Source: an optimization exercise on an open RTL-to-GDS flow (aim: small area and a short achievable clock period). Production flows keep margins and buffers that such runs may drop. RTL that was checked went through simulation tests only; none was proved equivalent to the original. Not every run is shown, and edits may drop behaviour that the tests do not exercise. Only the layout flow was run in runs 1, 3 to 7 and 13 to 16; the RTL was not checked for function there.

### Supply network, run 1

(3 px per um) Pins as bars on the die edge. Tap cells in grey.
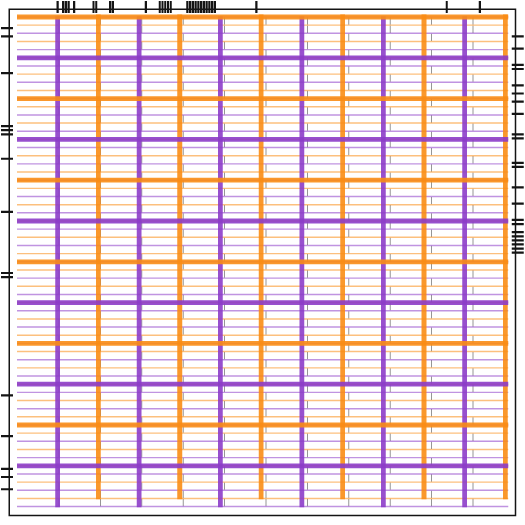
### Metal layers overlaid, run 1

(3 px per um)
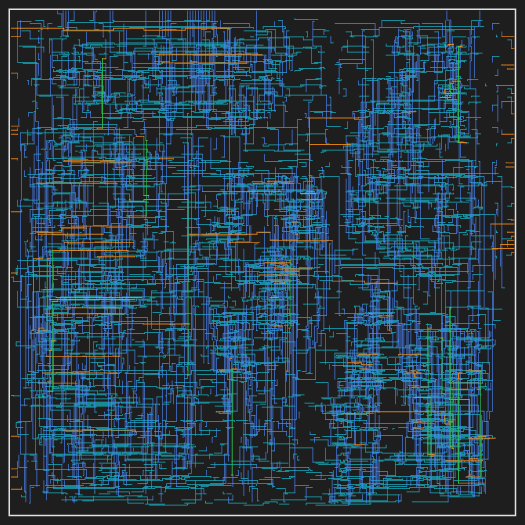
### Cell classes on the final placement, run 1

(2 px per um)
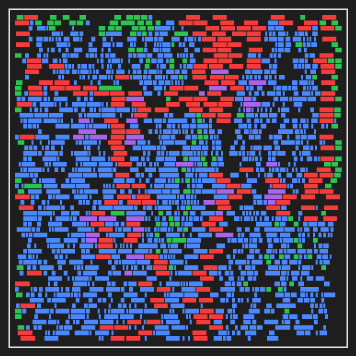
==> flow/design.v <==
module Mul12x13s_CS (
    input  [11:0] a,
    input  [12:0] b,
    output [24:0] x,
    output [24:0] y
);
    wire s1, c1, s2, c2, s3, c3, s4, c4, s5, c5, s6, c6, s7, c7, s8, c8;
    wire s9, c9, s10, c10, s11, c11, s12, c12, s13, c13, s14, c14, s15, c15, s16, c16;
    wire s17, c17, s18, c18, s19, c19, s20, c20, s21, c21, s22, c22, s23, c23, s24, c24;
    wire s25, c25, s26, c26, s27, c27, s28, c28, s29, c29, s30, c30, s31, c31, s32, c32;
    wire s33, c33, s34, c34, s35, c35, s36, c36, s37, c37, s38, c38, s39, c39, s40, c40;
    wire s41, c41, s42, c42, s43, c43, s44, c44, s45, c45, s46, c46, s47, c47, s48, c48;
    wire s49, c49, s50, c50, s51, c51, s52, c52, s53, c53, s54, c54, s55, c55, s56, c56;
    wire s57, c57, s58, c58, s59, c59, s60, c60, s61, c61, s62, c62, s63, c63, s64, c64;
    wire s65, c65, s66, c66, s67, c67, s68, c68, s69, c69, s70, c70, s71, c71, s72, c72;
    wire s73, c73, s74, c74, s75, c75, s76, c76, s77, c77, s78, c78, s79, c79, s80, c80;
    wire s81, c81, s82, c82, s83, c83, s84, c84, s85, c85, s86, c86, s87, c87, s88, c88;
    wire s89, c89, s90, c90, s91, c91, s92, c92, s93, c93, s94, c94, s95, c95, s96, c96;
    wire s97, c97, s98, c98, s99, c99, s100, c100, s101, c101, s102, c102, s103, c103, s104, c104;
    wire s105, c105, s106, c106, s107, c107, s108, c108, s109, c109, s110, c110, s111, c111, s112, c112;
    wire s113, c113, s114, c114, s115, c115, s116, c116, s117, c117, s118, c118, s119, c119, s120, c120;
    wire s121, c121;
    assign {c1, s1} = {1'b0, (a[0] & b[9])} + {1'b0, (a[1] & b[8])};
    assign {c2, s2} = {1'b0, (a[0] & b[10])} + {1'b0, (a[1] & b[9])} + {1'b0, (a[2] & b[8])};
    assign {c3, s3} = {1'b0, (a[3] & b[7])} + {1'b0, (a[4] & b[6])};
    assign {c4, s4} = {1'b0, (a[0] & b[11])} + {1'b0, (a[1] & b[10])} + {1'b0, (a[2] & b[9])};
    assign {c5, s5} = {1'b0, (a[3] & b[8])} + {1'b0, (a[4] & b[7])} + {1'b0, (a[5] & b[6])};
    assign {c6, s6} = {1'b0, (a[6] & b[5])} + {1'b0, (a[7] & b[4])};
    assign {c7, s7} = {1'b0, (a[1] & b[11])} + {1'b0, (a[2] & b[10])} + {1'b0, (a[3] & b[9])};
    assign {c8, s8} = {1'b0, (a[4] & b[8])} + {1'b0, (a[5] & b[7])} + {1'b0, (a[6] & b[6])};
    assign {c9, s9} = {1'b0, (a[7] & b[5])} + {1'b0, (a[8] & b[4])} + {1'b0, (a[9] & b[3])};
    assign {c10, s10} = {1'b0, (a[10] & b[2])} + {1'b0, (a[11] & b[1])};
    assign {c11, s11} = {1'b0, (a[2] & b[11])} + {1'b0, (a[3] & b[10])} + {1'b0, (a[4] & b[9])};
    assign {c12, s12} = {1'b0, (a[5] & b[8])} + {1'b0, (a[6] & b[7])} + {1'b0, (a[7] & b[6])};
    assign {c13, s13} = {1'b0, (a[8] & b[5])} + {1'b0, (a[9] & b[4])} + {1'b0, (a[10] & b[3])};
    assign {c14, s14} = {1'b0, (a[3] & b[11])} + {1'b0, (a[4] & b[10])} + {1'b0, (a[5] & b[9])};
    assign {c15, s15} = {1'b0, (a[6] & b[8])} + {1'b0, (a[7] & b[7])} + {1'b0, (a[8] & b[6])};
    assign {c16, s16} = {1'b0, (a[4] & b[11])} + {1'b0, (a[5] & b[10])} + {1'b0, (a[6] & b[9])};
    assign {c17, s17} = {1'b0, (a[0] & b[6])} + {1'b0, (a[1] & b[5])};
    assign {c18, s18} = {1'b0, (a[0] & b[7])} + {1'b0, (a[1] & b[6])} + {1'b0, (a[2] & b[5])};
    assign {c19, s19} = {1'b0, (a[3] & b[4])} + {1'b0, (a[4] & b[3])};
    assign {c20, s20} = {1'b0, (a[0] & b[8])} + {1'b0, (a[1] & b[7])} + {1'b0, (a[2] & b[6])};
    assign {c21, s21} = {1'b0, (a[3] & b[5])} + {1'b0, (a[4] & b[4])} + {1'b0, (a[5] & b[3])};
    assign {c22, s22} = {1'b0, (a[6] & b[2])} + {1'b0, (a[7] & b[1])};
    assign {c23, s23} = {1'b0, s1} + {1'b0, (a[2] & b[7])} + {1'b0, (a[3] & b[6])};
    assign {c24, s24} = {1'b0, (a[4] & b[5])} + {1'b0, (a[5] & b[4])} + {1'b0, (a[6] & b[3])};
    assign {c25, s25} = {1'b0, (a[7] & b[2])} + {1'b0, (a[8] & b[1])} + {1'b0, (a[9] & b[0])};
    assign {c26, s26} = {1'b0, s2} + {1'b0, s3} + {1'b0, (a[5] & b[5])};
    assign {c27, s27} = {1'b0, (a[6] & b[4])} + {1'b0, (a[7] & b[3])} + {1'b0, (a[8] & b[2])};
    assign {c28, s28} = {1'b0, (a[9] & b[1])} + {1'b0, (a[10] & b[0])} + {1'b0, c1};
    assign {c29, s29} = {1'b0, s4} + {1'b0, s5} + {1'b0, s6};
    assign {c30, s30} = {1'b0, (a[8] & b[3])} + {1'b0, (a[9] & b[2])} + {1'b0, (a[10] & b[1])};
    assign {c31, s31} = {1'b0, (a[11] & b[0])} + {1'b0, c2} + {1'b0, c3};
    assign {c32, s32} = {1'b0, s7} + {1'b0, s8} + {1'b0, s9};
    assign {c33, s33} = {1'b0, s10} + {1'b0, (~(a[0] & b[12]))} + {1'b0, 1'b1};
    assign {c34, s34} = {1'b0, c4} + {1'b0, c5} + {1'b0, c6};
    assign {c35, s35} = {1'b0, s11} + {1'b0, s12} + {1'b0, s13};
    assign {c36, s36} = {1'b0, (a[11] & b[2])} + {1'b0, (~(a[1] & b[12]))} + {1'b0, c7};
    assign {c37, s37} = {1'b0, c8} + {1'b0, c9} + {1'b0, c10};
    assign {c38, s38} = {1'b0, s14} + {1'b0, s15} + {1'b0, (a[9] & b[5])};
    assign {c39, s39} = {1'b0, (a[10] & b[4])} + {1'b0, (a[11] & b[3])} + {1'b0, (~(a[2] & b[12]))};
    assign {c40, s40} = {1'b0, c11} + {1'b0, c12} + {1'b0, c13};
    assign {c41, s41} = {1'b0, s16} + {1'b0, (a[7] & b[8])} + {1'b0, (a[8] & b[7])};
    assign {c42, s42} = {1'b0, (a[9] & b[6])} + {1'b0, (a[10] & b[5])} + {1'b0, (a[11] & b[4])};
    assign {c43, s43} = {1'b0, (~(a[3] & b[12]))} + {1'b0, c14} + {1'b0, c15};
    assign {c44, s44} = {1'b0, (a[5] & b[11])} + {1'b0, (a[6] & b[10])} + {1'b0, (a[7] & b[9])};
    assign {c45, s45} = {1'b0, (a[8] & b[8])} + {1'b0, (a[9] & b[7])} + {1'b0, (a[10] & b[6])};
    assign {c46, s46} = {1'b0, (a[11] & b[5])} + {1'b0, (~(a[4] & b[12]))} + {1'b0, c16};
    assign {c47, s47} = {1'b0, (a[6] & b[11])} + {1'b0, (a[7] & b[10])} + {1'b0, (a[8] & b[9])};
    assign {c48, s48} = {1'b0, (a[9] & b[8])} + {1'b0, (a[10] & b[7])} + {1'b0, (a[11] & b[6])};
    assign {c49, s49} = {1'b0, (a[7] & b[11])} + {1'b0, (a[8] & b[10])} + {1'b0, (a[9] & b[9])};
    assign {c50, s50} = {1'b0, (a[0] & b[4])} + {1'b0, (a[1] & b[3])};
    assign {c51, s51} = {1'b0, (a[0] & b[5])} + {1'b0, (a[1] & b[4])} + {1'b0, (a[2] & b[3])};
    assign {c52, s52} = {1'b0, (a[3] & b[2])} + {1'b0, (a[4] & b[1])};
    assign {c53, s53} = {1'b0, s17} + {1'b0, (a[2] & b[4])} + {1'b0, (a[3] & b[3])};
    assign {c54, s54} = {1'b0, (a[4] & b[2])} + {1'b0, (a[5] & b[1])} + {1'b0, (a[6] & b[0])};
    assign {c55, s55} = {1'b0, s18} + {1'b0, s19} + {1'b0, (a[5] & b[2])};
    assign {c56, s56} = {1'b0, (a[6] & b[1])} + {1'b0, (a[7] & b[0])} + {1'b0, c17};
    assign {c57, s57} = {1'b0, s20} + {1'b0, s21} + {1'b0, s22};
    assign {c58, s58} = {1'b0, (a[8] & b[0])} + {1'b0, c18} + {1'b0, c19};
    assign {c59, s59} = {1'b0, s23} + {1'b0, s24} + {1'b0, s25};
    assign {c60, s60} = {1'b0, c20} + {1'b0, c21} + {1'b0, c22};
    assign {c61, s61} = {1'b0, s26} + {1'b0, s27} + {1'b0, s28};
    assign {c62, s62} = {1'b0, c23} + {1'b0, c24} + {1'b0, c25};
    assign {c63, s63} = {1'b0, s29} + {1'b0, s30} + {1'b0, s31};
    assign {c64, s64} = {1'b0, c26} + {1'b0, c27} + {1'b0, c28};
    assign {c65, s65} = {1'b0, s32} + {1'b0, s33} + {1'b0, s34};
    assign {c66, s66} = {1'b0, c29} + {1'b0, c30} + {1'b0, c31};
    assign {c67, s67} = {1'b0, s35} + {1'b0, s36} + {1'b0, s37};
    assign {c68, s68} = {1'b0, c32} + {1'b0, c33} + {1'b0, c34};
    assign {c69, s69} = {1'b0, s38} + {1'b0, s39} + {1'b0, s40};
    assign {c70, s70} = {1'b0, c35} + {1'b0, c36} + {1'b0, c37};
    assign {c71, s71} = {1'b0, s41} + {1'b0, s42} + {1'b0, s43};
    assign {c72, s72} = {1'b0, c38} + {1'b0, c39} + {1'b0, c40};
    assign {c73, s73} = {1'b0, s44} + {1'b0, s45} + {1'b0, s46};
    assign {c74, s74} = {1'b0, c41} + {1'b0, c42} + {1'b0, c43};
    assign {c75, s75} = {1'b0, s47} + {1'b0, s48} + {1'b0, (~(a[5] & b[12]))};
    assign {c76, s76} = {1'b0, c44} + {1'b0, c45} + {1'b0, c46};
    assign {c77, s77} = {1'b0, s49} + {1'b0, (a[10] & b[8])} + {1'b0, (a[11] & b[7])};
    assign {c78, s78} = {1'b0, (~(a[6] & b[12]))} + {1'b0, c47} + {1'b0, c48};
    assign {c79, s79} = {1'b0, (a[8] & b[11])} + {1'b0, (a[9] & b[10])} + {1'b0, (a[10] & b[9])};
    assign {c80, s80} = {1'b0, (a[11] & b[8])} + {1'b0, (~(a[7] & b[12]))} + {1'b0, c49};
    assign {c81, s81} = {1'b0, (a[9] & b[11])} + {1'b0, (a[10] & b[10])} + {1'b0, (a[11] & b[9])};
    assign {c82, s82} = {1'b0, (a[0] & b[3])} + {1'b0, (a[1] & b[2])};
    assign {c83, s83} = {1'b0, s50} + {1'b0, (a[2] & b[2])} + {1'b0, (a[3] & b[1])};
    assign {c84, s84} = {1'b0, s51} + {1'b0, s52} + {1'b0, (a[5] & b[0])};
    assign {c85, s85} = {1'b0, s53} + {1'b0, s54} + {1'b0, c51};
    assign {c86, s86} = {1'b0, s55} + {1'b0, s56} + {1'b0, c53};
    assign {c87, s87} = {1'b0, s57} + {1'b0, s58} + {1'b0, c55};
    assign {c88, s88} = {1'b0, s59} + {1'b0, s60} + {1'b0, c57};
    assign {c89, s89} = {1'b0, s61} + {1'b0, s62} + {1'b0, c59};
    assign {c90, s90} = {1'b0, s63} + {1'b0, s64} + {1'b0, c61};
    assign {c91, s91} = {1'b0, s65} + {1'b0, s66} + {1'b0, c63};
    assign {c92, s92} = {1'b0, s67} + {1'b0, s68} + {1'b0, c65};
    assign {c93, s93} = {1'b0, s69} + {1'b0, s70} + {1'b0, c67};
    assign {c94, s94} = {1'b0, s71} + {1'b0, s72} + {1'b0, c69};
    assign {c95, s95} = {1'b0, s73} + {1'b0, s74} + {1'b0, c71};
    assign {c96, s96} = {1'b0, s75} + {1'b0, s76} + {1'b0, c73};
    assign {c97, s97} = {1'b0, s77} + {1'b0, s78} + {1'b0, c75};
    assign {c98, s98} = {1'b0, s79} + {1'b0, s80} + {1'b0, c77};
    assign {c99, s99} = {1'b0, s81} + {1'b0, (~(a[8] & b[12]))} + {1'b0, c79};
    assign {c100, s100} = {1'b0, (a[10] & b[11])} + {1'b0, (a[11] & b[10])} + {1'b0, (~(a[9] & b[12]))};
    assign {c101, s101} = {1'b0, (a[0] & b[2])} + {1'b0, (a[1] & b[1])};
    assign {c102, s102} = {1'b0, s82} + {1'b0, (a[2] & b[1])} + {1'b0, (a[3] & b[0])};
    assign {c103, s103} = {1'b0, s83} + {1'b0, (a[4] & b[0])} + {1'b0, c82};
    assign {c104, s104} = {1'b0, s84} + {1'b0, c50} + {1'b0, c83};
    assign {c105, s105} = {1'b0, s85} + {1'b0, c52} + {1'b0, c84};
    assign {c106, s106} = {1'b0, s86} + {1'b0, c54} + {1'b0, c85};
    assign {c107, s107} = {1'b0, s87} + {1'b0, c56} + {1'b0, c86};
    assign {c108, s108} = {1'b0, s88} + {1'b0, c58} + {1'b0, c87};
    assign {c109, s109} = {1'b0, s89} + {1'b0, c60} + {1'b0, c88};
    assign {c110, s110} = {1'b0, s90} + {1'b0, c62} + {1'b0, c89};
    assign {c111, s111} = {1'b0, s91} + {1'b0, c64} + {1'b0, c90};
    assign {c112, s112} = {1'b0, s92} + {1'b0, c66} + {1'b0, c91};
    assign {c113, s113} = {1'b0, s93} + {1'b0, c68} + {1'b0, c92};
    assign {c114, s114} = {1'b0, s94} + {1'b0, c70} + {1'b0, c93};
    assign {c115, s115} = {1'b0, s95} + {1'b0, c72} + {1'b0, c94};
    assign {c116, s116} = {1'b0, s96} + {1'b0, c74} + {1'b0, c95};
    assign {c117, s117} = {1'b0, s97} + {1'b0, c76} + {1'b0, c96};
    assign {c118, s118} = {1'b0, s98} + {1'b0, c78} + {1'b0, c97};
    assign {c119, s119} = {1'b0, s99} + {1'b0, c80} + {1'b0, c98};
    assign {c120, s120} = {1'b0, s100} + {1'b0, c81} + {1'b0, c99};
    assign {c121, s121} = {1'b0, (a[11] & b[11])} + {1'b0, (~(a[10] & b[12]))} + {1'b0, c100};
    assign x = {1'b1, (~(a[11] & b[12])), s121, s120, s119, s118, s117, s116, s115, s114, s113, s112, s111, s110, s109, s108, s107, s106, s105, s104, s103, s102, s101, (a[0] & b[1]), (a[0] & b[0])};
    assign y = {1'b0, c121, c120, c119, c118, c117, c116, c115, c114, c113, c112, c111, c110, c109, c108, c107, c106, c105, c104, c103, c102, c101, (a[2] & b[0]), (a[1] & b[0]), 1'b0};
endmodule
module Tab_P12 (input [3:0] h, output [12:0] t);
    assign t[0] = (~h[3] & ~h[2] & ~h[1] & ~h[0]) | (~h[3] & ~h[2] & ~h[1] & h[0]) | (~h[3] & ~h[2] & h[1] & h[0]) | (~h[3] & h[2] & h[1] & ~h[0]) | (h[3] & ~h[2] & ~h[1] & ~h[0]) | (h[3] & ~h[2] & ~h[1] & h[0]) | (h[3] & ~h[2] & h[1] & h[0]) | (h[3] & h[2] & ~h[1] & h[0]) | (h[3] & h[2] & h[1] & ~h[0]);
    assign t[1] = (~h[3] & ~h[2] & ~h[1] & h[0]) | (~h[3] & ~h[2] & h[1] & ~h[0]) | (~h[3] & h[2] & ~h[1] & h[0]) | (h[3] & ~h[2] & ~h[1] & ~h[0]) | (h[3] & ~h[2] & h[1] & h[0]) | (h[3] & h[2] & ~h[1] & ~h[0]) | (h[3] & h[2] & h[1] & ~h[0]) | (h[3] & h[2] & h[1] & h[0]);
    assign t[2] = (~h[3] & ~h[2] & ~h[1] & h[0]) | (~h[3] & ~h[2] & h[1] & ~h[0]) | (~h[3] & ~h[2] & h[1] & h[0]) | (~h[3] & h[2] & ~h[1] & ~h[0]) | (h[3] & ~h[2] & ~h[1] & ~h[0]) | (h[3] & ~h[2] & ~h[1] & h[0]) | (h[3] & ~h[2] & h[1] & ~h[0]) | (h[3] & h[2] & h[1] & ~h[0]) | (h[3] & h[2] & h[1] & h[0]);
    assign t[3] = (~h[3] & ~h[2] & ~h[1] & h[0]) | (~h[3] & ~h[2] & h[1] & ~h[0]) | (~h[3] & ~h[2] & h[1] & h[0]) | (~h[3] & h[2] & ~h[1] & ~h[0]) | (~h[3] & h[2] & ~h[1] & h[0]) | (~h[3] & h[2] & h[1] & ~h[0]) | (~h[3] & h[2] & h[1] & h[0]) | (h[3] & h[2] & h[1] & ~h[0]) | (h[3] & h[2] & h[1] & h[0]);
    assign t[4] = (~h[3] & ~h[2] & ~h[1] & h[0]) | (~h[3] & ~h[2] & h[1] & ~h[0]) | (~h[3] & ~h[2] & h[1] & h[0]) | (~h[3] & h[2] & ~h[1] & ~h[0]) | (~h[3] & h[2] & ~h[1] & h[0]) | (~h[3] & h[2] & h[1] & ~h[0]) | (~h[3] & h[2] & h[1] & h[0]) | (h[3] & ~h[2] & ~h[1] & ~h[0]) | (h[3] & ~h[2] & ~h[1] & h[0]) | (h[3] & ~h[2] & h[1] & ~h[0]) | (h[3] & ~h[2] & h[1] & h[0]) | (h[3] & h[2] & ~h[1] & ~h[0]) | (h[3] & h[2] & ~h[1] & h[0]);
    assign t[5] = (~h[3] & ~h[2] & ~h[1] & h[0]) | (~h[3] & ~h[2] & h[1] & ~h[0]) | (~h[3] & ~h[2] & h[1] & h[0]) | (~h[3] & h[2] & ~h[1] & ~h[0]) | (~h[3] & h[2] & ~h[1] & h[0]) | (~h[3] & h[2] & h[1] & ~h[0]) | (~h[3] & h[2] & h[1] & h[0]) | (h[3] & ~h[2] & ~h[1] & ~h[0]) | (h[3] & ~h[2] & ~h[1] & h[0]) | (h[3] & ~h[2] & h[1] & ~h[0]) | (h[3] & ~h[2] & h[1] & h[0]) | (h[3] & h[2] & ~h[1] & ~h[0]) | (h[3] & h[2] & ~h[1] & h[0]) | (h[3] & h[2] & h[1] & ~h[0]) | (h[3] & h[2] & h[1] & h[0]);
    assign t[6] = (~h[3] & ~h[2] & ~h[1] & h[0]) | (~h[3] & ~h[2] & h[1] & ~h[0]) | (~h[3] & ~h[2] & h[1] & h[0]) | (~h[3] & h[2] & ~h[1] & ~h[0]) | (~h[3] & h[2] & ~h[1] & h[0]) | (~h[3] & h[2] & h[1] & ~h[0]) | (~h[3] & h[2] & h[1] & h[0]) | (h[3] & ~h[2] & ~h[1] & ~h[0]) | (h[3] & ~h[2] & ~h[1] & h[0]) | (h[3] & ~h[2] & h[1] & ~h[0]) | (h[3] & ~h[2] & h[1] & h[0]) | (h[3] & h[2] & ~h[1] & ~h[0]) | (h[3] & h[2] & ~h[1] & h[0]) | (h[3] & h[2] & h[1] & ~h[0]) | (h[3] & h[2] & h[1] & h[0]);
    assign t[7] = (~h[3] & ~h[2] & ~h[1] & h[0]) | (~h[3] & ~h[2] & h[1] & ~h[0]) | (~h[3] & ~h[2] & h[1] & h[0]) | (~h[3] & h[2] & ~h[1] & ~h[0]) | (~h[3] & h[2] & ~h[1] & h[0]) | (~h[3] & h[2] & h[1] & ~h[0]) | (~h[3] & h[2] & h[1] & h[0]) | (h[3] & ~h[2] & ~h[1] & ~h[0]) | (h[3] & ~h[2] & ~h[1] & h[0]) | (h[3] & ~h[2] & h[1] & ~h[0]) | (h[3] & ~h[2] & h[1] & h[0]) | (h[3] & h[2] & ~h[1] & ~h[0]) | (h[3] & h[2] & ~h[1] & h[0]) | (h[3] & h[2] & h[1] & ~h[0]) | (h[3] & h[2] & h[1] & h[0]);
    assign t[8] = (~h[3] & ~h[2] & ~h[1] & ~h[0]) | (~h[3] & ~h[2] & h[1] & ~h[0]) | (~h[3] & h[2] & ~h[1] & ~h[0]) | (~h[3] & h[2] & ~h[1] & h[0]) | (~h[3] & h[2] & h[1] & h[0]) | (h[3] & ~h[2] & h[1] & ~h[0]) | (h[3] & h[2] & ~h[1] & ~h[0]) | (h[3] & h[2] & h[1] & h[0]);
    assign t[9] = (~h[3] & ~h[2] & ~h[1] & h[0]) | (~h[3] & h[2] & ~h[1] & ~h[0]) | (~h[3] & h[2] & h[1] & h[0]) | (h[3] & ~h[2] & ~h[1] & ~h[0]) | (h[3] & ~h[2] & h[1] & ~h[0]) | (h[3] & ~h[2] & h[1] & h[0]) | (h[3] & h[2] & h[1] & ~h[0]);
    assign t[10] = (~h[3] & ~h[2] & ~h[1] & ~h[0]) | (~h[3] & ~h[2] & h[1] & ~h[0]) | (~h[3] & h[2] & h[1] & ~h[0]) | (~h[3] & h[2] & h[1] & h[0]) | (h[3] & ~h[2] & h[1] & h[0]) | (h[3] & h[2] & ~h[1] & h[0]) | (h[3] & h[2] & h[1] & h[0]);
    assign t[11] = (~h[3] & ~h[2] & ~h[1] & ~h[0]) | (~h[3] & ~h[2] & h[1] & h[0]) | (~h[3] & h[2] & ~h[1] & ~h[0]) | (h[3] & ~h[2] & ~h[1] & ~h[0]) | (h[3] & h[2] & ~h[1] & ~h[0]) | (h[3] & h[2] & ~h[1] & h[0]);
    assign t[12] = 1'b0;
endmodule
module Tab_P16 (input [3:0] h, output [11:0] t);
    assign t[0] = (~h[3] & ~h[2] & ~h[1] & ~h[0]) | (~h[3] & ~h[2] & ~h[1] & h[0]) | (~h[3] & ~h[2] & h[1] & ~h[0]) | (~h[3] & h[2] & h[1] & h[0]) | (h[3] & ~h[2] & ~h[1] & ~h[0]) | (h[3] & ~h[2] & ~h[1] & h[0]) | (h[3] & h[2] & ~h[1] & h[0]) | (h[3] & h[2] & h[1] & ~h[0]) | (h[3] & h[2] & h[1] & h[0]);
    assign t[1] = (~h[3] & ~h[2] & h[1] & h[0]) | (~h[3] & h[2] & ~h[1] & ~h[0]) | (~h[3] & h[2] & ~h[1] & h[0]) | (~h[3] & h[2] & h[1] & ~h[0]) | (~h[3] & h[2] & h[1] & h[0]) | (h[3] & ~h[2] & ~h[1] & ~h[0]) | (h[3] & ~h[2] & ~h[1] & h[0]);
    assign t[2] = (~h[3] & ~h[2] & ~h[1] & h[0]) | (~h[3] & ~h[2] & h[1] & h[0]) | (~h[3] & h[2] & ~h[1] & h[0]) | (~h[3] & h[2] & h[1] & h[0]) | (h[3] & ~h[2] & ~h[1] & h[0]) | (h[3] & ~h[2] & h[1] & ~h[0]) | (h[3] & h[2] & ~h[1] & ~h[0]) | (h[3] & h[2] & h[1] & ~h[0]);
    assign t[3] = (~h[3] & ~h[2] & ~h[1] & h[0]) | (~h[3] & ~h[2] & h[1] & ~h[0]) | (~h[3] & h[2] & ~h[1] & h[0]) | (~h[3] & h[2] & h[1] & ~h[0]) | (h[3] & ~h[2] & ~h[1] & h[0]) | (h[3] & ~h[2] & h[1] & ~h[0]) | (h[3] & ~h[2] & h[1] & h[0]) | (h[3] & h[2] & h[1] & ~h[0]) | (h[3] & h[2] & h[1] & h[0]);
    assign t[4] = (~h[3] & ~h[2] & h[1] & ~h[0]) | (~h[3] & h[2] & ~h[1] & ~h[0]) | (~h[3] & h[2] & ~h[1] & h[0]) | (~h[3] & h[2] & h[1] & h[0]) | (h[3] & ~h[2] & h[1] & ~h[0]) | (h[3] & h[2] & ~h[1] & ~h[0]) | (h[3] & h[2] & h[1] & h[0]);
    assign t[5] = (~h[3] & ~h[2] & ~h[1] & h[0]) | (~h[3] & h[2] & ~h[1] & ~h[0]) | (~h[3] & h[2] & h[1] & h[0]) | (h[3] & ~h[2] & ~h[1] & ~h[0]) | (h[3] & ~h[2] & h[1] & ~h[0]) | (h[3] & ~h[2] & h[1] & h[0]) | (h[3] & h[2] & h[1] & ~h[0]);
    assign t[6] = (~h[3] & ~h[2] & ~h[1] & h[0]) | (~h[3] & ~h[2] & h[1] & ~h[0]) | (~h[3] & ~h[2] & h[1] & h[0]) | (~h[3] & h[2] & h[1] & h[0]) | (h[3] & ~h[2] & ~h[1] & ~h[0]) | (h[3] & ~h[2] & ~h[1] & h[0]) | (h[3] & h[2] & h[1] & ~h[0]) | (h[3] & h[2] & h[1] & h[0]);
    assign t[7] = (~h[3] & ~h[2] & ~h[1] & h[0]) | (~h[3] & ~h[2] & h[1] & ~h[0]) | (~h[3] & ~h[2] & h[1] & h[0]) | (~h[3] & h[2] & ~h[1] & ~h[0]) | (~h[3] & h[2] & ~h[1] & h[0]) | (~h[3] & h[2] & h[1] & ~h[0]) | (h[3] & h[2] & h[1] & ~h[0]) | (h[3] & h[2] & h[1] & h[0]);
    assign t[8] = (~h[3] & ~h[2] & ~h[1] & ~h[0]) | (~h[3] & ~h[2] & h[1] & h[0]) | (~h[3] & h[2] & ~h[1] & ~h[0]) | (~h[3] & h[2] & ~h[1] & h[0]) | (~h[3] & h[2] & h[1] & ~h[0]) | (h[3] & ~h[2] & h[1] & ~h[0]) | (h[3] & ~h[2] & h[1] & h[0]) | (h[3] & h[2] & ~h[1] & ~h[0]) | (h[3] & h[2] & h[1] & ~h[0]) | (h[3] & h[2] & h[1] & h[0]);
    assign t[9] = (~h[3] & h[2] & h[1] & h[0]) | (h[3] & ~h[2] & ~h[1] & ~h[0]) | (h[3] & ~h[2] & ~h[1] & h[0]) | (h[3] & ~h[2] & h[1] & ~h[0]) | (h[3] & ~h[2] & h[1] & h[0]) | (h[3] & h[2] & ~h[1] & ~h[0]) | (h[3] & h[2] & h[1] & ~h[0]) | (h[3] & h[2] & h[1] & h[0]);
    assign t[10] = (~h[3] & ~h[2] & ~h[1] & ~h[0]) | (~h[3] & ~h[2] & h[1] & ~h[0]) | (~h[3] & ~h[2] & h[1] & h[0]) | (~h[3] & h[2] & ~h[1] & h[0]) | (h[3] & ~h[2] & ~h[1] & ~h[0]) | (h[3] & ~h[2] & h[1] & h[0]) | (h[3] & h[2] & ~h[1] & h[0]) | (h[3] & h[2] & h[1] & ~h[0]);
    assign t[11] = (~h[3] & ~h[2] & ~h[1] & ~h[0]) | (~h[3] & ~h[2] & ~h[1] & h[0]) | (~h[3] & ~h[2] & h[1] & h[0]) | (~h[3] & h[2] & ~h[1] & ~h[0]) | (~h[3] & h[2] & h[1] & h[0]) | (h[3] & ~h[2] & h[1] & ~h[0]) | (h[3] & h[2] & ~h[1] & h[0]);
endmodule
module Tab_P20 (input [4:0] h, output [14:0] t);
    assign t[0] = (~h[4] & ~h[3] & ~h[2] & ~h[1] & h[0]) | (~h[4] & ~h[3] & ~h[2] & h[1] & h[0]) | (~h[4] & ~h[3] & h[2] & ~h[1] & h[0]) | (~h[4] & ~h[3] & h[2] & h[1] & h[0]) | (~h[4] & h[3] & ~h[2] & ~h[1] & h[0]) | (~h[4] & h[3] & ~h[2] & h[1] & h[0]) | (~h[4] & h[3] & h[2] & ~h[1] & h[0]) | (~h[4] & h[3] & h[2] & h[1] & h[0]) | (h[4] & ~h[3] & ~h[2] & ~h[1] & h[0]) | (h[4] & ~h[3] & ~h[2] & h[1] & h[0]) | (h[4] & ~h[3] & h[2] & ~h[1] & h[0]) | (h[4] & ~h[3] & h[2] & h[1] & h[0]) | (h[4] & h[3] & ~h[2] & ~h[1] & h[0]) | (h[4] & h[3] & ~h[2] & h[1] & h[0]) | (h[4] & h[3] & h[2] & ~h[1] & h[0]) | (h[4] & h[3] & h[2] & h[1] & h[0]);
    assign t[1] = (~h[4] & ~h[3] & ~h[2] & h[1] & ~h[0]) | (~h[4] & ~h[3] & ~h[2] & h[1] & h[0]) | (~h[4] & ~h[3] & h[2] & h[1] & ~h[0]) | (~h[4] & ~h[3] & h[2] & h[1] & h[0]) | (~h[4] & h[3] & ~h[2] & h[1] & ~h[0]) | (~h[4] & h[3] & ~h[2] & h[1] & h[0]) | (~h[4] & h[3] & h[2] & h[1] & ~h[0]) | (~h[4] & h[3] & h[2] & h[1] & h[0]) | (h[4] & ~h[3] & ~h[2] & h[1] & ~h[0]) | (h[4] & ~h[3] & ~h[2] & h[1] & h[0]) | (h[4] & ~h[3] & h[2] & h[1] & ~h[0]) | (h[4] & ~h[3] & h[2] & h[1] & h[0]) | (h[4] & h[3] & ~h[2] & h[1] & ~h[0]) | (h[4] & h[3] & ~h[2] & h[1] & h[0]) | (h[4] & h[3] & h[2] & h[1] & ~h[0]) | (h[4] & h[3] & h[2] & h[1] & h[0]);
    assign t[2] = (~h[4] & ~h[3] & ~h[2] & ~h[1] & h[0]) | (~h[4] & ~h[3] & ~h[2] & h[1] & h[0]) | (~h[4] & ~h[3] & h[2] & ~h[1] & ~h[0]) | (~h[4] & ~h[3] & h[2] & h[1] & ~h[0]) | (~h[4] & h[3] & ~h[2] & ~h[1] & h[0]) | (~h[4] & h[3] & ~h[2] & h[1] & h[0]) | (~h[4] & h[3] & h[2] & ~h[1] & ~h[0]) | (~h[4] & h[3] & h[2] & h[1] & ~h[0]) | (h[4] & ~h[3] & ~h[2] & ~h[1] & h[0]) | (h[4] & ~h[3] & ~h[2] & h[1] & h[0]) | (h[4] & ~h[3] & h[2] & ~h[1] & ~h[0]) | (h[4] & ~h[3] & h[2] & h[1] & ~h[0]) | (h[4] & h[3] & ~h[2] & ~h[1] & h[0]) | (h[4] & h[3] & ~h[2] & h[1] & h[0]) | (h[4] & h[3] & h[2] & ~h[1] & ~h[0]) | (h[4] & h[3] & h[2] & h[1] & ~h[0]);
    assign t[3] = (~h[4] & ~h[3] & ~h[2] & h[1] & ~h[0]) | (~h[4] & ~h[3] & ~h[2] & h[1] & h[0]) | (~h[4] & ~h[3] & h[2] & ~h[1] & h[0]) | (~h[4] & ~h[3] & h[2] & h[1] & ~h[0]) | (~h[4] & h[3] & ~h[2] & ~h[1] & ~h[0]) | (~h[4] & h[3] & ~h[2] & ~h[1] & h[0]) | (~h[4] & h[3] & h[2] & ~h[1] & ~h[0]) | (~h[4] & h[3] & h[2] & h[1] & h[0]) | (h[4] & ~h[3] & ~h[2] & h[1] & ~h[0]) | (h[4] & ~h[3] & ~h[2] & h[1] & h[0]) | (h[4] & ~h[3] & h[2] & ~h[1] & h[0]) | (h[4] & ~h[3] & h[2] & h[1] & ~h[0]) | (h[4] & h[3] & ~h[2] & ~h[1] & ~h[0]) | (h[4] & h[3] & ~h[2] & ~h[1] & h[0]) | (h[4] & h[3] & h[2] & ~h[1] & ~h[0]) | (h[4] & h[3] & h[2] & h[1] & h[0]);
    assign t[4] = (~h[4] & ~h[3] & h[2] & ~h[1] & ~h[0]) | (~h[4] & ~h[3] & h[2] & ~h[1] & h[0]) | (~h[4] & ~h[3] & h[2] & h[1] & ~h[0]) | (~h[4] & h[3] & ~h[2] & h[1] & ~h[0]) | (~h[4] & h[3] & ~h[2] & h[1] & h[0]) | (~h[4] & h[3] & h[2] & ~h[1] & ~h[0]) | (h[4] & ~h[3] & ~h[2] & ~h[1] & ~h[0]) | (h[4] & ~h[3] & ~h[2] & ~h[1] & h[0]) | (h[4] & ~h[3] & ~h[2] & h[1] & ~h[0]) | (h[4] & ~h[3] & ~h[2] & h[1] & h[0]) | (h[4] & ~h[3] & h[2] & h[1] & h[0]) | (h[4] & h[3] & ~h[2] & ~h[1] & ~h[0]) | (h[4] & h[3] & ~h[2] & ~h[1] & h[0]) | (h[4] & h[3] & h[2] & ~h[1] & h[0]) | (h[4] & h[3] & h[2] & h[1] & ~h[0]) | (h[4] & h[3] & h[2] & h[1] & h[0]);
    assign t[5] = (~h[4] & ~h[3] & h[2] & h[1] & h[0]) | (~h[4] & h[3] & ~h[2] & ~h[1] & ~h[0]) | (~h[4] & h[3] & ~h[2] & ~h[1] & h[0]) | (~h[4] & h[3] & ~h[2] & h[1] & ~h[0]) | (~h[4] & h[3] & ~h[2] & h[1] & h[0]) | (~h[4] & h[3] & h[2] & ~h[1] & ~h[0]) | (h[4] & ~h[3] & ~h[2] & ~h[1] & ~h[0]) | (h[4] & ~h[3] & ~h[2] & ~h[1] & h[0]) | (h[4] & ~h[3] & ~h[2] & h[1] & ~h[0]) | (h[4] & ~h[3] & ~h[2] & h[1] & h[0]) | (h[4] & h[3] & ~h[2] & h[1] & ~h[0]) | (h[4] & h[3] & ~h[2] & h[1] & h[0]) | (h[4] & h[3] & h[2] & ~h[1] & ~h[0]) | (h[4] & h[3] & h[2] & ~h[1] & h[0]) | (h[4] & h[3] & h[2] & h[1] & ~h[0]) | (h[4] & h[3] & h[2] & h[1] & h[0]);
    assign t[6] = (~h[4] & ~h[3] & ~h[2] & ~h[1] & h[0]) | (~h[4] & ~h[3] & ~h[2] & h[1] & h[0]) | (~h[4] & ~h[3] & h[2] & ~h[1] & h[0]) | (~h[4] & ~h[3] & h[2] & h[1] & h[0]) | (~h[4] & h[3] & ~h[2] & ~h[1] & h[0]) | (~h[4] & h[3] & ~h[2] & h[1] & h[0]) | (~h[4] & h[3] & h[2] & h[1] & ~h[0]) | (h[4] & ~h[3] & ~h[2] & ~h[1] & h[0]) | (h[4] & ~h[3] & ~h[2] & h[1] & h[0]) | (h[4] & ~h[3] & h[2] & ~h[1] & ~h[0]) | (h[4] & ~h[3] & h[2] & h[1] & ~h[0]) | (h[4] & h[3] & ~h[2] & ~h[1] & ~h[0]) | (h[4] & h[3] & ~h[2] & h[1] & ~h[0]) | (h[4] & h[3] & h[2] & ~h[1] & ~h[0]) | (h[4] & h[3] & h[2] & h[1] & ~h[0]);
    assign t[7] = (~h[4] & ~h[3] & ~h[2] & ~h[1] & h[0]) | (~h[4] & ~h[3] & ~h[2] & h[1] & ~h[0]) | (~h[4] & ~h[3] & h[2] & ~h[1] & h[0]) | (~h[4] & ~h[3] & h[2] & h[1] & ~h[0]) | (~h[4] & h[3] & ~h[2] & ~h[1] & h[0]) | (~h[4] & h[3] & ~h[2] & h[1] & ~h[0]) | (~h[4] & h[3] & h[2] & h[1] & ~h[0]) | (~h[4] & h[3] & h[2] & h[1] & h[0]) | (h[4] & ~h[3] & ~h[2] & ~h[1] & ~h[0]) | (h[4] & ~h[3] & ~h[2] & h[1] & h[0]) | (h[4] & ~h[3] & h[2] & ~h[1] & ~h[0]) | (h[4] & ~h[3] & h[2] & ~h[1] & h[0]) | (h[4] & h[3] & ~h[2] & ~h[1] & ~h[0]) | (h[4] & h[3] & ~h[2] & ~h[1] & h[0]) | (h[4] & h[3] & h[2] & ~h[1] & ~h[0]) | (h[4] & h[3] & h[2] & ~h[1] & h[0]);
    assign t[8] = (~h[4] & ~h[3] & ~h[2] & ~h[1] & h[0]) | (~h[4] & ~h[3] & ~h[2] & h[1] & ~h[0]) | (~h[4] & ~h[3] & ~h[2] & h[1] & h[0]) | (~h[4] & ~h[3] & h[2] & ~h[1] & ~h[0]) | (~h[4] & h[3] & ~h[2] & ~h[1] & h[0]) | (~h[4] & h[3] & ~h[2] & h[1] & ~h[0]) | (~h[4] & h[3] & ~h[2] & h[1] & h[0]) | (~h[4] & h[3] & h[2] & ~h[1] & ~h[0]) | (~h[4] & h[3] & h[2] & ~h[1] & h[0]) | (h[4] & ~h[3] & ~h[2] & ~h[1] & ~h[0]) | (h[4] & ~h[3] & ~h[2] & ~h[1] & h[0]) | (h[4] & ~h[3] & ~h[2] & h[1] & ~h[0]) | (h[4] & h[3] & ~h[2] & ~h[1] & ~h[0]) | (h[4] & h[3] & ~h[2] & ~h[1] & h[0]) | (h[4] & h[3] & ~h[2] & h[1] & ~h[0]) | (h[4] & h[3] & ~h[2] & h[1] & h[0]);
    assign t[9] = (~h[4] & ~h[3] & ~h[2] & ~h[1] & h[0]) | (~h[4] & ~h[3] & ~h[2] & h[1] & ~h[0]) | (~h[4] & ~h[3] & ~h[2] & h[1] & h[0]) | (~h[4] & ~h[3] & h[2] & ~h[1] & ~h[0]) | (~h[4] & ~h[3] & h[2] & ~h[1] & h[0]) | (~h[4] & ~h[3] & h[2] & h[1] & ~h[0]) | (~h[4] & ~h[3] & h[2] & h[1] & h[0]) | (~h[4] & h[3] & ~h[2] & ~h[1] & ~h[0]) | (h[4] & ~h[3] & ~h[2] & ~h[1] & ~h[0]) | (h[4] & ~h[3] & ~h[2] & ~h[1] & h[0]) | (h[4] & ~h[3] & ~h[2] & h[1] & ~h[0]) | (h[4] & ~h[3] & ~h[2] & h[1] & h[0]) | (h[4] & ~h[3] & h[2] & ~h[1] & ~h[0]) | (h[4] & ~h[3] & h[2] & ~h[1] & h[0]) | (h[4] & ~h[3] & h[2] & h[1] & ~h[0]) | (h[4] & ~h[3] & h[2] & h[1] & h[0]);
    assign t[10] = (~h[4] & ~h[3] & ~h[2] & ~h[1] & h[0]) | (~h[4] & ~h[3] & ~h[2] & h[1] & ~h[0]) | (~h[4] & ~h[3] & ~h[2] & h[1] & h[0]) | (~h[4] & ~h[3] & h[2] & ~h[1] & ~h[0]) | (~h[4] & ~h[3] & h[2] & ~h[1] & h[0]) | (~h[4] & ~h[3] & h[2] & h[1] & ~h[0]) | (~h[4] & ~h[3] & h[2] & h[1] & h[0]) | (~h[4] & h[3] & ~h[2] & ~h[1] & ~h[0]) | (~h[4] & h[3] & ~h[2] & ~h[1] & h[0]) | (~h[4] & h[3] & ~h[2] & h[1] & ~h[0]) | (~h[4] & h[3] & ~h[2] & h[1] & h[0]) | (~h[4] & h[3] & h[2] & ~h[1] & ~h[0]) | (~h[4] & h[3] & h[2] & ~h[1] & h[0]) | (~h[4] & h[3] & h[2] & h[1] & ~h[0]) | (~h[4] & h[3] & h[2] & h[1] & h[0]);
    assign t[11] = (~h[4] & ~h[3] & ~h[2] & ~h[1] & h[0]) | (~h[4] & ~h[3] & ~h[2] & h[1] & ~h[0]) | (~h[4] & ~h[3] & ~h[2] & h[1] & h[0]) | (~h[4] & ~h[3] & h[2] & ~h[1] & ~h[0]) | (~h[4] & ~h[3] & h[2] & ~h[1] & h[0]) | (~h[4] & ~h[3] & h[2] & h[1] & ~h[0]) | (~h[4] & ~h[3] & h[2] & h[1] & h[0]) | (~h[4] & h[3] & ~h[2] & ~h[1] & ~h[0]) | (~h[4] & h[3] & ~h[2] & ~h[1] & h[0]) | (~h[4] & h[3] & ~h[2] & h[1] & ~h[0]) | (~h[4] & h[3] & ~h[2] & h[1] & h[0]) | (~h[4] & h[3] & h[2] & ~h[1] & ~h[0]) | (~h[4] & h[3] & h[2] & ~h[1] & h[0]) | (~h[4] & h[3] & h[2] & h[1] & ~h[0]) | (~h[4] & h[3] & h[2] & h[1] & h[0]);
    assign t[12] = (~h[4] & ~h[3] & ~h[2] & ~h[1] & h[0]) | (~h[4] & ~h[3] & ~h[2] & h[1] & ~h[0]) | (~h[4] & ~h[3] & ~h[2] & h[1] & h[0]) | (~h[4] & ~h[3] & h[2] & ~h[1] & ~h[0]) | (~h[4] & ~h[3] & h[2] & ~h[1] & h[0]) | (~h[4] & ~h[3] & h[2] & h[1] & ~h[0]) | (~h[4] & ~h[3] & h[2] & h[1] & h[0]) | (~h[4] & h[3] & ~h[2] & ~h[1] & ~h[0]) | (~h[4] & h[3] & ~h[2] & ~h[1] & h[0]) | (~h[4] & h[3] & ~h[2] & h[1] & ~h[0]) | (~h[4] & h[3] & ~h[2] & h[1] & h[0]) | (~h[4] & h[3] & h[2] & ~h[1] & ~h[0]) | (~h[4] & h[3] & h[2] & ~h[1] & h[0]) | (~h[4] & h[3] & h[2] & h[1] & ~h[0]) | (~h[4] & h[3] & h[2] & h[1] & h[0]);
    assign t[13] = (~h[4] & ~h[3] & ~h[2] & ~h[1] & h[0]) | (~h[4] & ~h[3] & ~h[2] & h[1] & ~h[0]) | (~h[4] & ~h[3] & ~h[2] & h[1] & h[0]) | (~h[4] & ~h[3] & h[2] & ~h[1] & ~h[0]) | (~h[4] & ~h[3] & h[2] & ~h[1] & h[0]) | (~h[4] & ~h[3] & h[2] & h[1] & ~h[0]) | (~h[4] & ~h[3] & h[2] & h[1] & h[0]) | (~h[4] & h[3] & ~h[2] & ~h[1] & ~h[0]) | (~h[4] & h[3] & ~h[2] & ~h[1] & h[0]) | (~h[4] & h[3] & ~h[2] & h[1] & ~h[0]) | (~h[4] & h[3] & ~h[2] & h[1] & h[0]) | (~h[4] & h[3] & h[2] & ~h[1] & ~h[0]) | (~h[4] & h[3] & h[2] & ~h[1] & h[0]) | (~h[4] & h[3] & h[2] & h[1] & ~h[0]) | (~h[4] & h[3] & h[2] & h[1] & h[0]);
    assign t[14] = (~h[4] & ~h[3] & ~h[2] & ~h[1] & h[0]) | (~h[4] & ~h[3] & ~h[2] & h[1] & ~h[0]) | (~h[4] & ~h[3] & ~h[2] & h[1] & h[0]) | (~h[4] & ~h[3] & h[2] & ~h[1] & ~h[0]) | (~h[4] & ~h[3] & h[2] & ~h[1] & h[0]) | (~h[4] & ~h[3] & h[2] & h[1] & ~h[0]) | (~h[4] & ~h[3] & h[2] & h[1] & h[0]) | (~h[4] & h[3] & ~h[2] & ~h[1] & ~h[0]) | (~h[4] & h[3] & ~h[2] & ~h[1] & h[0]) | (~h[4] & h[3] & ~h[2] & h[1] & ~h[0]) | (~h[4] & h[3] & ~h[2] & h[1] & h[0]) | (~h[4] & h[3] & h[2] & ~h[1] & ~h[0]) | (~h[4] & h[3] & h[2] & ~h[1] & h[0]) | (~h[4] & h[3] & h[2] & h[1] & ~h[0]) | (~h[4] & h[3] & h[2] & h[1] & h[0]);
endmodule
module CSA #(parameter W = 8) (
    input  [W-1:0] a,
    input  [W-1:0] b,
    input  [W-1:0] c,
    output [W-1:0] s,
    output [W-1:0] y       
);
    wire [W-1:0] maj;
    genvar i;
    generate
        for (i = 0; i < W; i = i + 1) begin : bit_
            assign {maj[i], s[i]} = {1'b0, a[i]} + {1'b0, b[i]} + {1'b0, c[i]};
        end
    endgenerate
    assign y = {maj[W-2:0], 1'b0};
endmodule
module Butterfly_Unit (
    input clk,
    input reset,
    input [1:0] operation,   
    input valid_in,
    input [11:0] a_in,
    input [11:0] b_in,
    input [11:0] zeta,
    output reg [11:0] a_out,
    output reg [11:0] b_out,
    output reg valid_out
);
    localparam [12:0] Q = 13'd3329;
    wire        intt0 = operation[0];
    wire        zero0 = operation[1];
    wire [12:0] d0    = {1'b0, a_in} - {1'b0, b_in};
    wire [12:0] m0    = intt0 ? d0 : {1'b0, b_in};
    wire [12:0] s0    = {1'b0, a_in & {12{~zero0}}} + {1'b0, b_in & {12{intt0 & ~zero0}}};
    reg [12:0] m1;
    reg [11:0] z1;
    reg [12:0] s1;
    reg        op1;
    reg        v1;
    always @(posedge clk) begin
        m1  <= m0;
        s1  <= s0;
        z1  <= zeta & {12{~zero0}};
        op1 <= intt0;
    end
    wire [24:0] px1, py1;
    Mul12x13s_CS mul (.a(z1), .b(m1), .x(px1), .y(py1));
    reg [24:0] px2, py2;
    reg [12:0] s2;
    reg        op2;
    reg        v2;
    always @(posedge clk) begin
        px2 <= px1;
        py2 <= py1;
        s2  <= s1;
        op2 <= op1;
    end
    wire [12:0] h2 = px2[24:12] + py2[24:12];
    wire [12:0] t0;
    wire [11:0] t1;
    wire [14:0] t2;
    Tab_P12 tab0 (.h(h2[3:0]),  .t(t0));
    Tab_P16 tab1 (.h(h2[7:4]),  .t(t1));
    Tab_P20 tab2 (.h(h2[12:8]), .t(t2));
    wire [14:0] sa, ca, sb, cb, sc, cc;
    CSA #(15) csa_a (.a({3'b000, px2[11:0]}), .b({3'b000, py2[11:0]}), .c({2'b00, t0}), .s(sa), .y(ca));
    CSA #(15) csa_b (.a(sa), .b(ca), .c({3'b000, t1}), .s(sb), .y(cb));
    CSA #(15) csa_c (.a(sb), .b(cb), .c(t2), .s(sc), .y(cc));
    reg [14:0] xs3, xc3;
    reg [12:0] s3;
    reg        op3;
    reg        v3;
    always @(posedge clk) begin
        xs3 <= sc;
        xc3 <= cc;
        s3  <= s2;
        op3 <= op2;
    end
    wire [14:0] x3  = xs3 + xc3;
    wire        ge1 = x3 >= 15'd3329;
    wire        ge2 = x3 >= 15'd6658;
    wire        ge3 = x3 >= 15'd9987;
    wire        ge4 = x3 >= 15'd13316;
    wire [11:0] x31 = x3[11:0] + 12'd767;
    wire [11:0] x32 = x3[11:0] + 12'd1534;
    wire [11:0] x33 = x3[11:0] + 12'd2301;
    wire [11:0] x34 = x3[11:0] + 12'd3068;
    wire [11:0] r3  = ge4 ? x34 : ge3 ? x33 : ge2 ? x32 : ge1 ? x31 : x3[11:0];
    reg [11:0] r4;
    reg [12:0] s4;
    reg        op4;
    reg        v4;
    always @(posedge clk) begin
        r4  <= r3;
        s4  <= s3;
        op4 <= op3;
    end
    wire [11:0] rn4 = r4 & {12{~op4}};
    wire [12:0] t4  = s4 + {1'b0, rn4};                            
    wire        tg4 = t4 >= 13'd3329;
    wire [11:0] tm4 = t4[11:0] + 12'd767;
    wire [11:0] ao4 = tg4 ? tm4 : t4[11:0];
    wire [12:0] u4  = {1'b0, s4[11:0]} - {1'b0, r4};
    wire [11:0] uq4 = u4[11:0] + 12'd3329;
    wire [11:0] bo4 = op4 ? r4 : (u4[12] ? uq4 : u4[11:0]);
    always @(posedge clk) begin
        a_out <= ao4;
        b_out <= bo4;
    end
    always @(posedge clk) begin
        if (reset) begin
            v1 <= 1'b0; v2 <= 1'b0; v3 <= 1'b0; v4 <= 1'b0; valid_out <= 1'b0;
        end else begin
            v1 <= valid_in; v2 <= v1; v3 <= v2; v4 <= v3; valid_out <= v4;
        end
    end
endmodule
==> flow/run.sh <==
#!/bin/bash
# synth_recipe.tcl (not shown) runs the flow's synth.tcl, then flattens the netlist and writes it again
# the make line also repeats each setting of config.mk as NAME=value (left out here)
make -C /OpenROAD-flow-scripts/flow DESIGN_CONFIG=/design/flow/config.mk WORK_HOME=/design/flow/orfs CLKGATE_MAP_FILE= SYNTH_SCRIPT=/design/flow/synth_recipe.tcl finish
==> flow/config.mk <==
export PLATFORM = sky130hd
export DESIGN_NAME = Butterfly_Unit
export DESIGN_NICKNAME = Butterfly_Unit
export VERILOG_FILES = /design/flow/design.v
export SDC_FILE = /design/flow/constraint.sdc
export NUM_CORES = 4
export LEC_CHECK = 0
export CAP_MARGIN = 20
export CELL_PAD_IN_SITES_DETAIL_PLACEMENT = 0
export CELL_PAD_IN_SITES_GLOBAL_PLACEMENT = 0
export CORE_MARGIN = 2
export CORE_UTILIZATION = 55
export SETUP_SLACK_MARGIN = 3.0
export SLEW_MARGIN = 20
export TNS_END_PERCENT = 0
==> flow/constraint.sdc <==
create_clock -name core_clock -period 6.5 [get_ports {clk}]
set_input_delay 1.3000 -clock core_clock [delete_from_list [all_inputs] [get_ports {clk}]]
set_output_delay 1.3000 -clock core_clock [all_outputs]
set_load 0.01 [all_outputs]
==> impl_metrics.toml, run 1 <==
[layout]
final-clk-cell-share_pct = 3.62
relative_area_change_from_synthesis_to_final_layout_pct = 18.6
flip_flop_count_of_the_largest_register_after_layout = 24
n_fill_cell = 2186
seq_cell_count = 196
registers.top_by_ff_count = "px2"
n_all_buffers = 127

[timing]
endpoints_failing_setup = 0
fin_worst_hold_slack_ns = 0.324
final_period_minus_worst_setup_slack_ns = 3.61

[status]
run_status = "no timing/DRC/antenna violations"

[worst_setup_path]
end_kind = "register"
reg2reg_setup_slack_ns = 2.89
crit_end = "r4[7]"
critical_path_fanouts_max = 4
worst-setup-path-type = "reg2reg"
crit_top_cell = "sky130_fd_sc_hd__buf_4"
startpoint = "xc3[2]"
critPathArrivalTime_ns = 3.96
worst-path-buf-inv = 2

[synthesis]
ys.flop_type = "sky130_fd_sc_hd__dfxtp_1"
synth-async-reset-ratio_pct = 0
netlist.area_leader.share_pct = 26.4
synth_top_family_by_area = "adder cells"
seq_area_frac_synth_pct = 26.4
synthXorXnorAreaFrac_pct = 5.36
synthDistinctLibCells = 90
synthAdderAreaFrac_pct = 28.7
synth_area_in_compound_gates_pct = 14.4
synth.net_count = 1909
ys_warn_count = 1
synth.largest_area_cell = "sky130_fd_sc_hd__dfxtp_1"
post_synth_and_or_nand_nor_area_fraction_pct = 16.8

[drt]
route.antenna.remaining_nets = 0
drt_drc_violations_left = 0

[global_routing]
global_route_wire_length_before_repair_um = 54300
grt_max_degree = 35
groute.layer.met3.usage_pct = 3.08
grt.met2_usage_pct = 41.5
grt_util_met1_pct = 31.6

[worst_hold_path]
hp-class = "reg2reg"
min_delay_path_depth = 0

[clocking]
number_of_cts_inserted_buffers = 17
cts.hold.buffers_added = 0
ctsLongestPathBuffers = 2
clkLatencyLatePin_ns = 0.44
cts.clk_slew.worst_paths_ns = 0.08

[run]
maxCapViolations = 0

[place]
detailed_place_hpwl_um = 24800
placedInstanceArea_mm2 = 0.0157
dp_cells = 1973

[floorplanning]
well_taps = 341
floorplan.io_pins = 66
-- 'Supply network' (at the start) --
net	colour
VSS	purple
VDD	orange
signal pins	66
tap cells	341
met4 straps	12
met1 rails	61
rows	60
die extent in y: 168 um
x dimension of the die: 168 um
core area: 0.0267 mm^2

-- 'Metal layers overlaid' (at the start) --
layer	colour	wire length
M1	cyan	14900 um
M2	blue	16600 um
M3	orange	1140 um
M4	green	730 um
Post-Route WL: 33400 um
total routing resource utilization after global routing: 24.0%
DR vias: 11100
routed length per instance: 16.2 um

-- 'Cell classes on the final placement' (at the start) --
class	colour	cells
clock drivers and dummy loads	purple	32
registers	red	196
remaining logic cells	blue	1368
remaining buffers and delay cells	green	127
Layout Cell Area excl Fill: 0.0176 mm^2
register share of the cell area: 22.4%

### Clock tree after CTS, run 1

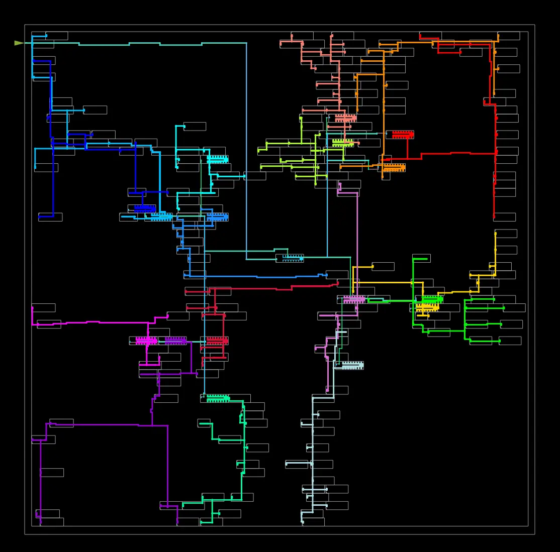

==> run 2: a larger rewrite; changed files in full <==
==> flow/design.v <==
module Mul12_CS (
    input  [11:0] a,
    input  [11:0] b,
    output [23:0] x,
    output [23:0] y
);
    wire s1, c1, s2, c2, s3, c3, s4, c4, s5, c5, s6, c6, s7, c7, s8, c8;
    wire s9, c9, s10, c10, s11, c11, s12, c12, s13, c13, s14, c14, s15, c15, s16, c16;
    wire s17, c17, s18, c18, s19, c19, s20, c20, s21, c21, s22, c22, s23, c23, s24, c24;
    wire s25, c25, s26, c26, s27, c27, s28, c28, s29, c29, s30, c30, s31, c31, s32, c32;
    wire s33, c33, s34, c34, s35, c35, s36, c36, s37, c37, s38, c38, s39, c39, s40, c40;
    wire s41, c41, s42, c42, s43, c43, s44, c44, s45, c45, s46, c46, s47, c47, s48, c48;
    wire s49, c49, s50, c50, s51, c51, s52, c52, s53, c53, s54, c54, s55, c55, s56, c56;
    wire s57, c57, s58, c58, s59, c59, s60, c60, s61, c61, s62, c62, s63, c63, s64, c64;
    wire s65, c65, s66, c66, s67, c67, s68, c68, s69, c69, s70, c70, s71, c71, s72, c72;
    wire s73, c73, s74, c74, s75, c75, s76, c76, s77, c77, s78, c78, s79, c79, s80, c80;
    wire s81, c81, s82, c82, s83, c83, s84, c84, s85, c85, s86, c86, s87, c87, s88, c88;
    wire s89, c89, s90, c90, s91, c91, s92, c92, s93, c93, s94, c94, s95, c95, s96, c96;
    wire s97, c97, s98, c98, s99, c99, s100, c100, s101, c101, s102, c102, s103, c103, s104, c104;
    wire s105, c105, s106, c106, s107, c107, s108, c108, s109, c109, s110, c110;
    assign s1 = (a[0] & b[9]) ^ (a[1] & b[8]);
    assign c1 = (a[0] & b[9]) & (a[1] & b[8]);
    assign s2 = (a[0] & b[10]) ^ (a[1] & b[9]) ^ (a[2] & b[8]);
    assign c2 = ((a[0] & b[10]) & (a[1] & b[9])) | ((a[0] & b[10]) & (a[2] & b[8])) | ((a[1] & b[9]) & (a[2] & b[8]));
    assign s3 = (a[3] & b[7]) ^ (a[4] & b[6]);
    assign c3 = (a[3] & b[7]) & (a[4] & b[6]);
    assign s4 = (a[0] & b[11]) ^ (a[1] & b[10]) ^ (a[2] & b[9]);
    assign c4 = ((a[0] & b[11]) & (a[1] & b[10])) | ((a[0] & b[11]) & (a[2] & b[9])) | ((a[1] & b[10]) & (a[2] & b[9]));
    assign s5 = (a[3] & b[8]) ^ (a[4] & b[7]) ^ (a[5] & b[6]);
    assign c5 = ((a[3] & b[8]) & (a[4] & b[7])) | ((a[3] & b[8]) & (a[5] & b[6])) | ((a[4] & b[7]) & (a[5] & b[6]));
    assign s6 = (a[6] & b[5]) ^ (a[7] & b[4]);
    assign c6 = (a[6] & b[5]) & (a[7] & b[4]);
    assign s7 = (a[1] & b[11]) ^ (a[2] & b[10]) ^ (a[3] & b[9]);
    assign c7 = ((a[1] & b[11]) & (a[2] & b[10])) | ((a[1] & b[11]) & (a[3] & b[9])) | ((a[2] & b[10]) & (a[3] & b[9]));
    assign s8 = (a[4] & b[8]) ^ (a[5] & b[7]) ^ (a[6] & b[6]);
    assign c8 = ((a[4] & b[8]) & (a[5] & b[7])) | ((a[4] & b[8]) & (a[6] & b[6])) | ((a[5] & b[7]) & (a[6] & b[6]));
    assign s9 = (a[7] & b[5]) ^ (a[8] & b[4]);
    assign c9 = (a[7] & b[5]) & (a[8] & b[4]);
    assign s10 = (a[2] & b[11]) ^ (a[3] & b[10]) ^ (a[4] & b[9]);
    assign c10 = ((a[2] & b[11]) & (a[3] & b[10])) | ((a[2] & b[11]) & (a[4] & b[9])) | ((a[3] & b[10]) & (a[4] & b[9]));
    assign s11 = (a[5] & b[8]) ^ (a[6] & b[7]) ^ (a[7] & b[6]);
    assign c11 = ((a[5] & b[8]) & (a[6] & b[7])) | ((a[5] & b[8]) & (a[7] & b[6])) | ((a[6] & b[7]) & (a[7] & b[6]));
    assign s12 = (a[3] & b[11]) ^ (a[4] & b[10]) ^ (a[5] & b[9]);
    assign c12 = ((a[3] & b[11]) & (a[4] & b[10])) | ((a[3] & b[11]) & (a[5] & b[9])) | ((a[4] & b[10]) & (a[5] & b[9]));
    assign s13 = (a[0] & b[6]) ^ (a[1] & b[5]);
    assign c13 = (a[0] & b[6]) & (a[1] & b[5]);
    assign s14 = (a[0] & b[7]) ^ (a[1] & b[6]) ^ (a[2] & b[5]);
    assign c14 = ((a[0] & b[7]) & (a[1] & b[6])) | ((a[0] & b[7]) & (a[2] & b[5])) | ((a[1] & b[6]) & (a[2] & b[5]));
    assign s15 = (a[3] & b[4]) ^ (a[4] & b[3]);
    assign c15 = (a[3] & b[4]) & (a[4] & b[3]);
    assign s16 = (a[0] & b[8]) ^ (a[1] & b[7]) ^ (a[2] & b[6]);
    assign c16 = ((a[0] & b[8]) & (a[1] & b[7])) | ((a[0] & b[8]) & (a[2] & b[6])) | ((a[1] & b[7]) & (a[2] & b[6]));
    assign s17 = (a[3] & b[5]) ^ (a[4] & b[4]) ^ (a[5] & b[3]);
    assign c17 = ((a[3] & b[5]) & (a[4] & b[4])) | ((a[3] & b[5]) & (a[5] & b[3])) | ((a[4] & b[4]) & (a[5] & b[3]));
    assign s18 = (a[6] & b[2]) ^ (a[7] & b[1]);
    assign c18 = (a[6] & b[2]) & (a[7] & b[1]);
    assign s19 = s1 ^ (a[2] & b[7]) ^ (a[3] & b[6]);
    assign c19 = (s1 & (a[2] & b[7])) | (s1 & (a[3] & b[6])) | ((a[2] & b[7]) & (a[3] & b[6]));
    assign s20 = (a[4] & b[5]) ^ (a[5] & b[4]) ^ (a[6] & b[3]);
    assign c20 = ((a[4] & b[5]) & (a[5] & b[4])) | ((a[4] & b[5]) & (a[6] & b[3])) | ((a[5] & b[4]) & (a[6] & b[3]));
    assign s21 = (a[7] & b[2]) ^ (a[8] & b[1]) ^ (a[9] & b[0]);
    assign c21 = ((a[7] & b[2]) & (a[8] & b[1])) | ((a[7] & b[2]) & (a[9] & b[0])) | ((a[8] & b[1]) & (a[9] & b[0]));
    assign s22 = s2 ^ s3 ^ (a[5] & b[5]);
    assign c22 = (s2 & s3) | (s2 & (a[5] & b[5])) | (s3 & (a[5] & b[5]));
    assign s23 = (a[6] & b[4]) ^ (a[7] & b[3]) ^ (a[8] & b[2]);
    assign c23 = ((a[6] & b[4]) & (a[7] & b[3])) | ((a[6] & b[4]) & (a[8] & b[2])) | ((a[7] & b[3]) & (a[8] & b[2]));
    assign s24 = (a[9] & b[1]) ^ (a[10] & b[0]) ^ c1;
    assign c24 = ((a[9] & b[1]) & (a[10] & b[0])) | ((a[9] & b[1]) & c1) | ((a[10] & b[0]) & c1);
    assign s25 = s4 ^ s5 ^ s6;
    assign c25 = (s4 & s5) | (s4 & s6) | (s5 & s6);
    assign s26 = (a[8] & b[3]) ^ (a[9] & b[2]) ^ (a[10] & b[1]);
    assign c26 = ((a[8] & b[3]) & (a[9] & b[2])) | ((a[8] & b[3]) & (a[10] & b[1])) | ((a[9] & b[2]) & (a[10] & b[1]));
    assign s27 = (a[11] & b[0]) ^ c2 ^ c3;
    assign c27 = ((a[11] & b[0]) & c2) | ((a[11] & b[0]) & c3) | (c2 & c3);
    assign s28 = s7 ^ s8 ^ s9;
    assign c28 = (s7 & s8) | (s7 & s9) | (s8 & s9);
    assign s29 = (a[9] & b[3]) ^ (a[10] & b[2]) ^ (a[11] & b[1]);
    assign c29 = ((a[9] & b[3]) & (a[10] & b[2])) | ((a[9] & b[3]) & (a[11] & b[1])) | ((a[10] & b[2]) & (a[11] & b[1]));
    assign s30 = c4 ^ c5 ^ c6;
    assign c30 = (c4 & c5) | (c4 & c6) | (c5 & c6);
    assign s31 = s10 ^ s11 ^ (a[8] & b[5]);
    assign c31 = (s10 & s11) | (s10 & (a[8] & b[5])) | (s11 & (a[8] & b[5]));
    assign s32 = (a[9] & b[4]) ^ (a[10] & b[3]) ^ (a[11] & b[2]);
    assign c32 = ((a[9] & b[4]) & (a[10] & b[3])) | ((a[9] & b[4]) & (a[11] & b[2])) | ((a[10] & b[3]) & (a[11] & b[2]));
    assign s33 = c7 ^ c8 ^ c9;
    assign c33 = (c7 & c8) | (c7 & c9) | (c8 & c9);
    assign s34 = s12 ^ (a[6] & b[8]) ^ (a[7] & b[7]);
    assign c34 = (s12 & (a[6] & b[8])) | (s12 & (a[7] & b[7])) | ((a[6] & b[8]) & (a[7] & b[7]));
    assign s35 = (a[8] & b[6]) ^ (a[9] & b[5]) ^ (a[10] & b[4]);
    assign c35 = ((a[8] & b[6]) & (a[9] & b[5])) | ((a[8] & b[6]) & (a[10] & b[4])) | ((a[9] & b[5]) & (a[10] & b[4]));
    assign s36 = (a[11] & b[3]) ^ c10 ^ c11;
    assign c36 = ((a[11] & b[3]) & c10) | ((a[11] & b[3]) & c11) | (c10 & c11);
    assign s37 = (a[4] & b[11]) ^ (a[5] & b[10]) ^ (a[6] & b[9]);
    assign c37 = ((a[4] & b[11]) & (a[5] & b[10])) | ((a[4] & b[11]) & (a[6] & b[9])) | ((a[5] & b[10]) & (a[6] & b[9]));
    assign s38 = (a[7] & b[8]) ^ (a[8] & b[7]) ^ (a[9] & b[6]);
    assign c38 = ((a[7] & b[8]) & (a[8] & b[7])) | ((a[7] & b[8]) & (a[9] & b[6])) | ((a[8] & b[7]) & (a[9] & b[6]));
    assign s39 = (a[10] & b[5]) ^ (a[11] & b[4]) ^ c12;
    assign c39 = ((a[10] & b[5]) & (a[11] & b[4])) | ((a[10] & b[5]) & c12) | ((a[11] & b[4]) & c12);
    assign s40 = (a[5] & b[11]) ^ (a[6] & b[10]) ^ (a[7] & b[9]);
    assign c40 = ((a[5] & b[11]) & (a[6] & b[10])) | ((a[5] & b[11]) & (a[7] & b[9])) | ((a[6] & b[10]) & (a[7] & b[9]));
    assign s41 = (a[8] & b[8]) ^ (a[9] & b[7]) ^ (a[10] & b[6]);
    assign c41 = ((a[8] & b[8]) & (a[9] & b[7])) | ((a[8] & b[8]) & (a[10] & b[6])) | ((a[9] & b[7]) & (a[10] & b[6]));
    assign s42 = (a[6] & b[11]) ^ (a[7] & b[10]) ^ (a[8] & b[9]);
    assign c42 = ((a[6] & b[11]) & (a[7] & b[10])) | ((a[6] & b[11]) & (a[8] & b[9])) | ((a[7] & b[10]) & (a[8] & b[9]));
    assign s43 = (a[0] & b[4]) ^ (a[1] & b[3]);
    assign c43 = (a[0] & b[4]) & (a[1] & b[3]);
    assign s44 = (a[0] & b[5]) ^ (a[1] & b[4]) ^ (a[2] & b[3]);
    assign c44 = ((a[0] & b[5]) & (a[1] & b[4])) | ((a[0] & b[5]) & (a[2] & b[3])) | ((a[1] & b[4]) & (a[2] & b[3]));
    assign s45 = (a[3] & b[2]) ^ (a[4] & b[1]);
    assign c45 = (a[3] & b[2]) & (a[4] & b[1]);
    assign s46 = s13 ^ (a[2] & b[4]) ^ (a[3] & b[3]);
    assign c46 = (s13 & (a[2] & b[4])) | (s13 & (a[3] & b[3])) | ((a[2] & b[4]) & (a[3] & b[3]));
    assign s47 = (a[4] & b[2]) ^ (a[5] & b[1]) ^ (a[6] & b[0]);
    assign c47 = ((a[4] & b[2]) & (a[5] & b[1])) | ((a[4] & b[2]) & (a[6] & b[0])) | ((a[5] & b[1]) & (a[6] & b[0]));
    assign s48 = s14 ^ s15 ^ (a[5] & b[2]);
    assign c48 = (s14 & s15) | (s14 & (a[5] & b[2])) | (s15 & (a[5] & b[2]));
    assign s49 = (a[6] & b[1]) ^ (a[7] & b[0]) ^ c13;
    assign c49 = ((a[6] & b[1]) & (a[7] & b[0])) | ((a[6] & b[1]) & c13) | ((a[7] & b[0]) & c13);
    assign s50 = s16 ^ s17 ^ s18;
    assign c50 = (s16 & s17) | (s16 & s18) | (s17 & s18);
    assign s51 = (a[8] & b[0]) ^ c14 ^ c15;
    assign c51 = ((a[8] & b[0]) & c14) | ((a[8] & b[0]) & c15) | (c14 & c15);
    assign s52 = s19 ^ s20 ^ s21;
    assign c52 = (s19 & s20) | (s19 & s21) | (s20 & s21);
    assign s53 = c16 ^ c17 ^ c18;
    assign c53 = (c16 & c17) | (c16 & c18) | (c17 & c18);
    assign s54 = s22 ^ s23 ^ s24;
    assign c54 = (s22 & s23) | (s22 & s24) | (s23 & s24);
    assign s55 = c19 ^ c20 ^ c21;
    assign c55 = (c19 & c20) | (c19 & c21) | (c20 & c21);
    assign s56 = s25 ^ s26 ^ s27;
    assign c56 = (s25 & s26) | (s25 & s27) | (s26 & s27);
    assign s57 = c22 ^ c23 ^ c24;
    assign c57 = (c22 & c23) | (c22 & c24) | (c23 & c24);
    assign s58 = s28 ^ s29 ^ s30;
    assign c58 = (s28 & s29) | (s28 & s30) | (s29 & s30);
    assign s59 = c25 ^ c26 ^ c27;
    assign c59 = (c25 & c26) | (c25 & c27) | (c26 & c27);
    assign s60 = s31 ^ s32 ^ s33;
    assign c60 = (s31 & s32) | (s31 & s33) | (s32 & s33);
    assign s61 = c28 ^ c29 ^ c30;
    assign c61 = (c28 & c29) | (c28 & c30) | (c29 & c30);
    assign s62 = s34 ^ s35 ^ s36;
    assign c62 = (s34 & s35) | (s34 & s36) | (s35 & s36);
    assign s63 = c31 ^ c32 ^ c33;
    assign c63 = (c31 & c32) | (c31 & c33) | (c32 & c33);
    assign s64 = s37 ^ s38 ^ s39;
    assign c64 = (s37 & s38) | (s37 & s39) | (s38 & s39);
    assign s65 = c34 ^ c35 ^ c36;
    assign c65 = (c34 & c35) | (c34 & c36) | (c35 & c36);
    assign s66 = s40 ^ s41 ^ (a[11] & b[5]);
    assign c66 = (s40 & s41) | (s40 & (a[11] & b[5])) | (s41 & (a[11] & b[5]));
    assign s67 = c37 ^ c38 ^ c39;
    assign c67 = (c37 & c38) | (c37 & c39) | (c38 & c39);
    assign s68 = s42 ^ (a[9] & b[8]) ^ (a[10] & b[7]);
    assign c68 = (s42 & (a[9] & b[8])) | (s42 & (a[10] & b[7])) | ((a[9] & b[8]) & (a[10] & b[7]));
    assign s69 = (a[11] & b[6]) ^ c40 ^ c41;
    assign c69 = ((a[11] & b[6]) & c40) | ((a[11] & b[6]) & c41) | (c40 & c41);
    assign s70 = (a[7] & b[11]) ^ (a[8] & b[10]) ^ (a[9] & b[9]);
    assign c70 = ((a[7] & b[11]) & (a[8] & b[10])) | ((a[7] & b[11]) & (a[9] & b[9])) | ((a[8] & b[10]) & (a[9] & b[9]));
    assign s71 = (a[10] & b[8]) ^ (a[11] & b[7]) ^ c42;
    assign c71 = ((a[10] & b[8]) & (a[11] & b[7])) | ((a[10] & b[8]) & c42) | ((a[11] & b[7]) & c42);
    assign s72 = (a[8] & b[11]) ^ (a[9] & b[10]) ^ (a[10] & b[9]);
    assign c72 = ((a[8] & b[11]) & (a[9] & b[10])) | ((a[8] & b[11]) & (a[10] & b[9])) | ((a[9] & b[10]) & (a[10] & b[9]));
    assign s73 = (a[0] & b[3]) ^ (a[1] & b[2]);
    assign c73 = (a[0] & b[3]) & (a[1] & b[2]);
    assign s74 = s43 ^ (a[2] & b[2]) ^ (a[3] & b[1]);
    assign c74 = (s43 & (a[2] & b[2])) | (s43 & (a[3] & b[1])) | ((a[2] & b[2]) & (a[3] & b[1]));
    assign s75 = s44 ^ s45 ^ (a[5] & b[0]);
    assign c75 = (s44 & s45) | (s44 & (a[5] & b[0])) | (s45 & (a[5] & b[0]));
    assign s76 = s46 ^ s47 ^ c44;
    assign c76 = (s46 & s47) | (s46 & c44) | (s47 & c44);
    assign s77 = s48 ^ s49 ^ c46;
    assign c77 = (s48 & s49) | (s48 & c46) | (s49 & c46);
    assign s78 = s50 ^ s51 ^ c48;
    assign c78 = (s50 & s51) | (s50 & c48) | (s51 & c48);
    assign s79 = s52 ^ s53 ^ c50;
    assign c79 = (s52 & s53) | (s52 & c50) | (s53 & c50);
    assign s80 = s54 ^ s55 ^ c52;
    assign c80 = (s54 & s55) | (s54 & c52) | (s55 & c52);
    assign s81 = s56 ^ s57 ^ c54;
    assign c81 = (s56 & s57) | (s56 & c54) | (s57 & c54);
    assign s82 = s58 ^ s59 ^ c56;
    assign c82 = (s58 & s59) | (s58 & c56) | (s59 & c56);
    assign s83 = s60 ^ s61 ^ c58;
    assign c83 = (s60 & s61) | (s60 & c58) | (s61 & c58);
    assign s84 = s62 ^ s63 ^ c60;
    assign c84 = (s62 & s63) | (s62 & c60) | (s63 & c60);
    assign s85 = s64 ^ s65 ^ c62;
    assign c85 = (s64 & s65) | (s64 & c62) | (s65 & c62);
    assign s86 = s66 ^ s67 ^ c64;
    assign c86 = (s66 & s67) | (s66 & c64) | (s67 & c64);
    assign s87 = s68 ^ s69 ^ c66;
    assign c87 = (s68 & s69) | (s68 & c66) | (s69 & c66);
    assign s88 = s70 ^ s71 ^ c68;
    assign c88 = (s70 & s71) | (s70 & c68) | (s71 & c68);
    assign s89 = s72 ^ (a[11] & b[8]) ^ c70;
    assign c89 = (s72 & (a[11] & b[8])) | (s72 & c70) | ((a[11] & b[8]) & c70);
    assign s90 = (a[9] & b[11]) ^ (a[10] & b[10]) ^ (a[11] & b[9]);
    assign c90 = ((a[9] & b[11]) & (a[10] & b[10])) | ((a[9] & b[11]) & (a[11] & b[9])) | ((a[10] & b[10]) & (a[11] & b[9]));
    assign s91 = (a[0] & b[2]) ^ (a[1] & b[1]);
    assign c91 = (a[0] & b[2]) & (a[1] & b[1]);
    assign s92 = s73 ^ (a[2] & b[1]) ^ (a[3] & b[0]);
    assign c92 = (s73 & (a[2] & b[1])) | (s73 & (a[3] & b[0])) | ((a[2] & b[1]) & (a[3] & b[0]));
    assign s93 = s74 ^ (a[4] & b[0]) ^ c73;
    assign c93 = (s74 & (a[4] & b[0])) | (s74 & c73) | ((a[4] & b[0]) & c73);
    assign s94 = s75 ^ c43 ^ c74;
    assign c94 = (s75 & c43) | (s75 & c74) | (c43 & c74);
    assign s95 = s76 ^ c45 ^ c75;
    assign c95 = (s76 & c45) | (s76 & c75) | (c45 & c75);
    assign s96 = s77 ^ c47 ^ c76;
    assign c96 = (s77 & c47) | (s77 & c76) | (c47 & c76);
    assign s97 = s78 ^ c49 ^ c77;
    assign c97 = (s78 & c49) | (s78 & c77) | (c49 & c77);
    assign s98 = s79 ^ c51 ^ c78;
    assign c98 = (s79 & c51) | (s79 & c78) | (c51 & c78);
    assign s99 = s80 ^ c53 ^ c79;
    assign c99 = (s80 & c53) | (s80 & c79) | (c53 & c79);
    assign s100 = s81 ^ c55 ^ c80;
    assign c100 = (s81 & c55) | (s81 & c80) | (c55 & c80);
    assign s101 = s82 ^ c57 ^ c81;
    assign c101 = (s82 & c57) | (s82 & c81) | (c57 & c81);
    assign s102 = s83 ^ c59 ^ c82;
    assign c102 = (s83 & c59) | (s83 & c82) | (c59 & c82);
    assign s103 = s84 ^ c61 ^ c83;
    assign c103 = (s84 & c61) | (s84 & c83) | (c61 & c83);
    assign s104 = s85 ^ c63 ^ c84;
    assign c104 = (s85 & c63) | (s85 & c84) | (c63 & c84);
    assign s105 = s86 ^ c65 ^ c85;
    assign c105 = (s86 & c65) | (s86 & c85) | (c65 & c85);
    assign s106 = s87 ^ c67 ^ c86;
    assign c106 = (s87 & c67) | (s87 & c86) | (c67 & c86);
    assign s107 = s88 ^ c69 ^ c87;
    assign c107 = (s88 & c69) | (s88 & c87) | (c69 & c87);
    assign s108 = s89 ^ c71 ^ c88;
    assign c108 = (s89 & c71) | (s89 & c88) | (c71 & c88);
    assign s109 = s90 ^ c72 ^ c89;
    assign c109 = (s90 & c72) | (s90 & c89) | (c72 & c89);
    assign s110 = (a[10] & b[11]) ^ (a[11] & b[10]) ^ c90;
    assign c110 = ((a[10] & b[11]) & (a[11] & b[10])) | ((a[10] & b[11]) & c90) | ((a[11] & b[10]) & c90);
    assign x = {1'b0, (a[11] & b[11]), s110, s109, s108, s107, s106, s105, s104, s103, s102, s101, s100, s99, s98, s97, s96, s95, s94, s93, s92, s91, (a[0] & b[1]), (a[0] & b[0])};
    assign y = {1'b0, c110, c109, c108, c107, c106, c105, c104, c103, c102, c101, c100, c99, c98, c97, c96, c95, c94, c93, c92, c91, (a[2] & b[0]), (a[1] & b[0]), 1'b0};
endmodule
module Tab_P12 (input [3:0] h, output [11:0] t);
    assign t[0] = (~h[3] & ~h[2] & ~h[1] & ~h[0]) | (~h[3] & ~h[2] & ~h[1] & h[0]) | (~h[3] & ~h[2] & h[1] & h[0]) | (~h[3] & h[2] & h[1] & ~h[0]) | (h[3] & ~h[2] & ~h[1] & ~h[0]) | (h[3] & ~h[2] & h[1] & h[0]) | (h[3] & h[2] & ~h[1] & h[0]) | (h[3] & h[2] & h[1] & ~h[0]);
    assign t[1] = (~h[3] & ~h[2] & ~h[1] & h[0]) | (~h[3] & ~h[2] & h[1] & ~h[0]) | (~h[3] & h[2] & ~h[1] & h[0]) | (h[3] & ~h[2] & ~h[1] & ~h[0]) | (h[3] & ~h[2] & ~h[1] & h[0]) | (h[3] & ~h[2] & h[1] & h[0]) | (h[3] & h[2] & ~h[1] & ~h[0]) | (h[3] & h[2] & h[1] & ~h[0]) | (h[3] & h[2] & h[1] & h[0]);
    assign t[2] = (~h[3] & ~h[2] & ~h[1] & h[0]) | (~h[3] & ~h[2] & h[1] & ~h[0]) | (~h[3] & ~h[2] & h[1] & h[0]) | (~h[3] & h[2] & ~h[1] & ~h[0]) | (h[3] & ~h[2] & ~h[1] & ~h[0]) | (h[3] & ~h[2] & ~h[1] & h[0]) | (h[3] & ~h[2] & h[1] & ~h[0]) | (h[3] & h[2] & h[1] & ~h[0]) | (h[3] & h[2] & h[1] & h[0]);
    assign t[3] = (~h[3] & ~h[2] & ~h[1] & h[0]) | (~h[3] & ~h[2] & h[1] & ~h[0]) | (~h[3] & ~h[2] & h[1] & h[0]) | (~h[3] & h[2] & ~h[1] & ~h[0]) | (~h[3] & h[2] & ~h[1] & h[0]) | (~h[3] & h[2] & h[1] & ~h[0]) | (~h[3] & h[2] & h[1] & h[0]) | (h[3] & h[2] & h[1] & ~h[0]) | (h[3] & h[2] & h[1] & h[0]);
    assign t[4] = (~h[3] & ~h[2] & ~h[1] & h[0]) | (~h[3] & ~h[2] & h[1] & ~h[0]) | (~h[3] & ~h[2] & h[1] & h[0]) | (~h[3] & h[2] & ~h[1] & ~h[0]) | (~h[3] & h[2] & ~h[1] & h[0]) | (~h[3] & h[2] & h[1] & ~h[0]) | (~h[3] & h[2] & h[1] & h[0]) | (h[3] & ~h[2] & ~h[1] & ~h[0]) | (h[3] & ~h[2] & ~h[1] & h[0]) | (h[3] & ~h[2] & h[1] & ~h[0]) | (h[3] & ~h[2] & h[1] & h[0]) | (h[3] & h[2] & ~h[1] & ~h[0]) | (h[3] & h[2] & ~h[1] & h[0]);
    assign t[5] = (~h[3] & ~h[2] & ~h[1] & h[0]) | (~h[3] & ~h[2] & h[1] & ~h[0]) | (~h[3] & ~h[2] & h[1] & h[0]) | (~h[3] & h[2] & ~h[1] & ~h[0]) | (~h[3] & h[2] & ~h[1] & h[0]) | (~h[3] & h[2] & h[1] & ~h[0]) | (~h[3] & h[2] & h[1] & h[0]) | (h[3] & ~h[2] & ~h[1] & ~h[0]) | (h[3] & ~h[2] & ~h[1] & h[0]) | (h[3] & ~h[2] & h[1] & ~h[0]) | (h[3] & ~h[2] & h[1] & h[0]) | (h[3] & h[2] & ~h[1] & ~h[0]) | (h[3] & h[2] & ~h[1] & h[0]) | (h[3] & h[2] & h[1] & ~h[0]) | (h[3] & h[2] & h[1] & h[0]);
    assign t[6] = (~h[3] & ~h[2] & ~h[1] & h[0]) | (~h[3] & ~h[2] & h[1] & ~h[0]) | (~h[3] & ~h[2] & h[1] & h[0]) | (~h[3] & h[2] & ~h[1] & ~h[0]) | (~h[3] & h[2] & ~h[1] & h[0]) | (~h[3] & h[2] & h[1] & ~h[0]) | (~h[3] & h[2] & h[1] & h[0]) | (h[3] & ~h[2] & ~h[1] & ~h[0]) | (h[3] & ~h[2] & ~h[1] & h[0]) | (h[3] & ~h[2] & h[1] & ~h[0]) | (h[3] & ~h[2] & h[1] & h[0]) | (h[3] & h[2] & ~h[1] & ~h[0]) | (h[3] & h[2] & ~h[1] & h[0]) | (h[3] & h[2] & h[1] & ~h[0]) | (h[3] & h[2] & h[1] & h[0]);
    assign t[7] = (~h[3] & ~h[2] & ~h[1] & h[0]) | (~h[3] & ~h[2] & h[1] & ~h[0]) | (~h[3] & ~h[2] & h[1] & h[0]) | (~h[3] & h[2] & ~h[1] & ~h[0]) | (~h[3] & h[2] & ~h[1] & h[0]) | (~h[3] & h[2] & h[1] & ~h[0]) | (~h[3] & h[2] & h[1] & h[0]) | (h[3] & ~h[2] & ~h[1] & ~h[0]) | (h[3] & ~h[2] & ~h[1] & h[0]) | (h[3] & ~h[2] & h[1] & ~h[0]) | (h[3] & ~h[2] & h[1] & h[0]) | (h[3] & h[2] & ~h[1] & ~h[0]) | (h[3] & h[2] & ~h[1] & h[0]) | (h[3] & h[2] & h[1] & ~h[0]) | (h[3] & h[2] & h[1] & h[0]);
    assign t[8] = (~h[3] & ~h[2] & ~h[1] & ~h[0]) | (~h[3] & ~h[2] & h[1] & ~h[0]) | (~h[3] & h[2] & ~h[1] & ~h[0]) | (~h[3] & h[2] & ~h[1] & h[0]) | (~h[3] & h[2] & h[1] & h[0]) | (h[3] & ~h[2] & ~h[1] & h[0]) | (h[3] & ~h[2] & h[1] & ~h[0]) | (h[3] & h[2] & ~h[1] & ~h[0]) | (h[3] & h[2] & h[1] & h[0]);
    assign t[9] = (~h[3] & ~h[2] & ~h[1] & h[0]) | (~h[3] & h[2] & ~h[1] & ~h[0]) | (~h[3] & h[2] & h[1] & h[0]) | (h[3] & ~h[2] & ~h[1] & ~h[0]) | (h[3] & ~h[2] & h[1] & ~h[0]) | (h[3] & ~h[2] & h[1] & h[0]) | (h[3] & h[2] & h[1] & ~h[0]);
    assign t[10] = (~h[3] & ~h[2] & ~h[1] & ~h[0]) | (~h[3] & ~h[2] & h[1] & ~h[0]) | (~h[3] & h[2] & h[1] & ~h[0]) | (~h[3] & h[2] & h[1] & h[0]) | (h[3] & ~h[2] & ~h[1] & h[0]) | (h[3] & ~h[2] & h[1] & h[0]) | (h[3] & h[2] & ~h[1] & h[0]) | (h[3] & h[2] & h[1] & h[0]);
    assign t[11] = (~h[3] & ~h[2] & ~h[1] & ~h[0]) | (~h[3] & ~h[2] & h[1] & h[0]) | (~h[3] & h[2] & ~h[1] & ~h[0]) | (h[3] & ~h[2] & ~h[1] & ~h[0]) | (h[3] & ~h[2] & ~h[1] & h[0]) | (h[3] & h[2] & ~h[1] & ~h[0]) | (h[3] & h[2] & ~h[1] & h[0]);
endmodule
module Tab_P16 (input [3:0] h, output [11:0] t);
    assign t[0] = (~h[3] & ~h[2] & ~h[1] & h[0]) | (~h[3] & ~h[2] & h[1] & ~h[0]) | (~h[3] & ~h[2] & h[1] & h[0]) | (~h[3] & h[2] & h[1] & h[0]) | (h[3] & ~h[2] & ~h[1] & ~h[0]) | (h[3] & ~h[2] & ~h[1] & h[0]) | (h[3] & h[2] & ~h[1] & h[0]) | (h[3] & h[2] & h[1] & ~h[0]) | (h[3] & h[2] & h[1] & h[0]);
    assign t[1] = (~h[3] & h[2] & ~h[1] & ~h[0]) | (~h[3] & h[2] & ~h[1] & h[0]) | (~h[3] & h[2] & h[1] & ~h[0]) | (~h[3] & h[2] & h[1] & h[0]) | (h[3] & ~h[2] & ~h[1] & ~h[0]) | (h[3] & ~h[2] & ~h[1] & h[0]);
    assign t[2] = (~h[3] & ~h[2] & ~h[1] & h[0]) | (~h[3] & ~h[2] & h[1] & h[0]) | (~h[3] & h[2] & ~h[1] & h[0]) | (~h[3] & h[2] & h[1] & h[0]) | (h[3] & ~h[2] & ~h[1] & h[0]) | (h[3] & ~h[2] & h[1] & ~h[0]) | (h[3] & h[2] & ~h[1] & ~h[0]) | (h[3] & h[2] & h[1] & ~h[0]);
    assign t[3] = (~h[3] & ~h[2] & ~h[1] & h[0]) | (~h[3] & ~h[2] & h[1] & ~h[0]) | (~h[3] & h[2] & ~h[1] & h[0]) | (~h[3] & h[2] & h[1] & ~h[0]) | (h[3] & ~h[2] & ~h[1] & h[0]) | (h[3] & ~h[2] & h[1] & ~h[0]) | (h[3] & ~h[2] & h[1] & h[0]) | (h[3] & h[2] & h[1] & ~h[0]) | (h[3] & h[2] & h[1] & h[0]);
    assign t[4] = (~h[3] & ~h[2] & h[1] & ~h[0]) | (~h[3] & h[2] & ~h[1] & ~h[0]) | (~h[3] & h[2] & ~h[1] & h[0]) | (~h[3] & h[2] & h[1] & h[0]) | (h[3] & ~h[2] & h[1] & ~h[0]) | (h[3] & h[2] & ~h[1] & ~h[0]) | (h[3] & h[2] & h[1] & h[0]);
    assign t[5] = (~h[3] & ~h[2] & ~h[1] & h[0]) | (~h[3] & h[2] & ~h[1] & ~h[0]) | (~h[3] & h[2] & h[1] & h[0]) | (h[3] & ~h[2] & ~h[1] & ~h[0]) | (h[3] & ~h[2] & h[1] & ~h[0]) | (h[3] & ~h[2] & h[1] & h[0]) | (h[3] & h[2] & h[1] & ~h[0]);
    assign t[6] = (~h[3] & ~h[2] & ~h[1] & h[0]) | (~h[3] & ~h[2] & h[1] & ~h[0]) | (~h[3] & ~h[2] & h[1] & h[0]) | (~h[3] & h[2] & h[1] & h[0]) | (h[3] & ~h[2] & ~h[1] & ~h[0]) | (h[3] & ~h[2] & ~h[1] & h[0]) | (h[3] & h[2] & h[1] & ~h[0]) | (h[3] & h[2] & h[1] & h[0]);
    assign t[7] = (~h[3] & ~h[2] & ~h[1] & h[0]) | (~h[3] & ~h[2] & h[1] & ~h[0]) | (~h[3] & ~h[2] & h[1] & h[0]) | (~h[3] & h[2] & ~h[1] & ~h[0]) | (~h[3] & h[2] & ~h[1] & h[0]) | (~h[3] & h[2] & h[1] & ~h[0]) | (h[3] & h[2] & h[1] & ~h[0]) | (h[3] & h[2] & h[1] & h[0]);
    assign t[8] = (~h[3] & h[2] & ~h[1] & ~h[0]) | (~h[3] & h[2] & ~h[1] & h[0]) | (~h[3] & h[2] & h[1] & ~h[0]) | (h[3] & ~h[2] & h[1] & ~h[0]) | (h[3] & ~h[2] & h[1] & h[0]) | (h[3] & h[2] & ~h[1] & ~h[0]) | (h[3] & h[2] & h[1] & ~h[0]) | (h[3] & h[2] & h[1] & h[0]);
    assign t[9] = (~h[3] & h[2] & h[1] & h[0]) | (h[3] & ~h[2] & ~h[1] & ~h[0]) | (h[3] & ~h[2] & ~h[1] & h[0]) | (h[3] & ~h[2] & h[1] & ~h[0]) | (h[3] & ~h[2] & h[1] & h[0]) | (h[3] & h[2] & ~h[1] & ~h[0]) | (h[3] & h[2] & h[1] & ~h[0]) | (h[3] & h[2] & h[1] & h[0]);
    assign t[10] = (~h[3] & ~h[2] & h[1] & ~h[0]) | (~h[3] & h[2] & ~h[1] & h[0]) | (h[3] & ~h[2] & ~h[1] & ~h[0]) | (h[3] & ~h[2] & h[1] & h[0]) | (h[3] & h[2] & ~h[1] & h[0]) | (h[3] & h[2] & h[1] & ~h[0]);
    assign t[11] = (~h[3] & ~h[2] & ~h[1] & h[0]) | (~h[3] & h[2] & ~h[1] & ~h[0]) | (~h[3] & h[2] & h[1] & h[0]) | (h[3] & ~h[2] & h[1] & ~h[0]) | (h[3] & h[2] & ~h[1] & h[0]);
endmodule
module Tab_P20 (input [3:0] h, output [11:0] t);
    assign t[0] = (~h[3] & ~h[2] & ~h[1] & ~h[0]) | (~h[3] & ~h[2] & h[1] & ~h[0]) | (~h[3] & h[2] & ~h[1] & ~h[0]) | (~h[3] & h[2] & h[1] & ~h[0]) | (h[3] & ~h[2] & ~h[1] & ~h[0]) | (h[3] & ~h[2] & h[1] & ~h[0]) | (h[3] & h[2] & ~h[1] & ~h[0]) | (h[3] & h[2] & h[1] & ~h[0]);
    assign t[1] = (~h[3] & ~h[2] & ~h[1] & h[0]) | (~h[3] & ~h[2] & h[1] & ~h[0]) | (~h[3] & h[2] & ~h[1] & h[0]) | (~h[3] & h[2] & h[1] & ~h[0]) | (h[3] & ~h[2] & ~h[1] & h[0]) | (h[3] & ~h[2] & h[1] & ~h[0]) | (h[3] & h[2] & ~h[1] & h[0]) | (h[3] & h[2] & h[1] & ~h[0]);
    assign t[2] = (~h[3] & ~h[2] & ~h[1] & h[0]) | (~h[3] & h[2] & ~h[1] & ~h[0]) | (~h[3] & h[2] & h[1] & ~h[0]) | (~h[3] & h[2] & h[1] & h[0]) | (h[3] & ~h[2] & ~h[1] & h[0]) | (h[3] & h[2] & ~h[1] & ~h[0]) | (h[3] & h[2] & h[1] & ~h[0]) | (h[3] & h[2] & h[1] & h[0]);
    assign t[3] = (~h[3] & ~h[2] & h[1] & ~h[0]) | (~h[3] & h[2] & ~h[1] & h[0]) | (~h[3] & h[2] & h[1] & ~h[0]) | (h[3] & ~h[2] & ~h[1] & ~h[0]) | (h[3] & ~h[2] & ~h[1] & h[0]) | (h[3] & ~h[2] & h[1] & h[0]) | (h[3] & h[2] & ~h[1] & ~h[0]) | (h[3] & h[2] & h[1] & h[0]);
    assign t[4] = (~h[3] & ~h[2] & h[1] & h[0]) | (~h[3] & h[2] & ~h[1] & ~h[0]) | (~h[3] & h[2] & ~h[1] & h[0]) | (~h[3] & h[2] & h[1] & ~h[0]) | (h[3] & ~h[2] & h[1] & ~h[0]) | (h[3] & ~h[2] & h[1] & h[0]) | (h[3] & h[2] & ~h[1] & ~h[0]);
    assign t[5] = (~h[3] & h[2] & h[1] & h[0]) | (h[3] & ~h[2] & ~h[1] & ~h[0]) | (h[3] & ~h[2] & ~h[1] & h[0]) | (h[3] & ~h[2] & h[1] & ~h[0]) | (h[3] & ~h[2] & h[1] & h[0]) | (h[3] & h[2] & ~h[1] & ~h[0]);
    assign t[6] = (~h[3] & ~h[2] & ~h[1] & h[0]) | (~h[3] & ~h[2] & h[1] & h[0]) | (~h[3] & h[2] & ~h[1] & h[0]) | (~h[3] & h[2] & h[1] & h[0]) | (h[3] & ~h[2] & ~h[1] & h[0]) | (h[3] & ~h[2] & h[1] & h[0]) | (h[3] & h[2] & h[1] & ~h[0]);
    assign t[7] = (~h[3] & ~h[2] & ~h[1] & h[0]) | (~h[3] & ~h[2] & h[1] & ~h[0]) | (~h[3] & h[2] & ~h[1] & h[0]) | (~h[3] & h[2] & h[1] & ~h[0]) | (h[3] & ~h[2] & ~h[1] & h[0]) | (h[3] & ~h[2] & h[1] & ~h[0]) | (h[3] & h[2] & h[1] & ~h[0]) | (h[3] & h[2] & h[1] & h[0]);
    assign t[8] = (~h[3] & ~h[2] & ~h[1] & ~h[0]) | (~h[3] & h[2] & ~h[1] & h[0]) | (~h[3] & h[2] & h[1] & ~h[0]) | (~h[3] & h[2] & h[1] & h[0]) | (h[3] & ~h[2] & ~h[1] & ~h[0]) | (h[3] & h[2] & h[1] & ~h[0]) | (h[3] & h[2] & h[1] & h[0]);
    assign t[9] = (~h[3] & h[2] & ~h[1] & h[0]) | (~h[3] & h[2] & h[1] & ~h[0]) | (~h[3] & h[2] & h[1] & h[0]) | (h[3] & ~h[2] & ~h[1] & ~h[0]) | (h[3] & ~h[2] & ~h[1] & h[0]) | (h[3] & ~h[2] & h[1] & ~h[0]) | (h[3] & ~h[2] & h[1] & h[0]) | (h[3] & h[2] & ~h[1] & ~h[0]) | (h[3] & h[2] & ~h[1] & h[0]);
    assign t[10] = (~h[3] & ~h[2] & ~h[1] & ~h[0]) | (~h[3] & ~h[2] & ~h[1] & h[0]) | (~h[3] & ~h[2] & h[1] & ~h[0]) | (~h[3] & ~h[2] & h[1] & h[0]) | (~h[3] & h[2] & ~h[1] & ~h[0]);
    assign t[11] = (~h[3] & ~h[2] & ~h[1] & ~h[0]) | (~h[3] & ~h[2] & ~h[1] & h[0]) | (~h[3] & ~h[2] & h[1] & ~h[0]) | (~h[3] & ~h[2] & h[1] & h[0]) | (~h[3] & h[2] & ~h[1] & ~h[0]) | (~h[3] & h[2] & ~h[1] & h[0]) | (~h[3] & h[2] & h[1] & ~h[0]) | (~h[3] & h[2] & h[1] & h[0]) | (h[3] & ~h[2] & ~h[1] & ~h[0]) | (h[3] & ~h[2] & ~h[1] & h[0]) | (h[3] & ~h[2] & h[1] & ~h[0]) | (h[3] & ~h[2] & h[1] & h[0]) | (h[3] & h[2] & ~h[1] & ~h[0]) | (h[3] & h[2] & ~h[1] & h[0]) | (h[3] & h[2] & h[1] & ~h[0]) | (h[3] & h[2] & h[1] & h[0]);
endmodule
module Tab_F12 (input [1:0] h, output [11:0] t);
    assign t[0] = (~h[1] & h[0]) | (h[1] & h[0]);
    assign t[1] = (~h[1] & h[0]) | (h[1] & ~h[0]);
    assign t[2] = (~h[1] & h[0]) | (h[1] & ~h[0]) | (h[1] & h[0]);
    assign t[3] = (~h[1] & h[0]) | (h[1] & ~h[0]) | (h[1] & h[0]);
    assign t[4] = (~h[1] & h[0]) | (h[1] & ~h[0]) | (h[1] & h[0]);
    assign t[5] = (~h[1] & h[0]) | (h[1] & ~h[0]) | (h[1] & h[0]);
    assign t[6] = (~h[1] & h[0]) | (h[1] & ~h[0]) | (h[1] & h[0]);
    assign t[7] = (~h[1] & h[0]) | (h[1] & ~h[0]) | (h[1] & h[0]);
    assign t[8] = (h[1] & ~h[0]);
    assign t[9] = (~h[1] & h[0]);
    assign t[10] = (h[1] & ~h[0]);
    assign t[11] = (h[1] & h[0]);
endmodule
module Butterfly_Unit (
    input clk,
    input reset,
    input [1:0] operation,   
    input valid_in,
    input [11:0] a_in,
    input [11:0] b_in,
    input [11:0] zeta,
    output reg [11:0] a_out,
    output reg [11:0] b_out,
    output reg valid_out
);
    localparam [12:0] Q = 13'd3329;
    wire        intt0 = operation[0];
    wire [12:0] d0    = {1'b0, a_in} - {1'b0, b_in};
    wire [12:0] dq0   = {1'b0, a_in} + {1'b0, ~b_in} + 13'd3330;    
    wire [11:0] m0    = !intt0 ? b_in : (d0[12] ? dq0[11:0] : d0[11:0]);
    wire [12:0] s0    = {1'b0, a_in} + {1'b0, b_in & {12{intt0}}};
    reg [11:0] m1, z1;
    reg [12:0] s1;
    reg [1:0]  op1;
    reg        v1;
    always @(posedge clk) begin
        m1  <= m0;
        s1  <= s0;
        z1  <= zeta;
        op1 <= operation;
    end
    wire [23:0] px1, py1;
    Mul12_CS mul (.a(z1), .b(m1), .x(px1), .y(py1));
    wire [23:0] p1 = px1 + py1;
    reg [23:0] p2;
    reg [12:0] s2;
    reg [1:0]  op2;
    reg        v2;
    always @(posedge clk) begin
        p2  <= p1;
        s2  <= s1;
        op2 <= op1;
    end
    wire [11:0] t0, t1, t2;
    Tab_P12 tab0 (.h(p2[15:12]), .t(t0));
    Tab_P16 tab1 (.h(p2[19:16]), .t(t1));
    Tab_P20 tab2 (.h(p2[23:20]), .t(t2));
    wire [13:0] o1 = {2'b00, p2[11:0]};
    wire [13:0] o2 = {2'b00, t0};
    wire [13:0] o3 = {2'b00, t1};
    wire [13:0] o4 = {2'b00, t2};
    wire [13:0] cs1 = o1 ^ o2 ^ o3;
    wire [13:0] cc1 = {(o1[12:0] & o2[12:0]) | (o1[12:0] & o3[12:0]) | (o2[12:0] & o3[12:0]), 1'b0};
    wire [13:0] cs2 = cs1 ^ cc1 ^ o4;
    wire [13:0] cc2 = {(cs1[12:0] & cc1[12:0]) | (cs1[12:0] & o4[12:0]) | (cc1[12:0] & o4[12:0]), 1'b0};
    wire [13:0] x2 = cs2 + cc2;           
    reg [13:0] x3;
    reg [12:0] s3;
    reg [1:0]  op3;
    reg        v3;
    always @(posedge clk) begin
        x3  <= x2;
        s3  <= s2;
        op3 <= op2;
    end
    wire [11:0] t3;
    Tab_F12 tab3 (.h(x3[13:12]), .t(t3));
    wire [12:0] y3  = {1'b0, x3[11:0]} + {1'b0, t3};      
    wire [13:0] ym3 = {1'b0, y3} - {1'b0, Q};
    wire [11:0] r3  = ym3[13] ? y3[11:0] : ym3[11:0];
    reg [11:0] r4;
    reg [12:0] s4;
    reg [1:0]  op4;
    reg        v4;
    always @(posedge clk) begin
        r4  <= r3;
        s4  <= s3;
        op4 <= op3;
    end
    wire [11:0] rn4 = r4 & {12{~op4[0]}};
    wire [12:0] t4  = s4 + {1'b0, rn4};                    
    wire [13:0] tm4 = {1'b0, t4} - {1'b0, Q};
    wire [11:0] ao4 = tm4[13] ? t4[11:0] : tm4[11:0];
    wire [12:0] u4  = {1'b0, s4[11:0]} - {1'b0, r4};
    wire [12:0] uq4 = {1'b0, s4[11:0]} + {1'b0, ~r4} + 13'd3330;    
    wire [11:0] bo4 = op4[0] ? r4 : (u4[12] ? uq4[11:0] : u4[11:0]);
    always @(posedge clk) begin
        a_out <= op4[1] ? 12'd0 : ao4;
        b_out <= op4[1] ? 12'd0 : bo4;
    end
    always @(posedge clk) begin
        if (reset) begin
            v1 <= 1'b0; v2 <= 1'b0; v3 <= 1'b0; v4 <= 1'b0; valid_out <= 1'b0;
        end else begin
            v1 <= valid_in; v2 <= v1; v3 <= v2; v4 <= v3; valid_out <= v4;
        end
    end
endmodule
==> flow/config.mk <==
export PLATFORM = sky130hd
export DESIGN_NAME = Butterfly_Unit
export DESIGN_NICKNAME = Butterfly_Unit
export VERILOG_FILES = /design/flow/design.v
export SDC_FILE = /design/flow/constraint.sdc
export NUM_CORES = 4
export LEC_CHECK = 0
export CAP_MARGIN = 20
export CORE_MARGIN = 2
export CORE_UTILIZATION = 40
export SLEW_MARGIN = 20
### Clock tree after CTS, run 2

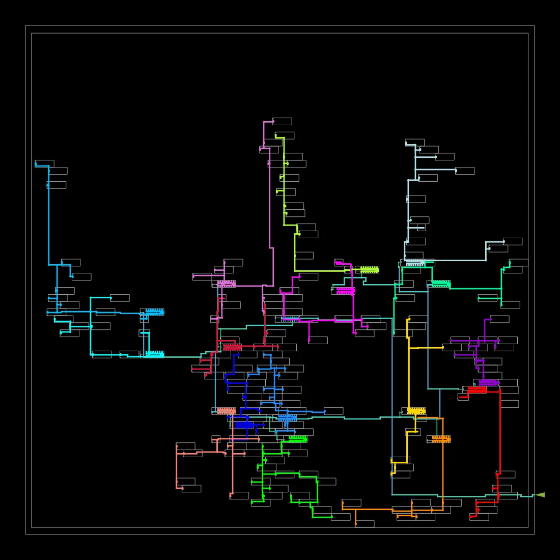
maximum level of the CTS H-tree: 4
number of CTS-inserted buffers: 17

### Cell classes on the final placement, run 2

(2 px per um)
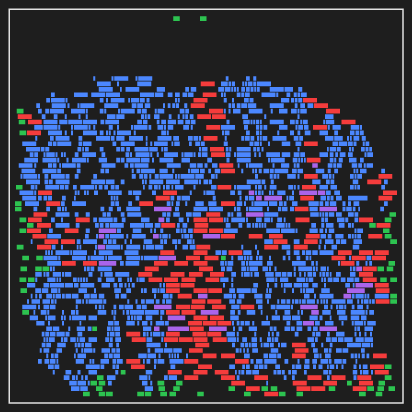
class	colour	cells
remaining logic cells	blue	1436
clock drivers and dummy loads	purple	32
remaining buffers and delay cells	green	69
registers	red	163
register share of the cell area: 19.9%
core area: 0.0364 mm^2

==> run 2 against run 1 <==
Utilization fell by 21 points. Wire length fell by 1.2%. Still clean. Via count fell by 1.0%. Flip-flop and latch count fell by 33. Synthesized cell count rose by 2.3%. Clock-buffer cell count rose by 1. Clock skew fell by 0.0011 ns. Largest cell class unchanged. First-iteration DRC count fell by 4.9%. Worst setup slack got worse by 2.0 ns.
==> impl_metrics.toml, run 2 <==
[status]
run_status = "no timing/DRC/antenna violations"

[worst_setup_path]
crit_top_cell = "sky130_fd_sc_hd__fa_1"
worst-path-buf-inv = 2
end_kind = "register"
reg2reg_setup_slack_ns = 0.92
critPathArrivalTime_ns = 5.95
worst_path_dominant_cell_family = "adder cells"
worst-setup-path-type = "reg2reg"

[clocking]
clkLatencyLatePin_ns = 0.44
cts.clk_slew.worst_paths_ns = 0.07
ctsLongestPathBuffers = 2
clockRootBuffer = "sky130_fd_sc_hd__clkbuf_16"

[drt]
wire_per_inst_um = 15.2
drt_drc_violations_left = 0
route.vias.total = 11000
route.met3.wl_um = 985
totalWireLength_um = 33000

[layout]
final.signal_inverter_count = 224
flip_flop_count_of_the_largest_register_after_layout = 24
n_fill_cell = 3551
n_all_buffers = 69
seq_cell_count = 163
relative_area_change_from_synthesis_to_final_layout_pct = 11.2
registers.top_by_ff_count = "p2"

[synthesis]
seq_area_frac_synth_pct = 22.1
mux_contribution_to_synthesized_area_pct = 1.61
synth.net_count = 1981
synth.largest_area_cell = "sky130_fd_sc_hd__dfxtp_1"
synth-async-reset-ratio_pct = 0
ys.flop_type = "sky130_fd_sc_hd__dfxtp_1"
netlist.area_leader.share_pct = 22.1
synthAdderAreaFrac_pct = 31.5
synthDistinctLibCells = 77
synthXorXnorAreaFrac_pct = 5.64
edff_count_synth = 0

[place]
detailed_place_hpwl_um = 26900
placedInstanceArea_mm2 = 0.0158
dp_cells = 2136

[timing]
final_period_minus_worst_setup_slack_ns = 5.58
final_min_period_over_clock_period_pct = 85.8
maxSlewViolCount = 0
layout_setup_ws_ns = 0.921

[worst_hold_path]
hp-class = "reg2reg"
min_delay_path_depth = 0

[global_routing]
grt_max_degree = 33
global_route_wire_length_before_repair_um = 55000
track_usage_pct = 17.8
groute.layer.met3.usage_pct = 2.42

[floorplanning]
well_taps = 468
floorplan.io_pins = 66

[run]
maxCapViolations = 0
### Clock wires, drivers and flops, run 2

(2 px per um)
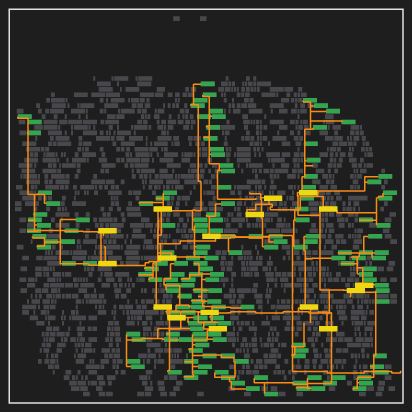

--- run 3: outline of the changes from run 2 ---
flow/design.v: 394 -> 425 lines; modules unchanged: 4
  Tab_F12: edited, 14 -> 14 lines
  Tab_F12x2: new, 14 lines
  CSA: new, 11 lines
  Butterfly_Unit: edited, 95 -> 101 lines
==> module Tab_F12 as of run 3 <==
module Tab_F12 (input [2:0] h, output [11:0] t);
    assign t[0] = (~h[2] & ~h[1] & h[0]) | (~h[2] & h[1] & h[0]);
    assign t[1] = (~h[2] & ~h[1] & h[0]) | (~h[2] & h[1] & ~h[0]);
    assign t[2] = (~h[2] & ~h[1] & h[0]) | (~h[2] & h[1] & ~h[0]) | (~h[2] & h[1] & h[0]) | (h[2] & ~h[1] & ~h[0]);
    assign t[3] = (~h[2] & ~h[1] & h[0]) | (~h[2] & h[1] & ~h[0]) | (~h[2] & h[1] & h[0]) | (h[2] & ~h[1] & ~h[0]);
    assign t[4] = (~h[2] & ~h[1] & h[0]) | (~h[2] & h[1] & ~h[0]) | (~h[2] & h[1] & h[0]) | (h[2] & ~h[1] & ~h[0]);
    assign t[5] = (~h[2] & ~h[1] & h[0]) | (~h[2] & h[1] & ~h[0]) | (~h[2] & h[1] & h[0]) | (h[2] & ~h[1] & ~h[0]);
    assign t[6] = (~h[2] & ~h[1] & h[0]) | (~h[2] & h[1] & ~h[0]) | (~h[2] & h[1] & h[0]) | (h[2] & ~h[1] & ~h[0]);
    assign t[7] = (~h[2] & ~h[1] & h[0]) | (~h[2] & h[1] & ~h[0]) | (~h[2] & h[1] & h[0]) | (h[2] & ~h[1] & ~h[0]);
    assign t[8] = (~h[2] & h[1] & ~h[0]) | (h[2] & ~h[1] & ~h[0]);
    assign t[9] = (~h[2] & ~h[1] & h[0]) | (h[2] & ~h[1] & ~h[0]);
    assign t[10] = (~h[2] & h[1] & ~h[0]);
    assign t[11] = (~h[2] & h[1] & h[0]) | (h[2] & ~h[1] & ~h[0]);
endmodule
==> module Butterfly_Unit as of run 3 <==
module Butterfly_Unit (
    input clk,
    input reset,
    input [1:0] operation,   
    input valid_in,
    input [11:0] a_in,
    input [11:0] b_in,
    input [11:0] zeta,
    output reg [11:0] a_out,
    output reg [11:0] b_out,
    output reg valid_out
);
    localparam [12:0] Q = 13'd3329;
    wire        intt0 = operation[0];
    wire [12:0] d0    = {1'b0, a_in} - {1'b0, b_in};
    wire [12:0] dq0   = {1'b0, a_in} + {1'b0, ~b_in} + 13'd3330;    
    wire [11:0] m0    = !intt0 ? b_in : (d0[12] ? dq0[11:0] : d0[11:0]);
    wire [12:0] s0    = {1'b0, a_in} + {1'b0, b_in & {12{intt0}}};
    reg [11:0] m1, z1;
    reg [12:0] s1;
    reg [1:0]  op1;
    reg        v1;
    always @(posedge clk) begin
        m1  <= m0;
        s1  <= s0;
        z1  <= zeta;
        op1 <= operation;
    end
    wire [23:0] px1, py1;
    Mul12_CS mul (.a(z1), .b(m1), .x(px1), .y(py1));
    reg [23:0] px2, py2;
    reg [12:0] s2;
    reg [1:0]  op2;
    reg        v2;
    always @(posedge clk) begin
        px2 <= px1;
        py2 <= py1;
        s2  <= s1;
        op2 <= op1;
    end
    wire [11:0] h2 = px2[23:12] + py2[23:12];
    wire [11:0] t0, t1, t2;
    Tab_P12 tab0 (.h(h2[3:0]),  .t(t0));
    Tab_P16 tab1 (.h(h2[7:4]),  .t(t1));
    Tab_P20 tab2 (.h(h2[11:8]), .t(t2));
    wire [14:0] sa, ca, sb, cb, sc, cc;
    CSA #(15) csa_a (.a({3'b000, px2[11:0]}), .b({3'b000, py2[11:0]}), .c({3'b000, t0}), .s(sa), .y(ca));
    CSA #(15) csa_b (.a(sa), .b(ca), .c({3'b000, t1}), .s(sb), .y(cb));
    CSA #(15) csa_c (.a(sb), .b(cb), .c({3'b000, t2}), .s(sc), .y(cc));
    reg [14:0] xs3, xc3;
    reg [12:0] s3;
    reg [1:0]  op3;
    reg        v3;
    always @(posedge clk) begin
        xs3 <= sc;
        xc3 <= cc;
        s3  <= s2;
        op3 <= op2;
    end
    wire [12:0] lc3 = {1'b0, xs3[11:0]} + {1'b0, xc3[11:0]};
    wire        c12 = lc3[12];
    wire [11:0] f3;
    Tab_F12x2 tab3 (.h({xs3[14:12], xc3[14:12]}), .t(f3));
    wire [14:0] gs3, gc3;
    CSA #(15) csa_g (.a({3'b000, xs3[11:0]}), .b({3'b000, xc3[11:0]}), .c({3'b000, f3}), .s(gs3), .y(gc3));
    wire [14:0] hs1, hc1, hs2, hc2;
    CSA #(15) csa_q1 (.a(gs3), .b(gc3), .c(15'h72ff), .s(hs1), .y(hc1));    
    CSA #(15) csa_q2 (.a(gs3), .b(gc3), .c(15'h65fe), .s(hs2), .y(hc2));    
    wire [14:0] g0 = gs3 + gc3;                        
    wire [14:0] g1 = hs1 + hc1;                        
    wire [14:0] g2 = hs2 + hc2;                        
    wire [11:0] r3 = !c12 ? (g1[14] ? g0[11:0] : g1[11:0])
                          : (g2[14] ? g1[11:0] : g2[11:0]);
    reg [11:0] r4;
    reg [12:0] s4;
    reg [1:0]  op4;
    reg        v4;
    always @(posedge clk) begin
        r4  <= r3;
        s4  <= s3;
        op4 <= op3;
    end
    wire [11:0] rn4 = r4 & {12{~op4[0]}};
    wire [12:0] t4  = s4 + {1'b0, rn4};                            
    wire [13:0] tm4 = {1'b0, s4} + {2'b00, rn4} - {1'b0, Q};
    wire [11:0] ao4 = tm4[13] ? t4[11:0] : tm4[11:0];
    wire [12:0] u4  = {1'b0, s4[11:0]} - {1'b0, r4};
    wire [12:0] uq4 = {1'b0, s4[11:0]} + {1'b0, ~r4} + 13'd3330;    
    wire [11:0] bo4 = op4[0] ? r4 : (u4[12] ? uq4[11:0] : u4[11:0]);
    always @(posedge clk) begin
        a_out <= op4[1] ? 12'd0 : ao4;
        b_out <= op4[1] ? 12'd0 : bo4;
    end
    always @(posedge clk) begin
        if (reset) begin
            v1 <= 1'b0; v2 <= 1'b0; v3 <= 1'b0; v4 <= 1'b0; valid_out <= 1'b0;
        end else begin
            v1 <= valid_in; v2 <= v1; v3 <= v2; v4 <= v3; valid_out <= v4;
        end
    end
endmodule
==> module CSA as of run 3 <==
module CSA #(parameter W = 8) (
    input  [W-1:0] a,
    input  [W-1:0] b,
    input  [W-1:0] c,
    output [W-1:0] s,
    output [W-1:0] y       
);
    wire [W-1:0] maj = (a & b) | (a & c) | (b & c);
    assign s = a ^ b ^ c;
    assign y = {maj[W-2:0], 1'b0};
endmodule
--- a/flow/config.mk
+++ b/flow/config.mk
@@ -9,3 +9,4 @@
 export CORE_MARGIN = 2
 export CORE_UTILIZATION = 40
+export SETUP_SLACK_MARGIN = 2.7
 export SLEW_MARGIN = 20
### Clock wires, drivers and flops, run 3

(2 px per um)
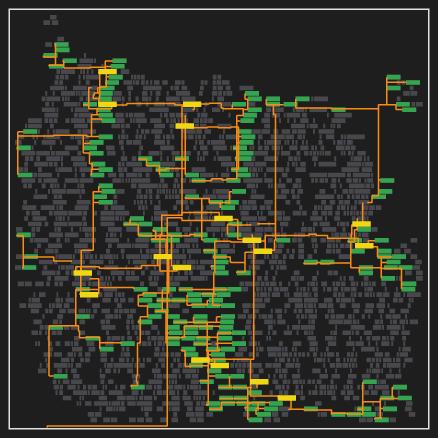
[clock wires] orange | length: 2690 um
[flip-flops] green | count: 196
[clock-net drivers] yellow | count: 17
routed clock nets	18
Worst-Skew Late Latency: 0.47 ns
worst clock skew on the final layout: 0.0112 ns

### Metal layers overlaid, run 3

(2 px per um)
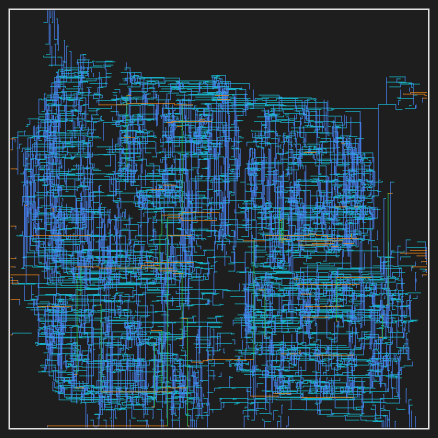
layer	colour	wire length
M2	blue	19000 um
M1	cyan	17700 um
M4	green	685 um
M3	orange	896 um
Post-Route WL: 38300 um
total routing resource utilization after global routing: 18.0%
DR vias: 12300

==> run 3 against run 2 <==
Sequential share of layout area is 0.63 points higher. Die area is 14% higher. Area after synthesis is 14% higher. Register-to-register slack better by 1.9 ns. Hold slack hardly changed. Critical endpoint is now xs3[2]. Highest routed layer unchanged.
==> impl_metrics.toml, run 3 <==
[timing]
fin_worst_hold_slack_ns = 0.324
final_min_period_over_clock_period_pct = 56.9

[synthesis]
ys.flop_type = "sky130_fd_sc_hd__dfxtp_1"
post_synth_and_or_nand_nor_area_fraction_pct = 14.7
synth.largest_area_cell = "sky130_fd_sc_hd__dfxtp_1"
synth_area_in_compound_gates_pct = 12.9
netlist.area_leader.share_pct = 23.3
synth-async-reset-ratio_pct = 0

[layout]
seq-cell-share_pct = 20.5
flip_flop_count_of_the_largest_register_after_layout = 23
n_fill_cell = 4018
seq_cell_count = 196
relative_area_change_from_synthesis_to_final_layout_pct = 14.2

[clocking]
cts.hold.buffers_added = 0
cts.clk_slew.worst_paths_ns = 0.09
number_of_cts_inserted_buffers = 17

[worst_setup_path]
worst-setup-path-type = "reg2reg"
crit_top_cell = "sky130_fd_sc_hd__fa_1"
critical_path_fanouts_max = 9
critPathArrivalTime_ns = 4.03

[place]
detailed_place_hpwl_um = 30600
dp_cells = 2383

[floorplanning]
well_taps = 539
floorplan.io_pins = 66
coreArea_mm2 = 0.0417
die_h_um = 209

[global_routing]
grt_util_met1_pct = 23.0

[run]
maxCapViolations = 0

[status]
run_status = "no timing/DRC/antenna violations"
### Supply network, run 3

(2 px per um) Pins as bars on the die edge. Tap cells in grey.
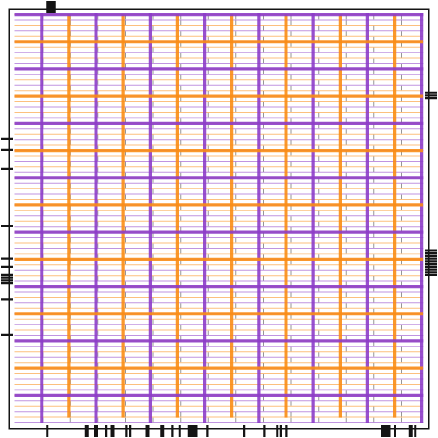

## Run 4: what changed since run 3
--- a/flow/config.mk
+++ b/flow/config.mk
@@ -9,4 +9,4 @@
 export CORE_MARGIN = 2
 export CORE_UTILIZATION = 40
-export SETUP_SLACK_MARGIN = 2.7
+export SETUP_SLACK_MARGIN = 3.1
 export SLEW_MARGIN = 20
### Supply network, run 4

(2 px per um) Pins as bars on the die edge. Tap cells in grey.
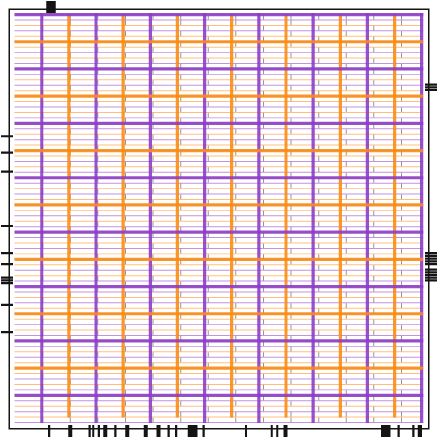
net	colour
VDD	orange
VSS	purple
tap cells	539
met4 straps	15
met5 straps	15
met1 rails	76
x dimension of the die: 209 um
die extent in y: 209 um
core area: 0.0417 mm^2

### Path with the least slack, run 4

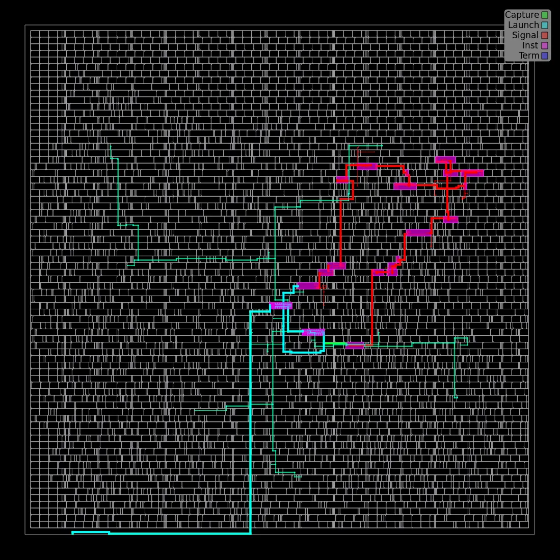
count of non-filler cells in the finished layout: 2515
Final Core Density: 49.6%

==> run 4 against run 3 <==
Still clean on timing, DRC and antenna. Clock skew is 0.0090 ns higher. Wire length is 5.6% higher. Final area grew 7.6%. Critical endpoint is now r4[9].
==> impl_metrics.toml, run 4 <==
[synthesis]
synth-async-reset-ratio_pct = 0
edff_count_synth = 0
synth_top_family_by_area = "adder cells"
synthAdderAreaFrac_pct = 33.3

[timing]
final_min_period_over_clock_period_pct = 55.8
maxSlewViolCount = 0
endpoints_failing_setup = 0
final.setup_skew_ns = 0.0203

[place]
dp_cells = 2383
placedInstanceArea_mm2 = 0.0181

[global_routing]
grt.met2_usage_pct = 32.5
track_usage_pct = 18.4

[layout]
n_fill_cell = 3872
seq-cell-share_pct = 19.4
final.signal_inverter_count = 314
registers.top_by_ff_count = "px2"

[worst_setup_path]
startpoint = "xs3[12]"
critPathArrivalTime_ns = 4.00
worst_path_dominant_cell_family = "adder cells"

[floorplanning]
floorplan.io_pins = 66
well_taps = 539

[worst_hold_path]
min_delay_path_depth = 0

[status]
run_status = "no timing/DRC/antenna violations"

[clocking]
cts.hold.buffers_added = 0
cts.clk_slew.worst_paths_ns = 0.08
clockRootBuffer = "sky130_fd_sc_hd__clkbuf_16"
clkLatencyLatePin_ns = 0.46

[drt]
route.antenna.remaining_nets = 0
drt_drc_violations_left = 0
### Clock wires, drivers and flops, run 4

(2 px per um)
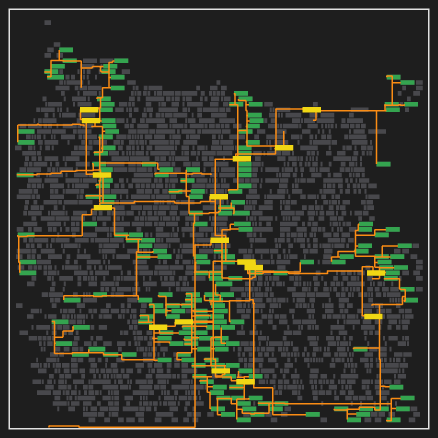

## Run 5: what changed since run 4
--- a/flow/config.mk
+++ b/flow/config.mk
@@ -9,4 +9,4 @@
 export CORE_MARGIN = 2
 export CORE_UTILIZATION = 40
-export SETUP_SLACK_MARGIN = 3.1
+export SETUP_SLACK_MARGIN = 3.4
 export SLEW_MARGIN = 20
### Clock wires, drivers and flops, run 5

(2 px per um)
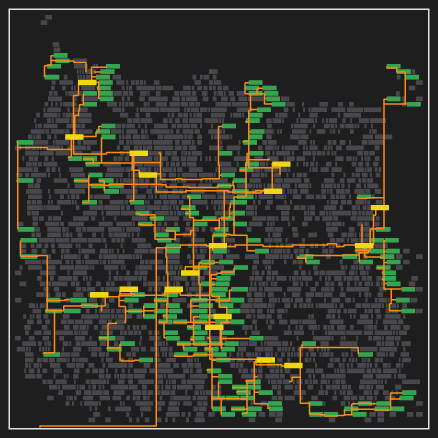
[clock-net drivers] yellow | count: 17
[flip-flops] green | count: 196
[clock wires] orange | length: 2710 um
routed clock nets	18
worst clock skew on the final layout: 0.0146 ns

==> run 5 against run 4 <==
Hold slack got worse by 0.0067 ns. Highest routed layer unchanged. First-iteration DRC count increased by 32%. Final area increased by 3.5%. Via count increased by 1.9%. Area after synthesis unchanged. Worst setup slack improved by 0.0064 ns. Global-route usage increased by 0.75 points. Non-clock buffer count increased by 32. Still clean. Maximum frequency increased by 0.18%.
==> impl_metrics.toml, run 5 <==
[global_routing]
grt.met2_usage_pct = 34.2
groute.layer.met3.usage_pct = 2.78
grt_max_degree = 25

[floorplanning]
well_taps = 539
coreArea_mm2 = 0.0417
die_h_um = 209

[timing]
fin_worst_hold_slack_ns = 0.313
maxSlewViolCount = 0
final_min_period_over_clock_period_pct = 55.7

[layout]
final.signal_inverter_count = 314
final-clk-cell-share_pct = 3.06
flip_flop_count_of_the_largest_register_after_layout = 23
relative_area_change_from_synthesis_to_final_layout_pct = 27.2
n_fill_cell = 3810
registers.top_by_ff_count = "px2"
final_core_density_pct = 51.3
n_all_buffers = 197

[clocking]
clockRootBuffer = "sky130_fd_sc_hd__clkbuf_16"
clkLatencyLatePin_ns = 0.47
cts.hold.buffers_added = 0
ctsLongestPathBuffers = 2
htreeDepth = 4
number_of_cts_inserted_buffers = 17

[place]
detailed_place_hpwl_um = 30600
dp_cells = 2383

[run]
maxCapViolations = 0

[synthesis]
seq_area_frac_synth_pct = 23.3
synthDistinctLibCells = 90
edff_count_synth = 0
netlist.area_leader.share_pct = 23.3
synth_top_family_by_area = "adder cells"
ys.flop_type = "sky130_fd_sc_hd__dfxtp_1"

[worst_setup_path]
worst-path-buf-inv = 1
crit_end = "r4[7]"
worst-setup-path-type = "reg2reg"
worst_path_dominant_cell_family = "compound AO/OA/AOI/OAI gates"

[status]
run_status = "no timing/DRC/antenna violations"

[drt]
route.met3.wl_um = 1350
### Metal layers overlaid, run 5

(2 px per um)
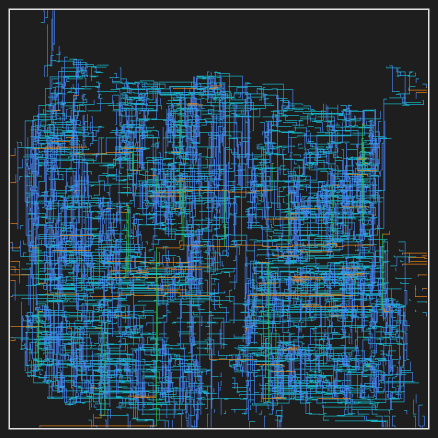
layer	colour	wire length
M1	cyan	18700 um
M4	green	875 um
M2	blue	20.9 mm
M3	orange	1350 um
Post-Route WL: 41800 um
total routing resource utilization after global routing: 19.2%
DR vias: 12900
routed length per instance: 16.4 um

### Clock tree after CTS, run 5

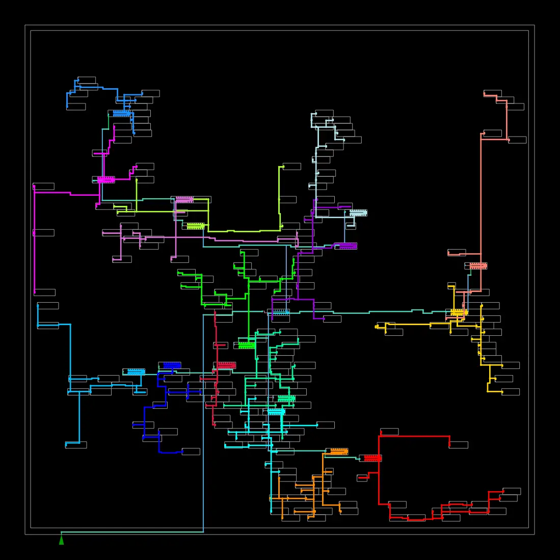

## Run 6: what changed since run 5
--- a/flow/design.v
+++ b/flow/design.v
@@ -19,226 +19,127 @@
     wire s97, c97, s98, c98, s99, c99, s100, c100, s101, c101, s102, c102, s103, c103, s104, c104;
     wire s105, c105, s106, c106, s107, c107, s108, c108, s109, c109, s110, c110;
-    assign s1 = (a[0] & b[9]) ^ (a[1] & b[8]);
-    assign c1 = (a[0] & b[9]) & (a[1] & b[8]);
-    assign s2 = (a[0] & b[10]) ^ (a[1] & b[9]) ^ (a[2] & b[8]);
-    assign c2 = ((a[0] & b[10]) & (a[1] & b[9])) | ((a[0] & b[10]) & (a[2] & b[8])) | ((a[1] & b[9]) & (a[2] & b[8]));
-    assign s3 = (a[3] & b[7]) ^ (a[4] & b[6]);
-    assign c3 = (a[3] & b[7]) & (a[4] & b[6]);
-    assign s4 = (a[0] & b[11]) ^ (a[1] & b[10]) ^ (a[2] & b[9]);
-    assign c4 = ((a[0] & b[11]) & (a[1] & b[10])) | ((a[0] & b[11]) & (a[2] & b[9])) | ((a[1] & b[10]) & (a[2] & b[9]));
-    assign s5 = (a[3] & b[8]) ^ (a[4] & b[7]) ^ (a[5] & b[6]);
-    assign c5 = ((a[3] & b[8]) & (a[4] & b[7])) | ((a[3] & b[8]) & (a[5] & b[6])) | ((a[4] & b[7]) & (a[5] & b[6]));
-    assign s6 = (a[6] & b[5]) ^ (a[7] & b[4]);
-    assign c6 = (a[6] & b[5]) & (a[7] & b[4]);
-    assign s7 = (a[1] & b[11]) ^ (a[2] & b[10]) ^ (a[3] & b[9]);
-    assign c7 = ((a[1] & b[11]) & (a[2] & b[10])) | ((a[1] & b[11]) & (a[3] & b[9])) | ((a[2] & b[10]) & (a[3] & b[9]));
-    assign s8 = (a[4] & b[8]) ^ (a[5] & b[7]) ^ (a[6] & b[6]);
-    assign c8 = ((a[4] & b[8]) & (a[5] & b[7])) | ((a[4] & b[8]) & (a[6] & b[6])) | ((a[5] & b[7]) & (a[6] & b[6]));
-    assign s9 = (a[7] & b[5]) ^ (a[8] & b[4]);
-    assign c9 = (a[7] & b[5]) & (a[8] & b[4]);
-    assign s10 = (a[2] & b[11]) ^ (a[3] & b[10]) ^ (a[4] & b[9]);
-    assign c10 = ((a[2] & b[11]) & (a[3] & b[10])) | ((a[2] & b[11]) & (a[4] & b[9])) | ((a[3] & b[10]) & (a[4] & b[9]));
-    assign s11 = (a[5] & b[8]) ^ (a[6] & b[7]) ^ (a[7] & b[6]);
-    assign c11 = ((a[5] & b[8]) & (a[6] & b[7])) | ((a[5] & b[8]) & (a[7] & b[6])) | ((a[6] & b[7]) & (a[7] & b[6]));
-    assign s12 = (a[3] & b[11]) ^ (a[4] & b[10]) ^ (a[5] & b[9]);
-    assign c12 = ((a[3] & b[11]) & (a[4] & b[10])) | ((a[3] & b[11]) & (a[5] & b[9])) | ((a[4] & b[10]) & (a[5] & b[9]));
-    assign s13 = (a[0] & b[6]) ^ (a[1] & b[5]);
-    assign c13 = (a[0] & b[6]) & (a[1] & b[5]);
-    assign s14 = (a[0] & b[7]) ^ (a[1] & b[6]) ^ (a[2] & b[5]);
-    assign c14 = ((a[0] & b[7]) & (a[1] & b[6])) | ((a[0] & b[7]) & (a[2] & b[5])) | ((a[1] & b[6]) & (a[2] & b[5]));
-    assign s15 = (a[3] & b[4]) ^ (a[4] & b[3]);
-    assign c15 = (a[3] & b[4]) & (a[4] & b[3]);
-    assign s16 = (a[0] & b[8]) ^ (a[1] & b[7]) ^ (a[2] & b[6]);
-    assign c16 = ((a[0] & b[8]) & (a[1] & b[7])) | ((a[0] & b[8]) & (a[2] & b[6])) | ((a[1] & b[7]) & (a[2] & b[6]));
-    assign s17 = (a[3] & b[5]) ^ (a[4] & b[4]) ^ (a[5] & b[3]);
-    assign c17 = ((a[3] & b[5]) & (a[4] & b[4])) | ((a[3] & b[5]) & (a[5] & b[3])) | ((a[4] & b[4]) & (a[5] & b[3]));
-    assign s18 = (a[6] & b[2]) ^ (a[7] & b[1]);
-    assign c18 = (a[6] & b[2]) & (a[7] & b[1]);
-    assign s19 = s1 ^ (a[2] & b[7]) ^ (a[3] & b[6]);
-    assign c19 = (s1 & (a[2] & b[7])) | (s1 & (a[3] & b[6])) | ((a[2] & b[7]) & (a[3] & b[6]));
-    assign s20 = (a[4] & b[5]) ^ (a[5] & b[4]) ^ (a[6] & b[3]);
-    assign c20 = ((a[4] & b[5]) & (a[5] & b[4])) | ((a[4] & b[5]) & (a[6] & b[3])) | ((a[5] & b[4]) & (a[6] & b[3]));
-    assign s21 = (a[7] & b[2]) ^ (a[8] & b[1]) ^ (a[9] & b[0]);
-    assign c21 = ((a[7] & b[2]) & (a[8] & b[1])) | ((a[7] & b[2]) & (a[9] & b[0])) | ((a[8] & b[1]) & (a[9] & b[0]));
-    assign s22 = s2 ^ s3 ^ (a[5] & b[5]);
-    assign c22 = (s2 & s3) | (s2 & (a[5] & b[5])) | (s3 & (a[5] & b[5]));
-    assign s23 = (a[6] & b[4]) ^ (a[7] & b[3]) ^ (a[8] & b[2]);
-    assign c23 = ((a[6] & b[4]) & (a[7] & b[3])) | ((a[6] & b[4]) & (a[8] & b[2])) | ((a[7] & b[3]) & (a[8] & b[2]));
-    assign s24 = (a[9] & b[1]) ^ (a[10] & b[0]) ^ c1;
-    assign c24 = ((a[9] & b[1]) & (a[10] & b[0])) | ((a[9] & b[1]) & c1) | ((a[10] & b[0]) & c1);
-    assign s25 = s4 ^ s5 ^ s6;
-    assign c25 = (s4 & s5) | (s4 & s6) | (s5 & s6);
-    assign s26 = (a[8] & b[3]) ^ (a[9] & b[2]) ^ (a[10] & b[1]);
-    assign c26 = ((a[8] & b[3]) & (a[9] & b[2])) | ((a[8] & b[3]) & (a[10] & b[1])) | ((a[9] & b[2]) & (a[10] & b[1]));
-    assign s27 = (a[11] & b[0]) ^ c2 ^ c3;
-    assign c27 = ((a[11] & b[0]) & c2) | ((a[11] & b[0]) & c3) | (c2 & c3);
-    assign s28 = s7 ^ s8 ^ s9;
-    assign c28 = (s7 & s8) | (s7 & s9) | (s8 & s9);
-    assign s29 = (a[9] & b[3]) ^ (a[10] & b[2]) ^ (a[11] & b[1]);
-    assign c29 = ((a[9] & b[3]) & (a[10] & b[2])) | ((a[9] & b[3]) & (a[11] & b[1])) | ((a[10] & b[2]) & (a[11] & b[1]));
-    assign s30 = c4 ^ c5 ^ c6;
-    assign c30 = (c4 & c5) | (c4 & c6) | (c5 & c6);
-    assign s31 = s10 ^ s11 ^ (a[8] & b[5]);
-    assign c31 = (s10 & s11) | (s10 & (a[8] & b[5])) | (s11 & (a[8] & b[5]));
-    assign s32 = (a[9] & b[4]) ^ (a[10] & b[3]) ^ (a[11] & b[2]);
-    assign c32 = ((a[9] & b[4]) & (a[10] & b[3])) | ((a[9] & b[4]) & (a[11] & b[2])) | ((a[10] & b[3]) & (a[11] & b[2]));
-    assign s33 = c7 ^ c8 ^ c9;
-    assign c33 = (c7 & c8) | (c7 & c9) | (c8 & c9);
-    assign s34 = s12 ^ (a[6] & b[8]) ^ (a[7] & b[7]);
-    assign c34 = (s12 & (a[6] & b[8])) | (s12 & (a[7] & b[7])) | ((a[6] & b[8]) & (a[7] & b[7]));
-    assign s35 = (a[8] & b[6]) ^ (a[9] & b[5]) ^ (a[10] & b[4]);
-    assign c35 = ((a[8] & b[6]) & (a[9] & b[5])) | ((a[8] & b[6]) & (a[10] & b[4])) | ((a[9] & b[5]) & (a[10] & b[4]));
-    assign s36 = (a[11] & b[3]) ^ c10 ^ c11;
-    assign c36 = ((a[11] & b[3]) & c10) | ((a[11] & b[3]) & c11) | (c10 & c11);
-    assign s37 = (a[4] & b[11]) ^ (a[5] & b[10]) ^ (a[6] & b[9]);
-    assign c37 = ((a[4] & b[11]) & (a[5] & b[10])) | ((a[4] & b[11]) & (a[6] & b[9])) | ((a[5] & b[10]) & (a[6] & b[9]));
-    assign s38 = (a[7] & b[8]) ^ (a[8] & b[7]) ^ (a[9] & b[6]);
-    assign c38 = ((a[7] & b[8]) & (a[8] & b[7])) | ((a[7] & b[8]) & (a[9] & b[6])) | ((a[8] & b[7]) & (a[9] & b[6]));
-    assign s39 = (a[10] & b[5]) ^ (a[11] & b[4]) ^ c12;
-    assign c39 = ((a[10] & b[5]) & (a[11] & b[4])) | ((a[10] & b[5]) & c12) | ((a[11] & b[4]) & c12);
-    assign s40 = (a[5] & b[11]) ^ (a[6] & b[10]) ^ (a[7] & b[9]);
-    assign c40 = ((a[5] & b[11]) & (a[6] & b[10])) | ((a[5] & b[11]) & (a[7] & b[9])) | ((a[6] & b[10]) & (a[7] & b[9]));
-    assign s41 = (a[8] & b[8]) ^ (a[9] & b[7]) ^ (a[10] & b[6]);
-    assign c41 = ((a[8] & b[8]) & (a[9] & b[7])) | ((a[8] & b[8]) & (a[10] & b[6])) | ((a[9] & b[7]) & (a[10] & b[6]));
-    assign s42 = (a[6] & b[11]) ^ (a[7] & b[10]) ^ (a[8] & b[9]);
-    assign c42 = ((a[6] & b[11]) & (a[7] & b[10])) | ((a[6] & b[11]) & (a[8] & b[9])) | ((a[7] & b[10]) & (a[8] & b[9]));
-    assign s43 = (a[0] & b[4]) ^ (a[1] & b[3]);
-    assign c43 = (a[0] & b[4]) & (a[1] & b[3]);
-    assign s44 = (a[0] & b[5]) ^ (a[1] & b[4]) ^ (a[2] & b[3]);
-    assign c44 = ((a[0] & b[5]) & (a[1] & b[4])) | ((a[0] & b[5]) & (a[2] & b[3])) | ((a[1] & b[4]) & (a[2] & b[3]));
-    assign s45 = (a[3] & b[2]) ^ (a[4] & b[1]);
-    assign c45 = (a[3] & b[2]) & (a[4] & b[1]);
-    assign s46 = s13 ^ (a[2] & b[4]) ^ (a[3] & b[3]);
-    assign c46 = (s13 & (a[2] & b[4])) | (s13 & (a[3] & b[3])) | ((a[2] & b[4]) & (a[3] & b[3]));
-    assign s47 = (a[4] & b[2]) ^ (a[5] & b[1]) ^ (a[6] & b[0]);
-    assign c47 = ((a[4] & b[2]) & (a[5] & b[1])) | ((a[4] & b[2]) & (a[6] & b[0])) | ((a[5] & b[1]) & (a[6] & b[0]));
-    assign s48 = s14 ^ s15 ^ (a[5] & b[2]);
-    assign c48 = (s14 & s15) | (s14 & (a[5] & b[2])) | (s15 & (a[5] & b[2]));
-    assign s49 = (a[6] & b[1]) ^ (a[7] & b[0]) ^ c13;
-    assign c49 = ((a[6] & b[1]) & (a[7] & b[0])) | ((a[6] & b[1]) & c13) | ((a[7] & b[0]) & c13);
-    assign s50 = s16 ^ s17 ^ s18;
-    assign c50 = (s16 & s17) | (s16 & s18) | (s17 & s18);
-    assign s51 = (a[8] & b[0]) ^ c14 ^ c15;
-    assign c51 = ((a[8] & b[0]) & c14) | ((a[8] & b[0]) & c15) | (c14 & c15);
-    assign s52 = s19 ^ s20 ^ s21;
-    assign c52 = (s19 & s20) | (s19 & s21) | (s20 & s21);
-    assign s53 = c16 ^ c17 ^ c18;
-    assign c53 = (c16 & c17) | (c16 & c18) | (c17 & c18);
-    assign s54 = s22 ^ s23 ^ s24;
-    assign c54 = (s22 & s23) | (s22 & s24) | (s23 & s24);
-    assign s55 = c19 ^ c20 ^ c21;
-    assign c55 = (c19 & c20) | (c19 & c21) | (c20 & c21);
-    assign s56 = s25 ^ s26 ^ s27;
-    assign c56 = (s25 & s26) | (s25 & s27) | (s26 & s27);
-    assign s57 = c22 ^ c23 ^ c24;
-    assign c57 = (c22 & c23) | (c22 & c24) | (c23 & c24);
-    assign s58 = s28 ^ s29 ^ s30;
-    assign c58 = (s28 & s29) | (s28 & s30) | (s29 & s30);
-    assign s59 = c25 ^ c26 ^ c27;
-    assign c59 = (c25 & c26) | (c25 & c27) | (c26 & c27);
-    assign s60 = s31 ^ s32 ^ s33;
-    assign c60 = (s31 & s32) | (s31 & s33) | (s32 & s33);
-    assign s61 = c28 ^ c29 ^ c30;
-    assign c61 = (c28 & c29) | (c28 & c30) | (c29 & c30);
-    assign s62 = s34 ^ s35 ^ s36;
-    assign c62 = (s34 & s35) | (s34 & s36) | (s35 & s36);
-    assign s63 = c31 ^ c32 ^ c33;
-    assign c63 = (c31 & c32) | (c31 & c33) | (c32 & c33);
-    assign s64 = s37 ^ s38 ^ s39;
-    assign c64 = (s37 & s38) | (s37 & s39) | (s38 & s39);
-    assign s65 = c34 ^ c35 ^ c36;
-    assign c65 = (c34 & c35) | (c34 & c36) | (c35 & c36);
-    assign s66 = s40 ^ s41 ^ (a[11] & b[5]);
-    assign c66 = (s40 & s41) | (s40 & (a[11] & b[5])) | (s41 & (a[11] & b[5]));
-    assign s67 = c37 ^ c38 ^ c39;
-    assign c67 = (c37 & c38) | (c37 & c39) | (c38 & c39);
-    assign s68 = s42 ^ (a[9] & b[8]) ^ (a[10] & b[7]);
-    assign c68 = (s42 & (a[9] & b[8])) | (s42 & (a[10] & b[7])) | ((a[9] & b[8]) & (a[10] & b[7]));
-    assign s69 = (a[11] & b[6]) ^ c40 ^ c41;
-    assign c69 = ((a[11] & b[6]) & c40) | ((a[11] & b[6]) & c41) | (c40 & c41);
-    assign s70 = (a[7] & b[11]) ^ (a[8] & b[10]) ^ (a[9] & b[9]);
-    assign c70 = ((a[7] & b[11]) & (a[8] & b[10])) | ((a[7] & b[11]) & (a[9] & b[9])) | ((a[8] & b[10]) & (a[9] & b[9]));
-    assign s71 = (a[10] & b[8]) ^ (a[11] & b[7]) ^ c42;
-    assign c71 = ((a[10] & b[8]) & (a[11] & b[7])) | ((a[10] & b[8]) & c42) | ((a[11] & b[7]) & c42);
-    assign s72 = (a[8] & b[11]) ^ (a[9] & b[10]) ^ (a[10] & b[9]);
-    assign c72 = ((a[8] & b[11]) & (a[9] & b[10])) | ((a[8] & b[11]) & (a[10] & b[9])) | ((a[9] & b[10]) & (a[10] & b[9]));
-    assign s73 = (a[0] & b[3]) ^ (a[1] & b[2]);
-    assign c73 = (a[0] & b[3]) & (a[1] & b[2]);
-    assign s74 = s43 ^ (a[2] & b[2]) ^ (a[3] & b[1]);
-    assign c74 = (s43 & (a[2] & b[2])) | (s43 & (a[3] & b[1])) | ((a[2] & b[2]) & (a[3] & b[1]));
-    assign s75 = s44 ^ s45 ^ (a[5] & b[0]);
-    assign c75 = (s44 & s45) | (s44 & (a[5] & b[0])) | (s45 & (a[5] & b[0]));
-    assign s76 = s46 ^ s47 ^ c44;
-    assign c76 = (s46 & s47) | (s46 & c44) | (s47 & c44);
-    assign s77 = s48 ^ s49 ^ c46;
-    assign c77 = (s48 & s49) | (s48 & c46) | (s49 & c46);
-    assign s78 = s50 ^ s51 ^ c48;
-    assign c78 = (s50 & s51) | (s50 & c48) | (s51 & c48);
-    assign s79 = s52 ^ s53 ^ c50;
-    assign c79 = (s52 & s53) | (s52 & c50) | (s53 & c50);
-    assign s80 = s54 ^ s55 ^ c52;
-    assign c80 = (s54 & s55) | (s54 & c52) | (s55 & c52);
-    assign s81 = s56 ^ s57 ^ c54;
-    assign c81 = (s56 & s57) | (s56 & c54) | (s57 & c54);
-    assign s82 = s58 ^ s59 ^ c56;
-    assign c82 = (s58 & s59) | (s58 & c56) | (s59 & c56);
-    assign s83 = s60 ^ s61 ^ c58;
-    assign c83 = (s60 & s61) | (s60 & c58) | (s61 & c58);
-    assign s84 = s62 ^ s63 ^ c60;
-    assign c84 = (s62 & s63) | (s62 & c60) | (s63 & c60);
-    assign s85 = s64 ^ s65 ^ c62;
-    assign c85 = (s64 & s65) | (s64 & c62) | (s65 & c62);
-    assign s86 = s66 ^ s67 ^ c64;
-    assign c86 = (s66 & s67) | (s66 & c64) | (s67 & c64);
-    assign s87 = s68 ^ s69 ^ c66;
-    assign c87 = (s68 & s69) | (s68 & c66) | (s69 & c66);
-    assign s88 = s70 ^ s71 ^ c68;
-    assign c88 = (s70 & s71) | (s70 & c68) | (s71 & c68);
-    assign s89 = s72 ^ (a[11] & b[8]) ^ c70;
-    assign c89 = (s72 & (a[11] & b[8])) | (s72 & c70) | ((a[11] & b[8]) & c70);
-    assign s90 = (a[9] & b[11]) ^ (a[10] & b[10]) ^ (a[11] & b[9]);
-    assign c90 = ((a[9] & b[11]) & (a[10] & b[10])) | ((a[9] & b[11]) & (a[11] & b[9])) | ((a[10] & b[10]) & (a[11] & b[9]));
-    assign s91 = (a[0] & b[2]) ^ (a[1] & b[1]);
-    assign c91 = (a[0] & b[2]) & (a[1] & b[1]);
-    assign s92 = s73 ^ (a[2] & b[1]) ^ (a[3] & b[0]);
-    assign c92 = (s73 & (a[2] & b[1])) | (s73 & (a[3] & b[0])) | ((a[2] & b[1]) & (a[3] & b[0]));
-    assign s93 = s74 ^ (a[4] & b[0]) ^ c73;
-    assign c93 = (s74 & (a[4] & b[0])) | (s74 & c73) | ((a[4] & b[0]) & c73);
-    assign s94 = s75 ^ c43 ^ c74;
-    assign c94 = (s75 & c43) | (s75 & c74) | (c43 & c74);
-    assign s95 = s76 ^ c45 ^ c75;
-    assign c95 = (s76 & c45) | (s76 & c75) | (c45 & c75);
-    assign s96 = s77 ^ c47 ^ c76;
-    assign c96 = (s77 & c47) | (s77 & c76) | (c47 & c76);
-    assign s97 = s78 ^ c49 ^ c77;
-    assign c97 = (s78 & c49) | (s78 & c77) | (c49 & c77);
-    assign s98 = s79 ^ c51 ^ c78;
-    assign c98 = (s79 & c51) | (s79 & c78) | (c51 & c78);
-    assign s99 = s80 ^ c53 ^ c79;
-    assign c99 = (s80 & c53) | (s80 & c79) | (c53 & c79);
-    assign s100 = s81 ^ c55 ^ c80;
-    assign c100 = (s81 & c55) | (s81 & c80) | (c55 & c80);
-    assign s101 = s82 ^ c57 ^ c81;
-    assign c101 = (s82 & c57) | (s82 & c81) | (c57 & c81);
-    assign s102 = s83 ^ c59 ^ c82;
-    assign c102 = (s83 & c59) | (s83 & c82) | (c59 & c82);
-    assign s103 = s84 ^ c61 ^ c83;
-    assign c103 = (s84 & c61) | (s84 & c83) | (c61 & c83);
-    assign s104 = s85 ^ c63 ^ c84;
-    assign c104 = (s85 & c63) | (s85 & c84) | (c63 & c84);
-    assign s105 = s86 ^ c65 ^ c85;
-    assign c105 = (s86 & c65) | (s86 & c85) | (c65 & c85);
-    assign s106 = s87 ^ c67 ^ c86;
-    assign c106 = (s87 & c67) | (s87 & c86) | (c67 & c86);
-    assign s107 = s88 ^ c69 ^ c87;
-    assign c107 = (s88 & c69) | (s88 & c87) | (c69 & c87);
-    assign s108 = s89 ^ c71 ^ c88;
-    assign c108 = (s89 & c71) | (s89 & c88) | (c71 & c88);
-    assign s109 = s90 ^ c72 ^ c89;
-    assign c109 = (s90 & c72) | (s90 & c89) | (c72 & c89);
-    assign s110 = (a[10] & b[11]) ^ (a[11] & b[10]) ^ c90;
-    assign c110 = ((a[10] & b[11]) & (a[11] & b[10])) | ((a[10] & b[11]) & c90) | ((a[11] & b[10]) & c90);
-    assign x = {1'b0, (a[11] & b[11]), s110, s109, s108, s107, s106, s105, s104, s103, s102, s101, s100, s99, s98, s97, s96, s95, s94, s93, s92, s91, (a[0] & b[1]), (a[0] & b[0])};
-    assign y = {1'b0, c110, c109, c108, c107, c106, c105, c104, c103, c102, c101, c100, c99, c98, c97, c96, c95, c94, c93, c92, c91, (a[2] & b[0]), (a[1] & b[0]), 1'b0};
+    assign s1 = ~((~(a[0] & b[9])) ^ (~(a[1] & b[8])));
+    assign c1 = (~(a[0] & b[9])) | (~(a[1] & b[8]));
+    assign {c2, s2} = {1'b0, (~(a[0] & b[10]))} + {1'b0, (~(a[1] & b[9]))} + {1'b0, (~(a[2] & b[8]))};
+    assign s3 = ~((~(a[3] & b[7])) ^ (~(a[4] & b[6])));
+    assign c3 = (~(a[3] & b[7])) | (~(a[4] & b[6]));
+    assign {c4, s4} = {1'b0, (~(a[0] & b[11]))} + {1'b0, (~(a[1] & b[10]))} + {1'b0, (~(a[2] & b[9]))};
+    assign {c5, s5} = {1'b0, (~(a[3] & b[8]))} + {1'b0, (~(a[4] & b[7]))} + {1'b0, (~(a[5] & b[6]))};
+    assign s6 = ~((~(a[6] & b[5])) ^ (~(a[7] & b[4])));
+    assign c6 = (~(a[6] & b[5])) | (~(a[7] & b[4]));
+    assign {c7, s7} = {1'b0, (~(a[1] & b[11]))} + {1'b0, (~(a[2] & b[10]))} + {1'b0, (~(a[3] & b[9]))};
+    assign {c8, s8} = {1'b0, (~(a[4] & b[8]))} + {1'b0, (~(a[5] & b[7]))} + {1'b0, (~(a[6] & b[6]))};
+    assign s9 = ~((~(a[7] & b[5])) ^ (~(a[8] & b[4])));
+    assign c9 = (~(a[7] & b[5])) | (~(a[8] & b[4]));
+    assign {c10, s10} = {1'b0, (~(a[2] & b[11]))} + {1'b0, (~(a[3] & b[10]))} + {1'b0, (~(a[4] & b[9]))};
+    assign {c11, s11} = {1'b0, (~(a[5] & b[8]))} + {1'b0, (~(a[6] & b[7]))} + {1'b0, (~(a[7] & b[6]))};
+    assign {c12, s12} = {1'b0, (~(a[3] & b[11]))} + {1'b0, (~(a[4] & b[10]))} + {1'b0, (~(a[5] & b[9]))};
+    assign s13 = ~((~(a[0] & b[6])) ^ (~(a[1] & b[5])));
+    assign c13 = (~(a[0] & b[6])) | (~(a[1] & b[5]));
+    assign {c14, s14} = {1'b0, (~(a[0] & b[7]))} + {1'b0, (~(a[1] & b[6]))} + {1'b0, (~(a[2] & b[5]))};
+    assign s15 = ~((~(a[3] & b[4])) ^ (~(a[4] & b[3])));
+    assign c15 = (~(a[3] & b[4])) | (~(a[4] & b[3]));
+    assign {c16, s16} = {1'b0, (~(a[0] & b[8]))} + {1'b0, (~(a[1] & b[7]))} + {1'b0, (~(a[2] & b[6]))};
+    assign {c17, s17} = {1'b0, (~(a[3] & b[5]))} + {1'b0, (~(a[4] & b[4]))} + {1'b0, (~(a[5] & b[3]))};
+    assign s18 = ~((~(a[6] & b[2])) ^ (~(a[7] & b[1])));
+    assign c18 = (~(a[6] & b[2])) | (~(a[7] & b[1]));
+    assign {c19, s19} = {1'b0, s1} + {1'b0, (~(a[2] & b[7]))} + {1'b0, (~(a[3] & b[6]))};
+    assign {c20, s20} = {1'b0, (~(a[4] & b[5]))} + {1'b0, (~(a[5] & b[4]))} + {1'b0, (~(a[6] & b[3]))};
+    assign {c21, s21} = {1'b0, (~(a[7] & b[2]))} + {1'b0, (~(a[8] & b[1]))} + {1'b0, (~(a[9] & b[0]))};
+    assign {c22, s22} = {1'b0, s2} + {1'b0, s3} + {1'b0, (~(a[5] & b[5]))};
+    assign {c23, s23} = {1'b0, (~(a[6] & b[4]))} + {1'b0, (~(a[7] & b[3]))} + {1'b0, (~(a[8] & b[2]))};
+    assign {c24, s24} = {1'b0, (~(a[9] & b[1]))} + {1'b0, (~(a[10] & b[0]))} + {1'b0, c1};
+    assign {c25, s25} = {1'b0, s4} + {1'b0, s5} + {1'b0, s6};
+    assign {c26, s26} = {1'b0, (~(a[8] & b[3]))} + {1'b0, (~(a[9] & b[2]))} + {1'b0, (~(a[10] & b[1]))};
+    assign {c27, s27} = {1'b0, (~(a[11] & b[0]))} + {1'b0, c2} + {1'b0, c3};
+    assign {c28, s28} = {1'b0, s7} + {1'b0, s8} + {1'b0, s9};
+    assign {c29, s29} = {1'b0, (~(a[9] & b[3]))} + {1'b0, (~(a[10] & b[2]))} + {1'b0, (~(a[11] & b[1]))};
+    assign {c30, s30} = {1'b0, c4} + {1'b0, c5} + {1'b0, c6};
+    assign {c31, s31} = {1'b0, s10} + {1'b0, s11} + {1'b0, (~(a[8] & b[5]))};
+    assign {c32, s32} = {1'b0, (~(a[9] & b[4]))} + {1'b0, (~(a[10] & b[3]))} + {1'b0, (~(a[11] & b[2]))};
+    assign {c33, s33} = {1'b0, c7} + {1'b0, c8} + {1'b0, c9};
+    assign {c34, s34} = {1'b0, s12} + {1'b0, (~(a[6] & b[8]))} + {1'b0, (~(a[7] & b[7]))};
+    assign {c35, s35} = {1'b0, (~(a[8] & b[6]))} + {1'b0, (~(a[9] & b[5]))} + {1'b0, (~(a[10] & b[4]))};
+    assign {c36, s36} = {1'b0, (~(a[11] & b[3]))} + {1'b0, c10} + {1'b0, c11};
+    assign {c37, s37} = {1'b0, (~(a[4] & b[11]))} + {1'b0, (~(a[5] & b[10]))} + {1'b0, (~(a[6] & b[9]))};
+    assign {c38, s38} = {1'b0, (~(a[7] & b[8]))} + {1'b0, (~(a[8] & b[7]))} + {1'b0, (~(a[9] & b[6]))};
+    assign {c39, s39} = {1'b0, (~(a[10] & b[5]))} + {1'b0, (~(a[11] & b[4]))} + {1'b0, c12};
+    assign {c40, s40} = {1'b0, (~(a[5] & b[11]))} + {1'b0, (~(a[6] & b[10]))} + {1'b0, (~(a[7] & b[9]))};
+    assign {c41, s41} = {1'b0, (~(a[8] & b[8]))} + {1'b0, (~(a[9] & b[7]))} + {1'b0, (~(a[10] & b[6]))};
+    assign {c42, s42} = {1'b0, (~(a[6] & b[11]))} + {1'b0, (~(a[7] & b[10]))} + {1'b0, (~(a[8] & b[9]))};
+    assign s43 = ~((~(a[0] & b[4])) ^ (~(a[1] & b[3])));
+    assign c43 = (~(a[0] & b[4])) | (~(a[1] & b[3]));
+    assign {c44, s44} = {1'b0, (~(a[0] & b[5]))} + {1'b0, (~(a[1] & b[4]))} + {1'b0, (~(a[2] & b[3]))};
+    assign s45 = ~((~(a[3] & b[2])) ^ (~(a[4] & b[1])));
+    assign c45 = (~(a[3] & b[2])) | (~(a[4] & b[1]));
+    assign {c46, s46} = {1'b0, s13} + {1'b0, (~(a[2] & b[4]))} + {1'b0, (~(a[3] & b[3]))};
+    assign {c47, s47} = {1'b0, (~(a[4] & b[2]))} + {1'b0, (~(a[5] & b[1]))} + {1'b0, (~(a[6] & b[0]))};
+    assign {c48, s48} = {1'b0, s14} + {1'b0, s15} + {1'b0, (~(a[5] & b[2]))};
+    assign {c49, s49} = {1'b0, (~(a[6] & b[1]))} + {1'b0, (~(a[7] & b[0]))} + {1'b0, c13};
+    assign {c50, s50} = {1'b0, s16} + {1'b0, s17} + {1'b0, s18};
+    assign {c51, s51} = {1'b0, (~(a[8] & b[0]))} + {1'b0, c14} + {1'b0, c15};
+    assign {c52, s52} = {1'b0, s19} + {1'b0, s20} + {1'b0, s21};
+    assign {c53, s53} = {1'b0, c16} + {1'b0, c17} + {1'b0, c18};
+    assign {c54, s54} = {1'b0, s22} + {1'b0, s23} + {1'b0, s24};
+    assign {c55, s55} = {1'b0, c19} + {1'b0, c20} + {1'b0, c21};
+    assign {c56, s56} = {1'b0, s25} + {1'b0, s26} + {1'b0, s27};
+    assign {c57, s57} = {1'b0, c22} + {1'b0, c23} + {1'b0, c24};
+    assign {c58, s58} = {1'b0, s28} + {1'b0, s29} + {1'b0, s30};
+    assign {c59, s59} = {1'b0, c25} + {1'b0, c26} + {1'b0, c27};
+    assign {c60, s60} = {1'b0, s31} + {1'b0, s32} + {1'b0, s33};
+    assign {c61, s61} = {1'b0, c28} + {1'b0, c29} + {1'b0, c30};
+    assign {c62, s62} = {1'b0, s34} + {1'b0, s35} + {1'b0, s36};
+    assign {c63, s63} = {1'b0, c31} + {1'b0, c32} + {1'b0, c33};
+    assign {c64, s64} = {1'b0, s37} + {1'b0, s38} + {1'b0, s39};
+    assign {c65, s65} = {1'b0, c34} + {1'b0, c35} + {1'b0, c36};
+    assign {c66, s66} = {1'b0, s40} + {1'b0, s41} + {1'b0, (~(a[11] & b[5]))};
+    assign {c67, s67} = {1'b0, c37} + {1'b0, c38} + {1'b0, c39};
+    assign {c68, s68} = {1'b0, s42} + {1'b0, (~(a[9] & b[8]))} + {1'b0, (~(a[10] & b[7]))};
+    assign {c69, s69} = {1'b0, (~(a[11] & b[6]))} + {1'b0, c40} + {1'b0, c41};
+    assign {c70, s70} = {1'b0, (~(a[7] & b[11]))} + {1'b0, (~(a[8] & b[10]))} + {1'b0, (~(a[9] & b[9]))};
+    assign {c71, s71} = {1'b0, (~(a[10] & b[8]))} + {1'b0, (~(a[11] & b[7]))} + {1'b0, c42};
+    assign {c72, s72} = {1'b0, (~(a[8] & b[11]))} + {1'b0, (~(a[9] & b[10]))} + {1'b0, (~(a[10] & b[9]))};
+    assign s73 = ~((~(a[0] & b[3])) ^ (~(a[1] & b[2])));
+    assign c73 = (~(a[0] & b[3])) | (~(a[1] & b[2]));
+    assign {c74, s74} = {1'b0, s43} + {1'b0, (~(a[2] & b[2]))} + {1'b0, (~(a[3] & b[1]))};
+    assign {c75, s75} = {1'b0, s44} + {1'b0, s45} + {1'b0, (~(a[5] & b[0]))};
+    assign {c76, s76} = {1'b0, s46} + {1'b0, s47} + {1'b0, c44};
+    assign {c77, s77} = {1'b0, s48} + {1'b0, s49} + {1'b0, c46};
+    assign {c78, s78} = {1'b0, s50} + {1'b0, s51} + {1'b0, c48};
+    assign {c79, s79} = {1'b0, s52} + {1'b0, s53} + {1'b0, c50};
+    assign {c80, s80} = {1'b0, s54} + {1'b0, s55} + {1'b0, c52};
+    assign {c81, s81} = {1'b0, s56} + {1'b0, s57} + {1'b0, c54};
+    assign {c82, s82} = {1'b0, s58} + {1'b0, s59} + {1'b0, c56};
+    assign {c83, s83} = {1'b0, s60} + {1'b0, s61} + {1'b0, c58};
+    assign {c84, s84} = {1'b0, s62} + {1'b0, s63} + {1'b0, c60};
+    assign {c85, s85} = {1'b0, s64} + {1'b0, s65} + {1'b0, c62};
+    assign {c86, s86} = {1'b0, s66} + {1'b0, s67} + {1'b0, c64};
+    assign {c87, s87} = {1'b0, s68} + {1'b0, s69} + {1'b0, c66};
+    assign {c88, s88} = {1'b0, s70} + {1'b0, s71} + {1'b0, c68};
+    assign {c89, s89} = {1'b0, s72} + {1'b0, (~(a[11] & b[8]))} + {1'b0, c70};
+    assign {c90, s90} = {1'b0, (~(a[9] & b[11]))} + {1'b0, (~(a[10] & b[10]))} + {1'b0, (~(a[11] & b[9]))};
+    assign s91 = ~((~(a[0] & b[2])) ^ (~(a[1] & b[1])));
+    assign c91 = (~(a[0] & b[2])) | (~(a[1] & b[1]));
+    assign {c92, s92} = {1'b0, s73} + {1'b0, (~(a[2] & b[1]))} + {1'b0, (~(a[3] & b[0]))};
+    assign {c93, s93} = {1'b0, s74} + {1'b0, (~(a[4] & b[0]))} + {1'b0, c73};
+    assign {c94, s94} = {1'b0, s75} + {1'b0, c43} + {1'b0, c74};
+    assign {c95, s95} = {1'b0, s76} + {1'b0, c45} + {1'b0, c75};
+    assign {c96, s96} = {1'b0, s77} + {1'b0, c47} + {1'b0, c76};
+    assign {c97, s97} = {1'b0, s78} + {1'b0, c49} + {1'b0, c77};
+    assign {c98, s98} = {1'b0, s79} + {1'b0, c51} + {1'b0, c78};
+    assign {c99, s99} = {1'b0, s80} + {1'b0, c53} + {1'b0, c79};
+    assign {c100, s100} = {1'b0, s81} + {1'b0, c55} + {1'b0, c80};
+    assign {c101, s101} = {1'b0, s82} + {1'b0, c57} + {1'b0, c81};
+    assign {c102, s102} = {1'b0, s83} + {1'b0, c59} + {1'b0, c82};
+    assign {c103, s103} = {1'b0, s84} + {1'b0, c61} + {1'b0, c83};
+    assign {c104, s104} = {1'b0, s85} + {1'b0, c63} + {1'b0, c84};
+    assign {c105, s105} = {1'b0, s86} + {1'b0, c65} + {1'b0, c85};
+    assign {c106, s106} = {1'b0, s87} + {1'b0, c67} + {1'b0, c86};
+    assign {c107, s107} = {1'b0, s88} + {1'b0, c69} + {1'b0, c87};
+    assign {c108, s108} = {1'b0, s89} + {1'b0, c71} + {1'b0, c88};
+    assign {c109, s109} = {1'b0, s90} + {1'b0, c72} + {1'b0, c89};
+    assign {c110, s110} = {1'b0, (~(a[10] & b[11]))} + {1'b0, (~(a[11] & b[10]))} + {1'b0, c90};
+    assign x = ~{1'b1, (~(a[11] & b[11])), s110, s109, s108, s107, s106, s105, s104, s103, s102, s101, s100, s99, s98, s97, s96, s95, s94, s93, s92, s91, (~(a[0] & b[1])), (~(a[0] & b[0]))};
+    assign y = ~{1'b1, c110, c109, c108, c107, c106, c105, c104, c103, c102, c101, c100, c99, c98, c97, c96, c95, c94, c93, c92, c91, (~(a[2] & b[0])), (~(a[1] & b[0])), 1'b1};
 endmodule
 module Tab_P12 (input [3:0] h, output [11:0] t);
@@ -319,6 +220,11 @@
     output [W-1:0] y       
 );
-    wire [W-1:0] maj = (a & b) | (a & c) | (b & c);
-    assign s = a ^ b ^ c;
+    wire [W-1:0] maj;
+    genvar i;
+    generate
+        for (i = 0; i < W; i = i + 1) begin : bit_
+            assign {maj[i], s[i]} = {1'b0, a[i]} + {1'b0, b[i]} + {1'b0, c[i]};
+        end
+    endgenerate
     assign y = {maj[W-2:0], 1'b0};
 endmodule
@@ -338,5 +244,7 @@
     wire        intt0 = operation[0];
     wire [12:0] d0    = {1'b0, a_in} - {1'b0, b_in};
-    wire [12:0] dq0   = {1'b0, a_in} + {1'b0, ~b_in} + 13'd3330;    
+    wire [12:0] ds0, dc0;
+    CSA #(13) csa_d (.a({1'b0, a_in}), .b({1'b1, ~b_in}), .c(13'd3330), .s(ds0), .y(dc0));
+    wire [12:0] dq0   = ds0 + dc0;                                   
     wire [11:0] m0    = !intt0 ? b_in : (d0[12] ? dq0[11:0] : d0[11:0]);
     wire [12:0] s0    = {1'b0, a_in} + {1'b0, b_in & {12{intt0}}};
@@ -407,8 +315,12 @@
     wire [11:0] rn4 = r4 & {12{~op4[0]}};
     wire [12:0] t4  = s4 + {1'b0, rn4};                            
-    wire [13:0] tm4 = {1'b0, s4} + {2'b00, rn4} - {1'b0, Q};
+    wire [13:0] ts4, tc4;
+    CSA #(14) csa_t (.a({1'b0, s4}), .b({2'b00, rn4}), .c(14'h32ff), .s(ts4), .y(tc4));
+    wire [13:0] tm4 = ts4 + tc4;                                   
     wire [11:0] ao4 = tm4[13] ? t4[11:0] : tm4[11:0];
     wire [12:0] u4  = {1'b0, s4[11:0]} - {1'b0, r4};
-    wire [12:0] uq4 = {1'b0, s4[11:0]} + {1'b0, ~r4} + 13'd3330;    
+    wire [12:0] us4, uc4;
+    CSA #(13) csa_u (.a({1'b0, s4[11:0]}), .b({1'b1, ~r4}), .c(13'd3330), .s(us4), .y(uc4));
+    wire [12:0] uq4 = us4 + uc4;                                   
     wire [11:0] bo4 = op4[0] ? r4 : (u4[12] ? uq4[11:0] : u4[11:0]);
     always @(posedge clk) begin
--- a/flow/config.mk
+++ b/flow/config.mk
@@ -9,4 +9,4 @@
 export CORE_MARGIN = 2
 export CORE_UTILIZATION = 40
-export SETUP_SLACK_MARGIN = 3.4
+export SETUP_SLACK_MARGIN = 2.8
 export SLEW_MARGIN = 20
### Clock tree after CTS, run 6

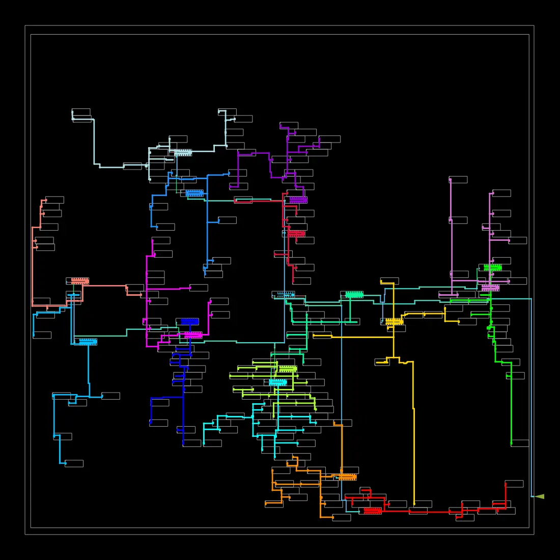
Clock Sink Count: 196
FF+latch count: 196
Root Buffer Master: sky130_fd_sc_hd__clkbuf_16

### Clock wires, drivers and flops, run 6

(2 px per um)
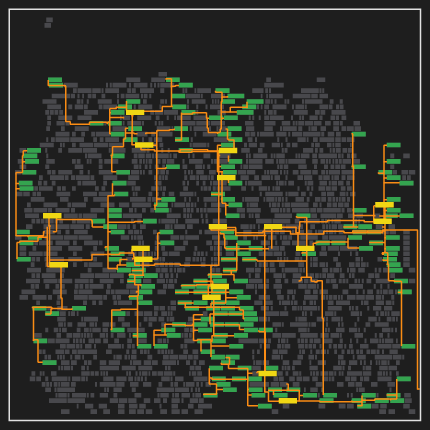
[clock wires] orange | length: 2620 um
[flip-flops] green | count: 196
[clock-net drivers] yellow | count: 17
routed clock nets	18
worst clock skew on the final layout: 0.0156 ns
Worst-Skew Late Latency: 0.46 ns

==> run 6 against run 5 <==
Worst setup slack lost 0.27 ns. Critical path depth grew 4. Synthesized cell count shrank 5.9%. Area after synthesis shrank 4.0%. First-iteration DRC count shrank 1.1%. Largest cell class unchanged. Final area shrank 11%.
==> impl_metrics.toml, run 6 <==
[layout]
relative_area_change_from_synthesis_to_final_layout_pct = 18.5
final_core_density_pct = 48.0
final-clk-cell-share_pct = 3.22
seq-cell-share_pct = 20.6
final.signal_inverter_count = 277
flip_flop_count_of_the_largest_register_after_layout = 23
final_cell_area_mm2 = 0.0191
n_fill_cell = 3784
post_layout_nonfiller_instances = 2356

[global_routing]
grt_util_met1_pct = 22.6
global_route_wire_length_before_repair_um = 59100
track_usage_pct = 17.7
grt.met2_usage_pct = 30.9
groute.layer.met3.usage_pct = 2.97

[worst_setup_path]
critical_path_fanouts_max = 6
worst-setup-path-type = "reg2reg"
worst_path_dominant_cell_family = "compound AO/OA/AOI/OAI gates"
reg2reg_setup_slack_ns = 2.61
critPathArrivalTime_ns = 4.27
end_kind = "register"

[floorplanning]
floorplan.io_pins = 66

[clocking]
cts.clk_slew.worst_paths_ns = 0.09
ctsLongestPathBuffers = 2
cts.hold.buffers_added = 0

[timing]
layout_setup_ws_ns = 2.61
final_period_minus_worst_setup_slack_ns = 3.89
endpoints_failing_setup = 0

[synthesis]
synth.largest_area_cell = "sky130_fd_sc_hd__dfxtp_1"
post_synth_and_or_nand_nor_area_fraction_pct = 13.4
synthAdderAreaFrac_pct = 34.6
synth-async-reset-ratio_pct = 0
edff_count_synth = 0
synthXorXnorAreaFrac_pct = 5.75
synthDistinctLibCells = 75
ys.flop_type = "sky130_fd_sc_hd__dfxtp_1"

[drt]
drt_drc_violations_left = 0
wire_per_inst_um = 15.6
route.met3.wl_um = 1200
route.antenna.remaining_nets = 0
totalWireLength_um = 36800
route.vias.total = 11700

[worst_hold_path]
min_delay_path_depth = 0
hp-class = "reg2reg"

[place]
dp_cells = 2267

[run]
maxCapViolations = 0

[status]
run_status = "no timing/DRC/antenna violations"
### Path with the least slack, run 6

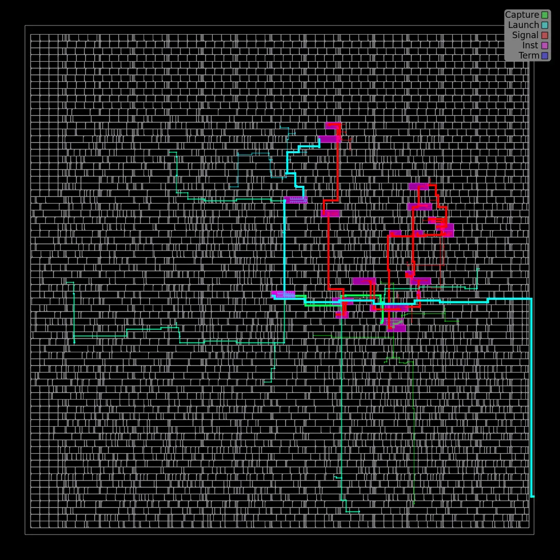

## Run 7: what changed since run 6
--- a/flow/config.mk
+++ b/flow/config.mk
@@ -9,4 +9,4 @@
 export CORE_MARGIN = 2
 export CORE_UTILIZATION = 40
-export SETUP_SLACK_MARGIN = 2.8
+export SETUP_SLACK_MARGIN = 2.4
 export SLEW_MARGIN = 20
### Path with the least slack, run 7

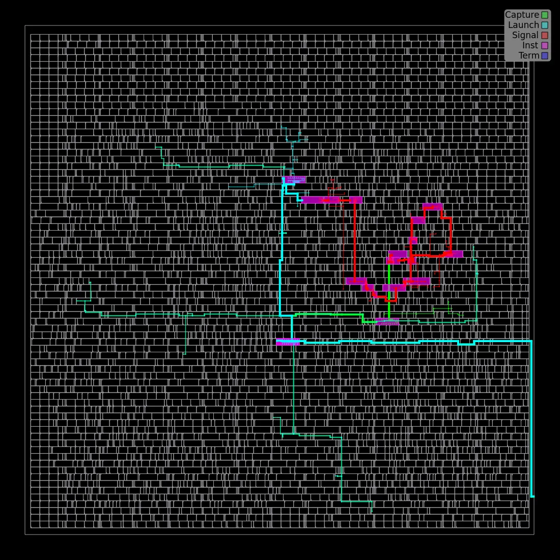
count of non-filler cells in the finished layout: 2320
slack of the critical path: 2.53 ns
Final Core Density: 45.9%

==> run 7 against run 6 <==
Still clean. Clock-buffer cell count stayed put. Sequential share of layout area increased by 0.93 points. Hold slack got worse by 0.0050 ns. Global-route usage decreased by 0.44 points. Area after synthesis did not move. Critical path type unchanged. Highest routed layer unchanged.
==> impl_metrics.toml, run 7 <==
[layout]
final.signal_inverter_count = 277
registers.top_by_ff_count = "px2"

[global_routing]
global_route_wire_length_before_repair_um = 57700
groute.layer.met3.usage_pct = 3.25

[synthesis]
synth.largest_area_cell = "sky130_fd_sc_hd__dfxtp_1"
seq_area_frac_synth_pct = 24.3
synth_area_in_compound_gates_pct = 12.5
ys_warn_count = 1
synth.net_count = 2106

[timing]
fin_worst_hold_slack_ns = 0.326
final_min_period_over_clock_period_pct = 61.0
endpoints_failing_setup = 0

[drt]
route.antenna.remaining_nets = 0
route.met3.wl_um = 1270

[place]
placedInstanceArea_mm2 = 0.0173

[worst_setup_path]
crit_end = "r4[6]"
reg2reg_setup_slack_ns = 2.53
worst-setup-path-type = "reg2reg"
worst_path_dominant_cell_family = "compound AO/OA/AOI/OAI gates"
worst-path-buf-inv = 2

[status]
run_status = "no timing/DRC/antenna violations"

[run]
maxCapViolations = 0

[clocking]
cts.hold.buffers_added = 0
clockRootBuffer = "sky130_fd_sc_hd__clkbuf_16"
### Supply network, run 7

(2 px per um) Pins as bars on the die edge. Tap cells in grey.
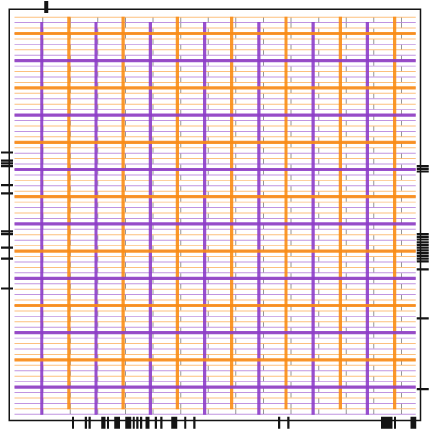
net	colour
VDD	orange
VSS	purple
met5 straps	14
met1 rails	74
met4 straps	14
signal pins	66
die extent in y: 205 um
x dimension of the die: 205 um
core area: 0.0398 mm^2

### Metal layers overlaid, run 7

(2 px per um)
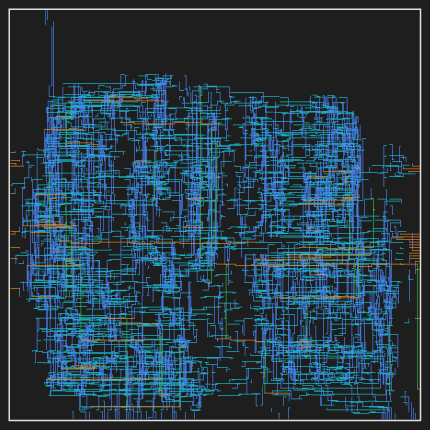

## Run 8: files that changed since run 7, shown whole
==> flow/design.v <==
module Mul12_CS (
    input  [11:0] a,
    input  [11:0] b,
    output [23:0] x,
    output [23:0] y
);
    wire s1, c1, s2, c2, s3, c3, s4, c4, s5, c5, s6, c6, s7, c7, s8, c8;
    wire s9, c9, s10, c10, s11, c11, s12, c12, s13, c13, s14, c14, s15, c15, s16, c16;
    wire s17, c17, s18, c18, s19, c19, s20, c20, s21, c21, s22, c22, s23, c23, s24, c24;
    wire s25, c25, s26, c26, s27, c27, s28, c28, s29, c29, s30, c30, s31, c31, s32, c32;
    wire s33, c33, s34, c34, s35, c35, s36, c36, s37, c37, s38, c38, s39, c39, s40, c40;
    wire s41, c41, s42, c42, s43, c43, s44, c44, s45, c45, s46, c46, s47, c47, s48, c48;
    wire s49, c49, s50, c50, s51, c51, s52, c52, s53, c53, s54, c54, s55, c55, s56, c56;
    wire s57, c57, s58, c58, s59, c59, s60, c60, s61, c61, s62, c62, s63, c63, s64, c64;
    wire s65, c65, s66, c66, s67, c67, s68, c68, s69, c69, s70, c70, s71, c71, s72, c72;
    wire s73, c73, s74, c74, s75, c75, s76, c76, s77, c77, s78, c78, s79, c79, s80, c80;
    wire s81, c81, s82, c82, s83, c83, s84, c84, s85, c85, s86, c86, s87, c87, s88, c88;
    wire s89, c89, s90, c90, s91, c91, s92, c92, s93, c93, s94, c94, s95, c95, s96, c96;
    wire s97, c97, s98, c98, s99, c99, s100, c100, s101, c101, s102, c102, s103, c103, s104, c104;
    wire s105, c105, s106, c106, s107, c107, s108, c108, s109, c109, s110, c110;
    assign s1 = ~((~(a[0] & b[9])) ^ (~(a[1] & b[8])));
    assign c1 = (~(a[0] & b[9])) | (~(a[1] & b[8]));
    assign {c2, s2} = {1'b0, (~(a[0] & b[10]))} + {1'b0, (~(a[1] & b[9]))} + {1'b0, (~(a[2] & b[8]))};
    assign s3 = ~((~(a[3] & b[7])) ^ (~(a[4] & b[6])));
    assign c3 = (~(a[3] & b[7])) | (~(a[4] & b[6]));
    assign {c4, s4} = {1'b0, (~(a[0] & b[11]))} + {1'b0, (~(a[1] & b[10]))} + {1'b0, (~(a[2] & b[9]))};
    assign {c5, s5} = {1'b0, (~(a[3] & b[8]))} + {1'b0, (~(a[4] & b[7]))} + {1'b0, (~(a[5] & b[6]))};
    assign s6 = ~((~(a[6] & b[5])) ^ (~(a[7] & b[4])));
    assign c6 = (~(a[6] & b[5])) | (~(a[7] & b[4]));
    assign {c7, s7} = {1'b0, (~(a[1] & b[11]))} + {1'b0, (~(a[2] & b[10]))} + {1'b0, (~(a[3] & b[9]))};
    assign {c8, s8} = {1'b0, (~(a[4] & b[8]))} + {1'b0, (~(a[5] & b[7]))} + {1'b0, (~(a[6] & b[6]))};
    assign s9 = ~((~(a[7] & b[5])) ^ (~(a[8] & b[4])));
    assign c9 = (~(a[7] & b[5])) | (~(a[8] & b[4]));
    assign {c10, s10} = {1'b0, (~(a[2] & b[11]))} + {1'b0, (~(a[3] & b[10]))} + {1'b0, (~(a[4] & b[9]))};
    assign {c11, s11} = {1'b0, (~(a[5] & b[8]))} + {1'b0, (~(a[6] & b[7]))} + {1'b0, (~(a[7] & b[6]))};
    assign {c12, s12} = {1'b0, (~(a[3] & b[11]))} + {1'b0, (~(a[4] & b[10]))} + {1'b0, (~(a[5] & b[9]))};
    assign s13 = ~((~(a[0] & b[6])) ^ (~(a[1] & b[5])));
    assign c13 = (~(a[0] & b[6])) | (~(a[1] & b[5]));
    assign {c14, s14} = {1'b0, (~(a[0] & b[7]))} + {1'b0, (~(a[1] & b[6]))} + {1'b0, (~(a[2] & b[5]))};
    assign s15 = ~((~(a[3] & b[4])) ^ (~(a[4] & b[3])));
    assign c15 = (~(a[3] & b[4])) | (~(a[4] & b[3]));
    assign {c16, s16} = {1'b0, (~(a[0] & b[8]))} + {1'b0, (~(a[1] & b[7]))} + {1'b0, (~(a[2] & b[6]))};
    assign {c17, s17} = {1'b0, (~(a[3] & b[5]))} + {1'b0, (~(a[4] & b[4]))} + {1'b0, (~(a[5] & b[3]))};
    assign s18 = ~((~(a[6] & b[2])) ^ (~(a[7] & b[1])));
    assign c18 = (~(a[6] & b[2])) | (~(a[7] & b[1]));
    assign {c19, s19} = {1'b0, s1} + {1'b0, (~(a[2] & b[7]))} + {1'b0, (~(a[3] & b[6]))};
    assign {c20, s20} = {1'b0, (~(a[4] & b[5]))} + {1'b0, (~(a[5] & b[4]))} + {1'b0, (~(a[6] & b[3]))};
    assign {c21, s21} = {1'b0, (~(a[7] & b[2]))} + {1'b0, (~(a[8] & b[1]))} + {1'b0, (~(a[9] & b[0]))};
    assign {c22, s22} = {1'b0, s2} + {1'b0, s3} + {1'b0, (~(a[5] & b[5]))};
    assign {c23, s23} = {1'b0, (~(a[6] & b[4]))} + {1'b0, (~(a[7] & b[3]))} + {1'b0, (~(a[8] & b[2]))};
    assign {c24, s24} = {1'b0, (~(a[9] & b[1]))} + {1'b0, (~(a[10] & b[0]))} + {1'b0, c1};
    assign {c25, s25} = {1'b0, s4} + {1'b0, s5} + {1'b0, s6};
    assign {c26, s26} = {1'b0, (~(a[8] & b[3]))} + {1'b0, (~(a[9] & b[2]))} + {1'b0, (~(a[10] & b[1]))};
    assign {c27, s27} = {1'b0, (~(a[11] & b[0]))} + {1'b0, c2} + {1'b0, c3};
    assign {c28, s28} = {1'b0, s7} + {1'b0, s8} + {1'b0, s9};
    assign {c29, s29} = {1'b0, (~(a[9] & b[3]))} + {1'b0, (~(a[10] & b[2]))} + {1'b0, (~(a[11] & b[1]))};
    assign {c30, s30} = {1'b0, c4} + {1'b0, c5} + {1'b0, c6};
    assign {c31, s31} = {1'b0, s10} + {1'b0, s11} + {1'b0, (~(a[8] & b[5]))};
    assign {c32, s32} = {1'b0, (~(a[9] & b[4]))} + {1'b0, (~(a[10] & b[3]))} + {1'b0, (~(a[11] & b[2]))};
    assign {c33, s33} = {1'b0, c7} + {1'b0, c8} + {1'b0, c9};
    assign {c34, s34} = {1'b0, s12} + {1'b0, (~(a[6] & b[8]))} + {1'b0, (~(a[7] & b[7]))};
    assign {c35, s35} = {1'b0, (~(a[8] & b[6]))} + {1'b0, (~(a[9] & b[5]))} + {1'b0, (~(a[10] & b[4]))};
    assign {c36, s36} = {1'b0, (~(a[11] & b[3]))} + {1'b0, c10} + {1'b0, c11};
    assign {c37, s37} = {1'b0, (~(a[4] & b[11]))} + {1'b0, (~(a[5] & b[10]))} + {1'b0, (~(a[6] & b[9]))};
    assign {c38, s38} = {1'b0, (~(a[7] & b[8]))} + {1'b0, (~(a[8] & b[7]))} + {1'b0, (~(a[9] & b[6]))};
    assign {c39, s39} = {1'b0, (~(a[10] & b[5]))} + {1'b0, (~(a[11] & b[4]))} + {1'b0, c12};
    assign {c40, s40} = {1'b0, (~(a[5] & b[11]))} + {1'b0, (~(a[6] & b[10]))} + {1'b0, (~(a[7] & b[9]))};
    assign {c41, s41} = {1'b0, (~(a[8] & b[8]))} + {1'b0, (~(a[9] & b[7]))} + {1'b0, (~(a[10] & b[6]))};
    assign {c42, s42} = {1'b0, (~(a[6] & b[11]))} + {1'b0, (~(a[7] & b[10]))} + {1'b0, (~(a[8] & b[9]))};
    assign s43 = ~((~(a[0] & b[4])) ^ (~(a[1] & b[3])));
    assign c43 = (~(a[0] & b[4])) | (~(a[1] & b[3]));
    assign {c44, s44} = {1'b0, (~(a[0] & b[5]))} + {1'b0, (~(a[1] & b[4]))} + {1'b0, (~(a[2] & b[3]))};
    assign s45 = ~((~(a[3] & b[2])) ^ (~(a[4] & b[1])));
    assign c45 = (~(a[3] & b[2])) | (~(a[4] & b[1]));
    assign {c46, s46} = {1'b0, s13} + {1'b0, (~(a[2] & b[4]))} + {1'b0, (~(a[3] & b[3]))};
    assign {c47, s47} = {1'b0, (~(a[4] & b[2]))} + {1'b0, (~(a[5] & b[1]))} + {1'b0, (~(a[6] & b[0]))};
    assign {c48, s48} = {1'b0, s14} + {1'b0, s15} + {1'b0, (~(a[5] & b[2]))};
    assign {c49, s49} = {1'b0, (~(a[6] & b[1]))} + {1'b0, (~(a[7] & b[0]))} + {1'b0, c13};
    assign {c50, s50} = {1'b0, s16} + {1'b0, s17} + {1'b0, s18};
    assign {c51, s51} = {1'b0, (~(a[8] & b[0]))} + {1'b0, c14} + {1'b0, c15};
    assign {c52, s52} = {1'b0, s19} + {1'b0, s20} + {1'b0, s21};
    assign {c53, s53} = {1'b0, c16} + {1'b0, c17} + {1'b0, c18};
    assign {c54, s54} = {1'b0, s22} + {1'b0, s23} + {1'b0, s24};
    assign {c55, s55} = {1'b0, c19} + {1'b0, c20} + {1'b0, c21};
    assign {c56, s56} = {1'b0, s25} + {1'b0, s26} + {1'b0, s27};
    assign {c57, s57} = {1'b0, c22} + {1'b0, c23} + {1'b0, c24};
    assign {c58, s58} = {1'b0, s28} + {1'b0, s29} + {1'b0, s30};
    assign {c59, s59} = {1'b0, c25} + {1'b0, c26} + {1'b0, c27};
    assign {c60, s60} = {1'b0, s31} + {1'b0, s32} + {1'b0, s33};
    assign {c61, s61} = {1'b0, c28} + {1'b0, c29} + {1'b0, c30};
    assign {c62, s62} = {1'b0, s34} + {1'b0, s35} + {1'b0, s36};
    assign {c63, s63} = {1'b0, c31} + {1'b0, c32} + {1'b0, c33};
    assign {c64, s64} = {1'b0, s37} + {1'b0, s38} + {1'b0, s39};
    assign {c65, s65} = {1'b0, c34} + {1'b0, c35} + {1'b0, c36};
    assign {c66, s66} = {1'b0, s40} + {1'b0, s41} + {1'b0, (~(a[11] & b[5]))};
    assign {c67, s67} = {1'b0, c37} + {1'b0, c38} + {1'b0, c39};
    assign {c68, s68} = {1'b0, s42} + {1'b0, (~(a[9] & b[8]))} + {1'b0, (~(a[10] & b[7]))};
    assign {c69, s69} = {1'b0, (~(a[11] & b[6]))} + {1'b0, c40} + {1'b0, c41};
    assign {c70, s70} = {1'b0, (~(a[7] & b[11]))} + {1'b0, (~(a[8] & b[10]))} + {1'b0, (~(a[9] & b[9]))};
    assign {c71, s71} = {1'b0, (~(a[10] & b[8]))} + {1'b0, (~(a[11] & b[7]))} + {1'b0, c42};
    assign {c72, s72} = {1'b0, (~(a[8] & b[11]))} + {1'b0, (~(a[9] & b[10]))} + {1'b0, (~(a[10] & b[9]))};
    assign s73 = ~((~(a[0] & b[3])) ^ (~(a[1] & b[2])));
    assign c73 = (~(a[0] & b[3])) | (~(a[1] & b[2]));
    assign {c74, s74} = {1'b0, s43} + {1'b0, (~(a[2] & b[2]))} + {1'b0, (~(a[3] & b[1]))};
    assign {c75, s75} = {1'b0, s44} + {1'b0, s45} + {1'b0, (~(a[5] & b[0]))};
    assign {c76, s76} = {1'b0, s46} + {1'b0, s47} + {1'b0, c44};
    assign {c77, s77} = {1'b0, s48} + {1'b0, s49} + {1'b0, c46};
    assign {c78, s78} = {1'b0, s50} + {1'b0, s51} + {1'b0, c48};
    assign {c79, s79} = {1'b0, s52} + {1'b0, s53} + {1'b0, c50};
    assign {c80, s80} = {1'b0, s54} + {1'b0, s55} + {1'b0, c52};
    assign {c81, s81} = {1'b0, s56} + {1'b0, s57} + {1'b0, c54};
    assign {c82, s82} = {1'b0, s58} + {1'b0, s59} + {1'b0, c56};
    assign {c83, s83} = {1'b0, s60} + {1'b0, s61} + {1'b0, c58};
    assign {c84, s84} = {1'b0, s62} + {1'b0, s63} + {1'b0, c60};
    assign {c85, s85} = {1'b0, s64} + {1'b0, s65} + {1'b0, c62};
    assign {c86, s86} = {1'b0, s66} + {1'b0, s67} + {1'b0, c64};
    assign {c87, s87} = {1'b0, s68} + {1'b0, s69} + {1'b0, c66};
    assign {c88, s88} = {1'b0, s70} + {1'b0, s71} + {1'b0, c68};
    assign {c89, s89} = {1'b0, s72} + {1'b0, (~(a[11] & b[8]))} + {1'b0, c70};
    assign {c90, s90} = {1'b0, (~(a[9] & b[11]))} + {1'b0, (~(a[10] & b[10]))} + {1'b0, (~(a[11] & b[9]))};
    assign s91 = ~((~(a[0] & b[2])) ^ (~(a[1] & b[1])));
    assign c91 = (~(a[0] & b[2])) | (~(a[1] & b[1]));
    assign {c92, s92} = {1'b0, s73} + {1'b0, (~(a[2] & b[1]))} + {1'b0, (~(a[3] & b[0]))};
    assign {c93, s93} = {1'b0, s74} + {1'b0, (~(a[4] & b[0]))} + {1'b0, c73};
    assign {c94, s94} = {1'b0, s75} + {1'b0, c43} + {1'b0, c74};
    assign {c95, s95} = {1'b0, s76} + {1'b0, c45} + {1'b0, c75};
    assign {c96, s96} = {1'b0, s77} + {1'b0, c47} + {1'b0, c76};
    assign {c97, s97} = {1'b0, s78} + {1'b0, c49} + {1'b0, c77};
    assign {c98, s98} = {1'b0, s79} + {1'b0, c51} + {1'b0, c78};
    assign {c99, s99} = {1'b0, s80} + {1'b0, c53} + {1'b0, c79};
    assign {c100, s100} = {1'b0, s81} + {1'b0, c55} + {1'b0, c80};
    assign {c101, s101} = {1'b0, s82} + {1'b0, c57} + {1'b0, c81};
    assign {c102, s102} = {1'b0, s83} + {1'b0, c59} + {1'b0, c82};
    assign {c103, s103} = {1'b0, s84} + {1'b0, c61} + {1'b0, c83};
    assign {c104, s104} = {1'b0, s85} + {1'b0, c63} + {1'b0, c84};
    assign {c105, s105} = {1'b0, s86} + {1'b0, c65} + {1'b0, c85};
    assign {c106, s106} = {1'b0, s87} + {1'b0, c67} + {1'b0, c86};
    assign {c107, s107} = {1'b0, s88} + {1'b0, c69} + {1'b0, c87};
    assign {c108, s108} = {1'b0, s89} + {1'b0, c71} + {1'b0, c88};
    assign {c109, s109} = {1'b0, s90} + {1'b0, c72} + {1'b0, c89};
    assign {c110, s110} = {1'b0, (~(a[10] & b[11]))} + {1'b0, (~(a[11] & b[10]))} + {1'b0, c90};
    assign x = ~{1'b1, (~(a[11] & b[11])), s110, s109, s108, s107, s106, s105, s104, s103, s102, s101, s100, s99, s98, s97, s96, s95, s94, s93, s92, s91, (~(a[0] & b[1])), (~(a[0] & b[0]))};
    assign y = ~{1'b1, c110, c109, c108, c107, c106, c105, c104, c103, c102, c101, c100, c99, c98, c97, c96, c95, c94, c93, c92, c91, (~(a[2] & b[0])), (~(a[1] & b[0])), 1'b1};
endmodule
module Tab_P12 (input [3:0] h, output [12:0] t);
    assign t[0] = (~h[3] & ~h[2] & ~h[1] & ~h[0]) | (~h[3] & ~h[2] & h[1] & h[0]) | (~h[3] & h[2] & ~h[1] & h[0]) | (~h[3] & h[2] & h[1] & ~h[0]) | (h[3] & ~h[2] & ~h[1] & ~h[0]) | (h[3] & ~h[2] & h[1] & ~h[0]) | (h[3] & ~h[2] & h[1] & h[0]) | (h[3] & h[2] & ~h[1] & h[0]);
    assign t[1] = (~h[3] & ~h[2] & h[1] & ~h[0]) | (~h[3] & h[2] & ~h[1] & h[0]) | (h[3] & ~h[2] & ~h[1] & ~h[0]) | (h[3] & ~h[2] & ~h[1] & h[0]) | (h[3] & ~h[2] & h[1] & h[0]) | (h[3] & h[2] & ~h[1] & ~h[0]) | (h[3] & h[2] & h[1] & h[0]);
    assign t[2] = (~h[3] & ~h[2] & h[1] & ~h[0]) | (~h[3] & ~h[2] & h[1] & h[0]) | (~h[3] & h[2] & ~h[1] & ~h[0]) | (h[3] & ~h[2] & ~h[1] & ~h[0]) | (h[3] & ~h[2] & ~h[1] & h[0]) | (h[3] & ~h[2] & h[1] & ~h[0]) | (h[3] & h[2] & h[1] & h[0]);
    assign t[3] = (~h[3] & ~h[2] & h[1] & ~h[0]) | (~h[3] & ~h[2] & h[1] & h[0]) | (~h[3] & h[2] & ~h[1] & ~h[0]) | (~h[3] & h[2] & ~h[1] & h[0]) | (~h[3] & h[2] & h[1] & ~h[0]) | (~h[3] & h[2] & h[1] & h[0]) | (h[3] & h[2] & h[1] & h[0]);
    assign t[4] = (~h[3] & ~h[2] & h[1] & ~h[0]) | (~h[3] & ~h[2] & h[1] & h[0]) | (~h[3] & h[2] & ~h[1] & ~h[0]) | (~h[3] & h[2] & ~h[1] & h[0]) | (~h[3] & h[2] & h[1] & ~h[0]) | (~h[3] & h[2] & h[1] & h[0]) | (h[3] & ~h[2] & ~h[1] & ~h[0]) | (h[3] & ~h[2] & ~h[1] & h[0]) | (h[3] & ~h[2] & h[1] & ~h[0]) | (h[3] & ~h[2] & h[1] & h[0]) | (h[3] & h[2] & ~h[1] & ~h[0]) | (h[3] & h[2] & ~h[1] & h[0]) | (h[3] & h[2] & h[1] & ~h[0]);
    assign t[5] = (~h[3] & ~h[2] & h[1] & ~h[0]) | (~h[3] & ~h[2] & h[1] & h[0]) | (~h[3] & h[2] & ~h[1] & ~h[0]) | (~h[3] & h[2] & ~h[1] & h[0]) | (~h[3] & h[2] & h[1] & ~h[0]) | (~h[3] & h[2] & h[1] & h[0]) | (h[3] & ~h[2] & ~h[1] & ~h[0]) | (h[3] & ~h[2] & ~h[1] & h[0]) | (h[3] & ~h[2] & h[1] & ~h[0]) | (h[3] & ~h[2] & h[1] & h[0]) | (h[3] & h[2] & ~h[1] & ~h[0]) | (h[3] & h[2] & ~h[1] & h[0]) | (h[3] & h[2] & h[1] & ~h[0]) | (h[3] & h[2] & h[1] & h[0]);
    assign t[6] = (~h[3] & ~h[2] & h[1] & ~h[0]) | (~h[3] & ~h[2] & h[1] & h[0]) | (~h[3] & h[2] & ~h[1] & ~h[0]) | (~h[3] & h[2] & ~h[1] & h[0]) | (~h[3] & h[2] & h[1] & ~h[0]) | (~h[3] & h[2] & h[1] & h[0]) | (h[3] & ~h[2] & ~h[1] & ~h[0]) | (h[3] & ~h[2] & ~h[1] & h[0]) | (h[3] & ~h[2] & h[1] & ~h[0]) | (h[3] & ~h[2] & h[1] & h[0]) | (h[3] & h[2] & ~h[1] & ~h[0]) | (h[3] & h[2] & ~h[1] & h[0]) | (h[3] & h[2] & h[1] & ~h[0]) | (h[3] & h[2] & h[1] & h[0]);
    assign t[7] = (~h[3] & ~h[2] & h[1] & ~h[0]) | (~h[3] & ~h[2] & h[1] & h[0]) | (~h[3] & h[2] & ~h[1] & ~h[0]) | (~h[3] & h[2] & ~h[1] & h[0]) | (~h[3] & h[2] & h[1] & ~h[0]) | (~h[3] & h[2] & h[1] & h[0]) | (h[3] & ~h[2] & ~h[1] & ~h[0]) | (h[3] & ~h[2] & ~h[1] & h[0]) | (h[3] & ~h[2] & h[1] & ~h[0]) | (h[3] & ~h[2] & h[1] & h[0]) | (h[3] & h[2] & ~h[1] & ~h[0]) | (h[3] & h[2] & ~h[1] & h[0]) | (h[3] & h[2] & h[1] & ~h[0]) | (h[3] & h[2] & h[1] & h[0]);
    assign t[8] = (~h[3] & ~h[2] & ~h[1] & ~h[0]) | (~h[3] & ~h[2] & h[1] & ~h[0]) | (~h[3] & h[2] & ~h[1] & ~h[0]) | (~h[3] & h[2] & h[1] & h[0]) | (h[3] & ~h[2] & ~h[1] & h[0]) | (h[3] & h[2] & ~h[1] & ~h[0]) | (h[3] & h[2] & h[1] & ~h[0]) | (h[3] & h[2] & h[1] & h[0]);
    assign t[9] = (~h[3] & h[2] & ~h[1] & ~h[0]) | (~h[3] & h[2] & ~h[1] & h[0]) | (~h[3] & h[2] & h[1] & h[0]) | (h[3] & ~h[2] & ~h[1] & ~h[0]) | (h[3] & ~h[2] & h[1] & h[0]) | (h[3] & h[2] & h[1] & ~h[0]);
    assign t[10] = (~h[3] & ~h[2] & ~h[1] & ~h[0]) | (~h[3] & ~h[2] & h[1] & ~h[0]) | (~h[3] & h[2] & ~h[1] & h[0]) | (~h[3] & h[2] & h[1] & ~h[0]) | (~h[3] & h[2] & h[1] & h[0]) | (h[3] & ~h[2] & ~h[1] & h[0]) | (h[3] & ~h[2] & h[1] & h[0]) | (h[3] & h[2] & ~h[1] & h[0]) | (h[3] & h[2] & h[1] & ~h[0]) | (h[3] & h[2] & h[1] & h[0]);
    assign t[11] = (~h[3] & ~h[2] & ~h[1] & ~h[0]) | (~h[3] & ~h[2] & h[1] & h[0]) | (~h[3] & h[2] & ~h[1] & ~h[0]) | (~h[3] & h[2] & ~h[1] & h[0]) | (h[3] & ~h[2] & ~h[1] & ~h[0]) | (h[3] & ~h[2] & ~h[1] & h[0]) | (h[3] & h[2] & ~h[1] & ~h[0]) | (h[3] & h[2] & ~h[1] & h[0]) | (h[3] & h[2] & h[1] & ~h[0]);
    assign t[12] = (~h[3] & ~h[2] & ~h[1] & h[0]) | (h[3] & ~h[2] & h[1] & ~h[0]);
endmodule
module Tab_P16 (input [3:0] h, output [11:0] t);
    assign t[0] = (~h[3] & ~h[2] & ~h[1] & h[0]) | (~h[3] & ~h[2] & h[1] & ~h[0]) | (~h[3] & ~h[2] & h[1] & h[0]) | (~h[3] & h[2] & h[1] & h[0]) | (h[3] & ~h[2] & ~h[1] & ~h[0]) | (h[3] & ~h[2] & ~h[1] & h[0]) | (h[3] & h[2] & ~h[1] & h[0]) | (h[3] & h[2] & h[1] & ~h[0]) | (h[3] & h[2] & h[1] & h[0]);
    assign t[1] = (~h[3] & h[2] & ~h[1] & ~h[0]) | (~h[3] & h[2] & ~h[1] & h[0]) | (~h[3] & h[2] & h[1] & ~h[0]) | (~h[3] & h[2] & h[1] & h[0]) | (h[3] & ~h[2] & ~h[1] & ~h[0]) | (h[3] & ~h[2] & ~h[1] & h[0]);
    assign t[2] = (~h[3] & ~h[2] & ~h[1] & h[0]) | (~h[3] & ~h[2] & h[1] & h[0]) | (~h[3] & h[2] & ~h[1] & h[0]) | (~h[3] & h[2] & h[1] & h[0]) | (h[3] & ~h[2] & ~h[1] & h[0]) | (h[3] & ~h[2] & h[1] & ~h[0]) | (h[3] & h[2] & ~h[1] & ~h[0]) | (h[3] & h[2] & h[1] & ~h[0]);
    assign t[3] = (~h[3] & ~h[2] & ~h[1] & h[0]) | (~h[3] & ~h[2] & h[1] & ~h[0]) | (~h[3] & h[2] & ~h[1] & h[0]) | (~h[3] & h[2] & h[1] & ~h[0]) | (h[3] & ~h[2] & ~h[1] & h[0]) | (h[3] & ~h[2] & h[1] & ~h[0]) | (h[3] & ~h[2] & h[1] & h[0]) | (h[3] & h[2] & h[1] & ~h[0]) | (h[3] & h[2] & h[1] & h[0]);
    assign t[4] = (~h[3] & ~h[2] & h[1] & ~h[0]) | (~h[3] & h[2] & ~h[1] & ~h[0]) | (~h[3] & h[2] & ~h[1] & h[0]) | (~h[3] & h[2] & h[1] & h[0]) | (h[3] & ~h[2] & h[1] & ~h[0]) | (h[3] & h[2] & ~h[1] & ~h[0]) | (h[3] & h[2] & h[1] & h[0]);
    assign t[5] = (~h[3] & ~h[2] & ~h[1] & h[0]) | (~h[3] & h[2] & ~h[1] & ~h[0]) | (~h[3] & h[2] & h[1] & h[0]) | (h[3] & ~h[2] & ~h[1] & ~h[0]) | (h[3] & ~h[2] & h[1] & ~h[0]) | (h[3] & ~h[2] & h[1] & h[0]) | (h[3] & h[2] & h[1] & ~h[0]);
    assign t[6] = (~h[3] & ~h[2] & ~h[1] & h[0]) | (~h[3] & ~h[2] & h[1] & ~h[0]) | (~h[3] & ~h[2] & h[1] & h[0]) | (~h[3] & h[2] & h[1] & h[0]) | (h[3] & ~h[2] & ~h[1] & ~h[0]) | (h[3] & ~h[2] & ~h[1] & h[0]) | (h[3] & h[2] & h[1] & ~h[0]) | (h[3] & h[2] & h[1] & h[0]);
    assign t[7] = (~h[3] & ~h[2] & ~h[1] & h[0]) | (~h[3] & ~h[2] & h[1] & ~h[0]) | (~h[3] & ~h[2] & h[1] & h[0]) | (~h[3] & h[2] & ~h[1] & ~h[0]) | (~h[3] & h[2] & ~h[1] & h[0]) | (~h[3] & h[2] & h[1] & ~h[0]) | (h[3] & h[2] & h[1] & ~h[0]) | (h[3] & h[2] & h[1] & h[0]);
    assign t[8] = (~h[3] & h[2] & ~h[1] & ~h[0]) | (~h[3] & h[2] & ~h[1] & h[0]) | (~h[3] & h[2] & h[1] & ~h[0]) | (h[3] & ~h[2] & h[1] & ~h[0]) | (h[3] & ~h[2] & h[1] & h[0]) | (h[3] & h[2] & ~h[1] & ~h[0]) | (h[3] & h[2] & h[1] & ~h[0]) | (h[3] & h[2] & h[1] & h[0]);
    assign t[9] = (~h[3] & h[2] & h[1] & h[0]) | (h[3] & ~h[2] & ~h[1] & ~h[0]) | (h[3] & ~h[2] & ~h[1] & h[0]) | (h[3] & ~h[2] & h[1] & ~h[0]) | (h[3] & ~h[2] & h[1] & h[0]) | (h[3] & h[2] & ~h[1] & ~h[0]) | (h[3] & h[2] & h[1] & ~h[0]) | (h[3] & h[2] & h[1] & h[0]);
    assign t[10] = (~h[3] & ~h[2] & h[1] & ~h[0]) | (~h[3] & h[2] & ~h[1] & h[0]) | (h[3] & ~h[2] & ~h[1] & ~h[0]) | (h[3] & ~h[2] & h[1] & h[0]) | (h[3] & h[2] & ~h[1] & h[0]) | (h[3] & h[2] & h[1] & ~h[0]);
    assign t[11] = (~h[3] & ~h[2] & ~h[1] & h[0]) | (~h[3] & h[2] & ~h[1] & ~h[0]) | (~h[3] & h[2] & h[1] & h[0]) | (h[3] & ~h[2] & h[1] & ~h[0]) | (h[3] & h[2] & ~h[1] & h[0]);
endmodule
module Tab_P20 (input [3:0] h, output [14:0] t);
    assign t[0] = (~h[3] & ~h[2] & ~h[1] & h[0]) | (~h[3] & ~h[2] & h[1] & h[0]) | (~h[3] & h[2] & ~h[1] & h[0]) | (~h[3] & h[2] & h[1] & h[0]) | (h[3] & ~h[2] & ~h[1] & h[0]) | (h[3] & ~h[2] & h[1] & h[0]) | (h[3] & h[2] & ~h[1] & h[0]) | (h[3] & h[2] & h[1] & h[0]);
    assign t[1] = (~h[3] & ~h[2] & h[1] & ~h[0]) | (~h[3] & ~h[2] & h[1] & h[0]) | (~h[3] & h[2] & h[1] & ~h[0]) | (~h[3] & h[2] & h[1] & h[0]) | (h[3] & ~h[2] & h[1] & ~h[0]) | (h[3] & ~h[2] & h[1] & h[0]) | (h[3] & h[2] & h[1] & ~h[0]) | (h[3] & h[2] & h[1] & h[0]);
    assign t[2] = (~h[3] & ~h[2] & ~h[1] & h[0]) | (~h[3] & ~h[2] & h[1] & h[0]) | (~h[3] & h[2] & ~h[1] & ~h[0]) | (~h[3] & h[2] & h[1] & ~h[0]) | (h[3] & ~h[2] & ~h[1] & h[0]) | (h[3] & ~h[2] & h[1] & h[0]) | (h[3] & h[2] & ~h[1] & ~h[0]) | (h[3] & h[2] & h[1] & ~h[0]);
    assign t[3] = (~h[3] & ~h[2] & h[1] & ~h[0]) | (~h[3] & ~h[2] & h[1] & h[0]) | (~h[3] & h[2] & ~h[1] & h[0]) | (~h[3] & h[2] & h[1] & ~h[0]) | (h[3] & ~h[2] & ~h[1] & ~h[0]) | (h[3] & ~h[2] & ~h[1] & h[0]) | (h[3] & h[2] & ~h[1] & ~h[0]) | (h[3] & h[2] & h[1] & h[0]);
    assign t[4] = (~h[3] & h[2] & ~h[1] & ~h[0]) | (~h[3] & h[2] & ~h[1] & h[0]) | (~h[3] & h[2] & h[1] & ~h[0]) | (h[3] & ~h[2] & h[1] & ~h[0]) | (h[3] & ~h[2] & h[1] & h[0]) | (h[3] & h[2] & ~h[1] & ~h[0]);
    assign t[5] = (~h[3] & h[2] & h[1] & h[0]) | (h[3] & ~h[2] & ~h[1] & ~h[0]) | (h[3] & ~h[2] & ~h[1] & h[0]) | (h[3] & ~h[2] & h[1] & ~h[0]) | (h[3] & ~h[2] & h[1] & h[0]) | (h[3] & h[2] & ~h[1] & ~h[0]);
    assign t[6] = (~h[3] & ~h[2] & ~h[1] & h[0]) | (~h[3] & ~h[2] & h[1] & h[0]) | (~h[3] & h[2] & ~h[1] & h[0]) | (~h[3] & h[2] & h[1] & h[0]) | (h[3] & ~h[2] & ~h[1] & h[0]) | (h[3] & ~h[2] & h[1] & h[0]) | (h[3] & h[2] & h[1] & ~h[0]);
    assign t[7] = (~h[3] & ~h[2] & ~h[1] & h[0]) | (~h[3] & ~h[2] & h[1] & ~h[0]) | (~h[3] & h[2] & ~h[1] & h[0]) | (~h[3] & h[2] & h[1] & ~h[0]) | (h[3] & ~h[2] & ~h[1] & h[0]) | (h[3] & ~h[2] & h[1] & ~h[0]) | (h[3] & h[2] & h[1] & ~h[0]) | (h[3] & h[2] & h[1] & h[0]);
    assign t[8] = (~h[3] & ~h[2] & ~h[1] & h[0]) | (~h[3] & ~h[2] & h[1] & ~h[0]) | (~h[3] & ~h[2] & h[1] & h[0]) | (~h[3] & h[2] & ~h[1] & ~h[0]) | (h[3] & ~h[2] & ~h[1] & h[0]) | (h[3] & ~h[2] & h[1] & ~h[0]) | (h[3] & ~h[2] & h[1] & h[0]) | (h[3] & h[2] & ~h[1] & ~h[0]) | (h[3] & h[2] & ~h[1] & h[0]);
    assign t[9] = (~h[3] & ~h[2] & ~h[1] & h[0]) | (~h[3] & ~h[2] & h[1] & ~h[0]) | (~h[3] & ~h[2] & h[1] & h[0]) | (~h[3] & h[2] & ~h[1] & ~h[0]) | (~h[3] & h[2] & ~h[1] & h[0]) | (~h[3] & h[2] & h[1] & ~h[0]) | (~h[3] & h[2] & h[1] & h[0]) | (h[3] & ~h[2] & ~h[1] & ~h[0]);
    assign t[10] = (~h[3] & ~h[2] & ~h[1] & h[0]) | (~h[3] & ~h[2] & h[1] & ~h[0]) | (~h[3] & ~h[2] & h[1] & h[0]) | (~h[3] & h[2] & ~h[1] & ~h[0]) | (~h[3] & h[2] & ~h[1] & h[0]) | (~h[3] & h[2] & h[1] & ~h[0]) | (~h[3] & h[2] & h[1] & h[0]) | (h[3] & ~h[2] & ~h[1] & ~h[0]) | (h[3] & ~h[2] & ~h[1] & h[0]) | (h[3] & ~h[2] & h[1] & ~h[0]) | (h[3] & ~h[2] & h[1] & h[0]) | (h[3] & h[2] & ~h[1] & ~h[0]) | (h[3] & h[2] & ~h[1] & h[0]) | (h[3] & h[2] & h[1] & ~h[0]) | (h[3] & h[2] & h[1] & h[0]);
    assign t[11] = (~h[3] & ~h[2] & ~h[1] & h[0]) | (~h[3] & ~h[2] & h[1] & ~h[0]) | (~h[3] & ~h[2] & h[1] & h[0]) | (~h[3] & h[2] & ~h[1] & ~h[0]) | (~h[3] & h[2] & ~h[1] & h[0]) | (~h[3] & h[2] & h[1] & ~h[0]) | (~h[3] & h[2] & h[1] & h[0]) | (h[3] & ~h[2] & ~h[1] & ~h[0]) | (h[3] & ~h[2] & ~h[1] & h[0]) | (h[3] & ~h[2] & h[1] & ~h[0]) | (h[3] & ~h[2] & h[1] & h[0]) | (h[3] & h[2] & ~h[1] & ~h[0]) | (h[3] & h[2] & ~h[1] & h[0]) | (h[3] & h[2] & h[1] & ~h[0]) | (h[3] & h[2] & h[1] & h[0]);
    assign t[12] = (~h[3] & ~h[2] & ~h[1] & h[0]) | (~h[3] & ~h[2] & h[1] & ~h[0]) | (~h[3] & ~h[2] & h[1] & h[0]) | (~h[3] & h[2] & ~h[1] & ~h[0]) | (~h[3] & h[2] & ~h[1] & h[0]) | (~h[3] & h[2] & h[1] & ~h[0]) | (~h[3] & h[2] & h[1] & h[0]) | (h[3] & ~h[2] & ~h[1] & ~h[0]) | (h[3] & ~h[2] & ~h[1] & h[0]) | (h[3] & ~h[2] & h[1] & ~h[0]) | (h[3] & ~h[2] & h[1] & h[0]) | (h[3] & h[2] & ~h[1] & ~h[0]) | (h[3] & h[2] & ~h[1] & h[0]) | (h[3] & h[2] & h[1] & ~h[0]) | (h[3] & h[2] & h[1] & h[0]);
    assign t[13] = (~h[3] & ~h[2] & ~h[1] & h[0]) | (~h[3] & ~h[2] & h[1] & ~h[0]) | (~h[3] & ~h[2] & h[1] & h[0]) | (~h[3] & h[2] & ~h[1] & ~h[0]) | (~h[3] & h[2] & ~h[1] & h[0]) | (~h[3] & h[2] & h[1] & ~h[0]) | (~h[3] & h[2] & h[1] & h[0]) | (h[3] & ~h[2] & ~h[1] & ~h[0]) | (h[3] & ~h[2] & ~h[1] & h[0]) | (h[3] & ~h[2] & h[1] & ~h[0]) | (h[3] & ~h[2] & h[1] & h[0]) | (h[3] & h[2] & ~h[1] & ~h[0]) | (h[3] & h[2] & ~h[1] & h[0]) | (h[3] & h[2] & h[1] & ~h[0]) | (h[3] & h[2] & h[1] & h[0]);
    assign t[14] = (~h[3] & ~h[2] & ~h[1] & h[0]) | (~h[3] & ~h[2] & h[1] & ~h[0]) | (~h[3] & ~h[2] & h[1] & h[0]) | (~h[3] & h[2] & ~h[1] & ~h[0]) | (~h[3] & h[2] & ~h[1] & h[0]) | (~h[3] & h[2] & h[1] & ~h[0]) | (~h[3] & h[2] & h[1] & h[0]) | (h[3] & ~h[2] & ~h[1] & ~h[0]) | (h[3] & ~h[2] & ~h[1] & h[0]) | (h[3] & ~h[2] & h[1] & ~h[0]) | (h[3] & ~h[2] & h[1] & h[0]) | (h[3] & h[2] & ~h[1] & ~h[0]) | (h[3] & h[2] & ~h[1] & h[0]) | (h[3] & h[2] & h[1] & ~h[0]) | (h[3] & h[2] & h[1] & h[0]);
endmodule
module CSA #(parameter W = 8) (
    input  [W-1:0] a,
    input  [W-1:0] b,
    input  [W-1:0] c,
    output [W-1:0] s,
    output [W-1:0] y       
);
    wire [W-1:0] maj;
    genvar i;
    generate
        for (i = 0; i < W; i = i + 1) begin : bit_
            assign {maj[i], s[i]} = {1'b0, a[i]} + {1'b0, b[i]} + {1'b0, c[i]};
        end
    endgenerate
    assign y = {maj[W-2:0], 1'b0};
endmodule
module Butterfly_Unit (
    input clk,
    input reset,
    input [1:0] operation,   
    input valid_in,
    input [11:0] a_in,
    input [11:0] b_in,
    input [11:0] zeta,
    output reg [11:0] a_out,
    output reg [11:0] b_out,
    output reg valid_out
);
    localparam [12:0] Q = 13'd3329;
    wire        intt0 = operation[0];
    wire [12:0] d0    = {1'b0, a_in} - {1'b0, b_in};
    wire [12:0] ds0, dc0;
    CSA #(13) csa_d (.a({1'b0, a_in}), .b({1'b1, ~b_in}), .c(13'd3330), .s(ds0), .y(dc0));
    wire [12:0] dq0   = ds0 + dc0;                                   
    wire [11:0] m0    = !intt0 ? b_in : (d0[12] ? dq0[11:0] : d0[11:0]);
    wire [12:0] s0    = {1'b0, a_in} + {1'b0, b_in & {12{intt0}}};
    reg [11:0] m1, z1;
    reg [12:0] s1;
    reg [1:0]  op1;
    reg        v1;
    always @(posedge clk) begin
        m1  <= m0;
        s1  <= s0;
        z1  <= zeta;
        op1 <= operation;
    end
    wire [23:0] px1, py1;
    Mul12_CS mul (.a(z1), .b(m1), .x(px1), .y(py1));
    reg [23:0] px2, py2;
    reg [12:0] s2;
    reg [1:0]  op2;
    reg        v2;
    always @(posedge clk) begin
        px2 <= px1;
        py2 <= py1;
        s2  <= s1;
        op2 <= op1;
    end
    wire [11:0] h2 = px2[23:12] + py2[23:12];
    wire [12:0] t0;
    wire [11:0] t1;
    wire [14:0] t2;
    Tab_P12 tab0 (.h(h2[3:0]),  .t(t0));
    Tab_P16 tab1 (.h(h2[7:4]),  .t(t1));
    Tab_P20 tab2 (.h(h2[11:8]), .t(t2));
    wire [14:0] sa, ca, sb, cb, sc, cc;
    CSA #(15) csa_a (.a({3'b000, px2[11:0]}), .b({3'b000, py2[11:0]}), .c({2'b00, t0}), .s(sa), .y(ca));
    CSA #(15) csa_b (.a(sa), .b(ca), .c({3'b000, t1}), .s(sb), .y(cb));
    CSA #(15) csa_c (.a(sb), .b(cb), .c(t2), .s(sc), .y(cc));
    reg [14:0] xs3, xc3;
    reg [12:0] s3;
    reg [1:0]  op3;
    reg        v3;
    always @(posedge clk) begin
        xs3 <= sc;
        xc3 <= cc;
        s3  <= s2;
        op3 <= op2;
    end
    wire [14:0] x3 = xs3 + xc3;
    wire [14:0] ks1, kc1, ks2, kc2, ks3, kc3, ks4, kc4;
    CSA #(15) csa_k1 (.a(xs3), .b(xc3), .c(15'h72ff), .s(ks1), .y(kc1));    
    CSA #(15) csa_k2 (.a(xs3), .b(xc3), .c(15'h65fe), .s(ks2), .y(kc2));    
    CSA #(15) csa_k3 (.a(xs3), .b(xc3), .c(15'h58fd), .s(ks3), .y(kc3));    
    CSA #(15) csa_k4 (.a(xs3), .b(xc3), .c(15'h4bfc), .s(ks4), .y(kc4));    
    wire [14:0] x1 = ks1 + kc1;
    wire [14:0] x2 = ks2 + kc2;
    wire [14:0] x3q = ks3 + kc3;
    wire [14:0] x4 = ks4 + kc4;
    wire [11:0] r3 = !x4[14]  ? x4[11:0]  :
                     !x3q[14] ? x3q[11:0] :
                     !x2[14]  ? x2[11:0]  :
                     !x1[14]  ? x1[11:0]  : x3[11:0];
    reg [11:0] r4;
    reg [12:0] s4;
    reg [1:0]  op4;
    reg        v4;
    always @(posedge clk) begin
        r4  <= r3;
        s4  <= s3;
        op4 <= op3;
    end
    wire [11:0] rn4 = r4 & {12{~op4[0]}};
    wire [12:0] t4  = s4 + {1'b0, rn4};                            
    wire [13:0] ts4, tc4;
    CSA #(14) csa_t (.a({1'b0, s4}), .b({2'b00, rn4}), .c(14'h32ff), .s(ts4), .y(tc4));
    wire [13:0] tm4 = ts4 + tc4;                                   
    wire [11:0] ao4 = tm4[13] ? t4[11:0] : tm4[11:0];
    wire [12:0] u4  = {1'b0, s4[11:0]} - {1'b0, r4};
    wire [12:0] us4, uc4;
    CSA #(13) csa_u (.a({1'b0, s4[11:0]}), .b({1'b1, ~r4}), .c(13'd3330), .s(us4), .y(uc4));
    wire [12:0] uq4 = us4 + uc4;                                   
    wire [11:0] bo4 = op4[0] ? r4 : (u4[12] ? uq4[11:0] : u4[11:0]);
    always @(posedge clk) begin
        a_out <= op4[1] ? 12'd0 : ao4;
        b_out <= op4[1] ? 12'd0 : bo4;
    end
    always @(posedge clk) begin
        if (reset) begin
            v1 <= 1'b0; v2 <= 1'b0; v3 <= 1'b0; v4 <= 1'b0; valid_out <= 1'b0;
        end else begin
            v1 <= valid_in; v2 <= v1; v3 <= v2; v4 <= v3; valid_out <= v4;
        end
    end
endmodule
==> flow/config.mk <==
export PLATFORM = sky130hd
export DESIGN_NAME = Butterfly_Unit
export DESIGN_NICKNAME = Butterfly_Unit
export VERILOG_FILES = /design/flow/design.v
export SDC_FILE = /design/flow/constraint.sdc
export NUM_CORES = 4
export LEC_CHECK = 0
export CAP_MARGIN = 20
export CORE_MARGIN = 2
export CORE_UTILIZATION = 40
export SETUP_SLACK_MARGIN = 2.5
export SLEW_MARGIN = 20
### Metal layers overlaid, run 8

(2 px per um)
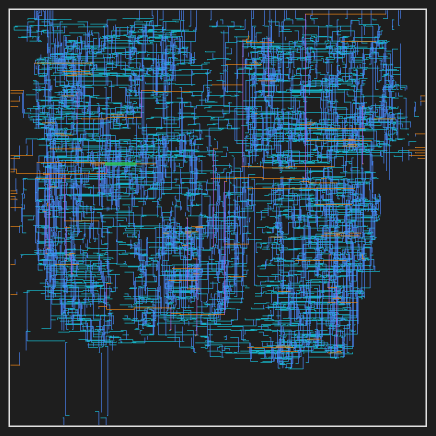
layer	colour	wire length
M3	orange	1160 um
M1	cyan	16800 um
M2	blue	17600 um
M5	green	13.8 um
M4	purple	620 um
total routing resource utilization after global routing: 17.3%
Post-Route WL: 36200 um
DR vias: 12100
routed length per instance: 15.1 um

==> run 8 against run 7 <==
Via count up 6.4%. Utilization down 0.57 points. Critical endpoint is now xs3[2]. Global-route usage about the same. Highest routed layer is now met5. Non-clock buffer count down 15. Wire length up 4.8%. Final cell count up 3.7%. Largest cell class unchanged.
==> impl_metrics.toml, run 8 <==
[run]
maxCapViolations = 0

[worst_setup_path]
end_kind = "register"
critical_path_fanouts_max = 9
crit_end = "xs3[2]"
crit_top_cell = "sky130_fd_sc_hd__fa_1"
worst-path-buf-inv = 1
critPathArrivalTime_ns = 4.13
reg2reg_setup_slack_ns = 2.70

[global_routing]
global_route_wire_length_before_repair_um = 61300
groute.layer.met3.usage_pct = 2.60
grt_max_degree = 41
grt_util_met1_pct = 22.3

[synthesis]
synth_area_in_compound_gates_pct = 13.9
synthXorXnorAreaFrac_pct = 6.05
ys.flop_type = "sky130_fd_sc_hd__dfxtp_1"
netlist.area_leader.share_pct = 24.0
ys_warn_count = 1
post_synth_and_or_nand_nor_area_fraction_pct = 14.4
synthDistinctLibCells = 70
mux_contribution_to_synthesized_area_pct = 0.806
synth.net_count = 2212
synth_top_family_by_area = "adder cells"
edff_count_synth = 0
synth-async-reset-ratio_pct = 0

[layout]
seq-cell-share_pct = 21.5
relative_area_change_from_synthesis_to_final_layout_pct = 11.7
seq_cell_count = 199
final.signal_inverter_count = 267

[floorplanning]
dieWidth_um = 208
floorplan.io_pins = 66

[clocking]
number_of_cts_inserted_buffers = 17
clkLatencyLatePin_ns = 0.46
ctsLongestPathBuffers = 2
htreeDepth = 4
cts.hold.buffers_added = 0

[timing]
endpoints_failing_setup = 0
final_min_period_over_clock_period_pct = 58.4

[worst_hold_path]
min_delay_path_depth = 0

[drt]
route.met3.wl_um = 1160
drt_drc_violations_left = 0

[place]
placedInstanceArea_mm2 = 0.0177

[status]
run_status = "no timing/DRC/antenna violations"
### Path with the least slack, run 8

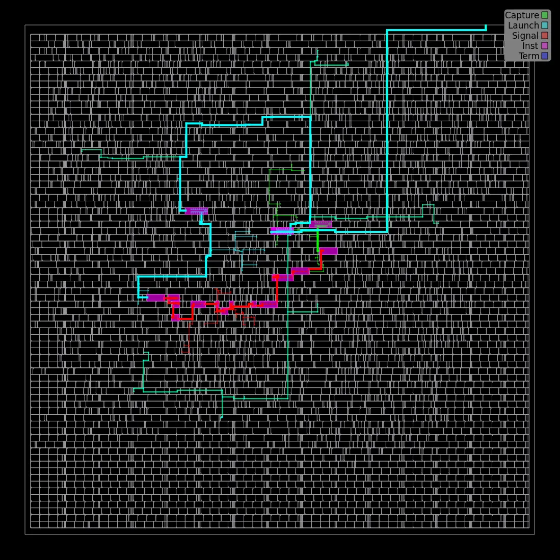
post-layout min period: 3.80 ns
Setup TNS Final: 0 ns
slack of the critical path: 2.70 ns
Final Core Density: 45.3%

### Supply network, run 8

(2 px per um) Pins as bars on the die edge. Tap cells in grey.
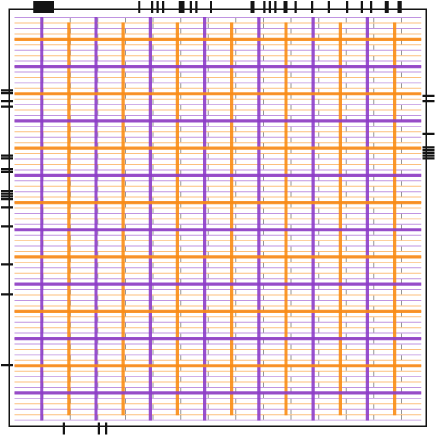

## Run 9: what changed since run 8
--- a/flow/config.mk
+++ b/flow/config.mk
@@ -9,4 +9,4 @@
 export CORE_MARGIN = 2
 export CORE_UTILIZATION = 40
-export SETUP_SLACK_MARGIN = 2.5
+export SETUP_SLACK_MARGIN = 2.9
 export SLEW_MARGIN = 20
### Supply network, run 9

(2 px per um) Pins as bars on the die edge. Tap cells in grey.
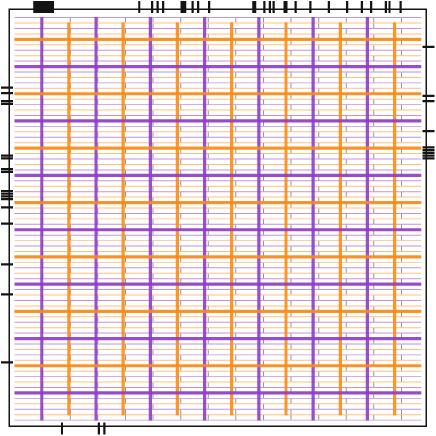
net	colour
VDD	orange
VSS	purple
rows	74
met1 rails	75
signal pins	66
tap cells	532
die extent in y: 208 um
core area: 0.0409 mm^2
x dimension of the die: 208 um

==> run 9 against run 8 <==
Final area rose by 3.7%. Global-route usage is 0.51 points higher. First-iteration DRC count up 14%. Clock-buffer cell count unchanged. Clock skew shrank 0.0022 ns. Hold slack gained 0.0050 ns. Die area unchanged. Via count increased by 1.8%. Maximum frequency rose by 8.1%. Critical endpoint unchanged. Largest cell class unchanged.
==> impl_metrics.toml, run 9 <==
[clocking]
cts_num_sinks = 199
ctsLongestPathBuffers = 2
cts.hold.buffers_added = 0

[timing]
final_min_period_over_clock_period_pct = 54.1
final_period_minus_worst_setup_slack_ns = 3.51
endpoints_failing_setup = 0

[layout]
n_all_buffers = 102
final-clk-cell-share_pct = 3.45
seq_cell_count = 199
relative_area_change_from_synthesis_to_final_layout_pct = 15.8

[floorplanning]
well_taps = 532

[status]
run_status = "no timing/DRC/antenna violations"

[drt]
wire_per_inst_um = 15.8
route.vias.total = 12300

[worst_setup_path]
worst-path-buf-inv = 3
startpoint = "py2[12]"
reg2reg_setup_slack_ns = 2.99

[synthesis]
ys_warn_count = 1
edff_count_synth = 0
synth.largest_area_cell = "sky130_fd_sc_hd__dfxtp_1"
synth-async-reset-ratio_pct = 0
ys.flop_type = "sky130_fd_sc_hd__dfxtp_1"

[place]
detailed_place_hpwl_um = 29500
dp_cells = 2370
placedInstanceArea_mm2 = 0.0177

[run]
maxCapViolations = 0

[global_routing]
groute.layer.met3.usage_pct = 2.16
grt_util_met1_pct = 23.5
track_usage_pct = 17.8

[worst_hold_path]
min_delay_path_depth = 0
### Cell classes on the final placement, run 9

(2 px per um)
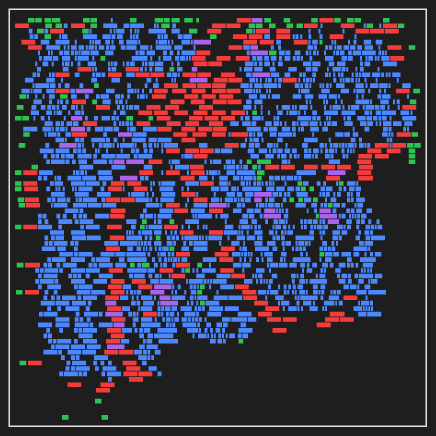
class	colour	cells
remaining logic cells	blue	1571
registers	red	199
remaining buffers and delay cells	green	102
clock drivers and dummy loads	purple	32
Final Core Density: 47.0%
Layout Cell Area excl Fill: 0.0192 mm^2
total number of placement rows: 74
register share of the cell area: 20.8%

### Path with the least slack, run 9

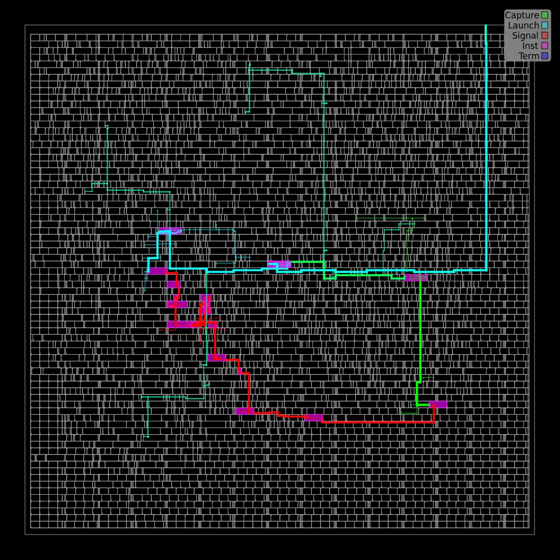

## Run 10: what changed since run 9
--- a/flow/config.mk
+++ b/flow/config.mk
@@ -8,5 +8,6 @@
 export CAP_MARGIN = 20
 export CORE_MARGIN = 2
-export CORE_UTILIZATION = 40
-export SETUP_SLACK_MARGIN = 2.9
+export CORE_UTILIZATION = 65
+export PLACE_DENSITY = 0.75
+export SETUP_SLACK_MARGIN = 2.7
 export SLEW_MARGIN = 20
### Path with the least slack, run 10

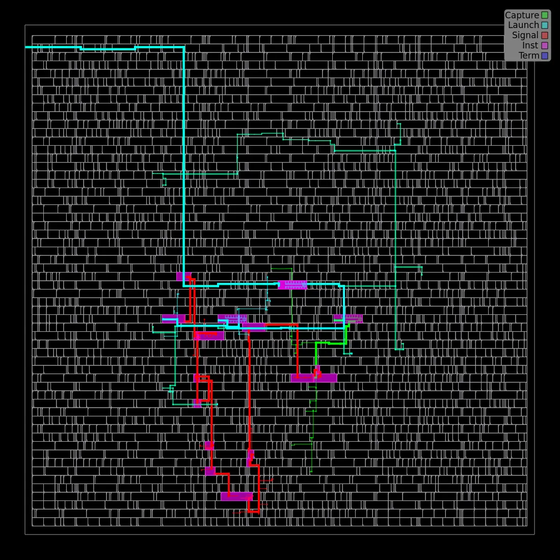
slack of the critical path: 2.81 ns
Final Core Density: 74.0%

==> run 10 against run 9 <==
Sequential share of layout area up 0.69 points. Area after synthesis stayed put. Global-route usage increased by 10 points. First-iteration DRC count increased by 19%. Hold slack improved by 0.0031 ns. Register-to-register slack got worse by 0.17 ns. Final area decreased by 3.4%. Flip-flop and latch count unchanged. Utilization up 27 points. Critical path type unchanged.
==> impl_metrics.toml, run 10 <==
[status]
run_status = "no timing/DRC/antenna violations"

[clocking]
cts.hold.buffers_added = 0
number_of_cts_inserted_buffers = 17
cts.clk_slew.worst_paths_ns = 0.08
clkLatencyLatePin_ns = 0.46

[drt]
drt_drc_violations_left = 0
route.met3.wl_um = 1240
route.antenna.remaining_nets = 0
wire_per_inst_um = 16.2

[synthesis]
synthDistinctLibCells = 70
seq_area_frac_synth_pct = 24.0
synth.net_count = 2212
synth-async-reset-ratio_pct = 0
post_synth_and_or_nand_nor_area_fraction_pct = 14.4
synthXorXnorAreaFrac_pct = 6.05
synth.largest_area_cell = "sky130_fd_sc_hd__dfxtp_1"
netlist.area_leader.share_pct = 24.0
ys.flop_type = "sky130_fd_sc_hd__dfxtp_1"
edff_count_synth = 0

[worst_setup_path]
startpoint = "px2[12]"
worst-setup-path-type = "reg2reg"
reg2reg_setup_slack_ns = 2.81
worst-path-buf-inv = 2
critical_path_fanouts_max = 9
crit_end = "xs3[9]"
end_kind = "register"

[run]
maxCapViolations = 0

[place]
dp_cells = 2168
detailed_place_hpwl_um = 27600

[global_routing]
global_route_wire_length_before_repair_um = 59400
grt_util_met1_pct = 35.4
groute.layer.met3.usage_pct = 4.22
track_usage_pct = 27.8
grt_max_degree = 41

[layout]
flip_flop_count_of_the_largest_register_after_layout = 23
n_all_buffers = 90
seq-cell-share_pct = 21.5
seq_cell_count = 199
n_fill_cell = 1876
final_cell_area_mm2 = 0.0186
registers.top_by_ff_count = "px2"

[floorplanning]
floorplan.io_pins = 66
dieWidth_um = 164
coreArea_mm2 = 0.0251
rows = 58
die_h_um = 164
well_taps = 330

[timing]
endpoints_failing_setup = 0
final_min_period_over_clock_period_pct = 56.7
setup_tns_final_ns = 0
maxSlewViolCount = 0
final_period_minus_worst_setup_slack_ns = 3.69
### Metal layers overlaid, run 10

(3 px per um)
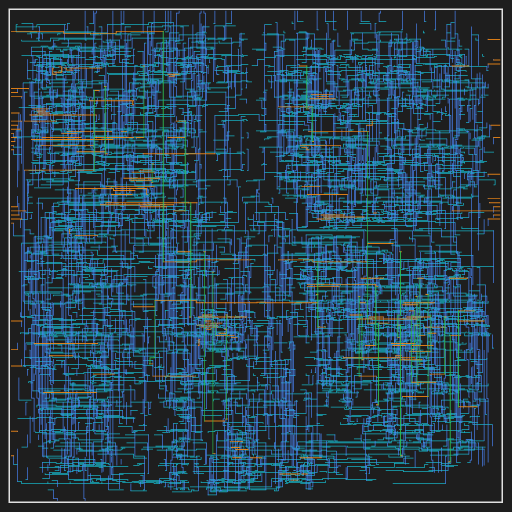
layer	colour	wire length
M1	cyan	16000 um
M2	blue	17800 um
M4	green	900 um
M3	orange	1240 um
Post-Route WL: 36000 um
DR vias: 12300

### Clock wires, drivers and flops, run 10

(2 px per um)
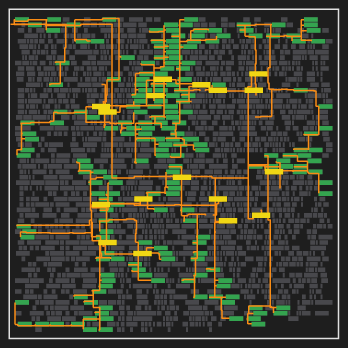

## Run 11: what changed since run 10
--- a/flow/config.mk
+++ b/flow/config.mk
@@ -7,7 +7,8 @@
 export LEC_CHECK = 0
 export CAP_MARGIN = 20
+export CELL_PAD_IN_SITES_DETAIL_PLACEMENT = 0
+export CELL_PAD_IN_SITES_GLOBAL_PLACEMENT = 0
 export CORE_MARGIN = 2
-export CORE_UTILIZATION = 65
-export PLACE_DENSITY = 0.75
+export CORE_UTILIZATION = 55
 export SETUP_SLACK_MARGIN = 2.7
 export SLEW_MARGIN = 20
### Clock wires, drivers and flops, run 11

(2 px per um)
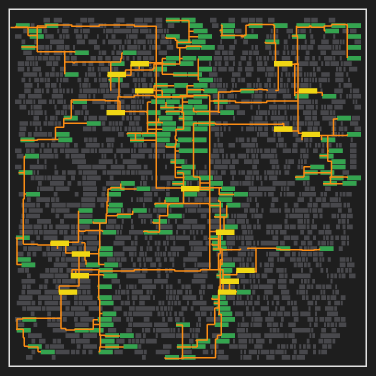
[flip-flops] green | count: 199
[clock wires] orange | length: 2530 um
[clock-net drivers] yellow | count: 17
flops lie	widely spread
worst clock skew on the final layout: 0.0138 ns

### Path with the least slack, run 11

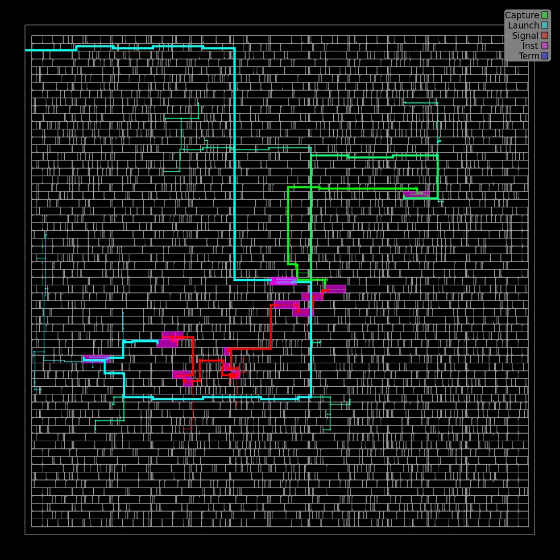
Final Core Density: 62.7%
slack of the critical path: 2.89 ns

==> run 11 against run 10 <==
Largest cell class unchanged. Area after synthesis unchanged. Utilization down 11 points. Clock-buffer cell count unchanged. Flip-flop and latch count unchanged. Final area up 0.33%. Hold slack better by 0.0044 ns. First-iteration DRC count down 19%. Critical path type unchanged. Still clean.
==> impl_metrics.toml, run 11 <==
[floorplanning]
floorplan.io_pins = 66
rows = 63

[layout]
final.signal_inverter_count = 267
relative_area_change_from_synthesis_to_final_layout_pct = 12.2
flip_flop_count_of_the_largest_register_after_layout = 23
registers.top_by_ff_count = "px2"
final_cell_area_mm2 = 0.0186
seq_cell_count = 199

[synthesis]
ys_warn_count = 1
synthDistinctLibCells = 70
synthXorXnorAreaFrac_pct = 6.05
synth.net_count = 2212
netlist.area_leader.share_pct = 24.0
edff_count_synth = 0
synth_area_in_compound_gates_pct = 13.9
mux_contribution_to_synthesized_area_pct = 0.806
post_synth_and_or_nand_nor_area_fraction_pct = 14.4

[timing]
final_period_minus_worst_setup_slack_ns = 3.61
maxSlewViolCount = 0
fin_worst_hold_slack_ns = 0.331
final_min_period_over_clock_period_pct = 55.6
endpoints_failing_setup = 0

[place]
placedInstanceArea_mm2 = 0.0175
detailed_place_hpwl_um = 28700

[run]
maxCapViolations = 0

[clocking]
number_of_cts_inserted_buffers = 17
htreeDepth = 4
clkLatencyLatePin_ns = 0.46
ctsLongestPathBuffers = 2
cts.hold.buffers_added = 0
cts_num_sinks = 199

[worst_setup_path]
crit_end = "xs3[1]"
startpoint = "px2[13]"
crit_top_cell = "sky130_fd_sc_hd__fa_1"
worst_path_dominant_cell_family = "adder cells"
worst-setup-path-type = "reg2reg"
end_kind = "register"
worst-path-buf-inv = 1
critical_path_fanouts_max = 6

[drt]
drt_drc_violations_left = 0
route.met3.wl_um = 1280
totalWireLength_um = 36700
wire_per_inst_um = 16.1
route.antenna.remaining_nets = 0
route.vias.total = 12100

[global_routing]
global_route_wire_length_before_repair_um = 59900
track_usage_pct = 24.0
grt_util_met1_pct = 31.3
grt_max_degree = 41
groute.layer.met3.usage_pct = 3.64

[worst_hold_path]
min_delay_path_depth = 0

[status]
run_status = "no timing/DRC/antenna violations"
### Supply network, run 11

(3 px per um) Pins as bars on the die edge. Tap cells in grey.
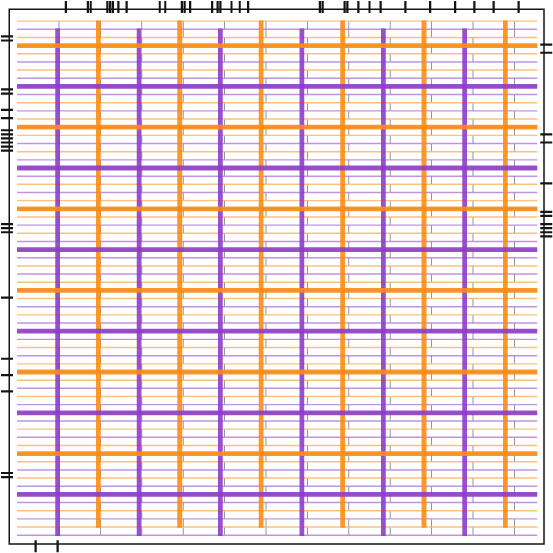

## Run 12: what changed since run 11
--- a/flow/config.mk
+++ b/flow/config.mk
@@ -11,4 +11,5 @@
 export CORE_MARGIN = 2
 export CORE_UTILIZATION = 55
-export SETUP_SLACK_MARGIN = 2.7
+export SETUP_SLACK_MARGIN = 3.0
 export SLEW_MARGIN = 20
+export TNS_END_PERCENT = 0
### Supply network, run 12

(3 px per um) Pins as bars on the die edge. Tap cells in grey.
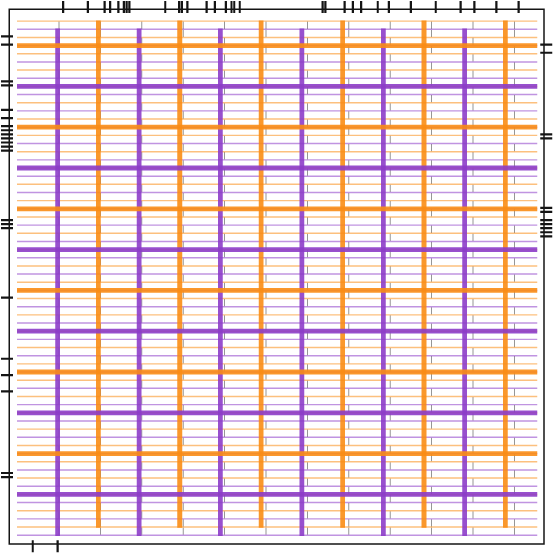
net	colour
VSS	purple
VDD	orange
signal pins	66
met4 straps	12
rows	63
met1 rails	64
met5 straps	12
die extent in y: 178 um
x dimension of the die: 178 um
core area: 0.0297 mm^2

==> run 12 against run 11 <==
Die area unchanged. Worst setup slack better by 0.12 ns. First-iteration DRC count up 16%. Critical path depth down 1. Via count up 2.3%. Maximum frequency up 3.3%. Flip-flop and latch count unchanged. Final area up 2.9%. Wire length up 4.2%. Non-clock buffer count up 19. Critical path type unchanged.
==> impl_metrics.toml, run 12 <==
[status]
run_status = "no timing/DRC/antenna violations"

[clocking]
clkLatencyLatePin_ns = 0.45
cts_num_sinks = 199
number_of_cts_inserted_buffers = 17
ctsLongestPathBuffers = 2
htreeDepth = 4

[timing]
endpoints_failing_setup = 0
fin_worst_hold_slack_ns = 0.328
maxSlewViolCount = 0
setup_tns_final_ns = 0
final.setup_skew_ns = 0.0160
layout_setup_ws_ns = 3.00

[worst_hold_path]
hp-class = "reg2reg"

[synthesis]
synthAdderAreaFrac_pct = 33.2
ys_warn_count = 1
seq_area_frac_synth_pct = 24.0
synth_area_in_compound_gates_pct = 13.9
synthXorXnorAreaFrac_pct = 6.05
synth-async-reset-ratio_pct = 0
synth.largest_area_cell = "sky130_fd_sc_hd__dfxtp_1"
post_synth_and_or_nand_nor_area_fraction_pct = 14.4
ys.flop_type = "sky130_fd_sc_hd__dfxtp_1"
synthDistinctLibCells = 70
edff_count_synth = 0
mux_contribution_to_synthesized_area_pct = 0.806

[layout]
final_cell_area_mm2 = 0.0192
flip_flop_count_of_the_largest_register_after_layout = 23
seq_cell_count = 199
n_all_buffers = 106
seq-cell-share_pct = 20.9
final.signal_inverter_count = 267
registers.top_by_ff_count = "px2"

[worst_setup_path]
critical_path_fanouts_max = 5
worst-setup-path-type = "reg2reg"
startpoint = "px2[12]"
crit_top_cell = "sky130_fd_sc_hd__fa_1"
end_kind = "register"

[drt]
route.met3.wl_um = 1530

[floorplanning]
rows = 63
well_taps = 390

[place]
dp_cells = 2227
placedInstanceArea_mm2 = 0.0176
detailed_place_hpwl_um = 28800

[global_routing]
global_route_wire_length_before_repair_um = 61800
groute.layer.met3.usage_pct = 4.01
grt_max_degree = 25
### Metal layers overlaid, run 12

(3 px per um)
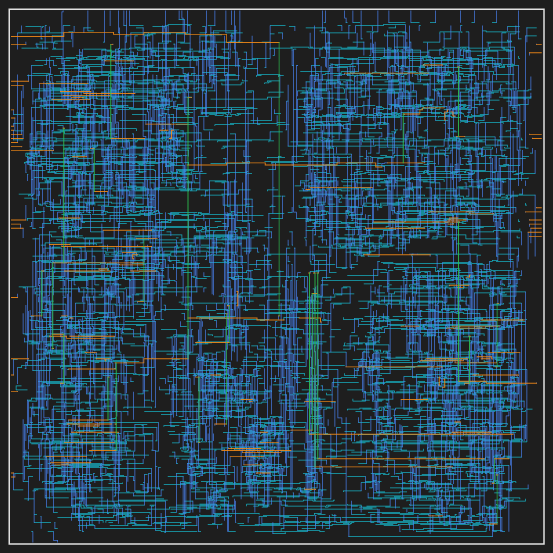
layer	colour	wire length
M1	cyan	17100 um
M4	green	843 um
M3	orange	1530 um
M2	blue	18700 um
routed length per instance: 16.6 um
DR vias: 12400
total routing resource utilization after global routing: 24.8%
Post-Route WL: 38200 um

### Clock tree after CTS, run 12

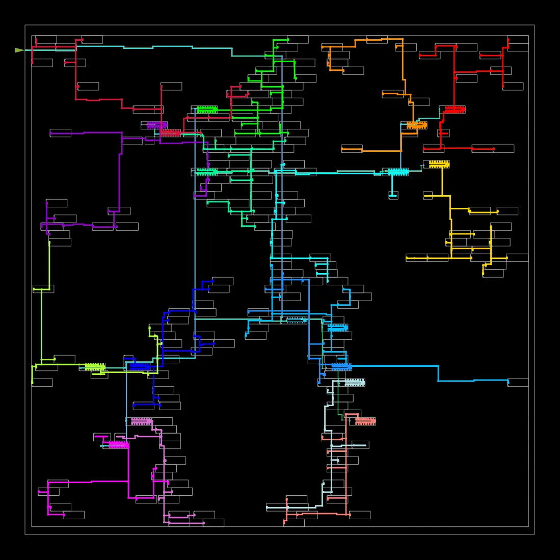

## Run 13: what changed since run 12
--- a/flow/design.v
+++ b/flow/design.v
@@ -268,18 +268,14 @@
         op3 <= op2;
     end
-    wire [14:0] x3 = xs3 + xc3;
-    wire [14:0] ks1, kc1, ks2, kc2, ks3, kc3, ks4, kc4;
-    CSA #(15) csa_k1 (.a(xs3), .b(xc3), .c(15'h72ff), .s(ks1), .y(kc1));    
-    CSA #(15) csa_k2 (.a(xs3), .b(xc3), .c(15'h65fe), .s(ks2), .y(kc2));    
-    CSA #(15) csa_k3 (.a(xs3), .b(xc3), .c(15'h58fd), .s(ks3), .y(kc3));    
-    CSA #(15) csa_k4 (.a(xs3), .b(xc3), .c(15'h4bfc), .s(ks4), .y(kc4));    
-    wire [14:0] x1 = ks1 + kc1;
-    wire [14:0] x2 = ks2 + kc2;
-    wire [14:0] x3q = ks3 + kc3;
-    wire [14:0] x4 = ks4 + kc4;
-    wire [11:0] r3 = !x4[14]  ? x4[11:0]  :
-                     !x3q[14] ? x3q[11:0] :
-                     !x2[14]  ? x2[11:0]  :
-                     !x1[14]  ? x1[11:0]  : x3[11:0];
+    wire [14:0] x3  = xs3 + xc3;
+    wire        ge1 = x3 >= 15'd3329;
+    wire        ge2 = x3 >= 15'd6658;
+    wire        ge3 = x3 >= 15'd9987;
+    wire        ge4 = x3 >= 15'd13316;
+    wire [11:0] x31 = x3[11:0] + 12'd767;
+    wire [11:0] x32 = x3[11:0] + 12'd1534;
+    wire [11:0] x33 = x3[11:0] + 12'd2301;
+    wire [11:0] x34 = x3[11:0] + 12'd3068;
+    wire [11:0] r3  = ge4 ? x34 : ge3 ? x33 : ge2 ? x32 : ge1 ? x31 : x3[11:0];
     reg [11:0] r4;
     reg [12:0] s4;
### Clock tree after CTS, run 13

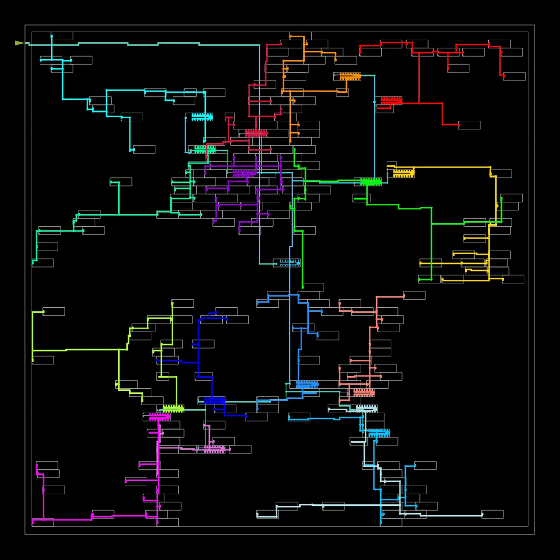
Clock Sink Count: 199
FF+latch count: 199

### Metal layers overlaid, run 13

(3 px per um)
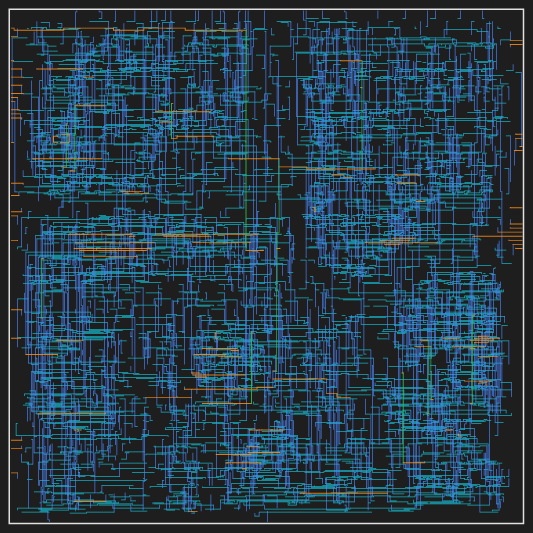
layer	colour	wire length
M1	cyan	15600 um
M3	orange	1010 um
M4	green	374 um
M2	blue	17000 um
total routing resource utilization after global routing: 24.4%
Post-Route WL: 34000 um
DR vias: 11100

==> run 13 against run 12 <==
Still clean on timing, DRC and antenna. Utilization grew 0.69 points. Highest routed layer unchanged. Via count down 10%. Non-clock buffer count grew 32.
==> impl_metrics.toml, run 13 <==
[synthesis]
synthXorXnorAreaFrac_pct = 6.21
synth.largest_area_cell = "sky130_fd_sc_hd__dfxtp_1"
synth-async-reset-ratio_pct = 0
ys_warn_count = 1
synth_top_family_by_area = "adder cells"
netlist.area_leader.share_pct = 26.0
post_synth_and_or_nand_nor_area_fraction_pct = 14.4
edff_count_synth = 0

[worst_setup_path]
critical_path_fanouts_max = 5
end_kind = "register"
crit_end = "xs3[2]"
reg2reg_setup_slack_ns = 2.93
critPathArrivalTime_ns = 3.88
worst-setup-path-type = "reg2reg"
worst_path_dominant_cell_family = "adder cells"

[layout]
n_all_buffers = 138
flip_flop_count_of_the_largest_register_after_layout = 23
seq-cell-share_pct = 22.1
final_core_density_pct = 65.2
n_fill_cell = 2331
final.signal_inverter_count = 207
post_layout_nonfiller_instances = 2111

[floorplanning]
floorplan.io_pins = 66

[place]
dp_cells = 2008

[global_routing]
grt.met2_usage_pct = 42.6
global_route_wire_length_before_repair_um = 56300

[clocking]
ctsLongestPathBuffers = 2
clkLatencyLatePin_ns = 0.44
clockRootBuffer = "sky130_fd_sc_hd__clkbuf_16"

[drt]
wire_per_inst_um = 16.1
route.antenna.remaining_nets = 0

[worst_hold_path]
hp-class = "reg2reg"

[timing]
final_period_minus_worst_setup_slack_ns = 3.57

[status]
run_status = "no timing/DRC/antenna violations"
### Cell classes on the final placement, run 13

(2 px per um)
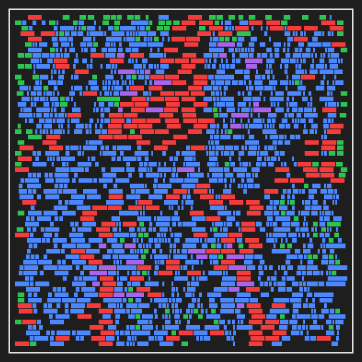

## Run 14: what changed since run 13
--- a/flow/design.v
+++ b/flow/design.v
@@ -289,13 +289,10 @@
     wire [11:0] rn4 = r4 & {12{~op4[0]}};
     wire [12:0] t4  = s4 + {1'b0, rn4};                            
-    wire [13:0] ts4, tc4;
-    CSA #(14) csa_t (.a({1'b0, s4}), .b({2'b00, rn4}), .c(14'h32ff), .s(ts4), .y(tc4));
-    wire [13:0] tm4 = ts4 + tc4;                                   
-    wire [11:0] ao4 = tm4[13] ? t4[11:0] : tm4[11:0];
+    wire        tg4 = t4 >= 13'd3329;
+    wire [11:0] tm4 = t4[11:0] + 12'd767;
+    wire [11:0] ao4 = tg4 ? tm4 : t4[11:0];
     wire [12:0] u4  = {1'b0, s4[11:0]} - {1'b0, r4};
-    wire [12:0] us4, uc4;
-    CSA #(13) csa_u (.a({1'b0, s4[11:0]}), .b({1'b1, ~r4}), .c(13'd3330), .s(us4), .y(uc4));
-    wire [12:0] uq4 = us4 + uc4;                                   
-    wire [11:0] bo4 = op4[0] ? r4 : (u4[12] ? uq4[11:0] : u4[11:0]);
+    wire [11:0] uq4 = u4[11:0] + 12'd3329;
+    wire [11:0] bo4 = op4[0] ? r4 : (u4[12] ? uq4 : u4[11:0]);
     always @(posedge clk) begin
         a_out <= op4[1] ? 12'd0 : ao4;
### Cell classes on the final placement, run 14

(2 px per um)
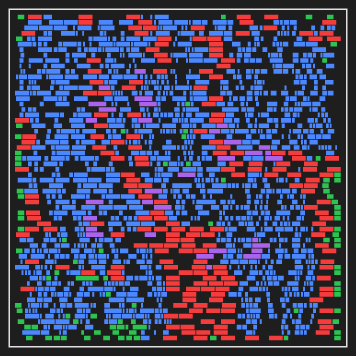
class	colour	cells
remaining logic cells	blue	1305
registers	red	199
remaining buffers and delay cells	green	90
clock drivers and dummy loads	purple	32
register share of the cell area: 23.7%
total number of placement rows: 60
Layout Cell Area excl Fill: 0.0168 mm^2
core area: 0.0267 mm^2

==> run 14 against run 13 <==
Largest cell class unchanged. Global-route usage shrank 0.22 points. Non-clock buffer count shrank 48. Synthesized cell count shrank 3.5%. First-iteration DRC count grew 21%. Register-to-register slack lost 0.19 ns. Clock skew shrank 0.0012 ns. Sequential share of layout area grew 1.5 points. Worst setup slack lost 0.20 ns.
==> impl_metrics.toml, run 14 <==
[status]
run_status = "no timing/DRC/antenna violations"

[run]
maxCapViolations = 0

[global_routing]
grt.met2_usage_pct = 42.1
groute.layer.met3.usage_pct = 3.01
track_usage_pct = 24.1
global_route_wire_length_before_repair_um = 54900

[synthesis]
synthDistinctLibCells = 87
post_synth_and_or_nand_nor_area_fraction_pct = 17.2
synth-async-reset-ratio_pct = 0
synth_top_family_by_area = "adder cells"
seq_area_frac_synth_pct = 26.9
synthAdderAreaFrac_pct = 29.5
synth_area_in_compound_gates_pct = 14.8
netlist.area_leader.share_pct = 26.9
edff_count_synth = 0
synth.largest_area_cell = "sky130_fd_sc_hd__dfxtp_1"
synth.net_count = 1862

[timing]
layout_setup_ws_ns = 2.73
maxSlewViolCount = 0
fin_worst_hold_slack_ns = 0.327
final_min_period_over_clock_period_pct = 58.0
final_period_minus_worst_setup_slack_ns = 3.77

[worst_setup_path]
reg2reg_setup_slack_ns = 2.74
crit_end = "m1[11]"
worst_path_dominant_cell_family = "compound AO/OA/AOI/OAI gates"
startpoint = "a_in[1]"
end_kind = "register"
worst-path-buf-inv = 4
worst-setup-path-type = "in2reg"
crit_top_cell = "sky130_fd_sc_hd__o21bai_1"

[drt]
drt_drc_violations_left = 0
wire_per_inst_um = 16.6
route.vias.total = 10800
route.antenna.remaining_nets = 0
totalWireLength_um = 32700
route.met3.wl_um = 977

[clocking]
cts_num_sinks = 199
cts.clk_slew.worst_paths_ns = 0.09
cts.hold.buffers_added = 0
htreeDepth = 4
ctsLongestPathBuffers = 2
clkLatencyLatePin_ns = 0.44

[layout]
registers.top_by_ff_count = "px2"
seq_cell_count = 199
final_core_density_pct = 63.2
n_all_buffers = 90
post_layout_nonfiller_instances = 1967
n_fill_cell = 2262
final.signal_inverter_count = 159
relative_area_change_from_synthesis_to_final_layout_pct = 13.7

[worst_hold_path]
hp-class = "reg2reg"
min_delay_path_depth = 0

[place]
dp_cells = 1913
placedInstanceArea_mm2 = 0.0157
### Supply network, run 14

(3 px per um) Pins as bars on the die edge. Tap cells in grey.
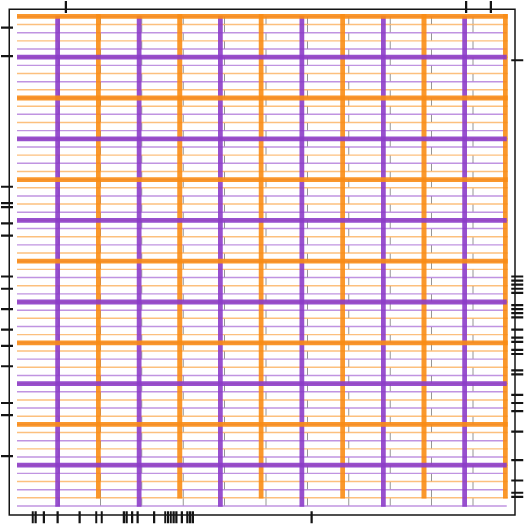
net	colour
VSS	purple
VDD	orange
tap cells	341
met1 rails	61
signal pins	66
rows	60
x dimension of the die: 168 um
die extent in y: 168 um

### Path with the least slack, run 14

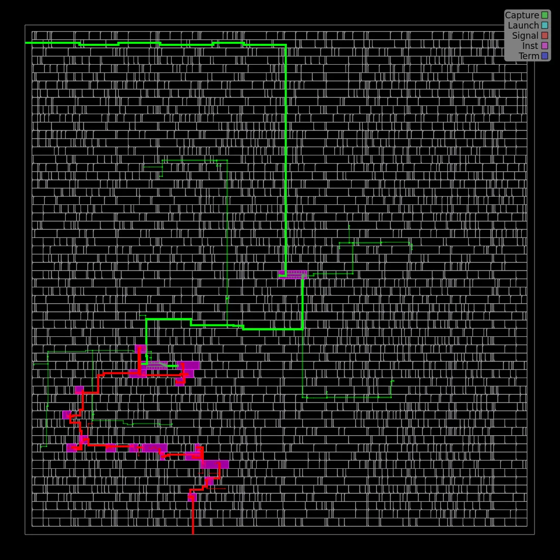

## Run 15: what changed since run 14
--- a/flow/config.mk
+++ b/flow/config.mk
@@ -13,3 +13,2 @@
 export SETUP_SLACK_MARGIN = 3.0
 export SLEW_MARGIN = 20
-export TNS_END_PERCENT = 0
### Path with the least slack, run 15

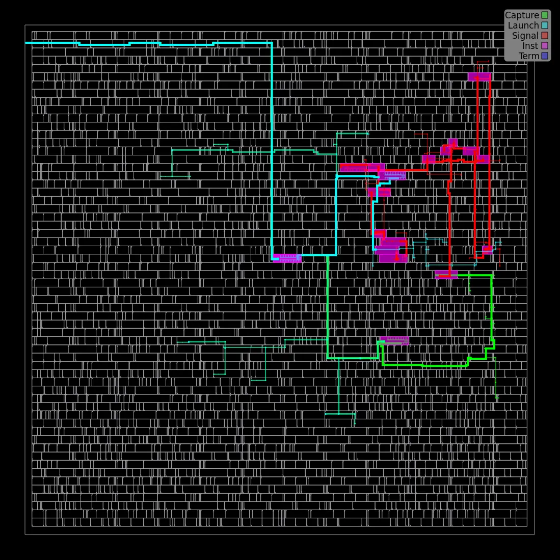
slack of the critical path: 2.74 ns
post-layout min period: 3.76 ns

### Supply network, run 15

(3 px per um) Pins as bars on the die edge. Tap cells in grey.
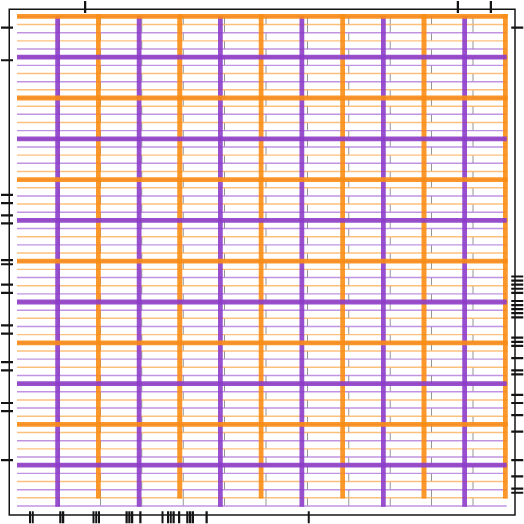
net	colour
VDD	orange
VSS	purple
met1 rails	61
met5 straps	12
met4 straps	12
rows	60
tap cells	341

==> run 15 against run 14 <==
Still clean. Clock-buffer cell count did not move. Clock skew is 0.0015 ns higher. Synthesized cell count stayed put. Utilization grew 5.5 points. Critical path type is now reg2reg. Critical endpoint is now r4[9].
==> impl_metrics.toml, run 15 <==
[status]
run_status = "no timing/DRC/antenna violations"

[layout]
flip_flop_count_of_the_largest_register_after_layout = 23
n_all_buffers = 173
seq-cell-share_pct = 21.9
final.signal_inverter_count = 159
registers.top_by_ff_count = "px2"
post_layout_nonfiller_instances = 2050

[synthesis]
synthAdderAreaFrac_pct = 29.5
synthXorXnorAreaFrac_pct = 5.11
synth.net_count = 1862
synthDistinctLibCells = 87
synth.largest_area_cell = "sky130_fd_sc_hd__dfxtp_1"
edff_count_synth = 0

[place]
dp_cells = 1912

[clocking]
htreeDepth = 4
cts_num_sinks = 199
number_of_cts_inserted_buffers = 17
clockRootBuffer = "sky130_fd_sc_hd__clkbuf_16"

[drt]
route.vias.total = 11300
totalWireLength_um = 35600

[worst_hold_path]
min_delay_path_depth = 0
hp-class = "reg2reg"

[timing]
endpoints_failing_setup = 0
final.setup_skew_ns = 0.0149
final_min_period_over_clock_period_pct = 57.9
maxSlewViolCount = 0

[worst_setup_path]
reg2reg_setup_slack_ns = 2.74
crit_end = "r4[9]"
worst_path_dominant_cell_family = "compound AO/OA/AOI/OAI gates"
critical_path_fanouts_max = 6

[floorplanning]
dieWidth_um = 168
floorplan.io_pins = 66

[run]
maxCapViolations = 0

[global_routing]
grt_max_degree = 29
track_usage_pct = 25.3
### Clock wires, drivers and flops, run 15

(2 px per um)
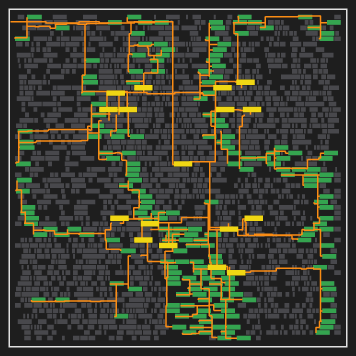

## Run 16: what changed since run 15
--- a/flow/config.mk
+++ b/flow/config.mk
@@ -11,4 +11,5 @@
 export CORE_MARGIN = 2
 export CORE_UTILIZATION = 55
-export SETUP_SLACK_MARGIN = 3.0
+export SETUP_SLACK_MARGIN = 3.3
 export SLEW_MARGIN = 20
+export TNS_END_PERCENT = 0
### Clock wires, drivers and flops, run 16

(2 px per um)
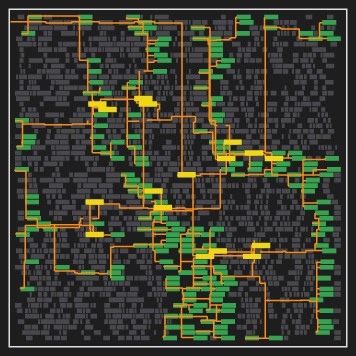
[clock wires] orange | length: 2440 um
[flip-flops] green | count: 199
[clock-net drivers] yellow | count: 17
routed clock nets	18
worst clock skew on the final layout: 0.0134 ns
Worst-Skew Late Latency: 0.44 ns

==> run 16 against run 15 <==
Area after synthesis did not move. Global-route usage fell by 1.1 points. Final cell count fell by 4.0%. Die area did not move. Synthesized cell count did not move. Largest cell class unchanged.
==> impl_metrics.toml, run 16 <==
[layout]
final.signal_inverter_count = 159
relative_area_change_from_synthesis_to_final_layout_pct = 13.7
seq_cell_count = 199
final-clk-cell-share_pct = 3.89
final_cell_area_mm2 = 0.0168
seq-cell-share_pct = 23.7

[floorplanning]
die_h_um = 168
well_taps = 341
coreArea_mm2 = 0.0267
rows = 60

[clocking]
cts.hold.buffers_added = 0
cts.clk_slew.worst_paths_ns = 0.09
htreeDepth = 4
ctsLongestPathBuffers = 2

[timing]
fin_worst_hold_slack_ns = 0.327
setup_tns_final_ns = 0
layout_setup_ws_ns = 2.73

[worst_setup_path]
end_kind = "register"
reg2reg_setup_slack_ns = 2.74
crit_end = "m1[11]"
crit_top_cell = "sky130_fd_sc_hd__o21bai_1"

[synthesis]
synth.largest_area_cell = "sky130_fd_sc_hd__dfxtp_1"
synthAdderAreaFrac_pct = 29.5
synth.net_count = 1862
synthDistinctLibCells = 87
synth_area_in_compound_gates_pct = 14.8
edff_count_synth = 0
ys_warn_count = 1
post_synth_and_or_nand_nor_area_fraction_pct = 17.2
synthXorXnorAreaFrac_pct = 5.11
seq_area_frac_synth_pct = 26.9
synth_top_family_by_area = "adder cells"
synth-async-reset-ratio_pct = 0

[global_routing]
global_route_wire_length_before_repair_um = 54900
grt_max_degree = 29

[drt]
route.met3.wl_um = 977
drt_drc_violations_left = 0
route.antenna.remaining_nets = 0

[run]
maxCapViolations = 0

[status]
run_status = "no timing/DRC/antenna violations"
### Metal layers overlaid, run 16

(3 px per um)
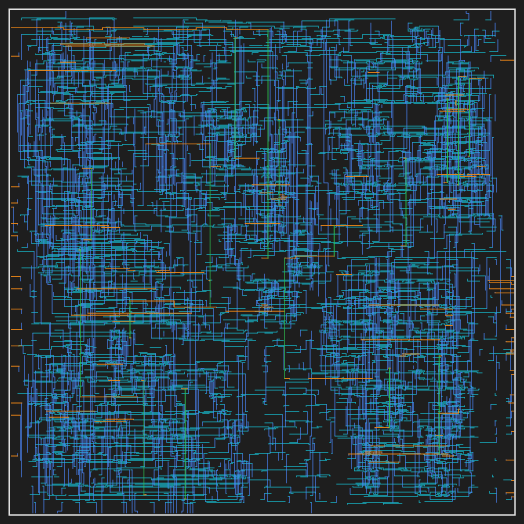
layer	colour	wire length
M1	cyan	15500 um
M2	blue	15700 um
M4	green	581 um
M3	orange	977 um
total routing resource utilization after global routing: 24.1%
Post-Route WL: 32700 um
DR vias: 10800
routed length per instance: 16.6 um


==> screenshots <==
Metal layers overlaid.
(a)
(2 px per um)
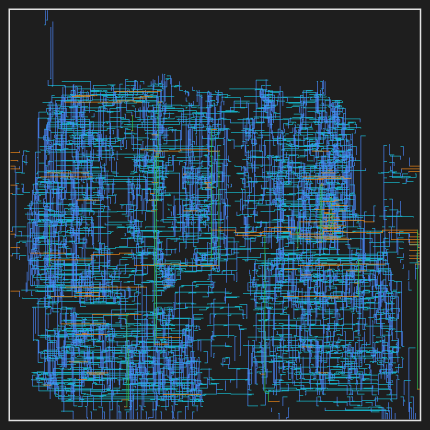
(b)
(2 px per um)
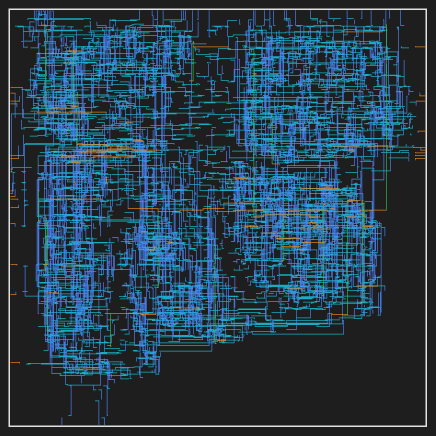
(c)
(3 px per um)
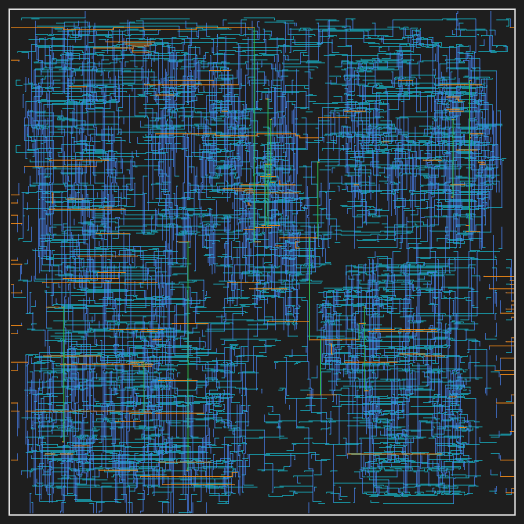
(d)
(3 px per um)
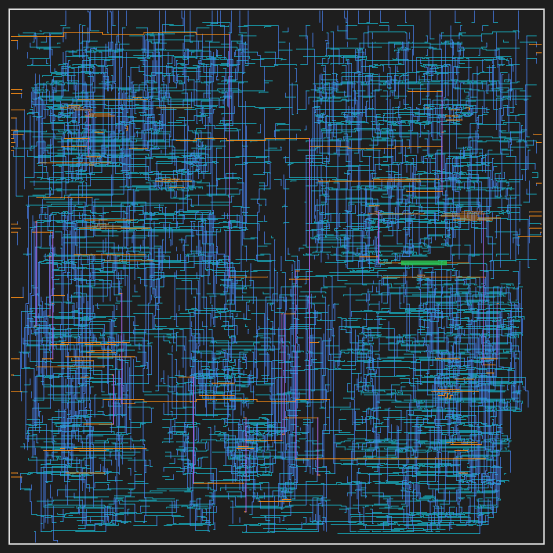
| from | picture |
|---|---|
| run 15 | (c) |
| run 6 | (a) |
| run 11 | (d) |
| run 9 | (b) |

Key to (c):
layer	colour	wire length
M1	cyan	16000 um
M4	green	479 um
M3	orange	1210 um
M2	blue	17900 um


## Gallery

Clock wires, drivers and flops.
(2 px per um)
Plate I
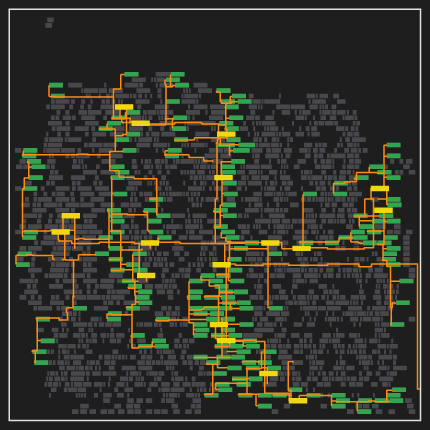
Plate II
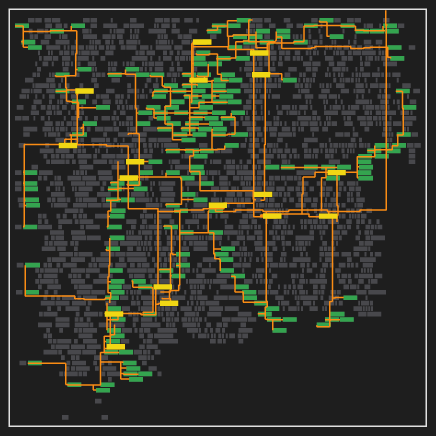
Plate III
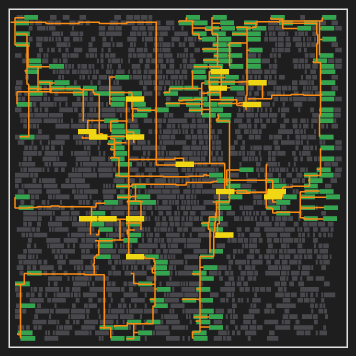
Plate IV
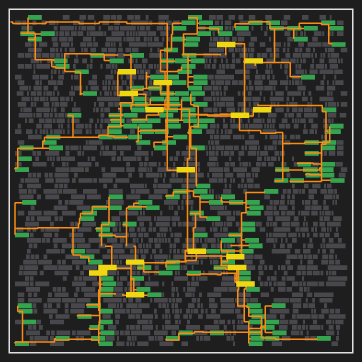
Plate V
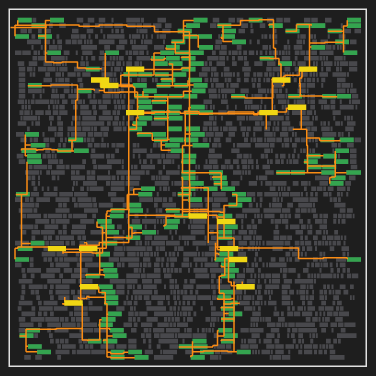
run 9 -> Plate II
run 1 -> Plate III
run 13 -> Plate IV
run 12 -> Plate V
run 7 -> Plate I

[what the ideal ports hide]
No port has a modelled driver above. Below, the same layouts with a new extraction and two added sets of constraints. Step 1 (the two cells are an assumption about what drives the block):
set clk [get_ports {clk}]
set_driving_cell -lib_cell sky130_fd_sc_hd__clkbuf_16 $clk
set_driving_cell -lib_cell sky130_fd_sc_hd__buf_2 [delete_from_list [all_inputs] $clk]
Step 2 also shifts input and output timing later by t, the mid clock arrival at the registers, as if the neighbouring blocks saw the same clock. Slacks: no drivers / after step 1 / after step 2; pairs: no drivers / after step 1.
| run | t, ns | setup slack, ns | worst slew at a driven data input, ns | cell pins on the clock port's net |
|---|---|---|---|---|
| run 1 | 0.483 | 2.889 / 2.889 / 2.615 | 0.04 | 1 |
| run 2 | 0.489 | 0.921 / 0.921 / 0.921 | 0.05 | 1 |
| run 3 | 0.514 | 2.801 / 2.801 / 2.372 | 0.07 | 1 |
| run 4 | 0.500 | 2.872 / 2.872 / 2.697 | 0.07 | 1 |
| run 5 | 0.511 | 2.878 / 2.878 / 2.814 | 0.07 | 1 |
| run 6 | 0.506 | 2.613 / 2.613 / 2.423 | 0.04 | 1 |
| run 7 | 0.499 | 2.532 / 2.532 / 2.119 | 0.04 | 1 |
| run 8 | 0.504 | 2.702 / 2.702 / 2.238 | 0.08 | 1 |
| run 9 | 0.520 | 2.986 / 2.986 / 2.540 | 0.08 | 1 |
| run 10 | 0.499 | 2.814 / 2.814 / 2.413 | 0.05 | 1 |
| run 11 | 0.502 | 2.887 / 2.887 / 2.408 | 0.04 | 1 |
| run 12 | 0.495 | 3.002 / 3.002 / 2.641 | 0.04 | 1 |
| run 13 | 0.484 | 2.927 / 2.927 / 2.490 | 0.04 | 1 |
| run 14 | 0.483 | 2.729 / 2.741 / 2.265 | 0.04 | 1 |
| run 15 | 0.485 | 2.740 / 2.740 / 2.277 | 0.05 | 1 |
| run 16 | 0.483 | 2.729 / 2.741 / 2.265 | 0.04 | 1 |
After both steps every run listed still meets setup and hold. The setup slack of run 11, which loses most, moves by 0.000 ns with the drivers and by -0.479 ns with both steps.
